Source: an optimization exercise on an open RTL-to-GDS flow (aim: small area, a short achievable clock period and few clock cycles per item). Production flows keep margins and buffers that such runs may drop.
In this exercise RTL edits were held to simulation tests only and were not proved equivalent to the original.
Not every run is shown, and edits may drop behaviour that the tests do not exercise.
Power is estimated from default activity; no workload was simulated.

run_1/m2.png
(1.5 px per um)
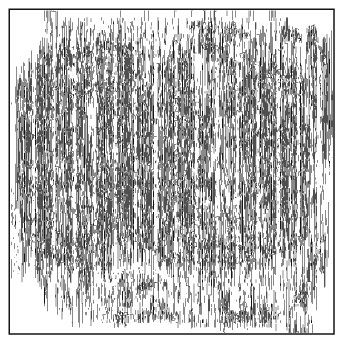
run_1/m1.png
(1.5 px per um)
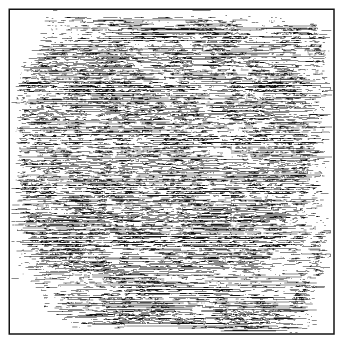
run_1/layers.png
(3 px per um) Only two layers are drawn.
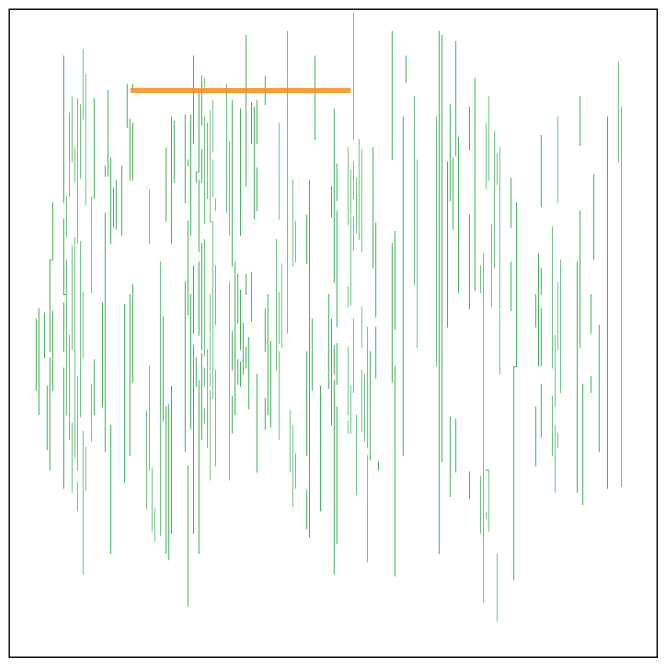
==> run.sh <==
#!/bin/bash
# synth_recipe.tcl (not shown) runs the flow's synth.tcl, then flattens the netlist and writes it again
# the make line also repeats each setting of config.mk as NAME=value (left out here)
make -C /OpenROAD-flow-scripts/flow DESIGN_CONFIG=/design/flow/config.mk WORK_HOME=/design/flow/orfs CLKGATE_MAP_FILE= SYNTH_SCRIPT=/design/flow/synth_recipe.tcl finish
==> config.mk <==
export PLATFORM = sky130hd
export DESIGN_NAME = mult
export DESIGN_NICKNAME = mult
export VERILOG_FILES = /design/flow/design.v
export SDC_FILE = /design/flow/constraint.sdc
export NUM_CORES = 4
export LEC_CHECK = 0
export ABC_AREA = 1
export CAP_MARGIN = 20
export CORE_MARGIN = 2
export CORE_UTILIZATION = 60
export PLACE_DENSITY = 0.7
export SETUP_SLACK_MARGIN = 4.0
export SLEW_MARGIN = 20
export SYNTH_HIERARCHICAL = 1
export TNS_END_PERCENT = 0
==> constraint.sdc <==
create_clock -name core_clock -period 9.0 [get_ports {clock}]
set_input_delay 1.8000 -clock core_clock [delete_from_list [all_inputs] [get_ports {clock}]]
set_output_delay 1.8000 -clock core_clock [all_outputs]
set_load 0.01 [all_outputs]
==> design.v <==
`timescale 1ns/100ps
typedef logic [31:0] ADDR;
typedef logic [31:0] DATA;
typedef logic [4:0] REG_IDX;
typedef logic [$clog2(32)-1:0] ROB_IDX;
typedef logic [3:0] MEM_TAG;
typedef union packed {
    logic [7:0][7:0]  byte_level;
    logic [3:0][15:0] half_level;
    logic [1:0][31:0] word_level;
    logic      [63:0] dbbl_level;
} MEM_BLOCK;
typedef enum logic [1:0] {
    BYTE   = 2'h0,
    HALF   = 2'h1,
    WORD   = 2'h2,
    DOUBLE = 2'h3
} MEM_SIZE;
typedef enum logic [1:0] {
    MEM_NONE   = 2'h0,
    MEM_LOAD   = 2'h1,
    MEM_STORE  = 2'h2
} MEM_COMMAND;
typedef struct packed {
    logic [12-$clog2(32):0] tags;
    logic                          valid;
} ICACHE_TAG;
typedef enum logic [3:0] {
    INST_ADDR_MISALIGN  = 4'h0,
    INST_ACCESS_FAULT   = 4'h1,
    ILLEGAL_INST        = 4'h2,
    BREAKPOINT          = 4'h3,
    LOAD_ADDR_MISALIGN  = 4'h4,
    LOAD_ACCESS_FAULT   = 4'h5,
    STORE_ADDR_MISALIGN = 4'h6,
    STORE_ACCESS_FAULT  = 4'h7,
    ECALL_U_MODE        = 4'h8,
    ECALL_S_MODE        = 4'h9,
    NO_ERROR            = 4'ha,  
    ECALL_M_MODE        = 4'hb,
    INST_PAGE_FAULT     = 4'hc,
    LOAD_PAGE_FAULT     = 4'hd,
    HALTED_ON_WFI       = 4'he,  
    STORE_PAGE_FAULT    = 4'hf
} EXCEPTION_CODE;
typedef union packed {
    logic [31:0] inst;
    struct packed {
        logic [6:0] funct7;
        logic [4:0] rs2;  
        logic [4:0] rs1;  
        logic [2:0] funct3;
        logic [4:0] rd;  
        logic [6:0] opcode;
    } r;  
    struct packed {
        logic [11:0] imm;  
        logic [4:0]  rs1;  
        logic [2:0]  funct3;
        logic [4:0]  rd;   
        logic [6:0]  opcode;
    } i;  
    struct packed {
        logic [6:0] off;  
        logic [4:0] rs2;  
        logic [4:0] rs1;  
        logic [2:0] funct3;
        logic [4:0] set;  
        logic [6:0] opcode;
    } s;  
    struct packed {
        logic       of;   
        logic [5:0] s;    
        logic [4:0] rs2;  
        logic [4:0] rs1;  
        logic [2:0] funct3;
        logic [3:0] et;   
        logic       f;    
        logic [6:0] opcode;
    } b;  
    struct packed {
        logic [19:0] imm;  
        logic [4:0]  rd;  
        logic [6:0]  opcode;
    } u;  
    struct packed {
        logic       of;  
        logic [9:0] et;  
        logic       s;   
        logic [7:0] f;   
        logic [4:0] rd;  
        logic [6:0] opcode;
    } j;   
} INST;  
typedef enum logic [1:0] {
    OPA_IS_RS1  = 2'h0,
    OPA_IS_NPC  = 2'h1,
    OPA_IS_PC   = 2'h2,
    OPA_IS_ZERO = 2'h3
} ALU_OPA_SELECT;
typedef enum logic [2:0] {
    OPB_IS_RS2    = 3'h0,
    OPB_IS_I_IMM  = 3'h1,
    OPB_IS_S_IMM  = 3'h2,
    OPB_IS_B_IMM  = 3'h3,
    OPB_IS_U_IMM  = 3'h4,
    OPB_IS_J_IMM  = 3'h5
} ALU_OPB_SELECT;
typedef enum logic [3:0] {
    ALU_ADD     = 4'h0,
    ALU_SUB     = 4'h1,
    ALU_SLT     = 4'h2,
    ALU_SLTU    = 4'h3,
    ALU_AND     = 4'h4,
    ALU_OR      = 4'h5,
    ALU_XOR     = 4'h6,
    ALU_SLL     = 4'h7,
    ALU_SRL     = 4'h8,
    ALU_SRA     = 4'h9
} ALU_FUNC;
typedef enum logic [2:0] {
    M_MUL,
    M_MULH,
    M_MULHSU,
    M_MULHU
} MULT_FUNC;
function automatic logic is_older(ROB_IDX a, ROB_IDX b, ROB_IDX head);
    int dist_a, dist_b;
    if (a >= head) dist_a = a - head;
    else           dist_a = (a + 32) - head;
    if (b >= head) dist_b = b - head;
    else           dist_b = (b + 32) - head;
    return (dist_a < dist_b);
endfunction
typedef struct packed {
    INST  inst;
    ADDR  PC;
    ADDR  NPC;  
    logic valid;
} IF_ID_PACKET;
typedef struct packed {
    INST inst;
    ADDR PC;
    ADDR NPC;  
    DATA rs1_value;  
    DATA rs2_value;  
    ALU_OPA_SELECT opa_select;  
    ALU_OPB_SELECT opb_select;  
    REG_IDX  dest_reg_idx;   
    ALU_FUNC alu_func;       
    logic    mult;           
    logic    rd_mem;         
    logic    wr_mem;         
    logic    cond_branch;    
    logic    uncond_branch;  
    logic    halt;           
    logic    illegal;        
    logic    csr_op;         
    logic    valid;
} ID_EX_PACKET;
typedef struct packed {
    DATA alu_result;
    ADDR NPC;
    logic    take_branch;  
    DATA     rs2_value;
    logic    rd_mem;
    logic    wr_mem;
    REG_IDX  dest_reg_idx;
    logic    halt;
    logic    illegal;
    logic    csr_op;
    logic    rd_unsigned;  
    MEM_SIZE mem_size;
    logic    valid;
} EX_MEM_PACKET;
typedef struct packed {
    DATA    result;
    ADDR    NPC;
    REG_IDX dest_reg_idx;  
    logic   take_branch;
    logic   halt;     
    logic   illegal;  
    logic   valid;
} MEM_WB_PACKET;
typedef struct packed {
    ADDR    NPC;
    DATA    data;
    REG_IDX reg_idx;
    logic   halt;
    logic   illegal;
    logic   valid;
} COMMIT_PACKET;
typedef struct packed {
    INST inst;  
    ADDR PC;
    ADDR NPC;  
    ALU_OPA_SELECT opa_select;  
    ALU_OPB_SELECT opb_select;  
    REG_IDX  dest_reg_idx;   
    ALU_FUNC alu_func;       
    logic    mult;           
    logic    rd_mem;         
    logic    wr_mem;         
    logic    cond_branch;    
    logic    uncond_branch;  
    logic    halt;           
    logic    illegal;        
    logic    csr_op;         
    logic    [1:0]fu_type;
    logic    valid;
} DISP_PACKET;
typedef struct packed {
    logic                           valid;      
    logic [$clog2(32)-1:0]  rob_idx;
    logic [1:0]                     fu_type; 
    logic [$clog2(32)-1:0]  dest_arch_reg;  
    logic [$clog2(64)-1:0]  dest_tag;   
    logic [$clog2(64)-1:0]  src1_tag;   
    logic [$clog2(64)-1:0]  src2_tag;   
    logic                          src1_ready;  
    logic                          src2_ready;  
    DISP_PACKET                   disp_packet;  
} rs_entry_t;
typedef enum logic [1:0] {
    FU_ALU = 2'b00,
    FU_MUL = 2'b01,
    FU_LOAD = 2'b10,
    FU_BRANCH = 2'b11
} fu_type_e;
typedef struct packed {
    logic                          valid;
    logic [32-1:0]              value;
    logic [$clog2(64)-1:0] dest_prf;
    logic [32-1:0] sw_data;
    logic                          is_lw;
    logic                          is_sw;
    logic [$clog2(32)-1:0] rob_idx;
    logic                          exception;
    logic                          mispred;
    ADDR                           j_type_value;
    logic                          is_jtype;
    logic [2:0]                    funct3;
} fu_resp_t;
typedef struct packed {
    logic                         valid;       
    logic [$clog2(32)-1:0] dest_arch;   
    logic [$clog2(64)-1:0] phys_tag;    
    logic [32-1:0]              value;       
} cdb_entry_t;
typedef struct packed {
    logic [$clog2(64)-1:0] phys;   
    logic                         valid;  
} map_entry_t;
typedef struct packed {
    logic     valid;
    ADDR      addr;
    logic     addr_valid;  
    MEM_SIZE  size;
    ROB_IDX   rob_idx;
    logic     data_valid;
    MEM_BLOCK data;
    logic     issued;   
    logic [$clog2(64)-1:0]disp_rd_new_prf;
    logic [2:0] funct3;
} lq_entry_t;
typedef struct packed {
    logic     valid;
    ADDR      addr;
    logic     addr_valid;
    MEM_SIZE  size;
    ROB_IDX   rob_idx;
    logic     data_valid;
    MEM_BLOCK data;
    logic     commited; 
} sq_entry_t;  
typedef struct packed {
    logic                          valid;    
    fu_type_e                      fu_type;        
    logic [3:0]                    opcode;         
    logic [$clog2(64)-1:0] dest_tag;       
    logic [32-1:0]               src1_mux;
    logic [32-1:0]               src2_mux;
    logic                          src1_valid;       
    logic [32-1:0]               src1_val;       
    logic [32-1:0]               src2_val;       
    logic                           src2_valid;       
    logic [32-1:0]               imm;
    logic [$clog2(32)-1:0] rob_idx;        
    DISP_PACKET                    disp_packet;  
} issue_packet_t;
module mult (
    input clock, reset, start,
    input DATA rs1, rs2,
    input MULT_FUNC func,
    output DATA result,
    output done
);
    wire a_sign = rs1[31] & (func[1:0] != 2'd3);
    wire b_sign = rs2[31] & ~func[1];
    wire [33:0] aa = {a_sign, a_sign, rs1};
    wire s1;
    wire c2;
    wire s3;
    wire c4;
    wire s5;
    wire c6;
    wire s7;
    wire c8;
    wire s9;
    wire c10;
    wire s11;
    wire c12;
    wire s13;
    wire c14;
    wire s15;
    wire c16;
    wire s17;
    wire c18;
    wire s19;
    wire c20;
    wire s21;
    wire c22;
    wire s23;
    wire c24;
    wire s25;
    wire c26;
    wire s27;
    wire c28;
    wire s29;
    wire c30;
    wire s31;
    wire c32;
    wire s33;
    wire c34;
    wire s35;
    wire c36;
    wire s37;
    wire c38;
    wire s39;
    wire c40;
    wire s41;
    wire c42;
    wire s43;
    wire c44;
    wire s45;
    wire c46;
    wire s47;
    wire c48;
    wire s49;
    wire c50;
    wire s51;
    wire c52;
    wire s53;
    wire c54;
    wire s55;
    wire c56;
    wire s57;
    wire c58;
    wire s59;
    wire c60;
    wire s61;
    wire c62;
    wire s63;
    wire c64;
    wire s65;
    wire c66;
    wire s67;
    wire c68;
    wire s69;
    wire c70;
    wire s71;
    wire c72;
    wire s73;
    wire c74;
    wire s75;
    wire c76;
    wire s77;
    wire c78;
    wire s79;
    wire c80;
    wire s81;
    wire c82;
    wire s83;
    wire c84;
    wire s85;
    wire c86;
    wire s87;
    wire c88;
    wire s89;
    wire c90;
    wire s91;
    wire c92;
    wire s93;
    wire c94;
    wire s95;
    wire c96;
    wire s97;
    wire c98;
    wire s99;
    wire c100;
    wire s101;
    wire c102;
    wire s103;
    wire c104;
    wire s105;
    wire c106;
    wire s107;
    wire c108;
    wire s109;
    wire c110;
    wire s111;
    wire c112;
    wire s113;
    wire c114;
    wire s115;
    wire c116;
    wire s117;
    wire c118;
    wire s119;
    wire c120;
    wire s121;
    wire c122;
    wire s123;
    wire c124;
    wire s125;
    wire c126;
    wire s127;
    wire c128;
    wire s129;
    wire c130;
    wire s131;
    wire c132;
    wire s133;
    wire c134;
    wire s135;
    wire c136;
    wire s137;
    wire c138;
    wire s139;
    wire c140;
    wire s141;
    wire c142;
    wire s143;
    wire c144;
    wire s145;
    wire c146;
    wire s147;
    wire c148;
    wire s149;
    wire c150;
    wire s151;
    wire c152;
    wire s153;
    wire c154;
    wire s155;
    wire c156;
    wire s157;
    wire c158;
    wire s159;
    wire c160;
    wire s161;
    wire c162;
    wire s163;
    wire c164;
    wire s165;
    wire c166;
    wire s167;
    wire c168;
    wire s169;
    wire c170;
    wire s171;
    wire c172;
    wire s173;
    wire c174;
    wire s175;
    wire c176;
    wire s177;
    wire c178;
    wire s179;
    wire c180;
    wire s181;
    wire c182;
    wire s183;
    wire c184;
    wire s185;
    wire c186;
    wire s187;
    wire c188;
    wire s189;
    wire c190;
    wire s191;
    wire c192;
    wire s193;
    wire c194;
    wire s195;
    wire c196;
    wire s197;
    wire c198;
    wire s199;
    wire c200;
    wire s201;
    wire c202;
    wire s203;
    wire c204;
    wire s205;
    wire c206;
    wire s207;
    wire c208;
    wire s209;
    wire c210;
    wire s211;
    wire c212;
    wire s213;
    wire c214;
    wire s215;
    wire c216;
    wire s217;
    wire c218;
    wire s219;
    wire c220;
    wire s221;
    wire c222;
    wire s223;
    wire c224;
    wire s225;
    wire c226;
    wire s227;
    wire c228;
    wire s229;
    wire c230;
    wire s231;
    wire c232;
    wire s233;
    wire c234;
    wire s235;
    wire c236;
    wire s237;
    wire c238;
    wire s239;
    wire c240;
    wire s241;
    wire c242;
    wire s243;
    wire c244;
    wire s245;
    wire c246;
    wire s247;
    wire c248;
    wire s249;
    wire c250;
    wire s251;
    wire c252;
    wire s253;
    wire c254;
    wire s255;
    wire c256;
    wire s257;
    wire c258;
    wire s259;
    wire c260;
    wire s261;
    wire c262;
    wire s263;
    wire c264;
    wire s265;
    wire c266;
    wire s267;
    wire c268;
    wire s269;
    wire c270;
    wire s271;
    wire c272;
    wire s273;
    wire c274;
    wire s275;
    wire c276;
    wire s277;
    wire c278;
    wire s279;
    wire c280;
    wire s281;
    wire c282;
    wire s283;
    wire c284;
    wire s285;
    wire c286;
    wire s287;
    wire c288;
    wire s289;
    wire c290;
    wire s291;
    wire c292;
    wire s293;
    wire c294;
    wire s295;
    wire c296;
    wire s297;
    wire c298;
    wire s299;
    wire c300;
    wire s301;
    wire c302;
    wire s303;
    wire c304;
    wire s305;
    wire c306;
    wire s307;
    wire c308;
    wire s309;
    wire c310;
    wire s311;
    wire c312;
    wire s313;
    wire c314;
    wire s315;
    wire c316;
    wire s317;
    wire c318;
    wire s319;
    wire c320;
    wire s321;
    wire c322;
    wire s323;
    wire c324;
    wire s325;
    wire c326;
    wire s327;
    wire c328;
    wire s329;
    wire c330;
    wire s331;
    wire c332;
    wire s333;
    wire c334;
    wire s335;
    wire c336;
    wire s337;
    wire c338;
    wire s339;
    wire c340;
    wire s341;
    wire c342;
    wire s343;
    wire c344;
    wire s345;
    wire c346;
    wire s347;
    wire c348;
    wire s349;
    wire c350;
    wire s351;
    wire c352;
    wire s353;
    wire c354;
    wire s355;
    wire c356;
    wire s357;
    wire c358;
    wire s359;
    wire c360;
    wire s361;
    wire c362;
    wire s363;
    wire c364;
    wire s365;
    wire c366;
    wire s367;
    wire c368;
    wire s369;
    wire c370;
    wire s371;
    wire c372;
    wire s373;
    wire c374;
    wire s375;
    wire c376;
    wire s377;
    wire c378;
    wire s379;
    wire c380;
    wire s381;
    wire c382;
    wire s383;
    wire c384;
    wire s385;
    wire c386;
    wire s387;
    wire c388;
    wire s389;
    wire c390;
    wire s391;
    wire c392;
    wire s393;
    wire c394;
    wire s395;
    wire c396;
    wire s397;
    wire c398;
    wire s399;
    wire c400;
    wire s401;
    wire c402;
    wire s403;
    wire c404;
    wire s405;
    wire c406;
    wire s407;
    wire c408;
    wire s409;
    wire c410;
    wire s411;
    wire c412;
    wire s413;
    wire c414;
    wire s415;
    wire c416;
    wire s417;
    wire c418;
    wire s419;
    wire c420;
    wire s421;
    wire c422;
    wire s423;
    wire c424;
    wire s425;
    wire c426;
    wire s427;
    wire c428;
    wire s429;
    wire c430;
    wire s431;
    wire c432;
    wire s433;
    wire c434;
    wire s435;
    wire c436;
    wire s437;
    wire c438;
    wire s439;
    wire c440;
    wire s441;
    wire c442;
    wire s443;
    wire c444;
    wire s445;
    wire c446;
    wire s447;
    wire c448;
    wire s449;
    wire c450;
    wire s451;
    wire c452;
    wire s453;
    wire c454;
    wire s455;
    wire c456;
    wire s457;
    wire c458;
    wire s459;
    wire c460;
    wire s461;
    wire c462;
    wire s463;
    wire c464;
    wire s465;
    wire c466;
    wire s467;
    wire c468;
    wire s469;
    wire c470;
    wire s471;
    wire c472;
    wire s473;
    wire c474;
    wire s475;
    wire c476;
    wire s477;
    wire c478;
    wire s479;
    wire c480;
    wire s481;
    wire c482;
    wire s483;
    wire c484;
    wire s485;
    wire c486;
    wire s487;
    wire c488;
    wire s489;
    wire c490;
    wire s491;
    wire c492;
    wire s493;
    wire c494;
    wire s495;
    wire c496;
    wire s497;
    wire c498;
    wire s499;
    wire c500;
    wire s501;
    wire c502;
    wire s503;
    wire c504;
    wire s505;
    wire c506;
    wire s507;
    wire c508;
    wire s509;
    wire c510;
    wire s511;
    wire c512;
    wire s513;
    wire c514;
    wire s515;
    wire c516;
    wire s517;
    wire c518;
    wire s519;
    wire c520;
    wire s521;
    wire c522;
    wire s523;
    wire c524;
    wire s525;
    wire c526;
    wire s527;
    wire c528;
    wire s529;
    wire c530;
    wire s531;
    wire c532;
    wire s533;
    wire c534;
    wire s535;
    wire c536;
    wire s537;
    wire c538;
    wire s539;
    wire c540;
    wire s541;
    wire c542;
    wire s543;
    wire c544;
    wire s545;
    wire c546;
    wire s547;
    wire c548;
    wire s549;
    wire c550;
    wire s551;
    wire c552;
    wire s553;
    wire c554;
    wire s555;
    wire c556;
    wire s557;
    wire c558;
    wire s559;
    wire c560;
    wire s561;
    wire c562;
    wire s563;
    wire c564;
    wire s565;
    wire c566;
    wire s567;
    wire c568;
    wire s569;
    wire c570;
    wire s571;
    wire c572;
    wire s573;
    wire c574;
    wire s575;
    wire c576;
    wire s577;
    wire c578;
    wire s579;
    wire c580;
    wire s581;
    wire c582;
    wire s583;
    wire c584;
    wire s585;
    wire c586;
    wire s587;
    wire c588;
    wire s589;
    wire c590;
    wire s591;
    wire c592;
    wire s593;
    wire c594;
    wire s595;
    wire c596;
    wire s597;
    wire c598;
    wire s599;
    wire c600;
    wire s601;
    wire c602;
    wire s603;
    wire c604;
    wire s605;
    wire c606;
    wire s607;
    wire c608;
    wire s609;
    wire c610;
    wire s611;
    wire c612;
    wire s613;
    wire c614;
    wire s615;
    wire c616;
    wire s617;
    wire c618;
    wire s619;
    wire c620;
    wire s621;
    wire c622;
    wire s623;
    wire c624;
    wire s625;
    wire c626;
    wire s627;
    wire c628;
    wire s629;
    wire c630;
    wire s631;
    wire c632;
    wire s633;
    wire c634;
    wire s635;
    wire c636;
    wire s637;
    wire c638;
    wire s639;
    wire c640;
    wire s641;
    wire c642;
    wire s643;
    wire c644;
    wire s645;
    wire c646;
    wire s647;
    wire c648;
    wire s649;
    wire c650;
    wire s651;
    wire c652;
    wire s653;
    wire c654;
    wire s655;
    wire c656;
    wire s657;
    wire c658;
    wire s659;
    wire c660;
    wire s661;
    wire c662;
    wire s663;
    wire c664;
    wire s665;
    wire c666;
    wire s667;
    wire c668;
    wire s669;
    wire c670;
    wire s671;
    wire c672;
    wire s673;
    wire c674;
    wire s675;
    wire c676;
    wire s677;
    wire c678;
    wire s679;
    wire c680;
    wire s681;
    wire c682;
    wire s683;
    wire c684;
    wire s685;
    wire c686;
    wire s687;
    wire c688;
    wire s689;
    wire c690;
    wire s691;
    wire c692;
    wire s693;
    wire c694;
    wire s695;
    wire c696;
    wire s697;
    wire c698;
    wire s699;
    wire c700;
    wire s701;
    wire c702;
    wire s703;
    wire c704;
    wire s705;
    wire c706;
    wire s707;
    wire c708;
    wire s709;
    wire c710;
    wire s711;
    wire c712;
    wire s713;
    wire c714;
    wire s715;
    wire c716;
    wire s717;
    wire c718;
    wire s719;
    wire c720;
    wire s721;
    wire c722;
    wire s723;
    wire c724;
    wire s725;
    wire c726;
    wire s727;
    wire c728;
    wire s729;
    wire c730;
    wire s731;
    wire c732;
    wire s733;
    wire c734;
    wire s735;
    wire c736;
    wire s737;
    wire c738;
    wire s739;
    wire c740;
    wire s741;
    wire c742;
    wire s743;
    wire c744;
    wire s745;
    wire c746;
    wire s747;
    wire c748;
    wire s749;
    wire c750;
    wire s751;
    wire c752;
    wire s753;
    wire c754;
    wire s755;
    wire c756;
    wire s757;
    wire c758;
    wire s759;
    wire c760;
    wire s761;
    wire c762;
    wire s763;
    wire c764;
    wire s765;
    wire c766;
    wire s767;
    wire c768;
    wire s769;
    wire c770;
    wire s771;
    wire c772;
    wire s773;
    wire c774;
    wire s775;
    wire c776;
    wire s777;
    wire c778;
    wire s779;
    wire c780;
    wire s781;
    wire c782;
    wire s783;
    wire c784;
    wire s785;
    wire c786;
    wire s787;
    wire c788;
    wire s789;
    wire c790;
    wire s791;
    wire c792;
    wire s793;
    wire c794;
    wire s795;
    wire c796;
    wire s797;
    wire c798;
    wire s799;
    wire c800;
    wire s801;
    wire c802;
    wire s803;
    wire c804;
    wire s805;
    wire c806;
    wire s807;
    wire c808;
    wire s809;
    wire c810;
    wire s811;
    wire c812;
    wire s813;
    wire c814;
    wire s815;
    wire c816;
    wire s817;
    wire c818;
    wire s819;
    wire c820;
    wire s821;
    wire c822;
    wire s823;
    wire c824;
    wire s825;
    wire c826;
    wire s827;
    wire c828;
    wire s829;
    wire c830;
    wire s831;
    wire c832;
    wire s833;
    wire c834;
    wire s835;
    wire c836;
    wire s837;
    wire c838;
    wire s839;
    wire c840;
    wire s841;
    wire c842;
    wire s843;
    wire c844;
    wire s845;
    wire c846;
    wire s847;
    wire c848;
    wire s849;
    wire c850;
    wire s851;
    wire c852;
    wire s853;
    wire c854;
    wire s855;
    wire c856;
    wire s857;
    wire c858;
    wire s859;
    wire c860;
    wire s861;
    wire c862;
    wire s863;
    wire c864;
    wire s865;
    wire c866;
    wire s867;
    wire c868;
    wire s869;
    wire c870;
    wire s871;
    wire c872;
    wire s873;
    wire c874;
    wire s875;
    wire c876;
    wire s877;
    wire c878;
    wire s879;
    wire c880;
    wire s881;
    wire c882;
    wire s883;
    wire c884;
    wire s885;
    wire c886;
    wire s887;
    wire c888;
    wire s889;
    wire c890;
    wire s891;
    wire c892;
    wire s893;
    wire c894;
    wire s895;
    wire c896;
    wire s897;
    wire c898;
    wire s899;
    wire c900;
    wire s901;
    wire c902;
    wire s903;
    wire c904;
    wire s905;
    wire c906;
    wire s907;
    wire c908;
    wire s909;
    wire c910;
    wire s911;
    wire c912;
    wire s913;
    wire c914;
    wire s915;
    wire c916;
    wire s917;
    wire c918;
    wire s919;
    wire c920;
    wire s921;
    wire c922;
    wire s923;
    wire c924;
    wire s925;
    wire c926;
    wire s927;
    wire c928;
    wire s929;
    wire c930;
    wire s931;
    wire c932;
    wire s933;
    wire c934;
    wire s935;
    wire c936;
    wire s937;
    wire c938;
    wire s939;
    wire c940;
    wire s941;
    wire c942;
    wire s943;
    wire c944;
    wire s945;
    wire c946;
    wire s947;
    wire c948;
    wire s949;
    wire c950;
    wire s951;
    wire c952;
    wire s953;
    wire c954;
    wire s955;
    wire c956;
    wire s957;
    wire c958;
    wire s959;
    wire c960;
    wire s961;
    wire c962;
    wire s963;
    wire c964;
    wire s965;
    wire c966;
    wire s967;
    wire c968;
    wire s969;
    wire c970;
    wire s971;
    wire c972;
    wire s973;
    wire c974;
    wire s975;
    wire c976;
    wire s977;
    wire c978;
    wire s979;
    wire c980;
    wire s981;
    wire c982;
    wire s983;
    wire c984;
    wire s985;
    wire c986;
    wire s987;
    wire c988;
    wire s989;
    wire c990;
    wire s991;
    wire c992;
    wire s993;
    wire c994;
    wire s995;
    wire c996;
    wire s997;
    wire c998;
    wire s999;
    wire c1000;
    wire s1001;
    wire c1002;
    wire s1003;
    wire c1004;
    wire s1005;
    wire c1006;
    wire s1007;
    wire c1008;
    wire s1009;
    wire c1010;
    wire bo0 = rs2[0] ^ 1'b0;
    wire bt0 = (rs2[1] & ~rs2[0] & ~1'b0) | (~rs2[1] & rs2[0] & 1'b0);
    wire [34:0] ax0 = {aa, 1'b0} ^ {35{rs2[1]}};
    wire [33:0] pp0 = ({34{bo0}} & ax0[34:1]) | ({34{bt0}} & ax0[33:0]);
    wire bn0 = rs2[1] & ~(rs2[0] & 1'b0);
    wire bo1 = rs2[2] ^ rs2[1];
    wire bt1 = (rs2[3] & ~rs2[2] & ~rs2[1]) | (~rs2[3] & rs2[2] & rs2[1]);
    wire [34:0] ax1 = {aa, 1'b0} ^ {35{rs2[3]}};
    wire [33:0] pp1 = ({34{bo1}} & ax1[34:1]) | ({34{bt1}} & ax1[33:0]);
    wire bn1 = rs2[3] & ~(rs2[2] & rs2[1]);
    wire bo2 = rs2[4] ^ rs2[3];
    wire bt2 = (rs2[5] & ~rs2[4] & ~rs2[3]) | (~rs2[5] & rs2[4] & rs2[3]);
    wire [34:0] ax2 = {aa, 1'b0} ^ {35{rs2[5]}};
    wire [33:0] pp2 = ({34{bo2}} & ax2[34:1]) | ({34{bt2}} & ax2[33:0]);
    wire bn2 = rs2[5] & ~(rs2[4] & rs2[3]);
    wire bo3 = rs2[6] ^ rs2[5];
    wire bt3 = (rs2[7] & ~rs2[6] & ~rs2[5]) | (~rs2[7] & rs2[6] & rs2[5]);
    wire [34:0] ax3 = {aa, 1'b0} ^ {35{rs2[7]}};
    wire [33:0] pp3 = ({34{bo3}} & ax3[34:1]) | ({34{bt3}} & ax3[33:0]);
    wire bn3 = rs2[7] & ~(rs2[6] & rs2[5]);
    wire bo4 = rs2[8] ^ rs2[7];
    wire bt4 = (rs2[9] & ~rs2[8] & ~rs2[7]) | (~rs2[9] & rs2[8] & rs2[7]);
    wire [34:0] ax4 = {aa, 1'b0} ^ {35{rs2[9]}};
    wire [33:0] pp4 = ({34{bo4}} & ax4[34:1]) | ({34{bt4}} & ax4[33:0]);
    wire bn4 = rs2[9] & ~(rs2[8] & rs2[7]);
    wire bo5 = rs2[10] ^ rs2[9];
    wire bt5 = (rs2[11] & ~rs2[10] & ~rs2[9]) | (~rs2[11] & rs2[10] & rs2[9]);
    wire [34:0] ax5 = {aa, 1'b0} ^ {35{rs2[11]}};
    wire [33:0] pp5 = ({34{bo5}} & ax5[34:1]) | ({34{bt5}} & ax5[33:0]);
    wire bn5 = rs2[11] & ~(rs2[10] & rs2[9]);
    wire bo6 = rs2[12] ^ rs2[11];
    wire bt6 = (rs2[13] & ~rs2[12] & ~rs2[11]) | (~rs2[13] & rs2[12] & rs2[11]);
    wire [34:0] ax6 = {aa, 1'b0} ^ {35{rs2[13]}};
    wire [33:0] pp6 = ({34{bo6}} & ax6[34:1]) | ({34{bt6}} & ax6[33:0]);
    wire bn6 = rs2[13] & ~(rs2[12] & rs2[11]);
    wire bo7 = rs2[14] ^ rs2[13];
    wire bt7 = (rs2[15] & ~rs2[14] & ~rs2[13]) | (~rs2[15] & rs2[14] & rs2[13]);
    wire [34:0] ax7 = {aa, 1'b0} ^ {35{rs2[15]}};
    wire [33:0] pp7 = ({34{bo7}} & ax7[34:1]) | ({34{bt7}} & ax7[33:0]);
    wire bn7 = rs2[15] & ~(rs2[14] & rs2[13]);
    wire bo8 = rs2[16] ^ rs2[15];
    wire bt8 = (rs2[17] & ~rs2[16] & ~rs2[15]) | (~rs2[17] & rs2[16] & rs2[15]);
    wire [34:0] ax8 = {aa, 1'b0} ^ {35{rs2[17]}};
    wire [33:0] pp8 = ({34{bo8}} & ax8[34:1]) | ({34{bt8}} & ax8[33:0]);
    wire bn8 = rs2[17] & ~(rs2[16] & rs2[15]);
    wire bo9 = rs2[18] ^ rs2[17];
    wire bt9 = (rs2[19] & ~rs2[18] & ~rs2[17]) | (~rs2[19] & rs2[18] & rs2[17]);
    wire [34:0] ax9 = {aa, 1'b0} ^ {35{rs2[19]}};
    wire [33:0] pp9 = ({34{bo9}} & ax9[34:1]) | ({34{bt9}} & ax9[33:0]);
    wire bn9 = rs2[19] & ~(rs2[18] & rs2[17]);
    wire bo10 = rs2[20] ^ rs2[19];
    wire bt10 = (rs2[21] & ~rs2[20] & ~rs2[19]) | (~rs2[21] & rs2[20] & rs2[19]);
    wire [34:0] ax10 = {aa, 1'b0} ^ {35{rs2[21]}};
    wire [33:0] pp10 = ({34{bo10}} & ax10[34:1]) | ({34{bt10}} & ax10[33:0]);
    wire bn10 = rs2[21] & ~(rs2[20] & rs2[19]);
    wire bo11 = rs2[22] ^ rs2[21];
    wire bt11 = (rs2[23] & ~rs2[22] & ~rs2[21]) | (~rs2[23] & rs2[22] & rs2[21]);
    wire [34:0] ax11 = {aa, 1'b0} ^ {35{rs2[23]}};
    wire [33:0] pp11 = ({34{bo11}} & ax11[34:1]) | ({34{bt11}} & ax11[33:0]);
    wire bn11 = rs2[23] & ~(rs2[22] & rs2[21]);
    wire bo12 = rs2[24] ^ rs2[23];
    wire bt12 = (rs2[25] & ~rs2[24] & ~rs2[23]) | (~rs2[25] & rs2[24] & rs2[23]);
    wire [34:0] ax12 = {aa, 1'b0} ^ {35{rs2[25]}};
    wire [33:0] pp12 = ({34{bo12}} & ax12[34:1]) | ({34{bt12}} & ax12[33:0]);
    wire bn12 = rs2[25] & ~(rs2[24] & rs2[23]);
    wire bo13 = rs2[26] ^ rs2[25];
    wire bt13 = (rs2[27] & ~rs2[26] & ~rs2[25]) | (~rs2[27] & rs2[26] & rs2[25]);
    wire [34:0] ax13 = {aa, 1'b0} ^ {35{rs2[27]}};
    wire [33:0] pp13 = ({34{bo13}} & ax13[34:1]) | ({34{bt13}} & ax13[33:0]);
    wire bn13 = rs2[27] & ~(rs2[26] & rs2[25]);
    wire bo14 = rs2[28] ^ rs2[27];
    wire bt14 = (rs2[29] & ~rs2[28] & ~rs2[27]) | (~rs2[29] & rs2[28] & rs2[27]);
    wire [34:0] ax14 = {aa, 1'b0} ^ {35{rs2[29]}};
    wire [33:0] pp14 = ({34{bo14}} & ax14[34:1]) | ({34{bt14}} & ax14[33:0]);
    wire bn14 = rs2[29] & ~(rs2[28] & rs2[27]);
    wire bo15 = rs2[30] ^ rs2[29];
    wire bt15 = (rs2[31] & ~rs2[30] & ~rs2[29]) | (~rs2[31] & rs2[30] & rs2[29]);
    wire [34:0] ax15 = {aa, 1'b0} ^ {35{rs2[31]}};
    wire [33:0] pp15 = ({34{bo15}} & ax15[34:1]) | ({34{bt15}} & ax15[33:0]);
    wire bn15 = rs2[31] & ~(rs2[30] & rs2[29]);
    wire [33:0] pp16 = {34{rs2[31] & ~b_sign}} & aa;
    mult_ha u_ha1 (.a(bn0), .b(pp0[0]), .s(s1), .co(c2));
    mult_ha u_ha2 (.a(pp0[1]), .b(c2), .s(s3), .co(c4));
    mult_ha u_ha3 (.a(bn1), .b(pp0[2]), .s(s5), .co(c6));
    mult_fa u_fa4 (.a(pp1[0]), .b(s5), .c(c4), .s(s7), .co(c8));
    mult_ha u_ha5 (.a(pp0[3]), .b(pp1[1]), .s(s9), .co(c10));
    mult_fa u_fa6 (.a(c6), .b(s9), .c(c8), .s(s11), .co(c12));
    mult_fa u_fa7 (.a(bn2), .b(pp0[4]), .c(pp1[2]), .s(s13), .co(c14));
    mult_ha u_ha8 (.a(pp2[0]), .b(c10), .s(s15), .co(c16));
    mult_fa u_fa9 (.a(s13), .b(s15), .c(c12), .s(s17), .co(c18));
    mult_fa u_fa10 (.a(pp0[5]), .b(pp1[3]), .c(pp2[1]), .s(s19), .co(c20));
    mult_ha u_ha11 (.a(c14), .b(s19), .s(s21), .co(c22));
    mult_fa u_fa12 (.a(c16), .b(s21), .c(c18), .s(s23), .co(c24));
    mult_fa u_fa13 (.a(bn3), .b(pp0[6]), .c(pp1[4]), .s(s25), .co(c26));
    mult_fa u_fa14 (.a(pp2[2]), .b(pp3[0]), .c(c20), .s(s27), .co(c28));
    mult_ha u_ha15 (.a(s25), .b(c22), .s(s29), .co(c30));
    mult_fa u_fa16 (.a(pp0[7]), .b(pp1[5]), .c(pp2[3]), .s(s31), .co(c32));
    mult_fa u_fa17 (.a(pp3[1]), .b(c26), .c(s31), .s(s33), .co(c34));
    mult_fa u_fa18 (.a(c28), .b(s33), .c(c30), .s(s35), .co(c36));
    mult_fa u_fa19 (.a(bn4), .b(pp0[8]), .c(pp1[6]), .s(s37), .co(c38));
    mult_fa u_fa20 (.a(pp2[4]), .b(pp3[2]), .c(pp4[0]), .s(s39), .co(c40));
    mult_fa u_fa21 (.a(c32), .b(s37), .c(s39), .s(s41), .co(c42));
    mult_fa u_fa22 (.a(c34), .b(s41), .c(c36), .s(s43), .co(c44));
    mult_fa u_fa23 (.a(pp0[9]), .b(pp1[7]), .c(pp2[5]), .s(s45), .co(c46));
    mult_fa u_fa24 (.a(pp3[3]), .b(pp4[1]), .c(c38), .s(s47), .co(c48));
    mult_fa u_fa25 (.a(c40), .b(s45), .c(c42), .s(s49), .co(c50));
    mult_fa u_fa26 (.a(s47), .b(s49), .c(c44), .s(s51), .co(c52));
    mult_fa u_fa27 (.a(bn5), .b(pp0[10]), .c(pp1[8]), .s(s53), .co(c54));
    mult_fa u_fa28 (.a(pp2[6]), .b(pp3[4]), .c(pp4[2]), .s(s55), .co(c56));
    mult_fa u_fa29 (.a(pp5[0]), .b(c46), .c(s53), .s(s57), .co(c58));
    mult_fa u_fa30 (.a(s55), .b(c48), .c(s57), .s(s59), .co(c60));
    mult_fa u_fa31 (.a(pp0[11]), .b(pp1[9]), .c(pp2[7]), .s(s61), .co(c62));
    mult_fa u_fa32 (.a(pp3[5]), .b(pp4[3]), .c(pp5[1]), .s(s63), .co(c64));
    mult_fa u_fa33 (.a(c54), .b(c56), .c(s61), .s(s65), .co(c66));
    mult_ha u_ha34 (.a(s63), .b(c58), .s(s67), .co(c68));
    mult_fa u_fa35 (.a(s65), .b(s67), .c(c60), .s(s69), .co(c70));
    mult_fa u_fa36 (.a(bn6), .b(pp0[12]), .c(pp1[10]), .s(s71), .co(c72));
    mult_fa u_fa37 (.a(pp2[8]), .b(pp3[6]), .c(pp4[4]), .s(s73), .co(c74));
    mult_fa u_fa38 (.a(pp5[2]), .b(pp6[0]), .c(c62), .s(s75), .co(c76));
    mult_fa u_fa39 (.a(c64), .b(s71), .c(s73), .s(s77), .co(c78));
    mult_fa u_fa40 (.a(c66), .b(s75), .c(s77), .s(s79), .co(c80));
    mult_fa u_fa41 (.a(c68), .b(s79), .c(c70), .s(s81), .co(c82));
    mult_fa u_fa42 (.a(pp0[13]), .b(pp1[11]), .c(pp2[9]), .s(s83), .co(c84));
    mult_fa u_fa43 (.a(pp3[7]), .b(pp4[5]), .c(pp5[3]), .s(s85), .co(c86));
    mult_fa u_fa44 (.a(pp6[1]), .b(c72), .c(c74), .s(s87), .co(c88));
    mult_fa u_fa45 (.a(s83), .b(s85), .c(c76), .s(s89), .co(c90));
    mult_fa u_fa46 (.a(c78), .b(s87), .c(s89), .s(s91), .co(c92));
    mult_fa u_fa47 (.a(bn7), .b(pp0[14]), .c(pp1[12]), .s(s93), .co(c94));
    mult_fa u_fa48 (.a(pp2[10]), .b(pp3[8]), .c(pp4[6]), .s(s95), .co(c96));
    mult_fa u_fa49 (.a(pp5[4]), .b(pp6[2]), .c(pp7[0]), .s(s97), .co(c98));
    mult_fa u_fa50 (.a(c84), .b(c86), .c(s93), .s(s99), .co(c100));
    mult_fa u_fa51 (.a(s95), .b(s97), .c(c88), .s(s101), .co(c102));
    mult_ha u_ha52 (.a(s99), .b(c90), .s(s103), .co(c104));
    mult_fa u_fa53 (.a(s101), .b(s103), .c(c92), .s(s105), .co(c106));
    mult_fa u_fa54 (.a(pp0[15]), .b(pp1[13]), .c(pp2[11]), .s(s107), .co(c108));
    mult_fa u_fa55 (.a(pp3[9]), .b(pp4[7]), .c(pp5[5]), .s(s109), .co(c110));
    mult_fa u_fa56 (.a(pp6[3]), .b(pp7[1]), .c(c94), .s(s111), .co(c112));
    mult_fa u_fa57 (.a(c96), .b(c98), .c(s107), .s(s113), .co(c114));
    mult_fa u_fa58 (.a(s109), .b(c100), .c(s111), .s(s115), .co(c116));
    mult_fa u_fa59 (.a(s113), .b(c102), .c(s115), .s(s117), .co(c118));
    mult_fa u_fa60 (.a(c104), .b(s117), .c(c106), .s(s119), .co(c120));
    mult_fa u_fa61 (.a(bn8), .b(pp0[16]), .c(pp1[14]), .s(s121), .co(c122));
    mult_fa u_fa62 (.a(pp2[12]), .b(pp3[10]), .c(pp4[8]), .s(s123), .co(c124));
    mult_fa u_fa63 (.a(pp5[6]), .b(pp6[4]), .c(pp7[2]), .s(s125), .co(c126));
    mult_fa u_fa64 (.a(pp8[0]), .b(c108), .c(c110), .s(s127), .co(c128));
    mult_fa u_fa65 (.a(s121), .b(s123), .c(s125), .s(s129), .co(c130));
    mult_fa u_fa66 (.a(c112), .b(c114), .c(s127), .s(s131), .co(c132));
    mult_fa u_fa67 (.a(s129), .b(c116), .c(s131), .s(s133), .co(c134));
    mult_fa u_fa68 (.a(pp0[17]), .b(pp1[15]), .c(pp2[13]), .s(s135), .co(c136));
    mult_fa u_fa69 (.a(pp3[11]), .b(pp4[9]), .c(pp5[7]), .s(s137), .co(c138));
    mult_fa u_fa70 (.a(pp6[5]), .b(pp7[3]), .c(pp8[1]), .s(s139), .co(c140));
    mult_fa u_fa71 (.a(c122), .b(c124), .c(c126), .s(s141), .co(c142));
    mult_fa u_fa72 (.a(s135), .b(s137), .c(s139), .s(s143), .co(c144));
    mult_fa u_fa73 (.a(c128), .b(c130), .c(s141), .s(s145), .co(c146));
    mult_ha u_ha74 (.a(s143), .b(c132), .s(s147), .co(c148));
    mult_fa u_fa75 (.a(s145), .b(s147), .c(c134), .s(s149), .co(c150));
    mult_fa u_fa76 (.a(bn9), .b(pp0[18]), .c(pp1[16]), .s(s151), .co(c152));
    mult_fa u_fa77 (.a(pp2[14]), .b(pp3[12]), .c(pp4[10]), .s(s153), .co(c154));
    mult_fa u_fa78 (.a(pp5[8]), .b(pp6[6]), .c(pp7[4]), .s(s155), .co(c156));
    mult_fa u_fa79 (.a(pp8[2]), .b(pp9[0]), .c(c136), .s(s157), .co(c158));
    mult_fa u_fa80 (.a(c138), .b(c140), .c(s151), .s(s159), .co(c160));
    mult_fa u_fa81 (.a(s153), .b(s155), .c(c142), .s(s161), .co(c162));
    mult_fa u_fa82 (.a(c144), .b(s157), .c(s159), .s(s163), .co(c164));
    mult_fa u_fa83 (.a(s161), .b(c146), .c(s163), .s(s165), .co(c166));
    mult_fa u_fa84 (.a(pp0[19]), .b(pp1[17]), .c(pp2[15]), .s(s167), .co(c168));
    mult_fa u_fa85 (.a(pp3[13]), .b(pp4[11]), .c(pp5[9]), .s(s169), .co(c170));
    mult_fa u_fa86 (.a(pp6[7]), .b(pp7[5]), .c(pp8[3]), .s(s171), .co(c172));
    mult_fa u_fa87 (.a(pp9[1]), .b(c152), .c(c154), .s(s173), .co(c174));
    mult_fa u_fa88 (.a(c156), .b(s167), .c(s169), .s(s175), .co(c176));
    mult_fa u_fa89 (.a(s171), .b(c158), .c(c160), .s(s177), .co(c178));
    mult_fa u_fa90 (.a(s173), .b(s175), .c(c162), .s(s179), .co(c180));
    mult_ha u_ha91 (.a(c164), .b(s177), .s(s181), .co(c182));
    mult_fa u_fa92 (.a(s181), .b(s179), .c(c166), .s(s183), .co(c184));
    mult_fa u_fa93 (.a(bn10), .b(pp0[20]), .c(pp10[0]), .s(s185), .co(c186));
    mult_fa u_fa94 (.a(pp1[18]), .b(pp2[16]), .c(pp3[14]), .s(s187), .co(c188));
    mult_fa u_fa95 (.a(pp4[12]), .b(pp5[10]), .c(pp6[8]), .s(s189), .co(c190));
    mult_fa u_fa96 (.a(pp7[6]), .b(pp8[4]), .c(pp9[2]), .s(s191), .co(c192));
    mult_fa u_fa97 (.a(c168), .b(c170), .c(c172), .s(s193), .co(c194));
    mult_fa u_fa98 (.a(s185), .b(s187), .c(s189), .s(s195), .co(c196));
    mult_fa u_fa99 (.a(s191), .b(c174), .c(c176), .s(s197), .co(c198));
    mult_fa u_fa100 (.a(s193), .b(s195), .c(c178), .s(s199), .co(c200));
    mult_fa u_fa101 (.a(s197), .b(c182), .c(c180), .s(s201), .co(c202));
    mult_fa u_fa102 (.a(pp0[21]), .b(pp10[1]), .c(pp1[19]), .s(s203), .co(c204));
    mult_fa u_fa103 (.a(pp2[17]), .b(pp3[15]), .c(pp4[13]), .s(s205), .co(c206));
    mult_fa u_fa104 (.a(pp5[11]), .b(pp6[9]), .c(pp7[7]), .s(s207), .co(c208));
    mult_fa u_fa105 (.a(pp8[5]), .b(pp9[3]), .c(c186), .s(s209), .co(c210));
    mult_fa u_fa106 (.a(c188), .b(c190), .c(c192), .s(s211), .co(c212));
    mult_fa u_fa107 (.a(s203), .b(s205), .c(s207), .s(s213), .co(c214));
    mult_fa u_fa108 (.a(c194), .b(c196), .c(s209), .s(s215), .co(c216));
    mult_fa u_fa109 (.a(s211), .b(s213), .c(c198), .s(s217), .co(c218));
    mult_ha u_ha110 (.a(s215), .b(c200), .s(s219), .co(c220));
    mult_fa u_fa111 (.a(s217), .b(s219), .c(c202), .s(s221), .co(c222));
    mult_fa u_fa112 (.a(bn11), .b(pp0[22]), .c(pp10[2]), .s(s223), .co(c224));
    mult_fa u_fa113 (.a(pp11[0]), .b(pp1[20]), .c(pp2[18]), .s(s225), .co(c226));
    mult_fa u_fa114 (.a(pp3[16]), .b(pp4[14]), .c(pp5[12]), .s(s227), .co(c228));
    mult_fa u_fa115 (.a(pp6[10]), .b(pp7[8]), .c(pp8[6]), .s(s229), .co(c230));
    mult_fa u_fa116 (.a(pp9[4]), .b(c204), .c(c206), .s(s231), .co(c232));
    mult_fa u_fa117 (.a(c208), .b(s223), .c(s225), .s(s233), .co(c234));
    mult_fa u_fa118 (.a(s227), .b(s229), .c(c210), .s(s235), .co(c236));
    mult_fa u_fa119 (.a(c212), .b(c214), .c(s231), .s(s237), .co(c238));
    mult_fa u_fa120 (.a(s233), .b(s235), .c(c216), .s(s239), .co(c240));
    mult_fa u_fa121 (.a(s237), .b(c218), .c(s239), .s(s241), .co(c242));
    mult_fa u_fa122 (.a(pp0[23]), .b(pp10[3]), .c(pp11[1]), .s(s243), .co(c244));
    mult_fa u_fa123 (.a(pp1[21]), .b(pp2[19]), .c(pp3[17]), .s(s245), .co(c246));
    mult_fa u_fa124 (.a(pp4[15]), .b(pp5[13]), .c(pp6[11]), .s(s247), .co(c248));
    mult_fa u_fa125 (.a(pp7[9]), .b(pp8[7]), .c(pp9[5]), .s(s249), .co(c250));
    mult_fa u_fa126 (.a(c224), .b(c226), .c(c228), .s(s251), .co(c252));
    mult_fa u_fa127 (.a(c230), .b(s243), .c(s245), .s(s253), .co(c254));
    mult_fa u_fa128 (.a(s247), .b(s249), .c(c232), .s(s255), .co(c256));
    mult_fa u_fa129 (.a(c234), .b(s251), .c(s253), .s(s257), .co(c258));
    mult_fa u_fa130 (.a(c236), .b(s255), .c(c238), .s(s259), .co(c260));
    mult_ha u_ha131 (.a(s257), .b(c240), .s(s261), .co(c262));
    mult_fa u_fa132 (.a(bn12), .b(pp0[24]), .c(pp10[4]), .s(s263), .co(c264));
    mult_fa u_fa133 (.a(pp11[2]), .b(pp12[0]), .c(pp1[22]), .s(s265), .co(c266));
    mult_fa u_fa134 (.a(pp2[20]), .b(pp3[18]), .c(pp4[16]), .s(s267), .co(c268));
    mult_fa u_fa135 (.a(pp5[14]), .b(pp6[12]), .c(pp7[10]), .s(s269), .co(c270));
    mult_fa u_fa136 (.a(pp8[8]), .b(pp9[6]), .c(c244), .s(s271), .co(c272));
    mult_fa u_fa137 (.a(c246), .b(c248), .c(c250), .s(s273), .co(c274));
    mult_fa u_fa138 (.a(s263), .b(s265), .c(s267), .s(s275), .co(c276));
    mult_fa u_fa139 (.a(s269), .b(c252), .c(c254), .s(s277), .co(c278));
    mult_fa u_fa140 (.a(s271), .b(s273), .c(s275), .s(s279), .co(c280));
    mult_fa u_fa141 (.a(c256), .b(c258), .c(s277), .s(s281), .co(c282));
    mult_ha u_ha142 (.a(s279), .b(c260), .s(s283), .co(c284));
    mult_fa u_fa143 (.a(s281), .b(c262), .c(s283), .s(s285), .co(c286));
    mult_fa u_fa144 (.a(pp0[25]), .b(pp10[5]), .c(pp11[3]), .s(s287), .co(c288));
    mult_fa u_fa145 (.a(pp12[1]), .b(pp1[23]), .c(pp2[21]), .s(s289), .co(c290));
    mult_fa u_fa146 (.a(pp3[19]), .b(pp4[17]), .c(pp5[15]), .s(s291), .co(c292));
    mult_fa u_fa147 (.a(pp6[13]), .b(pp7[11]), .c(pp8[9]), .s(s293), .co(c294));
    mult_fa u_fa148 (.a(pp9[7]), .b(c264), .c(c266), .s(s295), .co(c296));
    mult_fa u_fa149 (.a(c268), .b(c270), .c(s287), .s(s297), .co(c298));
    mult_fa u_fa150 (.a(s289), .b(s291), .c(s293), .s(s299), .co(c300));
    mult_fa u_fa151 (.a(c272), .b(c274), .c(c276), .s(s301), .co(c302));
    mult_fa u_fa152 (.a(s295), .b(s297), .c(s299), .s(s303), .co(c304));
    mult_fa u_fa153 (.a(c278), .b(c280), .c(s301), .s(s305), .co(c306));
    mult_fa u_fa154 (.a(s303), .b(c282), .c(s305), .s(s307), .co(c308));
    mult_fa u_fa155 (.a(bn13), .b(pp0[26]), .c(pp10[6]), .s(s309), .co(c310));
    mult_fa u_fa156 (.a(pp11[4]), .b(pp12[2]), .c(pp13[0]), .s(s311), .co(c312));
    mult_fa u_fa157 (.a(pp1[24]), .b(pp2[22]), .c(pp3[20]), .s(s313), .co(c314));
    mult_fa u_fa158 (.a(pp4[18]), .b(pp5[16]), .c(pp6[14]), .s(s315), .co(c316));
    mult_fa u_fa159 (.a(pp7[12]), .b(pp8[10]), .c(pp9[8]), .s(s317), .co(c318));
    mult_fa u_fa160 (.a(c288), .b(c290), .c(c292), .s(s319), .co(c320));
    mult_fa u_fa161 (.a(c294), .b(s309), .c(s311), .s(s321), .co(c322));
    mult_fa u_fa162 (.a(s313), .b(s315), .c(s317), .s(s323), .co(c324));
    mult_fa u_fa163 (.a(c296), .b(c298), .c(c300), .s(s325), .co(c326));
    mult_fa u_fa164 (.a(s319), .b(s321), .c(s323), .s(s327), .co(c328));
    mult_fa u_fa165 (.a(c302), .b(c304), .c(s325), .s(s329), .co(c330));
    mult_ha u_ha166 (.a(s327), .b(c306), .s(s331), .co(c332));
    mult_fa u_fa167 (.a(pp0[27]), .b(pp10[7]), .c(pp11[5]), .s(s333), .co(c334));
    mult_fa u_fa168 (.a(pp12[3]), .b(pp13[1]), .c(pp1[25]), .s(s335), .co(c336));
    mult_fa u_fa169 (.a(pp2[23]), .b(pp3[21]), .c(pp4[19]), .s(s337), .co(c338));
    mult_fa u_fa170 (.a(pp5[17]), .b(pp6[15]), .c(pp7[13]), .s(s339), .co(c340));
    mult_fa u_fa171 (.a(pp8[11]), .b(pp9[9]), .c(c310), .s(s341), .co(c342));
    mult_fa u_fa172 (.a(c312), .b(c314), .c(c316), .s(s343), .co(c344));
    mult_fa u_fa173 (.a(c318), .b(s333), .c(s335), .s(s345), .co(c346));
    mult_fa u_fa174 (.a(s337), .b(s339), .c(c320), .s(s347), .co(c348));
    mult_fa u_fa175 (.a(c322), .b(c324), .c(s341), .s(s349), .co(c350));
    mult_fa u_fa176 (.a(s343), .b(s345), .c(s347), .s(s351), .co(c352));
    mult_fa u_fa177 (.a(c326), .b(c328), .c(s349), .s(s353), .co(c354));
    mult_ha u_ha178 (.a(s351), .b(c330), .s(s355), .co(c356));
    mult_fa u_fa179 (.a(s353), .b(c332), .c(s355), .s(s357), .co(c358));
    mult_fa u_fa180 (.a(bn14), .b(pp0[28]), .c(pp10[8]), .s(s359), .co(c360));
    mult_fa u_fa181 (.a(pp11[6]), .b(pp12[4]), .c(pp13[2]), .s(s361), .co(c362));
    mult_fa u_fa182 (.a(pp14[0]), .b(pp1[26]), .c(pp2[24]), .s(s363), .co(c364));
    mult_fa u_fa183 (.a(pp3[22]), .b(pp4[20]), .c(pp5[18]), .s(s365), .co(c366));
    mult_fa u_fa184 (.a(pp6[16]), .b(pp7[14]), .c(pp8[12]), .s(s367), .co(c368));
    mult_fa u_fa185 (.a(pp9[10]), .b(c334), .c(c336), .s(s369), .co(c370));
    mult_fa u_fa186 (.a(c338), .b(c340), .c(s359), .s(s371), .co(c372));
    mult_fa u_fa187 (.a(s361), .b(s363), .c(s365), .s(s373), .co(c374));
    mult_fa u_fa188 (.a(s367), .b(c342), .c(c344), .s(s375), .co(c376));
    mult_fa u_fa189 (.a(c346), .b(s369), .c(s371), .s(s377), .co(c378));
    mult_fa u_fa190 (.a(s373), .b(c348), .c(s375), .s(s379), .co(c380));
    mult_fa u_fa191 (.a(c350), .b(s377), .c(c352), .s(s381), .co(c382));
    mult_fa u_fa192 (.a(s379), .b(c354), .c(c356), .s(s383), .co(c384));
    mult_fa u_fa193 (.a(pp0[29]), .b(pp10[9]), .c(pp11[7]), .s(s385), .co(c386));
    mult_fa u_fa194 (.a(pp12[5]), .b(pp13[3]), .c(pp14[1]), .s(s387), .co(c388));
    mult_fa u_fa195 (.a(pp1[27]), .b(pp2[25]), .c(pp3[23]), .s(s389), .co(c390));
    mult_fa u_fa196 (.a(pp4[21]), .b(pp5[19]), .c(pp6[17]), .s(s391), .co(c392));
    mult_fa u_fa197 (.a(pp7[15]), .b(pp8[13]), .c(pp9[11]), .s(s393), .co(c394));
    mult_fa u_fa198 (.a(c360), .b(c362), .c(c364), .s(s395), .co(c396));
    mult_fa u_fa199 (.a(c366), .b(c368), .c(s385), .s(s397), .co(c398));
    mult_fa u_fa200 (.a(s387), .b(s389), .c(s391), .s(s399), .co(c400));
    mult_fa u_fa201 (.a(s393), .b(c370), .c(c372), .s(s401), .co(c402));
    mult_fa u_fa202 (.a(c374), .b(s395), .c(s397), .s(s403), .co(c404));
    mult_fa u_fa203 (.a(s399), .b(c376), .c(c378), .s(s405), .co(c406));
    mult_fa u_fa204 (.a(s401), .b(s403), .c(c380), .s(s407), .co(c408));
    mult_ha u_ha205 (.a(s405), .b(c382), .s(s409), .co(c410));
    mult_fa u_fa206 (.a(bn15), .b(pp0[30]), .c(pp10[10]), .s(s411), .co(c412));
    mult_fa u_fa207 (.a(pp11[8]), .b(pp12[6]), .c(pp13[4]), .s(s413), .co(c414));
    mult_fa u_fa208 (.a(pp14[2]), .b(pp15[0]), .c(pp1[28]), .s(s415), .co(c416));
    mult_fa u_fa209 (.a(pp2[26]), .b(pp3[24]), .c(pp4[22]), .s(s417), .co(c418));
    mult_fa u_fa210 (.a(pp5[20]), .b(pp6[18]), .c(pp7[16]), .s(s419), .co(c420));
    mult_fa u_fa211 (.a(pp8[14]), .b(pp9[12]), .c(c386), .s(s421), .co(c422));
    mult_fa u_fa212 (.a(c388), .b(c390), .c(c392), .s(s423), .co(c424));
    mult_fa u_fa213 (.a(c394), .b(s411), .c(s413), .s(s425), .co(c426));
    mult_fa u_fa214 (.a(s415), .b(s417), .c(s419), .s(s427), .co(c428));
    mult_fa u_fa215 (.a(c396), .b(c398), .c(c400), .s(s429), .co(c430));
    mult_fa u_fa216 (.a(s421), .b(s423), .c(s425), .s(s431), .co(c432));
    mult_fa u_fa217 (.a(s427), .b(c402), .c(c404), .s(s433), .co(c434));
    mult_fa u_fa218 (.a(s429), .b(s431), .c(c406), .s(s435), .co(c436));
    mult_ha u_ha219 (.a(s433), .b(c408), .s(s437), .co(c438));
    mult_fa u_fa220 (.a(pp0[31]), .b(pp10[11]), .c(pp11[9]), .s(s439), .co(c440));
    mult_fa u_fa221 (.a(pp12[7]), .b(pp13[5]), .c(pp14[3]), .s(s441), .co(c442));
    mult_fa u_fa222 (.a(pp15[1]), .b(pp1[29]), .c(pp2[27]), .s(s443), .co(c444));
    mult_fa u_fa223 (.a(pp3[25]), .b(pp4[23]), .c(pp5[21]), .s(s445), .co(c446));
    mult_fa u_fa224 (.a(pp6[19]), .b(pp7[17]), .c(pp8[15]), .s(s447), .co(c448));
    mult_fa u_fa225 (.a(pp9[13]), .b(c412), .c(c414), .s(s449), .co(c450));
    mult_fa u_fa226 (.a(c416), .b(c418), .c(c420), .s(s451), .co(c452));
    mult_fa u_fa227 (.a(s439), .b(s441), .c(s443), .s(s453), .co(c454));
    mult_fa u_fa228 (.a(s445), .b(s447), .c(c422), .s(s455), .co(c456));
    mult_fa u_fa229 (.a(c424), .b(c426), .c(c428), .s(s457), .co(c458));
    mult_fa u_fa230 (.a(s449), .b(s451), .c(s453), .s(s459), .co(c460));
    mult_fa u_fa231 (.a(s455), .b(c430), .c(c432), .s(s461), .co(c462));
    mult_fa u_fa232 (.a(s457), .b(s459), .c(c434), .s(s463), .co(c464));
    mult_ha u_ha233 (.a(s461), .b(c436), .s(s465), .co(c466));
    mult_fa u_fa234 (.a(pp0[32]), .b(pp10[12]), .c(pp11[10]), .s(s467), .co(c468));
    mult_fa u_fa235 (.a(pp12[8]), .b(pp13[6]), .c(pp14[4]), .s(s469), .co(c470));
    mult_fa u_fa236 (.a(pp15[2]), .b(pp16[0]), .c(pp1[30]), .s(s471), .co(c472));
    mult_fa u_fa237 (.a(pp2[28]), .b(pp3[26]), .c(pp4[24]), .s(s473), .co(c474));
    mult_fa u_fa238 (.a(pp5[22]), .b(pp6[20]), .c(pp7[18]), .s(s475), .co(c476));
    mult_fa u_fa239 (.a(pp8[16]), .b(pp9[14]), .c(c440), .s(s477), .co(c478));
    mult_fa u_fa240 (.a(c442), .b(c444), .c(c446), .s(s479), .co(c480));
    mult_fa u_fa241 (.a(c448), .b(s467), .c(s469), .s(s481), .co(c482));
    mult_fa u_fa242 (.a(s471), .b(s473), .c(s475), .s(s483), .co(c484));
    mult_fa u_fa243 (.a(c450), .b(c452), .c(c454), .s(s485), .co(c486));
    mult_fa u_fa244 (.a(s477), .b(s479), .c(s481), .s(s487), .co(c488));
    mult_fa u_fa245 (.a(s483), .b(c456), .c(c458), .s(s489), .co(c490));
    mult_fa u_fa246 (.a(c460), .b(s485), .c(s487), .s(s491), .co(c492));
    mult_fa u_fa247 (.a(c462), .b(s489), .c(s491), .s(s493), .co(c494));
    assign s495 = ~(pp10[13] ^ pp11[11]);
    assign c496 = pp10[13] | pp11[11];
    mult_fa u_fa248 (.a(pp12[9]), .b(pp13[7]), .c(pp14[5]), .s(s497), .co(c498));
    mult_fa u_fa249 (.a(pp15[3]), .b(pp16[1]), .c(pp1[31]), .s(s499), .co(c500));
    mult_fa u_fa250 (.a(pp2[29]), .b(pp3[27]), .c(pp4[25]), .s(s501), .co(c502));
    mult_fa u_fa251 (.a(pp5[23]), .b(pp6[21]), .c(pp7[19]), .s(s503), .co(c504));
    mult_fa u_fa252 (.a(pp8[17]), .b(pp9[15]), .c(~pp0[33]), .s(s505), .co(c506));
    mult_fa u_fa253 (.a(s495), .b(c468), .c(c470), .s(s507), .co(c508));
    mult_fa u_fa254 (.a(c472), .b(c474), .c(c476), .s(s509), .co(c510));
    mult_fa u_fa255 (.a(s497), .b(s499), .c(s501), .s(s511), .co(c512));
    mult_fa u_fa256 (.a(s503), .b(s505), .c(c478), .s(s513), .co(c514));
    mult_fa u_fa257 (.a(c480), .b(c482), .c(c484), .s(s515), .co(c516));
    mult_fa u_fa258 (.a(s507), .b(s509), .c(s511), .s(s517), .co(c518));
    mult_fa u_fa259 (.a(s513), .b(c486), .c(c488), .s(s519), .co(c520));
    mult_fa u_fa260 (.a(s515), .b(s517), .c(c490), .s(s521), .co(c522));
    mult_ha u_ha261 (.a(c492), .b(s519), .s(s523), .co(c524));
    assign s525 = ~(pp10[14] ^ pp11[12]);
    assign c526 = pp10[14] | pp11[12];
    mult_fa u_fa262 (.a(pp12[10]), .b(pp13[8]), .c(pp14[6]), .s(s527), .co(c528));
    mult_fa u_fa263 (.a(pp15[4]), .b(pp16[2]), .c(pp1[32]), .s(s529), .co(c530));
    mult_fa u_fa264 (.a(pp2[30]), .b(pp3[28]), .c(pp4[26]), .s(s531), .co(c532));
    mult_fa u_fa265 (.a(pp5[24]), .b(pp6[22]), .c(pp7[20]), .s(s533), .co(c534));
    mult_fa u_fa266 (.a(pp8[18]), .b(pp9[16]), .c(c496), .s(s535), .co(c536));
    mult_fa u_fa267 (.a(s525), .b(c498), .c(c500), .s(s537), .co(c538));
    mult_fa u_fa268 (.a(c502), .b(c504), .c(c506), .s(s539), .co(c540));
    mult_fa u_fa269 (.a(s527), .b(s529), .c(s531), .s(s541), .co(c542));
    mult_fa u_fa270 (.a(s533), .b(s535), .c(c508), .s(s543), .co(c544));
    mult_fa u_fa271 (.a(c510), .b(c512), .c(s537), .s(s545), .co(c546));
    mult_fa u_fa272 (.a(s539), .b(s541), .c(c514), .s(s547), .co(c548));
    mult_fa u_fa273 (.a(s543), .b(c516), .c(c518), .s(s549), .co(c550));
    mult_fa u_fa274 (.a(s545), .b(s547), .c(c520), .s(s551), .co(c552));
    mult_ha u_ha275 (.a(s549), .b(c524), .s(s553), .co(c554));
    mult_fa u_fa276 (.a(pp10[15]), .b(pp11[13]), .c(pp12[11]), .s(s555), .co(c556));
    mult_fa u_fa277 (.a(pp13[9]), .b(pp14[7]), .c(pp15[5]), .s(s557), .co(c558));
    mult_fa u_fa278 (.a(pp16[3]), .b(pp2[31]), .c(pp3[29]), .s(s559), .co(c560));
    mult_fa u_fa279 (.a(pp4[27]), .b(pp5[25]), .c(pp6[23]), .s(s561), .co(c562));
    mult_fa u_fa280 (.a(pp7[21]), .b(pp8[19]), .c(pp9[17]), .s(s563), .co(c564));
    mult_fa u_fa281 (.a(~pp1[33]), .b(c526), .c(c528), .s(s565), .co(c566));
    mult_fa u_fa282 (.a(c530), .b(c532), .c(c534), .s(s567), .co(c568));
    mult_fa u_fa283 (.a(s555), .b(s557), .c(s559), .s(s569), .co(c570));
    mult_fa u_fa284 (.a(s561), .b(s563), .c(c536), .s(s571), .co(c572));
    mult_fa u_fa285 (.a(c538), .b(c540), .c(c542), .s(s573), .co(c574));
    mult_fa u_fa286 (.a(s565), .b(s567), .c(s569), .s(s575), .co(c576));
    mult_fa u_fa287 (.a(s571), .b(c544), .c(c546), .s(s577), .co(c578));
    mult_fa u_fa288 (.a(s573), .b(s575), .c(c548), .s(s579), .co(c580));
    mult_fa u_fa289 (.a(c550), .b(s577), .c(s579), .s(s581), .co(c582));
    assign s583 = ~(pp10[16] ^ pp11[14]);
    assign c584 = pp10[16] | pp11[14];
    mult_fa u_fa290 (.a(pp12[12]), .b(pp13[10]), .c(pp14[8]), .s(s585), .co(c586));
    mult_fa u_fa291 (.a(pp15[6]), .b(pp16[4]), .c(pp2[32]), .s(s587), .co(c588));
    mult_fa u_fa292 (.a(pp3[30]), .b(pp4[28]), .c(pp5[26]), .s(s589), .co(c590));
    mult_fa u_fa293 (.a(pp6[24]), .b(pp7[22]), .c(pp8[20]), .s(s591), .co(c592));
    mult_fa u_fa294 (.a(pp9[18]), .b(s583), .c(c556), .s(s593), .co(c594));
    mult_fa u_fa295 (.a(c558), .b(c560), .c(c562), .s(s595), .co(c596));
    mult_fa u_fa296 (.a(c564), .b(s585), .c(s587), .s(s597), .co(c598));
    mult_fa u_fa297 (.a(s589), .b(s591), .c(c566), .s(s599), .co(c600));
    mult_fa u_fa298 (.a(c568), .b(c570), .c(s593), .s(s601), .co(c602));
    mult_fa u_fa299 (.a(s595), .b(s597), .c(c572), .s(s603), .co(c604));
    mult_fa u_fa300 (.a(s599), .b(c574), .c(c576), .s(s605), .co(c606));
    mult_fa u_fa301 (.a(s601), .b(s603), .c(c578), .s(s607), .co(c608));
    mult_ha u_ha302 (.a(s605), .b(c580), .s(s609), .co(c610));
    mult_fa u_fa303 (.a(pp10[17]), .b(pp11[15]), .c(pp12[13]), .s(s611), .co(c612));
    mult_fa u_fa304 (.a(pp13[11]), .b(pp14[9]), .c(pp15[7]), .s(s613), .co(c614));
    mult_fa u_fa305 (.a(pp16[5]), .b(pp3[31]), .c(pp4[29]), .s(s615), .co(c616));
    mult_fa u_fa306 (.a(pp5[27]), .b(pp6[25]), .c(pp7[23]), .s(s617), .co(c618));
    mult_fa u_fa307 (.a(pp8[21]), .b(pp9[19]), .c(~pp2[33]), .s(s619), .co(c620));
    mult_fa u_fa308 (.a(c584), .b(c586), .c(c588), .s(s621), .co(c622));
    mult_fa u_fa309 (.a(c590), .b(c592), .c(s611), .s(s623), .co(c624));
    mult_fa u_fa310 (.a(s613), .b(s615), .c(s617), .s(s625), .co(c626));
    mult_fa u_fa311 (.a(s619), .b(c594), .c(c596), .s(s627), .co(c628));
    mult_fa u_fa312 (.a(c598), .b(s621), .c(s623), .s(s629), .co(c630));
    mult_fa u_fa313 (.a(s625), .b(c600), .c(s627), .s(s631), .co(c632));
    mult_fa u_fa314 (.a(c602), .b(s629), .c(c604), .s(s633), .co(c634));
    mult_fa u_fa315 (.a(s631), .b(c606), .c(s633), .s(s635), .co(c636));
    assign s637 = ~(pp10[18] ^ pp11[16]);
    assign c638 = pp10[18] | pp11[16];
    mult_fa u_fa316 (.a(pp12[14]), .b(pp13[12]), .c(pp14[10]), .s(s639), .co(c640));
    mult_fa u_fa317 (.a(pp15[8]), .b(pp16[6]), .c(pp3[32]), .s(s641), .co(c642));
    mult_fa u_fa318 (.a(pp4[30]), .b(pp5[28]), .c(pp6[26]), .s(s643), .co(c644));
    mult_fa u_fa319 (.a(pp7[24]), .b(pp8[22]), .c(pp9[20]), .s(s645), .co(c646));
    mult_fa u_fa320 (.a(s637), .b(c612), .c(c614), .s(s647), .co(c648));
    mult_fa u_fa321 (.a(c616), .b(c618), .c(c620), .s(s649), .co(c650));
    mult_fa u_fa322 (.a(s639), .b(s641), .c(s643), .s(s651), .co(c652));
    mult_fa u_fa323 (.a(s645), .b(c622), .c(c624), .s(s653), .co(c654));
    mult_fa u_fa324 (.a(c626), .b(s647), .c(s649), .s(s655), .co(c656));
    mult_fa u_fa325 (.a(s651), .b(c628), .c(c630), .s(s657), .co(c658));
    mult_fa u_fa326 (.a(s653), .b(s655), .c(c632), .s(s659), .co(c660));
    mult_ha u_ha327 (.a(s657), .b(c634), .s(s661), .co(c662));
    mult_fa u_fa328 (.a(pp10[19]), .b(pp11[17]), .c(pp12[15]), .s(s663), .co(c664));
    mult_fa u_fa329 (.a(pp13[13]), .b(pp14[11]), .c(pp15[9]), .s(s665), .co(c666));
    mult_fa u_fa330 (.a(pp16[7]), .b(pp4[31]), .c(pp5[29]), .s(s667), .co(c668));
    mult_fa u_fa331 (.a(pp6[27]), .b(pp7[25]), .c(pp8[23]), .s(s669), .co(c670));
    mult_fa u_fa332 (.a(pp9[21]), .b(~pp3[33]), .c(c638), .s(s671), .co(c672));
    mult_fa u_fa333 (.a(c640), .b(c642), .c(c644), .s(s673), .co(c674));
    mult_fa u_fa334 (.a(c646), .b(s663), .c(s665), .s(s675), .co(c676));
    mult_fa u_fa335 (.a(s667), .b(s669), .c(s671), .s(s677), .co(c678));
    mult_fa u_fa336 (.a(c648), .b(c650), .c(c652), .s(s679), .co(c680));
    mult_fa u_fa337 (.a(s673), .b(s675), .c(s677), .s(s681), .co(c682));
    mult_fa u_fa338 (.a(c654), .b(c656), .c(s679), .s(s683), .co(c684));
    mult_fa u_fa339 (.a(s681), .b(c658), .c(s683), .s(s685), .co(c686));
    assign s687 = ~(pp10[20] ^ pp11[18]);
    assign c688 = pp10[20] | pp11[18];
    mult_fa u_fa340 (.a(pp12[16]), .b(pp13[14]), .c(pp14[12]), .s(s689), .co(c690));
    mult_fa u_fa341 (.a(pp15[10]), .b(pp16[8]), .c(pp4[32]), .s(s691), .co(c692));
    mult_fa u_fa342 (.a(pp5[30]), .b(pp6[28]), .c(pp7[26]), .s(s693), .co(c694));
    mult_fa u_fa343 (.a(pp8[24]), .b(pp9[22]), .c(s687), .s(s695), .co(c696));
    mult_fa u_fa344 (.a(c664), .b(c666), .c(c668), .s(s697), .co(c698));
    mult_fa u_fa345 (.a(c670), .b(s689), .c(s691), .s(s699), .co(c700));
    mult_fa u_fa346 (.a(s693), .b(c672), .c(s695), .s(s701), .co(c702));
    mult_fa u_fa347 (.a(c674), .b(c676), .c(s697), .s(s703), .co(c704));
    mult_fa u_fa348 (.a(s699), .b(c678), .c(s701), .s(s705), .co(c706));
    mult_fa u_fa349 (.a(c680), .b(s703), .c(c682), .s(s707), .co(c708));
    mult_ha u_ha350 (.a(s705), .b(c684), .s(s709), .co(c710));
    mult_fa u_fa351 (.a(pp10[21]), .b(pp11[19]), .c(pp12[17]), .s(s711), .co(c712));
    mult_fa u_fa352 (.a(pp13[15]), .b(pp14[13]), .c(pp15[11]), .s(s713), .co(c714));
    mult_fa u_fa353 (.a(pp16[9]), .b(pp5[31]), .c(pp6[29]), .s(s715), .co(c716));
    mult_fa u_fa354 (.a(pp7[27]), .b(pp8[25]), .c(pp9[23]), .s(s717), .co(c718));
    mult_fa u_fa355 (.a(~pp4[33]), .b(c688), .c(c690), .s(s719), .co(c720));
    mult_fa u_fa356 (.a(c692), .b(c694), .c(s711), .s(s721), .co(c722));
    mult_fa u_fa357 (.a(s713), .b(s715), .c(s717), .s(s723), .co(c724));
    mult_fa u_fa358 (.a(c696), .b(c698), .c(c700), .s(s725), .co(c726));
    mult_fa u_fa359 (.a(s719), .b(s721), .c(s723), .s(s727), .co(c728));
    mult_fa u_fa360 (.a(c702), .b(c704), .c(s725), .s(s729), .co(c730));
    mult_fa u_fa361 (.a(s727), .b(c706), .c(s729), .s(s731), .co(c732));
    assign s733 = ~(pp10[22] ^ pp11[20]);
    assign c734 = pp10[22] | pp11[20];
    mult_fa u_fa362 (.a(pp12[18]), .b(pp13[16]), .c(pp14[14]), .s(s735), .co(c736));
    mult_fa u_fa363 (.a(pp15[12]), .b(pp16[10]), .c(pp5[32]), .s(s737), .co(c738));
    mult_fa u_fa364 (.a(pp6[30]), .b(pp7[28]), .c(pp8[26]), .s(s739), .co(c740));
    mult_fa u_fa365 (.a(pp9[24]), .b(s733), .c(c712), .s(s741), .co(c742));
    mult_fa u_fa366 (.a(c714), .b(c716), .c(c718), .s(s743), .co(c744));
    mult_fa u_fa367 (.a(s735), .b(s737), .c(s739), .s(s745), .co(c746));
    mult_fa u_fa368 (.a(c720), .b(c722), .c(c724), .s(s747), .co(c748));
    mult_fa u_fa369 (.a(s741), .b(s743), .c(s745), .s(s749), .co(c750));
    mult_fa u_fa370 (.a(c726), .b(c728), .c(s747), .s(s751), .co(c752));
    mult_ha u_ha371 (.a(s749), .b(c730), .s(s753), .co(c754));
    mult_fa u_fa372 (.a(pp10[23]), .b(pp11[21]), .c(pp12[19]), .s(s755), .co(c756));
    mult_fa u_fa373 (.a(pp13[17]), .b(pp14[15]), .c(pp15[13]), .s(s757), .co(c758));
    mult_fa u_fa374 (.a(pp16[11]), .b(pp6[31]), .c(pp7[29]), .s(s759), .co(c760));
    mult_fa u_fa375 (.a(pp8[27]), .b(pp9[25]), .c(~pp5[33]), .s(s761), .co(c762));
    mult_fa u_fa376 (.a(c734), .b(c736), .c(c738), .s(s763), .co(c764));
    mult_fa u_fa377 (.a(c740), .b(s755), .c(s757), .s(s765), .co(c766));
    mult_fa u_fa378 (.a(s759), .b(s761), .c(c742), .s(s767), .co(c768));
    mult_fa u_fa379 (.a(c744), .b(c746), .c(s763), .s(s769), .co(c770));
    mult_fa u_fa380 (.a(s765), .b(s767), .c(c748), .s(s771), .co(c772));
    mult_fa u_fa381 (.a(c750), .b(s769), .c(c752), .s(s773), .co(c774));
    assign s775 = ~(pp10[24] ^ pp11[22]);
    assign c776 = pp10[24] | pp11[22];
    mult_fa u_fa382 (.a(pp12[20]), .b(pp13[18]), .c(pp14[16]), .s(s777), .co(c778));
    mult_fa u_fa383 (.a(pp15[14]), .b(pp16[12]), .c(pp6[32]), .s(s779), .co(c780));
    mult_fa u_fa384 (.a(pp7[30]), .b(pp8[28]), .c(pp9[26]), .s(s781), .co(c782));
    mult_fa u_fa385 (.a(s775), .b(c756), .c(c758), .s(s783), .co(c784));
    mult_fa u_fa386 (.a(c760), .b(c762), .c(s777), .s(s785), .co(c786));
    mult_fa u_fa387 (.a(s779), .b(s781), .c(c764), .s(s787), .co(c788));
    mult_fa u_fa388 (.a(c766), .b(s783), .c(s785), .s(s789), .co(c790));
    mult_fa u_fa389 (.a(c768), .b(s787), .c(c770), .s(s791), .co(c792));
    mult_ha u_ha390 (.a(s789), .b(c772), .s(s793), .co(c794));
    mult_fa u_fa391 (.a(pp10[25]), .b(pp11[23]), .c(pp12[21]), .s(s795), .co(c796));
    mult_fa u_fa392 (.a(pp13[19]), .b(pp14[17]), .c(pp15[15]), .s(s797), .co(c798));
    mult_fa u_fa393 (.a(pp16[13]), .b(pp7[31]), .c(pp8[29]), .s(s799), .co(c800));
    mult_fa u_fa394 (.a(pp9[27]), .b(~pp6[33]), .c(c776), .s(s801), .co(c802));
    mult_fa u_fa395 (.a(c778), .b(c780), .c(c782), .s(s803), .co(c804));
    mult_fa u_fa396 (.a(s795), .b(s797), .c(s799), .s(s805), .co(c806));
    mult_fa u_fa397 (.a(s801), .b(c784), .c(c786), .s(s807), .co(c808));
    mult_fa u_fa398 (.a(s803), .b(s805), .c(c788), .s(s809), .co(c810));
    mult_fa u_fa399 (.a(c790), .b(s807), .c(s809), .s(s811), .co(c812));
    assign s813 = ~(pp10[26] ^ pp11[24]);
    assign c814 = pp10[26] | pp11[24];
    mult_fa u_fa400 (.a(pp12[22]), .b(pp13[20]), .c(pp14[18]), .s(s815), .co(c816));
    mult_fa u_fa401 (.a(pp15[16]), .b(pp16[14]), .c(pp7[32]), .s(s817), .co(c818));
    mult_fa u_fa402 (.a(pp8[30]), .b(pp9[28]), .c(s813), .s(s819), .co(c820));
    mult_fa u_fa403 (.a(c796), .b(c798), .c(c800), .s(s821), .co(c822));
    mult_fa u_fa404 (.a(s815), .b(s817), .c(c802), .s(s823), .co(c824));
    mult_fa u_fa405 (.a(s819), .b(c804), .c(c806), .s(s825), .co(c826));
    mult_fa u_fa406 (.a(s821), .b(s823), .c(c808), .s(s827), .co(c828));
    mult_ha u_ha407 (.a(s825), .b(c810), .s(s829), .co(c830));
    mult_fa u_fa408 (.a(s827), .b(s829), .c(c812), .s(s831), .co(c832));
    mult_fa u_fa409 (.a(pp10[27]), .b(pp11[25]), .c(pp12[23]), .s(s833), .co(c834));
    mult_fa u_fa410 (.a(pp13[21]), .b(pp14[19]), .c(pp15[17]), .s(s835), .co(c836));
    mult_fa u_fa411 (.a(pp16[15]), .b(pp8[31]), .c(pp9[29]), .s(s837), .co(c838));
    mult_fa u_fa412 (.a(~pp7[33]), .b(c814), .c(c816), .s(s839), .co(c840));
    mult_fa u_fa413 (.a(c818), .b(s833), .c(s835), .s(s841), .co(c842));
    mult_fa u_fa414 (.a(s837), .b(c820), .c(c822), .s(s843), .co(c844));
    mult_fa u_fa415 (.a(s839), .b(s841), .c(c824), .s(s845), .co(c846));
    mult_fa u_fa416 (.a(s843), .b(c826), .c(s845), .s(s847), .co(c848));
    mult_ha u_ha417 (.a(c828), .b(c830), .s(s849), .co(c850));
    assign s851 = ~(pp10[28] ^ pp11[26]);
    assign c852 = pp10[28] | pp11[26];
    mult_fa u_fa418 (.a(pp12[24]), .b(pp13[22]), .c(pp14[20]), .s(s853), .co(c854));
    mult_fa u_fa419 (.a(pp15[18]), .b(pp16[16]), .c(pp8[32]), .s(s855), .co(c856));
    mult_fa u_fa420 (.a(pp9[30]), .b(s851), .c(c834), .s(s857), .co(c858));
    mult_fa u_fa421 (.a(c836), .b(c838), .c(s853), .s(s859), .co(c860));
    mult_fa u_fa422 (.a(s855), .b(c840), .c(c842), .s(s861), .co(c862));
    mult_fa u_fa423 (.a(s857), .b(s859), .c(c844), .s(s863), .co(c864));
    mult_fa u_fa424 (.a(s861), .b(c846), .c(s863), .s(s865), .co(c866));
    mult_fa u_fa425 (.a(pp10[29]), .b(pp11[27]), .c(pp12[25]), .s(s867), .co(c868));
    mult_fa u_fa426 (.a(pp13[23]), .b(pp14[21]), .c(pp15[19]), .s(s869), .co(c870));
    mult_fa u_fa427 (.a(pp16[17]), .b(pp9[31]), .c(~pp8[33]), .s(s871), .co(c872));
    mult_fa u_fa428 (.a(c852), .b(c854), .c(c856), .s(s873), .co(c874));
    mult_fa u_fa429 (.a(s867), .b(s869), .c(s871), .s(s875), .co(c876));
    mult_fa u_fa430 (.a(c858), .b(c860), .c(s873), .s(s877), .co(c878));
    mult_fa u_fa431 (.a(s875), .b(c862), .c(s877), .s(s879), .co(c880));
    mult_fa u_fa432 (.a(c864), .b(s879), .c(c866), .s(s881), .co(c882));
    assign s883 = ~(pp10[30] ^ pp11[28]);
    assign c884 = pp10[30] | pp11[28];
    mult_fa u_fa433 (.a(pp12[26]), .b(pp13[24]), .c(pp14[22]), .s(s885), .co(c886));
    mult_fa u_fa434 (.a(pp15[20]), .b(pp16[18]), .c(pp9[32]), .s(s887), .co(c888));
    mult_fa u_fa435 (.a(s883), .b(c868), .c(c870), .s(s889), .co(c890));
    mult_fa u_fa436 (.a(c872), .b(s885), .c(s887), .s(s891), .co(c892));
    mult_fa u_fa437 (.a(c874), .b(c876), .c(s889), .s(s893), .co(c894));
    mult_fa u_fa438 (.a(s891), .b(c878), .c(s893), .s(s895), .co(c896));
    mult_fa u_fa439 (.a(pp10[31]), .b(pp11[29]), .c(pp12[27]), .s(s897), .co(c898));
    mult_fa u_fa440 (.a(pp13[25]), .b(pp14[23]), .c(pp15[21]), .s(s899), .co(c900));
    mult_fa u_fa441 (.a(pp16[19]), .b(~pp9[33]), .c(c884), .s(s901), .co(c902));
    mult_fa u_fa442 (.a(c886), .b(c888), .c(s897), .s(s903), .co(c904));
    mult_fa u_fa443 (.a(s899), .b(s901), .c(c890), .s(s905), .co(c906));
    mult_fa u_fa444 (.a(c892), .b(s903), .c(s905), .s(s907), .co(c908));
    mult_fa u_fa445 (.a(c894), .b(s907), .c(c896), .s(s909), .co(c910));
    assign s911 = ~(pp10[32] ^ pp11[30]);
    assign c912 = pp10[32] | pp11[30];
    mult_fa u_fa446 (.a(pp12[28]), .b(pp13[26]), .c(pp14[24]), .s(s913), .co(c914));
    mult_fa u_fa447 (.a(pp15[22]), .b(pp16[20]), .c(s911), .s(s915), .co(c916));
    mult_fa u_fa448 (.a(c898), .b(c900), .c(s913), .s(s917), .co(c918));
    mult_fa u_fa449 (.a(c902), .b(s915), .c(c904), .s(s919), .co(c920));
    mult_fa u_fa450 (.a(s917), .b(c906), .c(s919), .s(s921), .co(c922));
    mult_fa u_fa451 (.a(pp11[31]), .b(pp12[29]), .c(pp13[27]), .s(s923), .co(c924));
    mult_fa u_fa452 (.a(pp14[25]), .b(pp15[23]), .c(pp16[21]), .s(s925), .co(c926));
    mult_fa u_fa453 (.a(~pp10[33]), .b(c912), .c(c914), .s(s927), .co(c928));
    mult_fa u_fa454 (.a(s923), .b(s925), .c(c916), .s(s929), .co(c930));
    mult_fa u_fa455 (.a(c918), .b(s927), .c(s929), .s(s931), .co(c932));
    mult_fa u_fa456 (.a(c920), .b(s931), .c(c922), .s(s933), .co(c934));
    assign s935 = ~(pp11[32] ^ pp12[30]);
    assign c936 = pp11[32] | pp12[30];
    mult_fa u_fa457 (.a(pp13[28]), .b(pp14[26]), .c(pp15[24]), .s(s937), .co(c938));
    mult_fa u_fa458 (.a(pp16[22]), .b(s935), .c(c924), .s(s939), .co(c940));
    mult_fa u_fa459 (.a(c926), .b(s937), .c(c928), .s(s941), .co(c942));
    mult_fa u_fa460 (.a(s939), .b(c930), .c(s941), .s(s943), .co(c944));
    mult_fa u_fa461 (.a(pp12[31]), .b(pp13[29]), .c(pp14[27]), .s(s945), .co(c946));
    mult_fa u_fa462 (.a(pp15[25]), .b(pp16[23]), .c(~pp11[33]), .s(s947), .co(c948));
    mult_fa u_fa463 (.a(c936), .b(c938), .c(s945), .s(s949), .co(c950));
    mult_fa u_fa464 (.a(s947), .b(c940), .c(s949), .s(s951), .co(c952));
    mult_fa u_fa465 (.a(c942), .b(s951), .c(c944), .s(s953), .co(c954));
    assign s955 = ~(pp12[32] ^ pp13[30]);
    assign c956 = pp12[32] | pp13[30];
    mult_fa u_fa466 (.a(pp14[28]), .b(pp15[26]), .c(pp16[24]), .s(s957), .co(c958));
    mult_fa u_fa467 (.a(s955), .b(c946), .c(c948), .s(s959), .co(c960));
    mult_fa u_fa468 (.a(s957), .b(c950), .c(s959), .s(s961), .co(c962));
    mult_fa u_fa469 (.a(c952), .b(s961), .c(c954), .s(s963), .co(c964));
    mult_fa u_fa470 (.a(pp13[31]), .b(pp14[29]), .c(pp15[27]), .s(s965), .co(c966));
    mult_fa u_fa471 (.a(pp16[25]), .b(~pp12[33]), .c(c956), .s(s967), .co(c968));
    mult_fa u_fa472 (.a(c958), .b(s965), .c(s967), .s(s969), .co(c970));
    mult_ha u_ha473 (.a(c960), .b(s969), .s(s971), .co(c972));
    assign s973 = ~(pp13[32] ^ pp14[30]);
    assign c974 = pp13[32] | pp14[30];
    mult_fa u_fa474 (.a(pp15[28]), .b(pp16[26]), .c(s973), .s(s975), .co(c976));
    mult_fa u_fa475 (.a(c966), .b(c968), .c(s975), .s(s977), .co(c978));
    mult_fa u_fa476 (.a(c970), .b(s977), .c(c972), .s(s979), .co(c980));
    mult_fa u_fa477 (.a(pp14[31]), .b(pp15[29]), .c(pp16[27]), .s(s981), .co(c982));
    mult_fa u_fa478 (.a(~pp13[33]), .b(c974), .c(s981), .s(s983), .co(c984));
    mult_ha u_ha479 (.a(c976), .b(s983), .s(s985), .co(c986));
    mult_fa u_fa480 (.a(c978), .b(s985), .c(c980), .s(s987), .co(c988));
    assign s989 = ~(pp14[32] ^ pp15[30]);
    assign c990 = pp14[32] | pp15[30];
    mult_fa u_fa481 (.a(pp16[28]), .b(s989), .c(c982), .s(s991), .co(c992));
    mult_ha u_ha482 (.a(c984), .b(s991), .s(s993), .co(c994));
    mult_fa u_fa483 (.a(pp15[31]), .b(pp16[29]), .c(~pp14[33]), .s(s995), .co(c996));
    mult_ha u_ha484 (.a(c990), .b(s995), .s(s997), .co(c998));
    mult_fa u_fa485 (.a(s997), .b(c992), .c(c994), .s(s999), .co(c1000));
    assign s1001 = ~(pp15[32] ^ pp16[30]);
    assign c1002 = pp15[32] | pp16[30];
    mult_ha u_ha486 (.a(s1001), .b(c996), .s(s1003), .co(c1004));
    mult_fa u_fa487 (.a(s1003), .b(c998), .c(c1000), .s(s1005), .co(c1006));
    mult_fa u_fa488 (.a(pp16[31]), .b(~pp15[33]), .c(c1002), .s(s1007), .co(c1008));
    mult_fa u_fa489 (.a(c1004), .b(s1007), .c(c1006), .s(s1009), .co(c1010));
    logic q0_0;
    logic q0_1;
    logic q0_2;
    logic q0_3;
    logic q0_4;
    logic q0_5;
    logic q0_6;
    logic q0_7;
    logic q0_8;
    logic q0_9;
    logic q0_10;
    logic q0_11;
    logic q0_12;
    logic q0_13;
    logic q0_14;
    logic q0_15;
    logic q0_16;
    logic q0_17;
    logic q0_18;
    logic q0_19;
    logic q0_20;
    logic q0_21;
    logic q0_22;
    logic q0_23;
    logic q0_24;
    logic q0_25;
    logic q0_26;
    logic q0_27;
    logic q0_28;
    logic q0_29;
    logic q0_30;
    logic q0_31;
    logic q0_32;
    logic q0_33;
    logic q0_34;
    logic q0_35;
    logic q0_36;
    logic q0_37;
    logic q0_38;
    logic q0_39;
    logic q0_40;
    logic q0_41;
    logic q0_42;
    logic q0_43;
    logic q0_44;
    logic q0_45;
    logic q0_46;
    logic q0_47;
    logic q0_48;
    logic q0_49;
    logic q0_50;
    logic q0_51;
    logic q0_52;
    logic q0_53;
    logic q0_54;
    logic q0_55;
    logic q0_56;
    logic q0_57;
    logic q0_58;
    logic q0_59;
    logic q0_60;
    logic q0_61;
    logic q0_62;
    logic q0_63;
    logic q1_6;
    logic q1_10;
    logic q1_13;
    logic q1_16;
    logic q1_18;
    logic q1_20;
    logic q1_22;
    logic q1_23;
    logic q1_25;
    logic q1_26;
    logic q1_28;
    logic q1_29;
    logic q1_30;
    logic q1_31;
    logic q1_32;
    logic q1_33;
    logic q1_34;
    logic q1_35;
    logic q1_36;
    logic q1_37;
    logic q1_38;
    logic q1_39;
    logic q1_40;
    logic q1_41;
    logic q1_42;
    logic q1_43;
    logic q1_44;
    logic q1_45;
    logic q1_47;
    logic q1_48;
    logic q1_50;
    logic q1_52;
    logic q1_54;
    logic q1_57;
    logic q1_60;
    logic q2_6;
    logic q2_10;
    logic q2_13;
    logic q2_16;
    logic q2_18;
    logic q2_20;
    logic q2_22;
    logic q2_23;
    logic q2_25;
    logic q2_26;
    logic q2_28;
    logic q2_29;
    logic q2_30;
    logic q2_31;
    logic q2_32;
    logic q2_33;
    logic q2_34;
    logic q2_35;
    logic q2_36;
    logic q2_37;
    logic q2_38;
    logic q2_39;
    logic q2_40;
    logic q2_41;
    logic q2_42;
    logic q2_43;
    logic q2_44;
    logic q2_45;
    logic q2_47;
    logic q2_48;
    logic q2_50;
    logic q2_52;
    logic q2_54;
    logic q2_57;
    logic q2_60;
    logic is_mul_q, done_q;
    always_ff @(posedge clock) begin
        q0_0 <= s1;
        q0_1 <= s3;
        q0_2 <= s7;
        q0_3 <= s11;
        q0_4 <= s17;
        q0_5 <= s23;
        q0_6 <= s27;
        q0_7 <= s35;
        q0_8 <= s43;
        q0_9 <= s51;
        q0_10 <= c50;
        q0_11 <= s69;
        q0_12 <= s81;
        q0_13 <= c80;
        q0_14 <= s105;
        q0_15 <= s119;
        q0_16 <= c118;
        q0_17 <= s149;
        q0_18 <= c148;
        q0_19 <= s183;
        q0_20 <= s199;
        q0_21 <= s221;
        q0_22 <= c220;
        q0_23 <= s259;
        q0_24 <= s285;
        q0_25 <= c284;
        q0_26 <= s329;
        q0_27 <= s357;
        q0_28 <= s381;
        q0_29 <= s407;
        q0_30 <= s435;
        q0_31 <= s463;
        q0_32 <= c464;
        q0_33 <= s523;
        q0_34 <= c522;
        q0_35 <= c552;
        q0_36 <= s607;
        q0_37 <= c608;
        q0_38 <= s661;
        q0_39 <= c662;
        q0_40 <= s707;
        q0_41 <= c708;
        q0_42 <= s751;
        q0_43 <= s771;
        q0_44 <= s791;
        q0_45 <= c792;
        q0_46 <= s831;
        q0_47 <= s847;
        q0_48 <= c848;
        q0_49 <= s881;
        q0_50 <= c880;
        q0_51 <= s909;
        q0_52 <= c908;
        q0_53 <= s933;
        q0_54 <= c932;
        q0_55 <= s953;
        q0_56 <= s963;
        q0_57 <= c962;
        q0_58 <= s979;
        q0_59 <= s987;
        q0_60 <= s993;
        q0_61 <= s999;
        q0_62 <= s1005;
        q0_63 <= s1009;
        q1_6 <= s29;
        q1_10 <= s59;
        q1_13 <= s91;
        q1_16 <= s133;
        q1_18 <= s165;
        q1_20 <= s201;
        q1_22 <= s241;
        q1_23 <= s261;
        q1_25 <= s307;
        q1_26 <= s331;
        q1_28 <= c358;
        q1_29 <= s409;
        q1_30 <= c410;
        q1_31 <= c438;
        q1_32 <= s493;
        q1_33 <= s521;
        q1_34 <= s551;
        q1_35 <= c554;
        q1_36 <= s609;
        q1_37 <= c610;
        q1_38 <= s659;
        q1_39 <= c660;
        q1_40 <= s709;
        q1_41 <= c710;
        q1_42 <= s753;
        q1_43 <= c754;
        q1_44 <= s793;
        q1_45 <= c794;
        q1_47 <= s849;
        q1_48 <= c850;
        q1_50 <= s895;
        q1_52 <= s921;
        q1_54 <= s943;
        q1_57 <= s971;
        q1_60 <= c986;
        q2_6 <= c24;
        q2_10 <= c52;
        q2_13 <= c82;
        q2_16 <= c120;
        q2_18 <= c150;
        q2_20 <= c184;
        q2_22 <= c222;
        q2_23 <= c242;
        q2_25 <= c286;
        q2_26 <= c308;
        q2_28 <= s383;
        q2_29 <= c384;
        q2_30 <= s437;
        q2_31 <= s465;
        q2_32 <= c466;
        q2_33 <= c494;
        q2_34 <= s553;
        q2_35 <= s581;
        q2_36 <= c582;
        q2_37 <= s635;
        q2_38 <= c636;
        q2_39 <= s685;
        q2_40 <= c686;
        q2_41 <= s731;
        q2_42 <= c732;
        q2_43 <= s773;
        q2_44 <= c774;
        q2_45 <= s811;
        q2_47 <= c832;
        q2_48 <= s865;
        q2_50 <= c882;
        q2_52 <= c910;
        q2_54 <= c934;
        q2_57 <= c964;
        q2_60 <= c988;
        is_mul_q <= (func[1:0] == 2'd0);
    end
    wire [63:0] row0_q = {q0_63, q0_62, q0_61, q0_60, q0_59, q0_58, q0_57, q0_56, q0_55, q0_54, q0_53, q0_52, q0_51, q0_50, q0_49, q0_48, q0_47, q0_46, q0_45, q0_44, q0_43, q0_42, q0_41, q0_40, q0_39, q0_38, q0_37, q0_36, q0_35, q0_34, q0_33, q0_32, q0_31, q0_30, q0_29, q0_28, q0_27, q0_26, q0_25, q0_24, q0_23, q0_22, q0_21, q0_20, q0_19, q0_18, q0_17, q0_16, q0_15, q0_14, q0_13, q0_12, q0_11, q0_10, q0_9, q0_8, q0_7, q0_6, q0_5, q0_4, q0_3, q0_2, q0_1, q0_0};
    wire [63:0] row1_q = {1'b0, 1'b0, 1'b0, q1_60, 1'b0, 1'b0, q1_57, 1'b0, 1'b0, q1_54, 1'b0, q1_52, 1'b0, q1_50, 1'b0, q1_48, q1_47, 1'b0, q1_45, q1_44, q1_43, q1_42, q1_41, q1_40, q1_39, q1_38, q1_37, q1_36, q1_35, q1_34, q1_33, q1_32, q1_31, q1_30, q1_29, q1_28, 1'b0, q1_26, q1_25, 1'b0, q1_23, q1_22, 1'b0, q1_20, 1'b0, q1_18, 1'b0, q1_16, 1'b0, 1'b0, q1_13, 1'b0, 1'b0, q1_10, 1'b0, 1'b0, 1'b0, q1_6, 1'b0, 1'b0, 1'b0, 1'b0, 1'b0, 1'b0};
    wire [63:0] row2_q = {1'b0, 1'b0, 1'b0, q2_60, 1'b0, 1'b0, q2_57, 1'b0, 1'b0, q2_54, 1'b0, q2_52, 1'b0, q2_50, 1'b0, q2_48, q2_47, 1'b0, q2_45, q2_44, q2_43, q2_42, q2_41, q2_40, q2_39, q2_38, q2_37, q2_36, q2_35, q2_34, q2_33, q2_32, q2_31, q2_30, q2_29, q2_28, 1'b0, q2_26, q2_25, 1'b0, q2_23, q2_22, 1'b0, q2_20, 1'b0, q2_18, 1'b0, q2_16, 1'b0, 1'b0, q2_13, 1'b0, 1'b0, q2_10, 1'b0, 1'b0, 1'b0, q2_6, 1'b0, 1'b0, 1'b0, 1'b0, 1'b0, 1'b0};
    always_ff @(posedge clock) begin
        if (reset) done_q <= 1'b0;
        else       done_q <= start;
    end
    wire bs1011;
    wire bc1012;
    wire bs1013;
    wire bc1014;
    wire bs1015;
    wire bc1016;
    wire bs1017;
    wire bc1018;
    wire bs1019;
    wire bc1020;
    wire bs1021;
    wire bc1022;
    wire bs1023;
    wire bc1024;
    wire bs1025;
    wire bc1026;
    wire bs1027;
    wire bc1028;
    wire bs1029;
    wire bc1030;
    wire bs1031;
    wire bc1032;
    wire bs1033;
    wire bc1034;
    wire bs1035;
    wire bc1036;
    wire bs1037;
    wire bc1038;
    wire bs1039;
    wire bc1040;
    wire bs1041;
    wire bc1042;
    wire bs1043;
    wire bc1044;
    wire bs1045;
    wire bc1046;
    wire bs1047;
    wire bc1048;
    wire bs1049;
    wire bc1050;
    wire bs1051;
    wire bc1052;
    wire bs1053;
    wire bc1054;
    wire bs1055;
    wire bc1056;
    wire bs1057;
    wire bc1058;
    wire bs1059;
    wire bc1060;
    wire bs1061;
    wire bc1062;
    wire bs1063;
    wire bc1064;
    wire bs1065;
    wire bc1066;
    wire bs1067;
    wire bc1068;
    wire bs1069;
    wire bc1070;
    wire bs1071;
    wire bc1072;
    wire bs1073;
    wire bc1074;
    wire bs1075;
    wire bc1076;
    wire bs1077;
    wire bc1078;
    wire bs1079;
    wire bc1080;
    mult_ha u_ha490 (.a(q0_6), .b(q1_6), .s(bs1011), .co(bc1012));
    mult_ha u_ha491 (.a(q0_10), .b(q1_10), .s(bs1013), .co(bc1014));
    mult_ha u_ha492 (.a(q0_13), .b(q1_13), .s(bs1015), .co(bc1016));
    mult_ha u_ha493 (.a(q0_16), .b(q1_16), .s(bs1017), .co(bc1018));
    mult_ha u_ha494 (.a(q0_18), .b(q1_18), .s(bs1019), .co(bc1020));
    mult_ha u_ha495 (.a(q0_20), .b(q1_20), .s(bs1021), .co(bc1022));
    mult_ha u_ha496 (.a(q0_22), .b(q1_22), .s(bs1023), .co(bc1024));
    mult_fa u_fa497 (.a(q0_23), .b(q1_23), .c(q2_23), .s(bs1025), .co(bc1026));
    mult_ha u_ha498 (.a(q0_25), .b(q1_25), .s(bs1027), .co(bc1028));
    mult_fa u_fa499 (.a(q0_26), .b(q1_26), .c(q2_26), .s(bs1029), .co(bc1030));
    mult_ha u_ha500 (.a(q0_28), .b(q1_28), .s(bs1031), .co(bc1032));
    mult_fa u_fa501 (.a(q0_29), .b(q1_29), .c(q2_29), .s(bs1033), .co(bc1034));
    mult_fa u_fa502 (.a(q0_30), .b(q1_30), .c(q2_30), .s(bs1035), .co(bc1036));
    mult_fa u_fa503 (.a(q0_31), .b(q1_31), .c(q2_31), .s(bs1037), .co(bc1038));
    mult_fa u_fa504 (.a(q0_32), .b(q1_32), .c(q2_32), .s(bs1039), .co(bc1040));
    mult_fa u_fa505 (.a(q0_33), .b(q1_33), .c(q2_33), .s(bs1041), .co(bc1042));
    mult_fa u_fa506 (.a(q0_34), .b(q1_34), .c(q2_34), .s(bs1043), .co(bc1044));
    mult_fa u_fa507 (.a(q0_35), .b(q1_35), .c(q2_35), .s(bs1045), .co(bc1046));
    mult_fa u_fa508 (.a(q0_36), .b(q1_36), .c(q2_36), .s(bs1047), .co(bc1048));
    mult_fa u_fa509 (.a(q0_37), .b(q1_37), .c(q2_37), .s(bs1049), .co(bc1050));
    mult_fa u_fa510 (.a(q0_38), .b(q1_38), .c(q2_38), .s(bs1051), .co(bc1052));
    mult_fa u_fa511 (.a(q0_39), .b(q1_39), .c(q2_39), .s(bs1053), .co(bc1054));
    mult_fa u_fa512 (.a(q0_40), .b(q1_40), .c(q2_40), .s(bs1055), .co(bc1056));
    mult_fa u_fa513 (.a(q0_41), .b(q1_41), .c(q2_41), .s(bs1057), .co(bc1058));
    mult_fa u_fa514 (.a(q0_42), .b(q1_42), .c(q2_42), .s(bs1059), .co(bc1060));
    mult_fa u_fa515 (.a(q0_43), .b(q1_43), .c(q2_43), .s(bs1061), .co(bc1062));
    mult_fa u_fa516 (.a(q0_44), .b(q1_44), .c(q2_44), .s(bs1063), .co(bc1064));
    mult_fa u_fa517 (.a(q0_45), .b(q1_45), .c(q2_45), .s(bs1065), .co(bc1066));
    mult_ha u_ha518 (.a(q0_47), .b(q1_47), .s(bs1067), .co(bc1068));
    mult_fa u_fa519 (.a(q0_48), .b(q1_48), .c(q2_48), .s(bs1069), .co(bc1070));
    mult_ha u_ha520 (.a(q0_50), .b(q1_50), .s(bs1071), .co(bc1072));
    mult_ha u_ha521 (.a(q0_52), .b(q1_52), .s(bs1073), .co(bc1074));
    mult_ha u_ha522 (.a(q0_54), .b(q1_54), .s(bs1075), .co(bc1076));
    mult_ha u_ha523 (.a(q0_57), .b(q1_57), .s(bs1077), .co(bc1078));
    mult_ha u_ha524 (.a(q0_60), .b(q1_60), .s(bs1079), .co(bc1080));
    wire [63:0] sum0 = {q0_63, q0_62, bc1080, bs1079, q0_59, bc1078, bs1077, q0_56, bc1076, bs1075, bc1074, bs1073, bc1072, bs1071, bc1070, bc1068, bs1067, bc1066, bc1064, bc1062, bc1060, bc1058, bc1056, bc1054, bc1052, bc1050, bc1048, bc1046, bc1044, bc1042, bc1040, bc1038, bc1036, bc1034, bc1032, bs1031, bc1030, bc1028, bs1027, bc1026, bc1024, bs1023, bc1022, bs1021, bc1020, bs1019, bc1018, bs1017, q0_15, bc1016, bs1015, q0_12, bc1014, bs1013, q0_9, q0_8, bc1012, bs1011, q0_5, q0_4, q0_3, q0_2, q0_1, q0_0};
    wire [63:0] sum1 = {1'b0, 1'b0, q0_61, q2_60, 1'b0, q0_58, q2_57, 1'b0, q0_55, q2_54, q0_53, q2_52, q0_51, q2_50, q0_49, bs1069, q2_47, q0_46, bs1065, bs1063, bs1061, bs1059, bs1057, bs1055, bs1053, bs1051, bs1049, bs1047, bs1045, bs1043, bs1041, bs1039, bs1037, bs1035, bs1033, q2_28, q0_27, bs1029, q2_25, q0_24, bs1025, q2_22, q0_21, q2_20, q0_19, q2_18, q0_17, q2_16, 1'b0, q0_14, q2_13, 1'b0, q0_11, q2_10, 1'b0, 1'b0, q0_7, q2_6, 1'b0, 1'b0, 1'b0, 1'b0, 1'b0, 1'b0};
    wire [63:0] prod;
    wire [63:0] ag0 = sum0 & sum1;
    wire [63:0] ap0 = sum0 ^ sum1;
    wire pg1 = ag0[1] | (ap0[1] & ag0[0]);
    wire pp_1 = ap0[1] & ap0[0];
    wire pg2 = ag0[3] | (ap0[3] & ag0[2]);
    wire pp_2 = ap0[3] & ap0[2];
    wire pg3 = ag0[5] | (ap0[5] & ag0[4]);
    wire pp_3 = ap0[5] & ap0[4];
    wire pg4 = ag0[7] | (ap0[7] & ag0[6]);
    wire pp_4 = ap0[7] & ap0[6];
    wire pg5 = ag0[9] | (ap0[9] & ag0[8]);
    wire pp_5 = ap0[9] & ap0[8];
    wire pg6 = ag0[11] | (ap0[11] & ag0[10]);
    wire pp_6 = ap0[11] & ap0[10];
    wire pg7 = ag0[13] | (ap0[13] & ag0[12]);
    wire pp_7 = ap0[13] & ap0[12];
    wire pg8 = ag0[15] | (ap0[15] & ag0[14]);
    wire pp_8 = ap0[15] & ap0[14];
    wire pg9 = ag0[17] | (ap0[17] & ag0[16]);
    wire pp_9 = ap0[17] & ap0[16];
    wire pg10 = ag0[19] | (ap0[19] & ag0[18]);
    wire pp_10 = ap0[19] & ap0[18];
    wire pg11 = ag0[21] | (ap0[21] & ag0[20]);
    wire pp_11 = ap0[21] & ap0[20];
    wire pg12 = ag0[23] | (ap0[23] & ag0[22]);
    wire pp_12 = ap0[23] & ap0[22];
    wire pg13 = ag0[25] | (ap0[25] & ag0[24]);
    wire pp_13 = ap0[25] & ap0[24];
    wire pg14 = ag0[27] | (ap0[27] & ag0[26]);
    wire pp_14 = ap0[27] & ap0[26];
    wire pg15 = ag0[29] | (ap0[29] & ag0[28]);
    wire pp_15 = ap0[29] & ap0[28];
    wire pg16 = ag0[31] | (ap0[31] & ag0[30]);
    wire pp_16 = ap0[31] & ap0[30];
    wire pg17 = ag0[33] | (ap0[33] & ag0[32]);
    wire pp_17 = ap0[33] & ap0[32];
    wire pg18 = ag0[35] | (ap0[35] & ag0[34]);
    wire pp_18 = ap0[35] & ap0[34];
    wire pg19 = ag0[37] | (ap0[37] & ag0[36]);
    wire pp_19 = ap0[37] & ap0[36];
    wire pg20 = ag0[39] | (ap0[39] & ag0[38]);
    wire pp_20 = ap0[39] & ap0[38];
    wire pg21 = ag0[41] | (ap0[41] & ag0[40]);
    wire pp_21 = ap0[41] & ap0[40];
    wire pg22 = ag0[43] | (ap0[43] & ag0[42]);
    wire pp_22 = ap0[43] & ap0[42];
    wire pg23 = ag0[45] | (ap0[45] & ag0[44]);
    wire pp_23 = ap0[45] & ap0[44];
    wire pg24 = ag0[47] | (ap0[47] & ag0[46]);
    wire pp_24 = ap0[47] & ap0[46];
    wire pg25 = ag0[49] | (ap0[49] & ag0[48]);
    wire pp_25 = ap0[49] & ap0[48];
    wire pg26 = ag0[51] | (ap0[51] & ag0[50]);
    wire pp_26 = ap0[51] & ap0[50];
    wire pg27 = ag0[53] | (ap0[53] & ag0[52]);
    wire pp_27 = ap0[53] & ap0[52];
    wire pg28 = ag0[55] | (ap0[55] & ag0[54]);
    wire pp_28 = ap0[55] & ap0[54];
    wire pg29 = ag0[57] | (ap0[57] & ag0[56]);
    wire pp_29 = ap0[57] & ap0[56];
    wire pg30 = ag0[59] | (ap0[59] & ag0[58]);
    wire pp_30 = ap0[59] & ap0[58];
    wire pg31 = ag0[61] | (ap0[61] & ag0[60]);
    wire pp_31 = ap0[61] & ap0[60];
    wire pg32 = ag0[63] | (ap0[63] & ag0[62]);
    wire pp_32 = ap0[63] & ap0[62];
    wire pg33 = ag0[2] | (ap0[2] & pg1);
    wire pp_33 = ap0[2] & pp_1;
    wire pg34 = pg2 | (pp_2 & pg1);
    wire pp_34 = pp_2 & pp_1;
    wire pg35 = ag0[6] | (ap0[6] & pg3);
    wire pp_35 = ap0[6] & pp_3;
    wire pg36 = pg4 | (pp_4 & pg3);
    wire pp_36 = pp_4 & pp_3;
    wire pg37 = ag0[10] | (ap0[10] & pg5);
    wire pp_37 = ap0[10] & pp_5;
    wire pg38 = pg6 | (pp_6 & pg5);
    wire pp_38 = pp_6 & pp_5;
    wire pg39 = ag0[14] | (ap0[14] & pg7);
    wire pp_39 = ap0[14] & pp_7;
    wire pg40 = pg8 | (pp_8 & pg7);
    wire pp_40 = pp_8 & pp_7;
    wire pg41 = ag0[18] | (ap0[18] & pg9);
    wire pp_41 = ap0[18] & pp_9;
    wire pg42 = pg10 | (pp_10 & pg9);
    wire pp_42 = pp_10 & pp_9;
    wire pg43 = ag0[22] | (ap0[22] & pg11);
    wire pp_43 = ap0[22] & pp_11;
    wire pg44 = pg12 | (pp_12 & pg11);
    wire pp_44 = pp_12 & pp_11;
    wire pg45 = ag0[26] | (ap0[26] & pg13);
    wire pp_45 = ap0[26] & pp_13;
    wire pg46 = pg14 | (pp_14 & pg13);
    wire pp_46 = pp_14 & pp_13;
    wire pg47 = ag0[30] | (ap0[30] & pg15);
    wire pp_47 = ap0[30] & pp_15;
    wire pg48 = pg16 | (pp_16 & pg15);
    wire pp_48 = pp_16 & pp_15;
    wire pg49 = ag0[34] | (ap0[34] & pg17);
    wire pp_49 = ap0[34] & pp_17;
    wire pg50 = pg18 | (pp_18 & pg17);
    wire pp_50 = pp_18 & pp_17;
    wire pg51 = ag0[38] | (ap0[38] & pg19);
    wire pp_51 = ap0[38] & pp_19;
    wire pg52 = pg20 | (pp_20 & pg19);
    wire pp_52 = pp_20 & pp_19;
    wire pg53 = ag0[42] | (ap0[42] & pg21);
    wire pp_53 = ap0[42] & pp_21;
    wire pg54 = pg22 | (pp_22 & pg21);
    wire pp_54 = pp_22 & pp_21;
    wire pg55 = ag0[46] | (ap0[46] & pg23);
    wire pp_55 = ap0[46] & pp_23;
    wire pg56 = pg24 | (pp_24 & pg23);
    wire pp_56 = pp_24 & pp_23;
    wire pg57 = ag0[50] | (ap0[50] & pg25);
    wire pp_57 = ap0[50] & pp_25;
    wire pg58 = pg26 | (pp_26 & pg25);
    wire pp_58 = pp_26 & pp_25;
    wire pg59 = ag0[54] | (ap0[54] & pg27);
    wire pp_59 = ap0[54] & pp_27;
    wire pg60 = pg28 | (pp_28 & pg27);
    wire pp_60 = pp_28 & pp_27;
    wire pg61 = ag0[58] | (ap0[58] & pg29);
    wire pp_61 = ap0[58] & pp_29;
    wire pg62 = pg30 | (pp_30 & pg29);
    wire pp_62 = pp_30 & pp_29;
    wire pg63 = ag0[62] | (ap0[62] & pg31);
    wire pp_63 = ap0[62] & pp_31;
    wire pg64 = pg32 | (pp_32 & pg31);
    wire pp_64 = pp_32 & pp_31;
    wire pg65 = ag0[4] | (ap0[4] & pg34);
    wire pp_65 = ap0[4] & pp_34;
    wire pg66 = pg3 | (pp_3 & pg34);
    wire pp_66 = pp_3 & pp_34;
    wire pg67 = pg35 | (pp_35 & pg34);
    wire pp_67 = pp_35 & pp_34;
    wire pg68 = pg36 | (pp_36 & pg34);
    wire pp_68 = pp_36 & pp_34;
    wire pg69 = ag0[12] | (ap0[12] & pg38);
    wire pp_69 = ap0[12] & pp_38;
    wire pg70 = pg7 | (pp_7 & pg38);
    wire pp_70 = pp_7 & pp_38;
    wire pg71 = pg39 | (pp_39 & pg38);
    wire pp_71 = pp_39 & pp_38;
    wire pg72 = pg40 | (pp_40 & pg38);
    wire pp_72 = pp_40 & pp_38;
    wire pg73 = ag0[20] | (ap0[20] & pg42);
    wire pp_73 = ap0[20] & pp_42;
    wire pg74 = pg11 | (pp_11 & pg42);
    wire pp_74 = pp_11 & pp_42;
    wire pg75 = pg43 | (pp_43 & pg42);
    wire pp_75 = pp_43 & pp_42;
    wire pg76 = pg44 | (pp_44 & pg42);
    wire pp_76 = pp_44 & pp_42;
    wire pg77 = ag0[28] | (ap0[28] & pg46);
    wire pp_77 = ap0[28] & pp_46;
    wire pg78 = pg15 | (pp_15 & pg46);
    wire pp_78 = pp_15 & pp_46;
    wire pg79 = pg47 | (pp_47 & pg46);
    wire pp_79 = pp_47 & pp_46;
    wire pg80 = pg48 | (pp_48 & pg46);
    wire pp_80 = pp_48 & pp_46;
    wire pg81 = ag0[36] | (ap0[36] & pg50);
    wire pp_81 = ap0[36] & pp_50;
    wire pg82 = pg19 | (pp_19 & pg50);
    wire pp_82 = pp_19 & pp_50;
    wire pg83 = pg51 | (pp_51 & pg50);
    wire pp_83 = pp_51 & pp_50;
    wire pg84 = pg52 | (pp_52 & pg50);
    wire pp_84 = pp_52 & pp_50;
    wire pg85 = ag0[44] | (ap0[44] & pg54);
    wire pp_85 = ap0[44] & pp_54;
    wire pg86 = pg23 | (pp_23 & pg54);
    wire pp_86 = pp_23 & pp_54;
    wire pg87 = pg55 | (pp_55 & pg54);
    wire pp_87 = pp_55 & pp_54;
    wire pg88 = pg56 | (pp_56 & pg54);
    wire pp_88 = pp_56 & pp_54;
    wire pg89 = ag0[52] | (ap0[52] & pg58);
    wire pp_89 = ap0[52] & pp_58;
    wire pg90 = pg27 | (pp_27 & pg58);
    wire pp_90 = pp_27 & pp_58;
    wire pg91 = pg59 | (pp_59 & pg58);
    wire pp_91 = pp_59 & pp_58;
    wire pg92 = pg60 | (pp_60 & pg58);
    wire pp_92 = pp_60 & pp_58;
    wire pg93 = ag0[60] | (ap0[60] & pg62);
    wire pp_93 = ap0[60] & pp_62;
    wire pg94 = pg31 | (pp_31 & pg62);
    wire pp_94 = pp_31 & pp_62;
    wire pg95 = pg63 | (pp_63 & pg62);
    wire pp_95 = pp_63 & pp_62;
    wire pg96 = pg64 | (pp_64 & pg62);
    wire pp_96 = pp_64 & pp_62;
    wire pg97 = ag0[8] | (ap0[8] & pg68);
    wire pp_97 = ap0[8] & pp_68;
    wire pg98 = pg5 | (pp_5 & pg68);
    wire pp_98 = pp_5 & pp_68;
    wire pg99 = pg37 | (pp_37 & pg68);
    wire pp_99 = pp_37 & pp_68;
    wire pg100 = pg38 | (pp_38 & pg68);
    wire pp_100 = pp_38 & pp_68;
    wire pg101 = pg69 | (pp_69 & pg68);
    wire pp_101 = pp_69 & pp_68;
    wire pg102 = pg70 | (pp_70 & pg68);
    wire pp_102 = pp_70 & pp_68;
    wire pg103 = pg71 | (pp_71 & pg68);
    wire pp_103 = pp_71 & pp_68;
    wire pg104 = pg72 | (pp_72 & pg68);
    wire pp_104 = pp_72 & pp_68;
    wire pg105 = ag0[24] | (ap0[24] & pg76);
    wire pp_105 = ap0[24] & pp_76;
    wire pg106 = pg13 | (pp_13 & pg76);
    wire pp_106 = pp_13 & pp_76;
    wire pg107 = pg45 | (pp_45 & pg76);
    wire pp_107 = pp_45 & pp_76;
    wire pg108 = pg46 | (pp_46 & pg76);
    wire pp_108 = pp_46 & pp_76;
    wire pg109 = pg77 | (pp_77 & pg76);
    wire pp_109 = pp_77 & pp_76;
    wire pg110 = pg78 | (pp_78 & pg76);
    wire pp_110 = pp_78 & pp_76;
    wire pg111 = pg79 | (pp_79 & pg76);
    wire pp_111 = pp_79 & pp_76;
    wire pg112 = pg80 | (pp_80 & pg76);
    wire pp_112 = pp_80 & pp_76;
    wire pg113 = ag0[40] | (ap0[40] & pg84);
    wire pp_113 = ap0[40] & pp_84;
    wire pg114 = pg21 | (pp_21 & pg84);
    wire pp_114 = pp_21 & pp_84;
    wire pg115 = pg53 | (pp_53 & pg84);
    wire pp_115 = pp_53 & pp_84;
    wire pg116 = pg54 | (pp_54 & pg84);
    wire pp_116 = pp_54 & pp_84;
    wire pg117 = pg85 | (pp_85 & pg84);
    wire pp_117 = pp_85 & pp_84;
    wire pg118 = pg86 | (pp_86 & pg84);
    wire pp_118 = pp_86 & pp_84;
    wire pg119 = pg87 | (pp_87 & pg84);
    wire pp_119 = pp_87 & pp_84;
    wire pg120 = pg88 | (pp_88 & pg84);
    wire pp_120 = pp_88 & pp_84;
    wire pg121 = ag0[56] | (ap0[56] & pg92);
    wire pp_121 = ap0[56] & pp_92;
    wire pg122 = pg29 | (pp_29 & pg92);
    wire pp_122 = pp_29 & pp_92;
    wire pg123 = pg61 | (pp_61 & pg92);
    wire pp_123 = pp_61 & pp_92;
    wire pg124 = pg62 | (pp_62 & pg92);
    wire pp_124 = pp_62 & pp_92;
    wire pg125 = pg93 | (pp_93 & pg92);
    wire pp_125 = pp_93 & pp_92;
    wire pg126 = pg94 | (pp_94 & pg92);
    wire pp_126 = pp_94 & pp_92;
    wire pg127 = pg95 | (pp_95 & pg92);
    wire pp_127 = pp_95 & pp_92;
    wire pg128 = pg96 | (pp_96 & pg92);
    wire pp_128 = pp_96 & pp_92;
    wire pg129 = ag0[16] | (ap0[16] & pg104);
    wire pp_129 = ap0[16] & pp_104;
    wire pg130 = pg9 | (pp_9 & pg104);
    wire pp_130 = pp_9 & pp_104;
    wire pg131 = pg41 | (pp_41 & pg104);
    wire pp_131 = pp_41 & pp_104;
    wire pg132 = pg42 | (pp_42 & pg104);
    wire pp_132 = pp_42 & pp_104;
    wire pg133 = pg73 | (pp_73 & pg104);
    wire pp_133 = pp_73 & pp_104;
    wire pg134 = pg74 | (pp_74 & pg104);
    wire pp_134 = pp_74 & pp_104;
    wire pg135 = pg75 | (pp_75 & pg104);
    wire pp_135 = pp_75 & pp_104;
    wire pg136 = pg76 | (pp_76 & pg104);
    wire pp_136 = pp_76 & pp_104;
    wire pg137 = pg105 | (pp_105 & pg104);
    wire pp_137 = pp_105 & pp_104;
    wire pg138 = pg106 | (pp_106 & pg104);
    wire pp_138 = pp_106 & pp_104;
    wire pg139 = pg107 | (pp_107 & pg104);
    wire pp_139 = pp_107 & pp_104;
    wire pg140 = pg108 | (pp_108 & pg104);
    wire pp_140 = pp_108 & pp_104;
    wire pg141 = pg109 | (pp_109 & pg104);
    wire pp_141 = pp_109 & pp_104;
    wire pg142 = pg110 | (pp_110 & pg104);
    wire pp_142 = pp_110 & pp_104;
    wire pg143 = pg111 | (pp_111 & pg104);
    wire pp_143 = pp_111 & pp_104;
    wire pg144 = pg112 | (pp_112 & pg104);
    wire pp_144 = pp_112 & pp_104;
    wire pg145 = ag0[48] | (ap0[48] & pg120);
    wire pp_145 = ap0[48] & pp_120;
    wire pg146 = pg25 | (pp_25 & pg120);
    wire pp_146 = pp_25 & pp_120;
    wire pg147 = pg57 | (pp_57 & pg120);
    wire pp_147 = pp_57 & pp_120;
    wire pg148 = pg58 | (pp_58 & pg120);
    wire pp_148 = pp_58 & pp_120;
    wire pg149 = pg89 | (pp_89 & pg120);
    wire pp_149 = pp_89 & pp_120;
    wire pg150 = pg90 | (pp_90 & pg120);
    wire pp_150 = pp_90 & pp_120;
    wire pg151 = pg91 | (pp_91 & pg120);
    wire pp_151 = pp_91 & pp_120;
    wire pg152 = pg92 | (pp_92 & pg120);
    wire pp_152 = pp_92 & pp_120;
    wire pg153 = pg121 | (pp_121 & pg120);
    wire pp_153 = pp_121 & pp_120;
    wire pg154 = pg122 | (pp_122 & pg120);
    wire pp_154 = pp_122 & pp_120;
    wire pg155 = pg123 | (pp_123 & pg120);
    wire pp_155 = pp_123 & pp_120;
    wire pg156 = pg124 | (pp_124 & pg120);
    wire pp_156 = pp_124 & pp_120;
    wire pg157 = pg125 | (pp_125 & pg120);
    wire pp_157 = pp_125 & pp_120;
    wire pg158 = pg126 | (pp_126 & pg120);
    wire pp_158 = pp_126 & pp_120;
    wire pg159 = pg127 | (pp_127 & pg120);
    wire pp_159 = pp_127 & pp_120;
    wire pg160 = pg128 | (pp_128 & pg120);
    wire pp_160 = pp_128 & pp_120;
    wire pg161 = ag0[32] | (ap0[32] & pg144);
    wire pp_161 = ap0[32] & pp_144;
    wire pg162 = pg17 | (pp_17 & pg144);
    wire pp_162 = pp_17 & pp_144;
    wire pg163 = pg49 | (pp_49 & pg144);
    wire pp_163 = pp_49 & pp_144;
    wire pg164 = pg50 | (pp_50 & pg144);
    wire pp_164 = pp_50 & pp_144;
    wire pg165 = pg81 | (pp_81 & pg144);
    wire pp_165 = pp_81 & pp_144;
    wire pg166 = pg82 | (pp_82 & pg144);
    wire pp_166 = pp_82 & pp_144;
    wire pg167 = pg83 | (pp_83 & pg144);
    wire pp_167 = pp_83 & pp_144;
    wire pg168 = pg84 | (pp_84 & pg144);
    wire pp_168 = pp_84 & pp_144;
    wire pg169 = pg113 | (pp_113 & pg144);
    wire pp_169 = pp_113 & pp_144;
    wire pg170 = pg114 | (pp_114 & pg144);
    wire pp_170 = pp_114 & pp_144;
    wire pg171 = pg115 | (pp_115 & pg144);
    wire pp_171 = pp_115 & pp_144;
    wire pg172 = pg116 | (pp_116 & pg144);
    wire pp_172 = pp_116 & pp_144;
    wire pg173 = pg117 | (pp_117 & pg144);
    wire pp_173 = pp_117 & pp_144;
    wire pg174 = pg118 | (pp_118 & pg144);
    wire pp_174 = pp_118 & pp_144;
    wire pg175 = pg119 | (pp_119 & pg144);
    wire pp_175 = pp_119 & pp_144;
    wire pg176 = pg120 | (pp_120 & pg144);
    wire pp_176 = pp_120 & pp_144;
    wire pg177 = pg145 | (pp_145 & pg144);
    wire pp_177 = pp_145 & pp_144;
    wire pg178 = pg146 | (pp_146 & pg144);
    wire pp_178 = pp_146 & pp_144;
    wire pg179 = pg147 | (pp_147 & pg144);
    wire pp_179 = pp_147 & pp_144;
    wire pg180 = pg148 | (pp_148 & pg144);
    wire pp_180 = pp_148 & pp_144;
    wire pg181 = pg149 | (pp_149 & pg144);
    wire pp_181 = pp_149 & pp_144;
    wire pg182 = pg150 | (pp_150 & pg144);
    wire pp_182 = pp_150 & pp_144;
    wire pg183 = pg151 | (pp_151 & pg144);
    wire pp_183 = pp_151 & pp_144;
    wire pg184 = pg152 | (pp_152 & pg144);
    wire pp_184 = pp_152 & pp_144;
    wire pg185 = pg153 | (pp_153 & pg144);
    wire pp_185 = pp_153 & pp_144;
    wire pg186 = pg154 | (pp_154 & pg144);
    wire pp_186 = pp_154 & pp_144;
    wire pg187 = pg155 | (pp_155 & pg144);
    wire pp_187 = pp_155 & pp_144;
    wire pg188 = pg156 | (pp_156 & pg144);
    wire pp_188 = pp_156 & pp_144;
    wire pg189 = pg157 | (pp_157 & pg144);
    wire pp_189 = pp_157 & pp_144;
    wire pg190 = pg158 | (pp_158 & pg144);
    wire pp_190 = pp_158 & pp_144;
    wire pg191 = pg159 | (pp_159 & pg144);
    wire pp_191 = pp_159 & pp_144;
    wire pg192 = pg160 | (pp_160 & pg144);
    wire pp_192 = pp_160 & pp_144;
    assign prod[0] = ap0[0];
    assign prod[1] = ap0[1] ^ ag0[0];
    assign prod[2] = ap0[2] ^ pg1;
    assign prod[3] = ap0[3] ^ pg33;
    assign prod[4] = ap0[4] ^ pg34;
    assign prod[5] = ap0[5] ^ pg65;
    assign prod[6] = ap0[6] ^ pg66;
    assign prod[7] = ap0[7] ^ pg67;
    assign prod[8] = ap0[8] ^ pg68;
    assign prod[9] = ap0[9] ^ pg97;
    assign prod[10] = ap0[10] ^ pg98;
    assign prod[11] = ap0[11] ^ pg99;
    assign prod[12] = ap0[12] ^ pg100;
    assign prod[13] = ap0[13] ^ pg101;
    assign prod[14] = ap0[14] ^ pg102;
    assign prod[15] = ap0[15] ^ pg103;
    assign prod[16] = ap0[16] ^ pg104;
    assign prod[17] = ap0[17] ^ pg129;
    assign prod[18] = ap0[18] ^ pg130;
    assign prod[19] = ap0[19] ^ pg131;
    assign prod[20] = ap0[20] ^ pg132;
    assign prod[21] = ap0[21] ^ pg133;
    assign prod[22] = ap0[22] ^ pg134;
    assign prod[23] = ap0[23] ^ pg135;
    assign prod[24] = ap0[24] ^ pg136;
    assign prod[25] = ap0[25] ^ pg137;
    assign prod[26] = ap0[26] ^ pg138;
    assign prod[27] = ap0[27] ^ pg139;
    assign prod[28] = ap0[28] ^ pg140;
    assign prod[29] = ap0[29] ^ pg141;
    assign prod[30] = ap0[30] ^ pg142;
    assign prod[31] = ap0[31] ^ pg143;
    assign prod[32] = ap0[32] ^ pg144;
    assign prod[33] = ap0[33] ^ pg161;
    assign prod[34] = ap0[34] ^ pg162;
    assign prod[35] = ap0[35] ^ pg163;
    assign prod[36] = ap0[36] ^ pg164;
    assign prod[37] = ap0[37] ^ pg165;
    assign prod[38] = ap0[38] ^ pg166;
    assign prod[39] = ap0[39] ^ pg167;
    assign prod[40] = ap0[40] ^ pg168;
    assign prod[41] = ap0[41] ^ pg169;
    assign prod[42] = ap0[42] ^ pg170;
    assign prod[43] = ap0[43] ^ pg171;
    assign prod[44] = ap0[44] ^ pg172;
    assign prod[45] = ap0[45] ^ pg173;
    assign prod[46] = ap0[46] ^ pg174;
    assign prod[47] = ap0[47] ^ pg175;
    assign prod[48] = ap0[48] ^ pg176;
    assign prod[49] = ap0[49] ^ pg177;
    assign prod[50] = ap0[50] ^ pg178;
    assign prod[51] = ap0[51] ^ pg179;
    assign prod[52] = ap0[52] ^ pg180;
    assign prod[53] = ap0[53] ^ pg181;
    assign prod[54] = ap0[54] ^ pg182;
    assign prod[55] = ap0[55] ^ pg183;
    assign prod[56] = ap0[56] ^ pg184;
    assign prod[57] = ap0[57] ^ pg185;
    assign prod[58] = ap0[58] ^ pg186;
    assign prod[59] = ap0[59] ^ pg187;
    assign prod[60] = ap0[60] ^ pg188;
    assign prod[61] = ap0[61] ^ pg189;
    assign prod[62] = ap0[62] ^ pg190;
    assign prod[63] = ap0[63] ^ pg191;
    assign result = is_mul_q ? prod[31:0] : prod[63:32];
    assign done = done_q;
endmodule
module mult_fa (input a, b, c, output s, co);
    assign s = a ^ b ^ c;
    assign co = (a & b) | (a & c) | (b & c);
endmodule
module mult_ha (input a, b, output s, co);
    assign s = a ^ b;
    assign co = a & b;
endmodule
==> results.toml, run 1 <==
[route]
vias = 24331
drt_wl_total_mm = 101
via_per_inst = 6.89
drt-pass1-iter-count = 7

[power]
pwr-share-seq = 0.097
p_int_w = 0.00587
powerComb_w = 0.0105
power.share.clock = 0.057
leakage_nw = 12.4
top_power_group = "combinational logic"
power.switching_w = 0.00658
power.density_nw_per_um2 = 403
switching_share = 0.529

[sta]
fin_ws_ns = 3.63
tightest_slew_ns = 0.966
fin_crit_sh = 0.597
max-slew-margin-rel = 0.356
fmax_mhz = 186
slew_violations = 0

[setup_path]
startpoint = "rs2[26]"
crit_buf_inv = 2
cp_slowest_cell = "clkdlybuf4s50_1"
crit_end = "q2_31"
crit_required_ns = 9.36
slowest_delay_ns = 0.52

[synth]
synth_ff_type = "dfxtp_1"
synth_compound_area_frac = 0.153
synth.avg_cell_area_um2 = 9.25
syn_area_um2 = 26800
synth_common_cells = "xnor2_1, fa_1, o22ai_1"
yosys.area.top_type = "fa_1"
synth_top_family_by_area = "adder cells"
synth_cells = 2903
synth_async_sr_flop_share = 0
synthTopCellsByArea = "fa_1, xnor2_1, o22ai_1, dfxtp_1, ha_1"
synthAdderAreaFrac = 0.417
synth_warnings = 7
ys_seq_elements = 136
synth.most_common_cell = "xnor2_1"

[placed_design]
portBuffers = 101
hpwl_mm = 71.1
postPlaceCellArea_um2 = 28100
place_ws_ns = 2.12

[min_path]
hold_path_depth = 3
min_to = "done_q"

[grt]
grtUsageTotal = 0.433
antenna_found_initial = 1
first_global_vias = 25042

[run_status]
status = "timing/DRC/antenna clean"

[job]
maxCapViolCount = 0

[cts]
cts_tree = "yes"
root_buffer = "clkbuf_16"
cts_hold_buffers = 0
numCtsBuffers = 17

[layout]
syn_to_final_growth_pct = 15.2
finalNonFillerCells = 3532
layout_commonest_cell = "xnor2_1"
nNetsFinal = 3606

[floorplan]
io_pins = 103
rows = 77
Testbench counts for the RTL of run 1, summed over its fixed seeds: cycles 24,000, ops 24,000.
-- m2.png (at the start) --
- main direction: vertical
- nets with wire on the layer: 3,207
- longest straight run: 77.0 um
- share of all routed wire: 44%

-- m1.png (at the start) --
- share of all routed wire: 35%
- main direction: horizontal
- longest straight run: 81.2 um
- nets with wire on the layer: 3,394
- wire length on this layer: 35.5 mm

-- layers.png (at the start) --
- green: M4 (wire length 7,890 um)
- orange: M5 (wire length 71.8 um)

==> run 1: layer usage <==
metal / vias to the layer above / track usage / share of wire
li1: 9867 / - / -
met1: 11919 / 0.536 / 0.35
met2: 1990 / 0.657 / 0.44
met3: 553 / 0.128 / 0.13
met4: 2 / 0.294 / 0.078
met5: - / 0.0115 / 0.00070
==> run 1: per-module statistics from Yosys (local to each module, per instance) <==
module | cells | flops+latches
mult_fa | 1 | 0
mult_ha | 1 | 0
mult | 2379 | 136
==> run 1: cell type report <==
class,count,area [um2]
clock buffers,21,470
repair buffers,234,2350
well taps,592,741
repair inverters,11,83.8
multi-input cells,2326,23400
flip-flops and latches,136,2720
clock inverters,10,96.3
inverters,202,1030
fillers,3337,13300
==> run 1: cells by family after synthesis <==
group                      Yosys count
AOI/OAI and AO/OA                  659
xor gates and xnor gates           518
buffers and inverters              443
adders and majority gates          608
DFF                                136
and+or+nand+nor                    539
==> run 1: what timing repair did <==
| item | CTS | global route |
|---|---|---|
| setup buffers | 61 | 14 |
| pin swaps | 27 | 13 |
| gates resized for setup | 312 | 93 |
| gates cloned | 13 | 3 |
| endpoints found under the setup margin | 154 | 116 |
==> run 2, diff against run 1 <==
==> flow/run.sh (new file) <==
#!/bin/bash
# The standard layout (standard.sh: ORFS synthesis through finish), except
# that the port buffers buffer_ports inserts are plain buf_2 cells rather than the
# delay cells it picks by default. Make's full output goes to flow_make.log.
set -euo pipefail
bash standard.sh BUFFER_PORTS_ARGS="-buffer_cell sky130_fd_sc_hd__buf_2" finish > flow_make.log 2>&1
==> standard.sh (new file) <==
#!/bin/bash
# synth_recipe.tcl (not shown) runs the flow's synth.tcl, then flattens the netlist and writes it again
# the make line also repeats each setting of config.mk as NAME=value (left out here)
make -C /OpenROAD-flow-scripts/flow DESIGN_CONFIG=/design/flow/config.mk WORK_HOME=/design/flow/orfs CLKGATE_MAP_FILE= SYNTH_SCRIPT=/design/flow/synth_recipe.tcl "${@:-finish}"
removed: run.sh
run_2/clock_nets.png
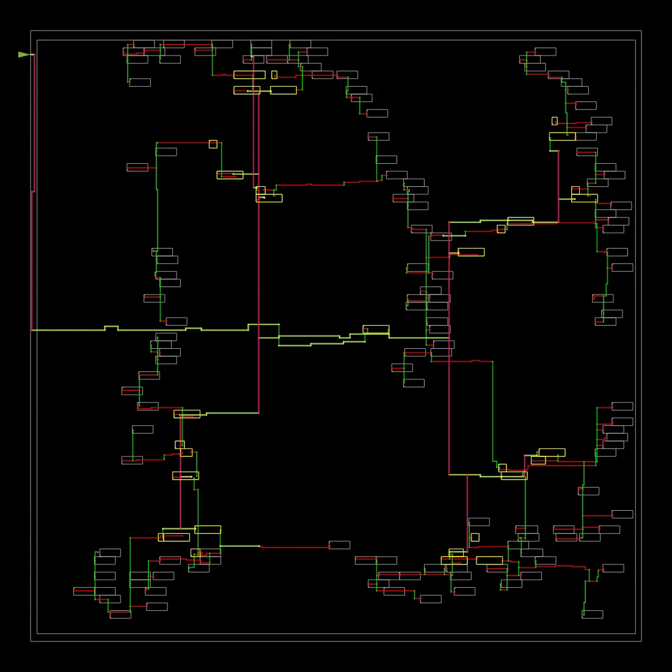
Clk. pwr: 0.000717 W
clock buffers: 19
num sequential: 136
clock sink total: 136

run_2/pinout.png
(2 px per um) Pins as bars across the die edge, other pins in gray.
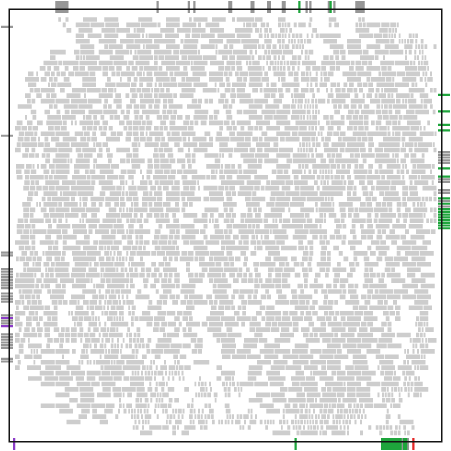
- green: result (pins 32; direction output; edge 16 east, 14 south, 2 north)
- purple: func (pins 3; direction input; edge 2 west, 1 south)
- red: done (pins 1; direction output; edge south)
- all pins by edge: 29 west, 29 north, 27 east, 18 south

run_2/m1.png
(1.5 px per um)
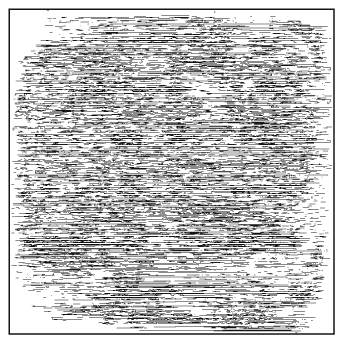
- longest straight run: 108 um
- main direction: horizontal
- share of all routed wire: 35%

==> results.toml, run 2 <==
[run_status]
status = "timing/DRC/antenna clean"

[setup_path]
crit_buf_inv = 1
crit_end = "q1_32"
cp_slowest_cell = "buf_2"
startpoint = "rs1[11]"
slowest_delay_ns = 0.71

[grt]
grt_util_met3 = 0.149
antenna_found_initial = 0
grtUsageMet1 = 0.540
first_global_vias = 25162

[synth]
ys_seq_elements = 136
synth_warnings = 7
synthTopCellsByArea = "fa_1, xnor2_1, o22ai_1, dfxtp_1, ha_1"
synth.avg_cell_area_um2 = 9.25
synth_common_cells = "xnor2_1, fa_1, o22ai_1"
syn_area_um2 = 26800

[min_path]
min_to = "done_q"
hold_path_depth = 2

[layout]
syn_to_final_growth_pct = 15.1
nNetsFinal = 3594
ff_latch_area_um2 = 2730
multiInputGateArea_um2 = 23500

[route]
wl_met2_mm = 45.5
drt_wl_total_mm = 106
top_layer_used = "met4"
vias = 24606
via_per_inst = 6.99
drt-met1-wl_mm = 36.6
drt-pass1-iter-count = 8

[power]
power.density_nw_per_um2 = 403
power.share.clock = 0.058
power.switching_w = 0.00669
pwr-share-seq = 0.097
leakage_nw = 12.4
switching_share = 0.537

[sta]
fmax_mhz = 192
max-slew-margin-rel = 0.343

[placed_design]
postPlaceCellArea_um2 = 27500
portBuffers = 101
hpwl_mm = 71.7

[job]
maxCapViolCount = 0

[cts]
numCtsBuffers = 17
[run 2: metrics by stage]
stage,hold WS [ns],setup WS (ns),std cells
after detailed placement,1.96,2.38,3385
final,1.47,3.80,3521
after floorplan,1.87,3.97,2903
after global placement,1.96,2.42,3385
after CTS,1.46,3.93,3482
after global routing,1.47,3.80,3521
[run 2: cell families after synthesis]
group                    Yosys count  synth area share
AO/OA/AOI/OAI                    659             0.153
XOR/XNOR                         518             0.169
adder cells (fa/ha/maj)          608             0.417
buffers and inverters            443            0.0706
flip-flops                       136             0.101
AND/OR/NAND/NOR                  539            0.0884
[run 2: Yosys stat by module (local to each module, per instance)]
module / area, um2 / cells
mult_fa: 20.0 / 1
mult_ha: 12.5 / 1
mult: 16700 / 2379
[run 2: timing repair]
item,CTS,global route
setup buffers,48,28
hold endpoints to repair,0,0
endpoints found under the setup margin,149,92
hold buffers,0,0
gates cloned,17,11
pin swaps,17,36
resized for setup,255,141
[run 2: final cells by class]
type,count,area share
Sequential cell,136,0.0882
Clock buffer,19,0.0147
Multi-Input combinational cell,2326,0.761
Timing Repair Buffer,219,0.0686
Tap cell,592,0.0240
Clock inverter,13,0.00389
Timing Repair inverter,14,0.00397
Inverter,202,0.0356
==> run 3, diff against run 2 <==
--- a/design.v
+++ b/design.v
@@ -1308,85 +1308,85 @@
     wire c1008;
     wire s1009;
     wire c1010;
-    wire bo0 = rs2[0] ^ 1'b0;
-    wire bt0 = (rs2[1] & ~rs2[0] & ~1'b0) | (~rs2[1] & rs2[0] & 1'b0);
-    wire [34:0] ax0 = {aa, 1'b0} ^ {35{rs2[1]}};
-    wire [33:0] pp0 = ({34{bo0}} & ax0[34:1]) | ({34{bt0}} & ax0[33:0]);
+    wire bo0_n, bt0_n;
+    mult_benc u_benc0 (.x2(rs2[1]), .x1(rs2[0]), .x0(1'b0), .one_n(bo0_n), .two_n(bt0_n));
+    wire [34:0] ax0_n = ~({aa, 1'b0} ^ {35{rs2[1]}});
+    wire [33:0] pp0 = ~(({34{bo0_n}} | ax0_n[34:1]) & ({34{bt0_n}} | ax0_n[33:0]));
     wire bn0 = rs2[1] & ~(rs2[0] & 1'b0);
-    wire bo1 = rs2[2] ^ rs2[1];
-    wire bt1 = (rs2[3] & ~rs2[2] & ~rs2[1]) | (~rs2[3] & rs2[2] & rs2[1]);
-    wire [34:0] ax1 = {aa, 1'b0} ^ {35{rs2[3]}};
-    wire [33:0] pp1 = ({34{bo1}} & ax1[34:1]) | ({34{bt1}} & ax1[33:0]);
+    wire bo1_n, bt1_n;
+    mult_benc u_benc1 (.x2(rs2[3]), .x1(rs2[2]), .x0(rs2[1]), .one_n(bo1_n), .two_n(bt1_n));
+    wire [34:0] ax1_n = ~({aa, 1'b0} ^ {35{rs2[3]}});
+    wire [33:0] pp1 = ~(({34{bo1_n}} | ax1_n[34:1]) & ({34{bt1_n}} | ax1_n[33:0]));
     wire bn1 = rs2[3] & ~(rs2[2] & rs2[1]);
-    wire bo2 = rs2[4] ^ rs2[3];
-    wire bt2 = (rs2[5] & ~rs2[4] & ~rs2[3]) | (~rs2[5] & rs2[4] & rs2[3]);
-    wire [34:0] ax2 = {aa, 1'b0} ^ {35{rs2[5]}};
-    wire [33:0] pp2 = ({34{bo2}} & ax2[34:1]) | ({34{bt2}} & ax2[33:0]);
+    wire bo2_n, bt2_n;
+    mult_benc u_benc2 (.x2(rs2[5]), .x1(rs2[4]), .x0(rs2[3]), .one_n(bo2_n), .two_n(bt2_n));
+    wire [34:0] ax2_n = ~({aa, 1'b0} ^ {35{rs2[5]}});
+    wire [33:0] pp2 = ~(({34{bo2_n}} | ax2_n[34:1]) & ({34{bt2_n}} | ax2_n[33:0]));
     wire bn2 = rs2[5] & ~(rs2[4] & rs2[3]);
-    wire bo3 = rs2[6] ^ rs2[5];
-    wire bt3 = (rs2[7] & ~rs2[6] & ~rs2[5]) | (~rs2[7] & rs2[6] & rs2[5]);
-    wire [34:0] ax3 = {aa, 1'b0} ^ {35{rs2[7]}};
-    wire [33:0] pp3 = ({34{bo3}} & ax3[34:1]) | ({34{bt3}} & ax3[33:0]);
+    wire bo3_n, bt3_n;
+    mult_benc u_benc3 (.x2(rs2[7]), .x1(rs2[6]), .x0(rs2[5]), .one_n(bo3_n), .two_n(bt3_n));
+    wire [34:0] ax3_n = ~({aa, 1'b0} ^ {35{rs2[7]}});
+    wire [33:0] pp3 = ~(({34{bo3_n}} | ax3_n[34:1]) & ({34{bt3_n}} | ax3_n[33:0]));
     wire bn3 = rs2[7] & ~(rs2[6] & rs2[5]);
-    wire bo4 = rs2[8] ^ rs2[7];
-    wire bt4 = (rs2[9] & ~rs2[8] & ~rs2[7]) | (~rs2[9] & rs2[8] & rs2[7]);
-    wire [34:0] ax4 = {aa, 1'b0} ^ {35{rs2[9]}};
-    wire [33:0] pp4 = ({34{bo4}} & ax4[34:1]) | ({34{bt4}} & ax4[33:0]);
+    wire bo4_n, bt4_n;
+    mult_benc u_benc4 (.x2(rs2[9]), .x1(rs2[8]), .x0(rs2[7]), .one_n(bo4_n), .two_n(bt4_n));
+    wire [34:0] ax4_n = ~({aa, 1'b0} ^ {35{rs2[9]}});
+    wire [33:0] pp4 = ~(({34{bo4_n}} | ax4_n[34:1]) & ({34{bt4_n}} | ax4_n[33:0]));
     wire bn4 = rs2[9] & ~(rs2[8] & rs2[7]);
-    wire bo5 = rs2[10] ^ rs2[9];
-    wire bt5 = (rs2[11] & ~rs2[10] & ~rs2[9]) | (~rs2[11] & rs2[10] & rs2[9]);
-    wire [34:0] ax5 = {aa, 1'b0} ^ {35{rs2[11]}};
-    wire [33:0] pp5 = ({34{bo5}} & ax5[34:1]) | ({34{bt5}} & ax5[33:0]);
+    wire bo5_n, bt5_n;
+    mult_benc u_benc5 (.x2(rs2[11]), .x1(rs2[10]), .x0(rs2[9]), .one_n(bo5_n), .two_n(bt5_n));
+    wire [34:0] ax5_n = ~({aa, 1'b0} ^ {35{rs2[11]}});
+    wire [33:0] pp5 = ~(({34{bo5_n}} | ax5_n[34:1]) & ({34{bt5_n}} | ax5_n[33:0]));
     wire bn5 = rs2[11] & ~(rs2[10] & rs2[9]);
-    wire bo6 = rs2[12] ^ rs2[11];
-    wire bt6 = (rs2[13] & ~rs2[12] & ~rs2[11]) | (~rs2[13] & rs2[12] & rs2[11]);
-    wire [34:0] ax6 = {aa, 1'b0} ^ {35{rs2[13]}};
-    wire [33:0] pp6 = ({34{bo6}} & ax6[34:1]) | ({34{bt6}} & ax6[33:0]);
+    wire bo6_n, bt6_n;
+    mult_benc u_benc6 (.x2(rs2[13]), .x1(rs2[12]), .x0(rs2[11]), .one_n(bo6_n), .two_n(bt6_n));
+    wire [34:0] ax6_n = ~({aa, 1'b0} ^ {35{rs2[13]}});
+    wire [33:0] pp6 = ~(({34{bo6_n}} | ax6_n[34:1]) & ({34{bt6_n}} | ax6_n[33:0]));
     wire bn6 = rs2[13] & ~(rs2[12] & rs2[11]);
-    wire bo7 = rs2[14] ^ rs2[13];
-    wire bt7 = (rs2[15] & ~rs2[14] & ~rs2[13]) | (~rs2[15] & rs2[14] & rs2[13]);
-    wire [34:0] ax7 = {aa, 1'b0} ^ {35{rs2[15]}};
-    wire [33:0] pp7 = ({34{bo7}} & ax7[34:1]) | ({34{bt7}} & ax7[33:0]);
+    wire bo7_n, bt7_n;
+    mult_benc u_benc7 (.x2(rs2[15]), .x1(rs2[14]), .x0(rs2[13]), .one_n(bo7_n), .two_n(bt7_n));
+    wire [34:0] ax7_n = ~({aa, 1'b0} ^ {35{rs2[15]}});
+    wire [33:0] pp7 = ~(({34{bo7_n}} | ax7_n[34:1]) & ({34{bt7_n}} | ax7_n[33:0]));
     wire bn7 = rs2[15] & ~(rs2[14] & rs2[13]);
-    wire bo8 = rs2[16] ^ rs2[15];
-    wire bt8 = (rs2[17] & ~rs2[16] & ~rs2[15]) | (~rs2[17] & rs2[16] & rs2[15]);
-    wire [34:0] ax8 = {aa, 1'b0} ^ {35{rs2[17]}};
-    wire [33:0] pp8 = ({34{bo8}} & ax8[34:1]) | ({34{bt8}} & ax8[33:0]);
+    wire bo8_n, bt8_n;
+    mult_benc u_benc8 (.x2(rs2[17]), .x1(rs2[16]), .x0(rs2[15]), .one_n(bo8_n), .two_n(bt8_n));
+    wire [34:0] ax8_n = ~({aa, 1'b0} ^ {35{rs2[17]}});
+    wire [33:0] pp8 = ~(({34{bo8_n}} | ax8_n[34:1]) & ({34{bt8_n}} | ax8_n[33:0]));
     wire bn8 = rs2[17] & ~(rs2[16] & rs2[15]);
-    wire bo9 = rs2[18] ^ rs2[17];
-    wire bt9 = (rs2[19] & ~rs2[18] & ~rs2[17]) | (~rs2[19] & rs2[18] & rs2[17]);
-    wire [34:0] ax9 = {aa, 1'b0} ^ {35{rs2[19]}};
-    wire [33:0] pp9 = ({34{bo9}} & ax9[34:1]) | ({34{bt9}} & ax9[33:0]);
+    wire bo9_n, bt9_n;
+    mult_benc u_benc9 (.x2(rs2[19]), .x1(rs2[18]), .x0(rs2[17]), .one_n(bo9_n), .two_n(bt9_n));
+    wire [34:0] ax9_n = ~({aa, 1'b0} ^ {35{rs2[19]}});
+    wire [33:0] pp9 = ~(({34{bo9_n}} | ax9_n[34:1]) & ({34{bt9_n}} | ax9_n[33:0]));
     wire bn9 = rs2[19] & ~(rs2[18] & rs2[17]);
-    wire bo10 = rs2[20] ^ rs2[19];
-    wire bt10 = (rs2[21] & ~rs2[20] & ~rs2[19]) | (~rs2[21] & rs2[20] & rs2[19]);
-    wire [34:0] ax10 = {aa, 1'b0} ^ {35{rs2[21]}};
-    wire [33:0] pp10 = ({34{bo10}} & ax10[34:1]) | ({34{bt10}} & ax10[33:0]);
+    wire bo10_n, bt10_n;
+    mult_benc u_benc10 (.x2(rs2[21]), .x1(rs2[20]), .x0(rs2[19]), .one_n(bo10_n), .two_n(bt10_n));
+    wire [34:0] ax10_n = ~({aa, 1'b0} ^ {35{rs2[21]}});
+    wire [33:0] pp10 = ~(({34{bo10_n}} | ax10_n[34:1]) & ({34{bt10_n}} | ax10_n[33:0]));
     wire bn10 = rs2[21] & ~(rs2[20] & rs2[19]);
-    wire bo11 = rs2[22] ^ rs2[21];
-    wire bt11 = (rs2[23] & ~rs2[22] & ~rs2[21]) | (~rs2[23] & rs2[22] & rs2[21]);
-    wire [34:0] ax11 = {aa, 1'b0} ^ {35{rs2[23]}};
-    wire [33:0] pp11 = ({34{bo11}} & ax11[34:1]) | ({34{bt11}} & ax11[33:0]);
+    wire bo11_n, bt11_n;
+    mult_benc u_benc11 (.x2(rs2[23]), .x1(rs2[22]), .x0(rs2[21]), .one_n(bo11_n), .two_n(bt11_n));
+    wire [34:0] ax11_n = ~({aa, 1'b0} ^ {35{rs2[23]}});
+    wire [33:0] pp11 = ~(({34{bo11_n}} | ax11_n[34:1]) & ({34{bt11_n}} | ax11_n[33:0]));
     wire bn11 = rs2[23] & ~(rs2[22] & rs2[21]);
-    wire bo12 = rs2[24] ^ rs2[23];
-    wire bt12 = (rs2[25] & ~rs2[24] & ~rs2[23]) | (~rs2[25] & rs2[24] & rs2[23]);
-    wire [34:0] ax12 = {aa, 1'b0} ^ {35{rs2[25]}};
-    wire [33:0] pp12 = ({34{bo12}} & ax12[34:1]) | ({34{bt12}} & ax12[33:0]);
+    wire bo12_n, bt12_n;
+    mult_benc u_benc12 (.x2(rs2[25]), .x1(rs2[24]), .x0(rs2[23]), .one_n(bo12_n), .two_n(bt12_n));
+    wire [34:0] ax12_n = ~({aa, 1'b0} ^ {35{rs2[25]}});
+    wire [33:0] pp12 = ~(({34{bo12_n}} | ax12_n[34:1]) & ({34{bt12_n}} | ax12_n[33:0]));
     wire bn12 = rs2[25] & ~(rs2[24] & rs2[23]);
-    wire bo13 = rs2[26] ^ rs2[25];
-    wire bt13 = (rs2[27] & ~rs2[26] & ~rs2[25]) | (~rs2[27] & rs2[26] & rs2[25]);
-    wire [34:0] ax13 = {aa, 1'b0} ^ {35{rs2[27]}};
-    wire [33:0] pp13 = ({34{bo13}} & ax13[34:1]) | ({34{bt13}} & ax13[33:0]);
+    wire bo13_n, bt13_n;
+    mult_benc u_benc13 (.x2(rs2[27]), .x1(rs2[26]), .x0(rs2[25]), .one_n(bo13_n), .two_n(bt13_n));
+    wire [34:0] ax13_n = ~({aa, 1'b0} ^ {35{rs2[27]}});
+    wire [33:0] pp13 = ~(({34{bo13_n}} | ax13_n[34:1]) & ({34{bt13_n}} | ax13_n[33:0]));
     wire bn13 = rs2[27] & ~(rs2[26] & rs2[25]);
-    wire bo14 = rs2[28] ^ rs2[27];
-    wire bt14 = (rs2[29] & ~rs2[28] & ~rs2[27]) | (~rs2[29] & rs2[28] & rs2[27]);
-    wire [34:0] ax14 = {aa, 1'b0} ^ {35{rs2[29]}};
-    wire [33:0] pp14 = ({34{bo14}} & ax14[34:1]) | ({34{bt14}} & ax14[33:0]);
+    wire bo14_n, bt14_n;
+    mult_benc u_benc14 (.x2(rs2[29]), .x1(rs2[28]), .x0(rs2[27]), .one_n(bo14_n), .two_n(bt14_n));
+    wire [34:0] ax14_n = ~({aa, 1'b0} ^ {35{rs2[29]}});
+    wire [33:0] pp14 = ~(({34{bo14_n}} | ax14_n[34:1]) & ({34{bt14_n}} | ax14_n[33:0]));
     wire bn14 = rs2[29] & ~(rs2[28] & rs2[27]);
-    wire bo15 = rs2[30] ^ rs2[29];
-    wire bt15 = (rs2[31] & ~rs2[30] & ~rs2[29]) | (~rs2[31] & rs2[30] & rs2[29]);
-    wire [34:0] ax15 = {aa, 1'b0} ^ {35{rs2[31]}};
-    wire [33:0] pp15 = ({34{bo15}} & ax15[34:1]) | ({34{bt15}} & ax15[33:0]);
+    wire bo15_n, bt15_n;
+    mult_benc u_benc15 (.x2(rs2[31]), .x1(rs2[30]), .x0(rs2[29]), .one_n(bo15_n), .two_n(bt15_n));
+    wire [34:0] ax15_n = ~({aa, 1'b0} ^ {35{rs2[31]}});
+    wire [33:0] pp15 = ~(({34{bo15_n}} | ax15_n[34:1]) & ({34{bt15_n}} | ax15_n[33:0]));
     wire bn15 = rs2[31] & ~(rs2[30] & rs2[29]);
     wire [33:0] pp16 = {34{rs2[31] & ~b_sign}} & aa;
     mult_ha u_ha1 (.a(bn0), .b(pp0[0]), .s(s1), .co(c2));
@@ -2754,6 +2754,10 @@
     assign s = a ^ b ^ c;
     assign co = (a & b) | (a & c) | (b & c);
 endmodule
+module mult_benc (input x2, x1, x0, output one_n, two_n);
+    assign one_n = ~(x1 ^ x0);
+    assign two_n = ~((x2 ^ x1) & ~(x1 ^ x0));
+endmodule
 module mult_ha (input a, b, output s, co);
     assign s = a ^ b;
     assign co = a & b;
run_3/m2.png
(1.5 px per um)
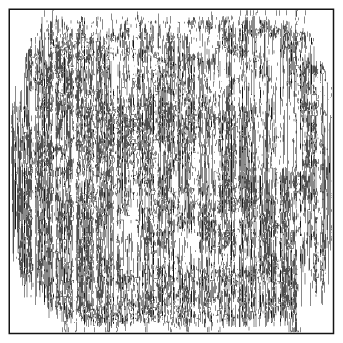
- main direction: vertical
- longest straight run: 105 um
- share of all routed wire: 39%
- nets with wire on the layer: 3,182
- wire length on this layer: 42.1 mm

run_3/clock_nets.png
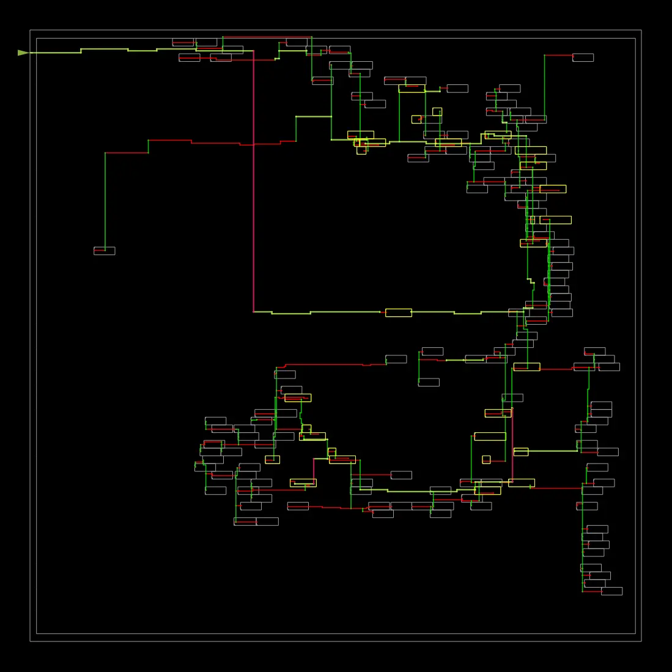
clock buffers: 20
clock buffer count from CTS: 17
Clk. pwr: 0.000740 W

run_3/pinout.png
(2 px per um) Pins as bars across the die edge, other pins in gray.
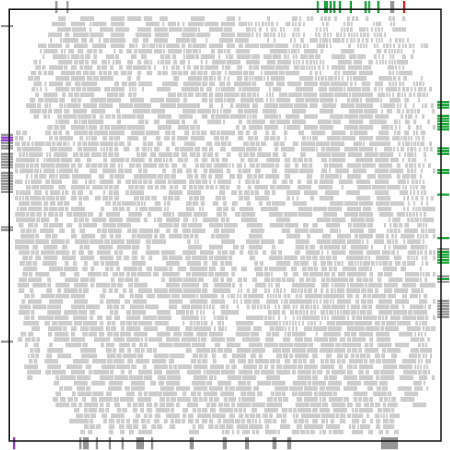
- green: result (pins 32; direction output; edge 22 east, 10 north)
- purple: func (pins 3; direction input; edge 2 west, 1 south)
- red: done (pins 1; direction output; edge north)
- all pins by edge: 32 south, 32 east, 24 west, 15 north

==> results.toml, run 3 <==
[layout]
nMultiInputCombCells = 2324
ff_latch_area_um2 = 2730
largest_cell_class = "multi-input combinational cells"
syn_to_final_growth_pct = 16.4
seq-cell-share = 0.0876
multi_input_area_share = 0.755

[setup_path]
crit_required_ns = 9.28
slowest_delay_ns = 0.55

[synth]
synth_cells = 2928
syn_area_um2 = 26700
ys_seq_elements = 136
synth_common_cells = "xnor2_1, o22ai_1, fa_1"
synth-simple-area-share = 0.0800
synth.most_common_cell = "xnor2_1"
synth_warnings = 7

[power]
power.density_nw_per_um2 = 416
switching_share = 0.533
power.share.clock = 0.057

[sta]
max-slew-margin-rel = 0.456
slew_violations = 0
fin_ws_ns = 3.93

[grt]
first_global_vias = 23807
grtUsageTotal = 0.433
antenna_found_initial = 1

[route]
drt-pass1-iter-count = 8

[run_status]
status = "timing/DRC/antenna clean"

[cts]
cts_tree = "yes"

[min_path]
min_to = "is_mul_q"
hold_path_depth = 2

[floorplan]
rows = 77
Testbench counts for the RTL of run 3, summed over its fixed seeds: cycles 24,000, ops 24,000.
-- run 3: through the flow --
| stage | hold WS, ns | power [W] | utilization |
|---|---|---|---|
| after floorplan | 1.87 | 0.00764 | - |
| after global placement | 1.96 | 0.0107 | 0.623 |
| after detailed placement | 1.96 | 0.0110 | 0.623 |
| after CTS | 1.50 | 0.0120 | 0.659 |
| after global routing | 1.51 | 0.0139 | 0.705 |
| final | 1.51 | 0.0129 | 0.705 |
-- run 3: routing by layer --
| layer | wire length (um) | global-route usage | share of wire |
|---|---|---|---|
| met5 | 94 | 0.0115 | 0.00088 |
| met4 | 7400 | 0.210 | 0.069 |
| met3 | 18400 | 0.174 | 0.17 |
| met2 | 42100 | 0.601 | 0.39 |
| met1 | 38900 | 0.586 | 0.36 |
-- run 3: timing repair --
item / in CTS / in global routing
gates resized for setup: 149 / 262
cloned: 13 / 20
endpoints found under the setup margin: 145 / 89
pin swaps: 13 / 52
hold buffers: 0 / 0
setup buffers: 16 / 60
-- run 3: kinds of logic after synthesis --
logic type               Yosys count
AO/OA/AOI/OAI                    665
XOR/XNOR                         547
adder cells (fa/ha/maj)          593
buffers and inverters            484
flip-flops                       136
other                              1
AND/OR/NAND/NOR                  502
## Run 4: large edit since run 3, in outline
design.v: 2764 -> 2764 lines; modules unchanged: 3
  mult: edited, 2462 -> 2462 lines
run_4/layers.png
(3 px per um) Only two layers are drawn.
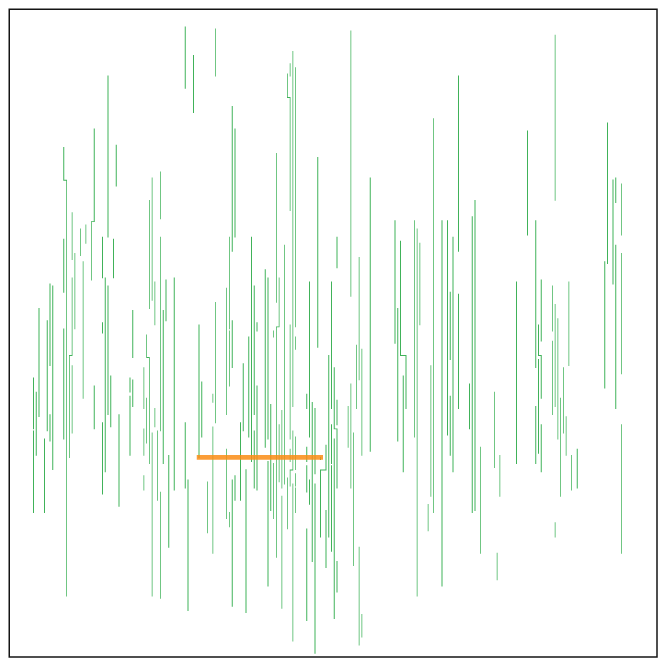
- orange: M5 (wire length 40.5 um)
- green: M4 (wire length 6,530 um)

run_4/m2.png
(1.5 px per um)
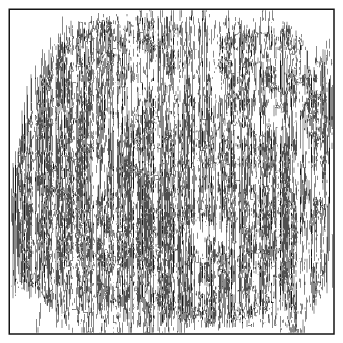
- share of all routed wire: 44%
- longest straight run: 84.3 um

run_4/pinout.png
(2 px per um) Pins as bars across the die edge, other pins in gray.
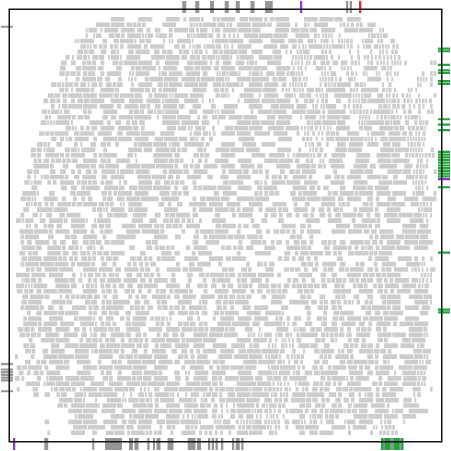
- purple: func (pins 3; direction input; edge 1 east, 1 north, 1 south)
- green: result (pins 32; direction output; edge 24 east, 8 south)
- red: done (pins 1; direction output; edge north)
- all pins by edge: 50 south, 25 east, 20 north, 8 west

==> results.toml, run 4 <==
[run_status]
status = "timing/DRC/antenna clean"

[power]
p_clk_w = 0.000692
pwr-share-seq = 0.097
power.density_nw_per_um2 = 425
leakage_nw = 12.1
powerComb_w = 0.0107

[floorplan]
taps = 592
io_pins = 103
rows = 77

[layout]
multiInputGateArea_um2 = 23000
nMultiInputCombCells = 2318
largest_cell_class = "multi-input combinational cells"
seq_cells = 136
n_clock_buffer = 19
nNonClkInverters = 216
nNetsFinal = 3552
syn_to_final_growth_pct = 11.2
seq-cell-share = 0.0913

[sta]
max-slew-margin-rel = 0.431
fmax_mhz = 195
tightest_slew_ns = 0.854
fin_crit_sh = 0.569
slew_violations = 0

[min_path]
min_to = "done_q"
hold_path_depth = 2

[synth]
synth_compound_area_frac = 0.152
synth_common_cells = "xnor2_1, o22ai_1, fa_1"
synthAdderAreaFrac = 0.411
synth_warnings = 7
synth.avg_cell_area_um2 = 9.16
synth_cells = 2930
synthTopCellsByArea = "fa_1, xnor2_1, o22ai_1, dfxtp_1, ha_1"
synth.most_common_cell = "xnor2_1"
synth_top_family_by_area = "adder cells"
yosys.area.top_type = "fa_1"
syn_area_um2 = 26800
synth-simple-area-share = 0.0830
synth_ff_type = "dfxtp_1"

[grt]
grtUsageMet1 = 0.505
first_global_vias = 23809
grtUsageTotal = 0.404
grt_util_met2 = 0.636
antenna_found_initial = 3

[setup_path]
crit_buf_inv = 2
crit_required_ns = 9.34
startpoint = "rs2[17]"
crit_end = "q2_35"
cp_slowest_cell = "fa_1"

[route]
drt_wl_total_mm = 96.8
vias = 23468
met3_length_mm = 11.9
top_layer_used = "met5"

[cts]
root_buffer = "clkbuf_16"
cts_tree = "yes"

[job]
maxCapViolCount = 0

[placed_design]
dp_cells = 3409
hpwl_mm = 70.5
Testbench counts for the RTL of run 4, summed over its fixed seeds: cycles 24,000, ops 24,000.
## run 4: cell count changes in the layout (fill, tap and decap cells not counted), sizes merged, moves of 2 or more
cell,previous run,this run
bufbuf,4,0
clkbuf,59,42
bufinv,3,0
nor2,105,103
clkinvlp,2,4
inv,216,221
buf,207,177
nand2,307,303
a21o,21,17
## run 4: what timing repair did
| item | 4_1_cts | 5_1_grt |
|---|---|---|
| pin swaps | 16 | 17 |
| hold buffers | 0 | 0 |
| resized for setup | 113 | 128 |
| endpoints found under the setup margin | 153 | 93 |
| setup buffers | 18 | 18 |
| cloned | 3 | 14 |
## run 4: stage by stage
stage | power (W) | area (um2) | worst slack (ns) | utilization | hold slack, ns
2_1_floorplan | 0.00777 | 27600 | 3.98 | - | 1.87
3_3_place_gp | 0.0106 | 27500 | 2.37 | 0.623 | 1.96
3_5_place_dp | 0.0109 | 27600 | 2.35 | 0.623 | 1.96
4_1_cts | 0.0119 | 28800 | 3.82 | 0.651 | 1.46
5_1_grt | 0.0137 | 29800 | 3.81 | 0.674 | 1.47
6_report | 0.0127 | 29800 | 3.88 | 0.674 | 1.47
## Run 5: large edit since run 4, in outline
design.v: 2764 -> 2764 lines; modules unchanged: 3
  mult: edited, 2462 -> 2462 lines
run_5/m1.png
(1.5 px per um)
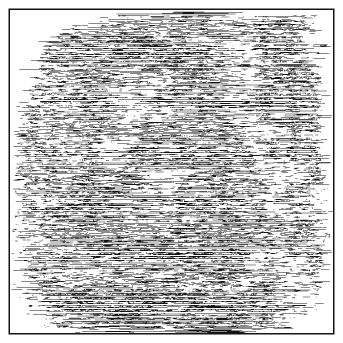
- longest straight run: 79.1 um
- share of all routed wire: 34%
- main direction: horizontal
- wire length on this layer: 36.6 mm
- nets with wire on the layer: 3,348

run_5/m2.png
(1.5 px per um)
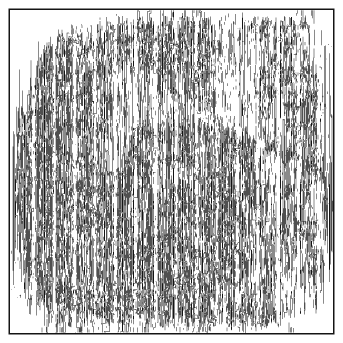
- main direction: vertical
- nets with wire on the layer: 3,139
- longest straight run: 102 um
- wire length on this layer: 45.5 mm

run_5/layers.png
(3 px per um) Only two layers are drawn.
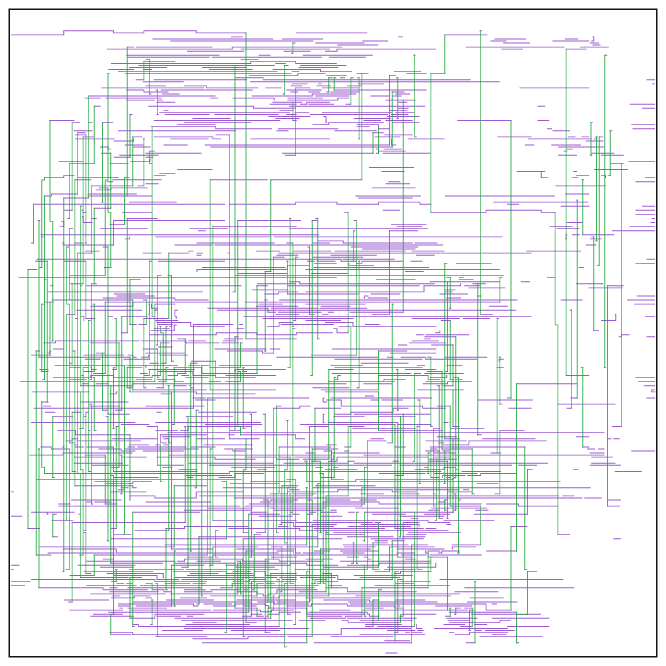
- purple: M3 (wire length 16,600 um)
- green: M4 (wire length 9,000 um)

==> results.toml, run 5 <==
[sta]
tightest_slew_ns = 1.13
hold_slack_ns = 1.46
slew_violations = 0
fmax_mhz = 198

[power]
leakage_nw = 12.6
power.density_nw_per_um2 = 432
fin_total_pwr_w = 0.0134

[cts]
numCtsBuffers = 17
root_buffer = "clkbuf_16"
clkSinkCount = 136
cts_hold_buffers = 0

[synth]
synth_common_cells = "xnor2_1, o22ai_1, fa_1"
synth_ff_type = "dfxtp_1"
synth_compound_area_frac = 0.154
synth_warnings = 7
synth.most_common_cell = "xnor2_1"
synth-simple-area-share = 0.0827
synth_mux_area_frac = 0
synthAdderAreaFrac = 0.411
synth_async_sr_flop_share = 0
synth_xor_area_frac = 0.178
synth_top_family_by_area = "adder cells"

[run_status]
status = "timing/DRC/antenna clean"

[placed_design]
place_ws_ns = 2.23
dp_cells = 3399
portBuffers = 101
hpwl_mm = 70.7

[setup_path]
crit_buf_inv = 3

[layout]
n_clock_buffer = 18
nNetsFinal = 3574
buffers = 223
seq_cells = 136
multi_input_area_share = 0.760
syn_to_final_growth_pct = 16.0
nMultiInputCombCells = 2322
largest_cell_class = "multi-input combinational cells"
nNonClkInverters = 211

[job]
maxCapViolCount = 0

[grt]
antenna_found_initial = 0

[route]
met3_length_mm = 16.6
drt-pass1-iter-count = 8
drt_wl_total_mm = 108

[floorplan]
rows = 77
taps = 592
Testbench counts for the RTL of run 5, summed over its fixed seeds: cycles 24,000, ops 24,000.
run 5: timing repair:
item                       4_1_cts  5_1_grt
pin swaps                       20       35
gates resized for setup        200      172
setup buffers                   21       29
cloned                          23       12
setup endpoints to repair      145       71
run 5: routing by layer:
layer / track usage / vias up
met1: 0.539 / 11848
met3: 0.188 / 669
met4: 0.303 / 0
li1: - / 9898
met2: 0.680 / 2284
met5: 0.00208 / -
run 5: power breakdown:
group	switching, W	total, W	internal (W)
Sequential	0.000167	0.00125	0.00109
Combinational	0.00668	0.0114	0.00472
Clock	0.000312	0.000761	0.000449
run 5: Yosys stat by module, one instance, submodules excluded:
module | cells inside | flip-flops and latches | copies in the design
mult | 2304 | 136 | 1
mult_fa | 1 | 0 | 476
mult_benc | 6 | 0 | 16
mult_ha | 1 | 0 | 48
run 5: final timing paths:
| kind | depth (start not counted) | slack [ns] | endpoint | startpoint |
|---|---|---|---|---|
| min | 2 | 1.46 | done_q | reset |
| max | 12 | 3.94 | q2_35 | rs2[25] |
run 5: metrics by stage:
step                      cell area, um2   util
after floorplan                    27700      -
after global placement             27600  0.625
after detailed placement           27600  0.625
after CTS                          29800  0.675
after global routing               31100  0.704
final                              31100  0.704

## what the ideal ports hide
No port has a modelled driver above. Below, the same layouts with a new extraction and two added sets of constraints. Step 1 (the two cells are an assumption about what drives the block):
set clk [get_ports {clock}]
set_driving_cell -lib_cell sky130_fd_sc_hd__clkbuf_16 $clk
set_driving_cell -lib_cell sky130_fd_sc_hd__buf_2 [delete_from_list [all_inputs] $clk]
Step 2 moves the port delays by t, midway between the first and last clock arrival at a register: inputs arrive t later, outputs are due t later. That takes back most of the time a late clock gives input paths. Three values: no drivers, after step 1, after step 2; two values: the first two.
| run | shift t [ns] | setup WS [ns] | clock arrival spread, ns |
|---|---|---|---|
| run 1 | 0.540 | 3.627 / 3.570 / 3.126 | 0.020 / 0.019 |
| run 2 | 0.533 | 3.797 / 3.803 / 3.293 | 0.016 / 0.016 |
| run 3 | 0.506 | 3.926 / 3.861 / 3.355 | 0.033 / 0.033 |
| run 4 | 0.522 | 3.877 / 3.856 / 3.334 | 0.014 / 0.014 |
| run 5 | 0.542 | 3.939 / 3.925 / 3.411 | 0.011 / 0.011 |
After both steps setup and hold are still met in every run listed. The setup slack of run 3, which loses most, moves by -0.065 ns with the drivers and by -0.571 ns with both steps.
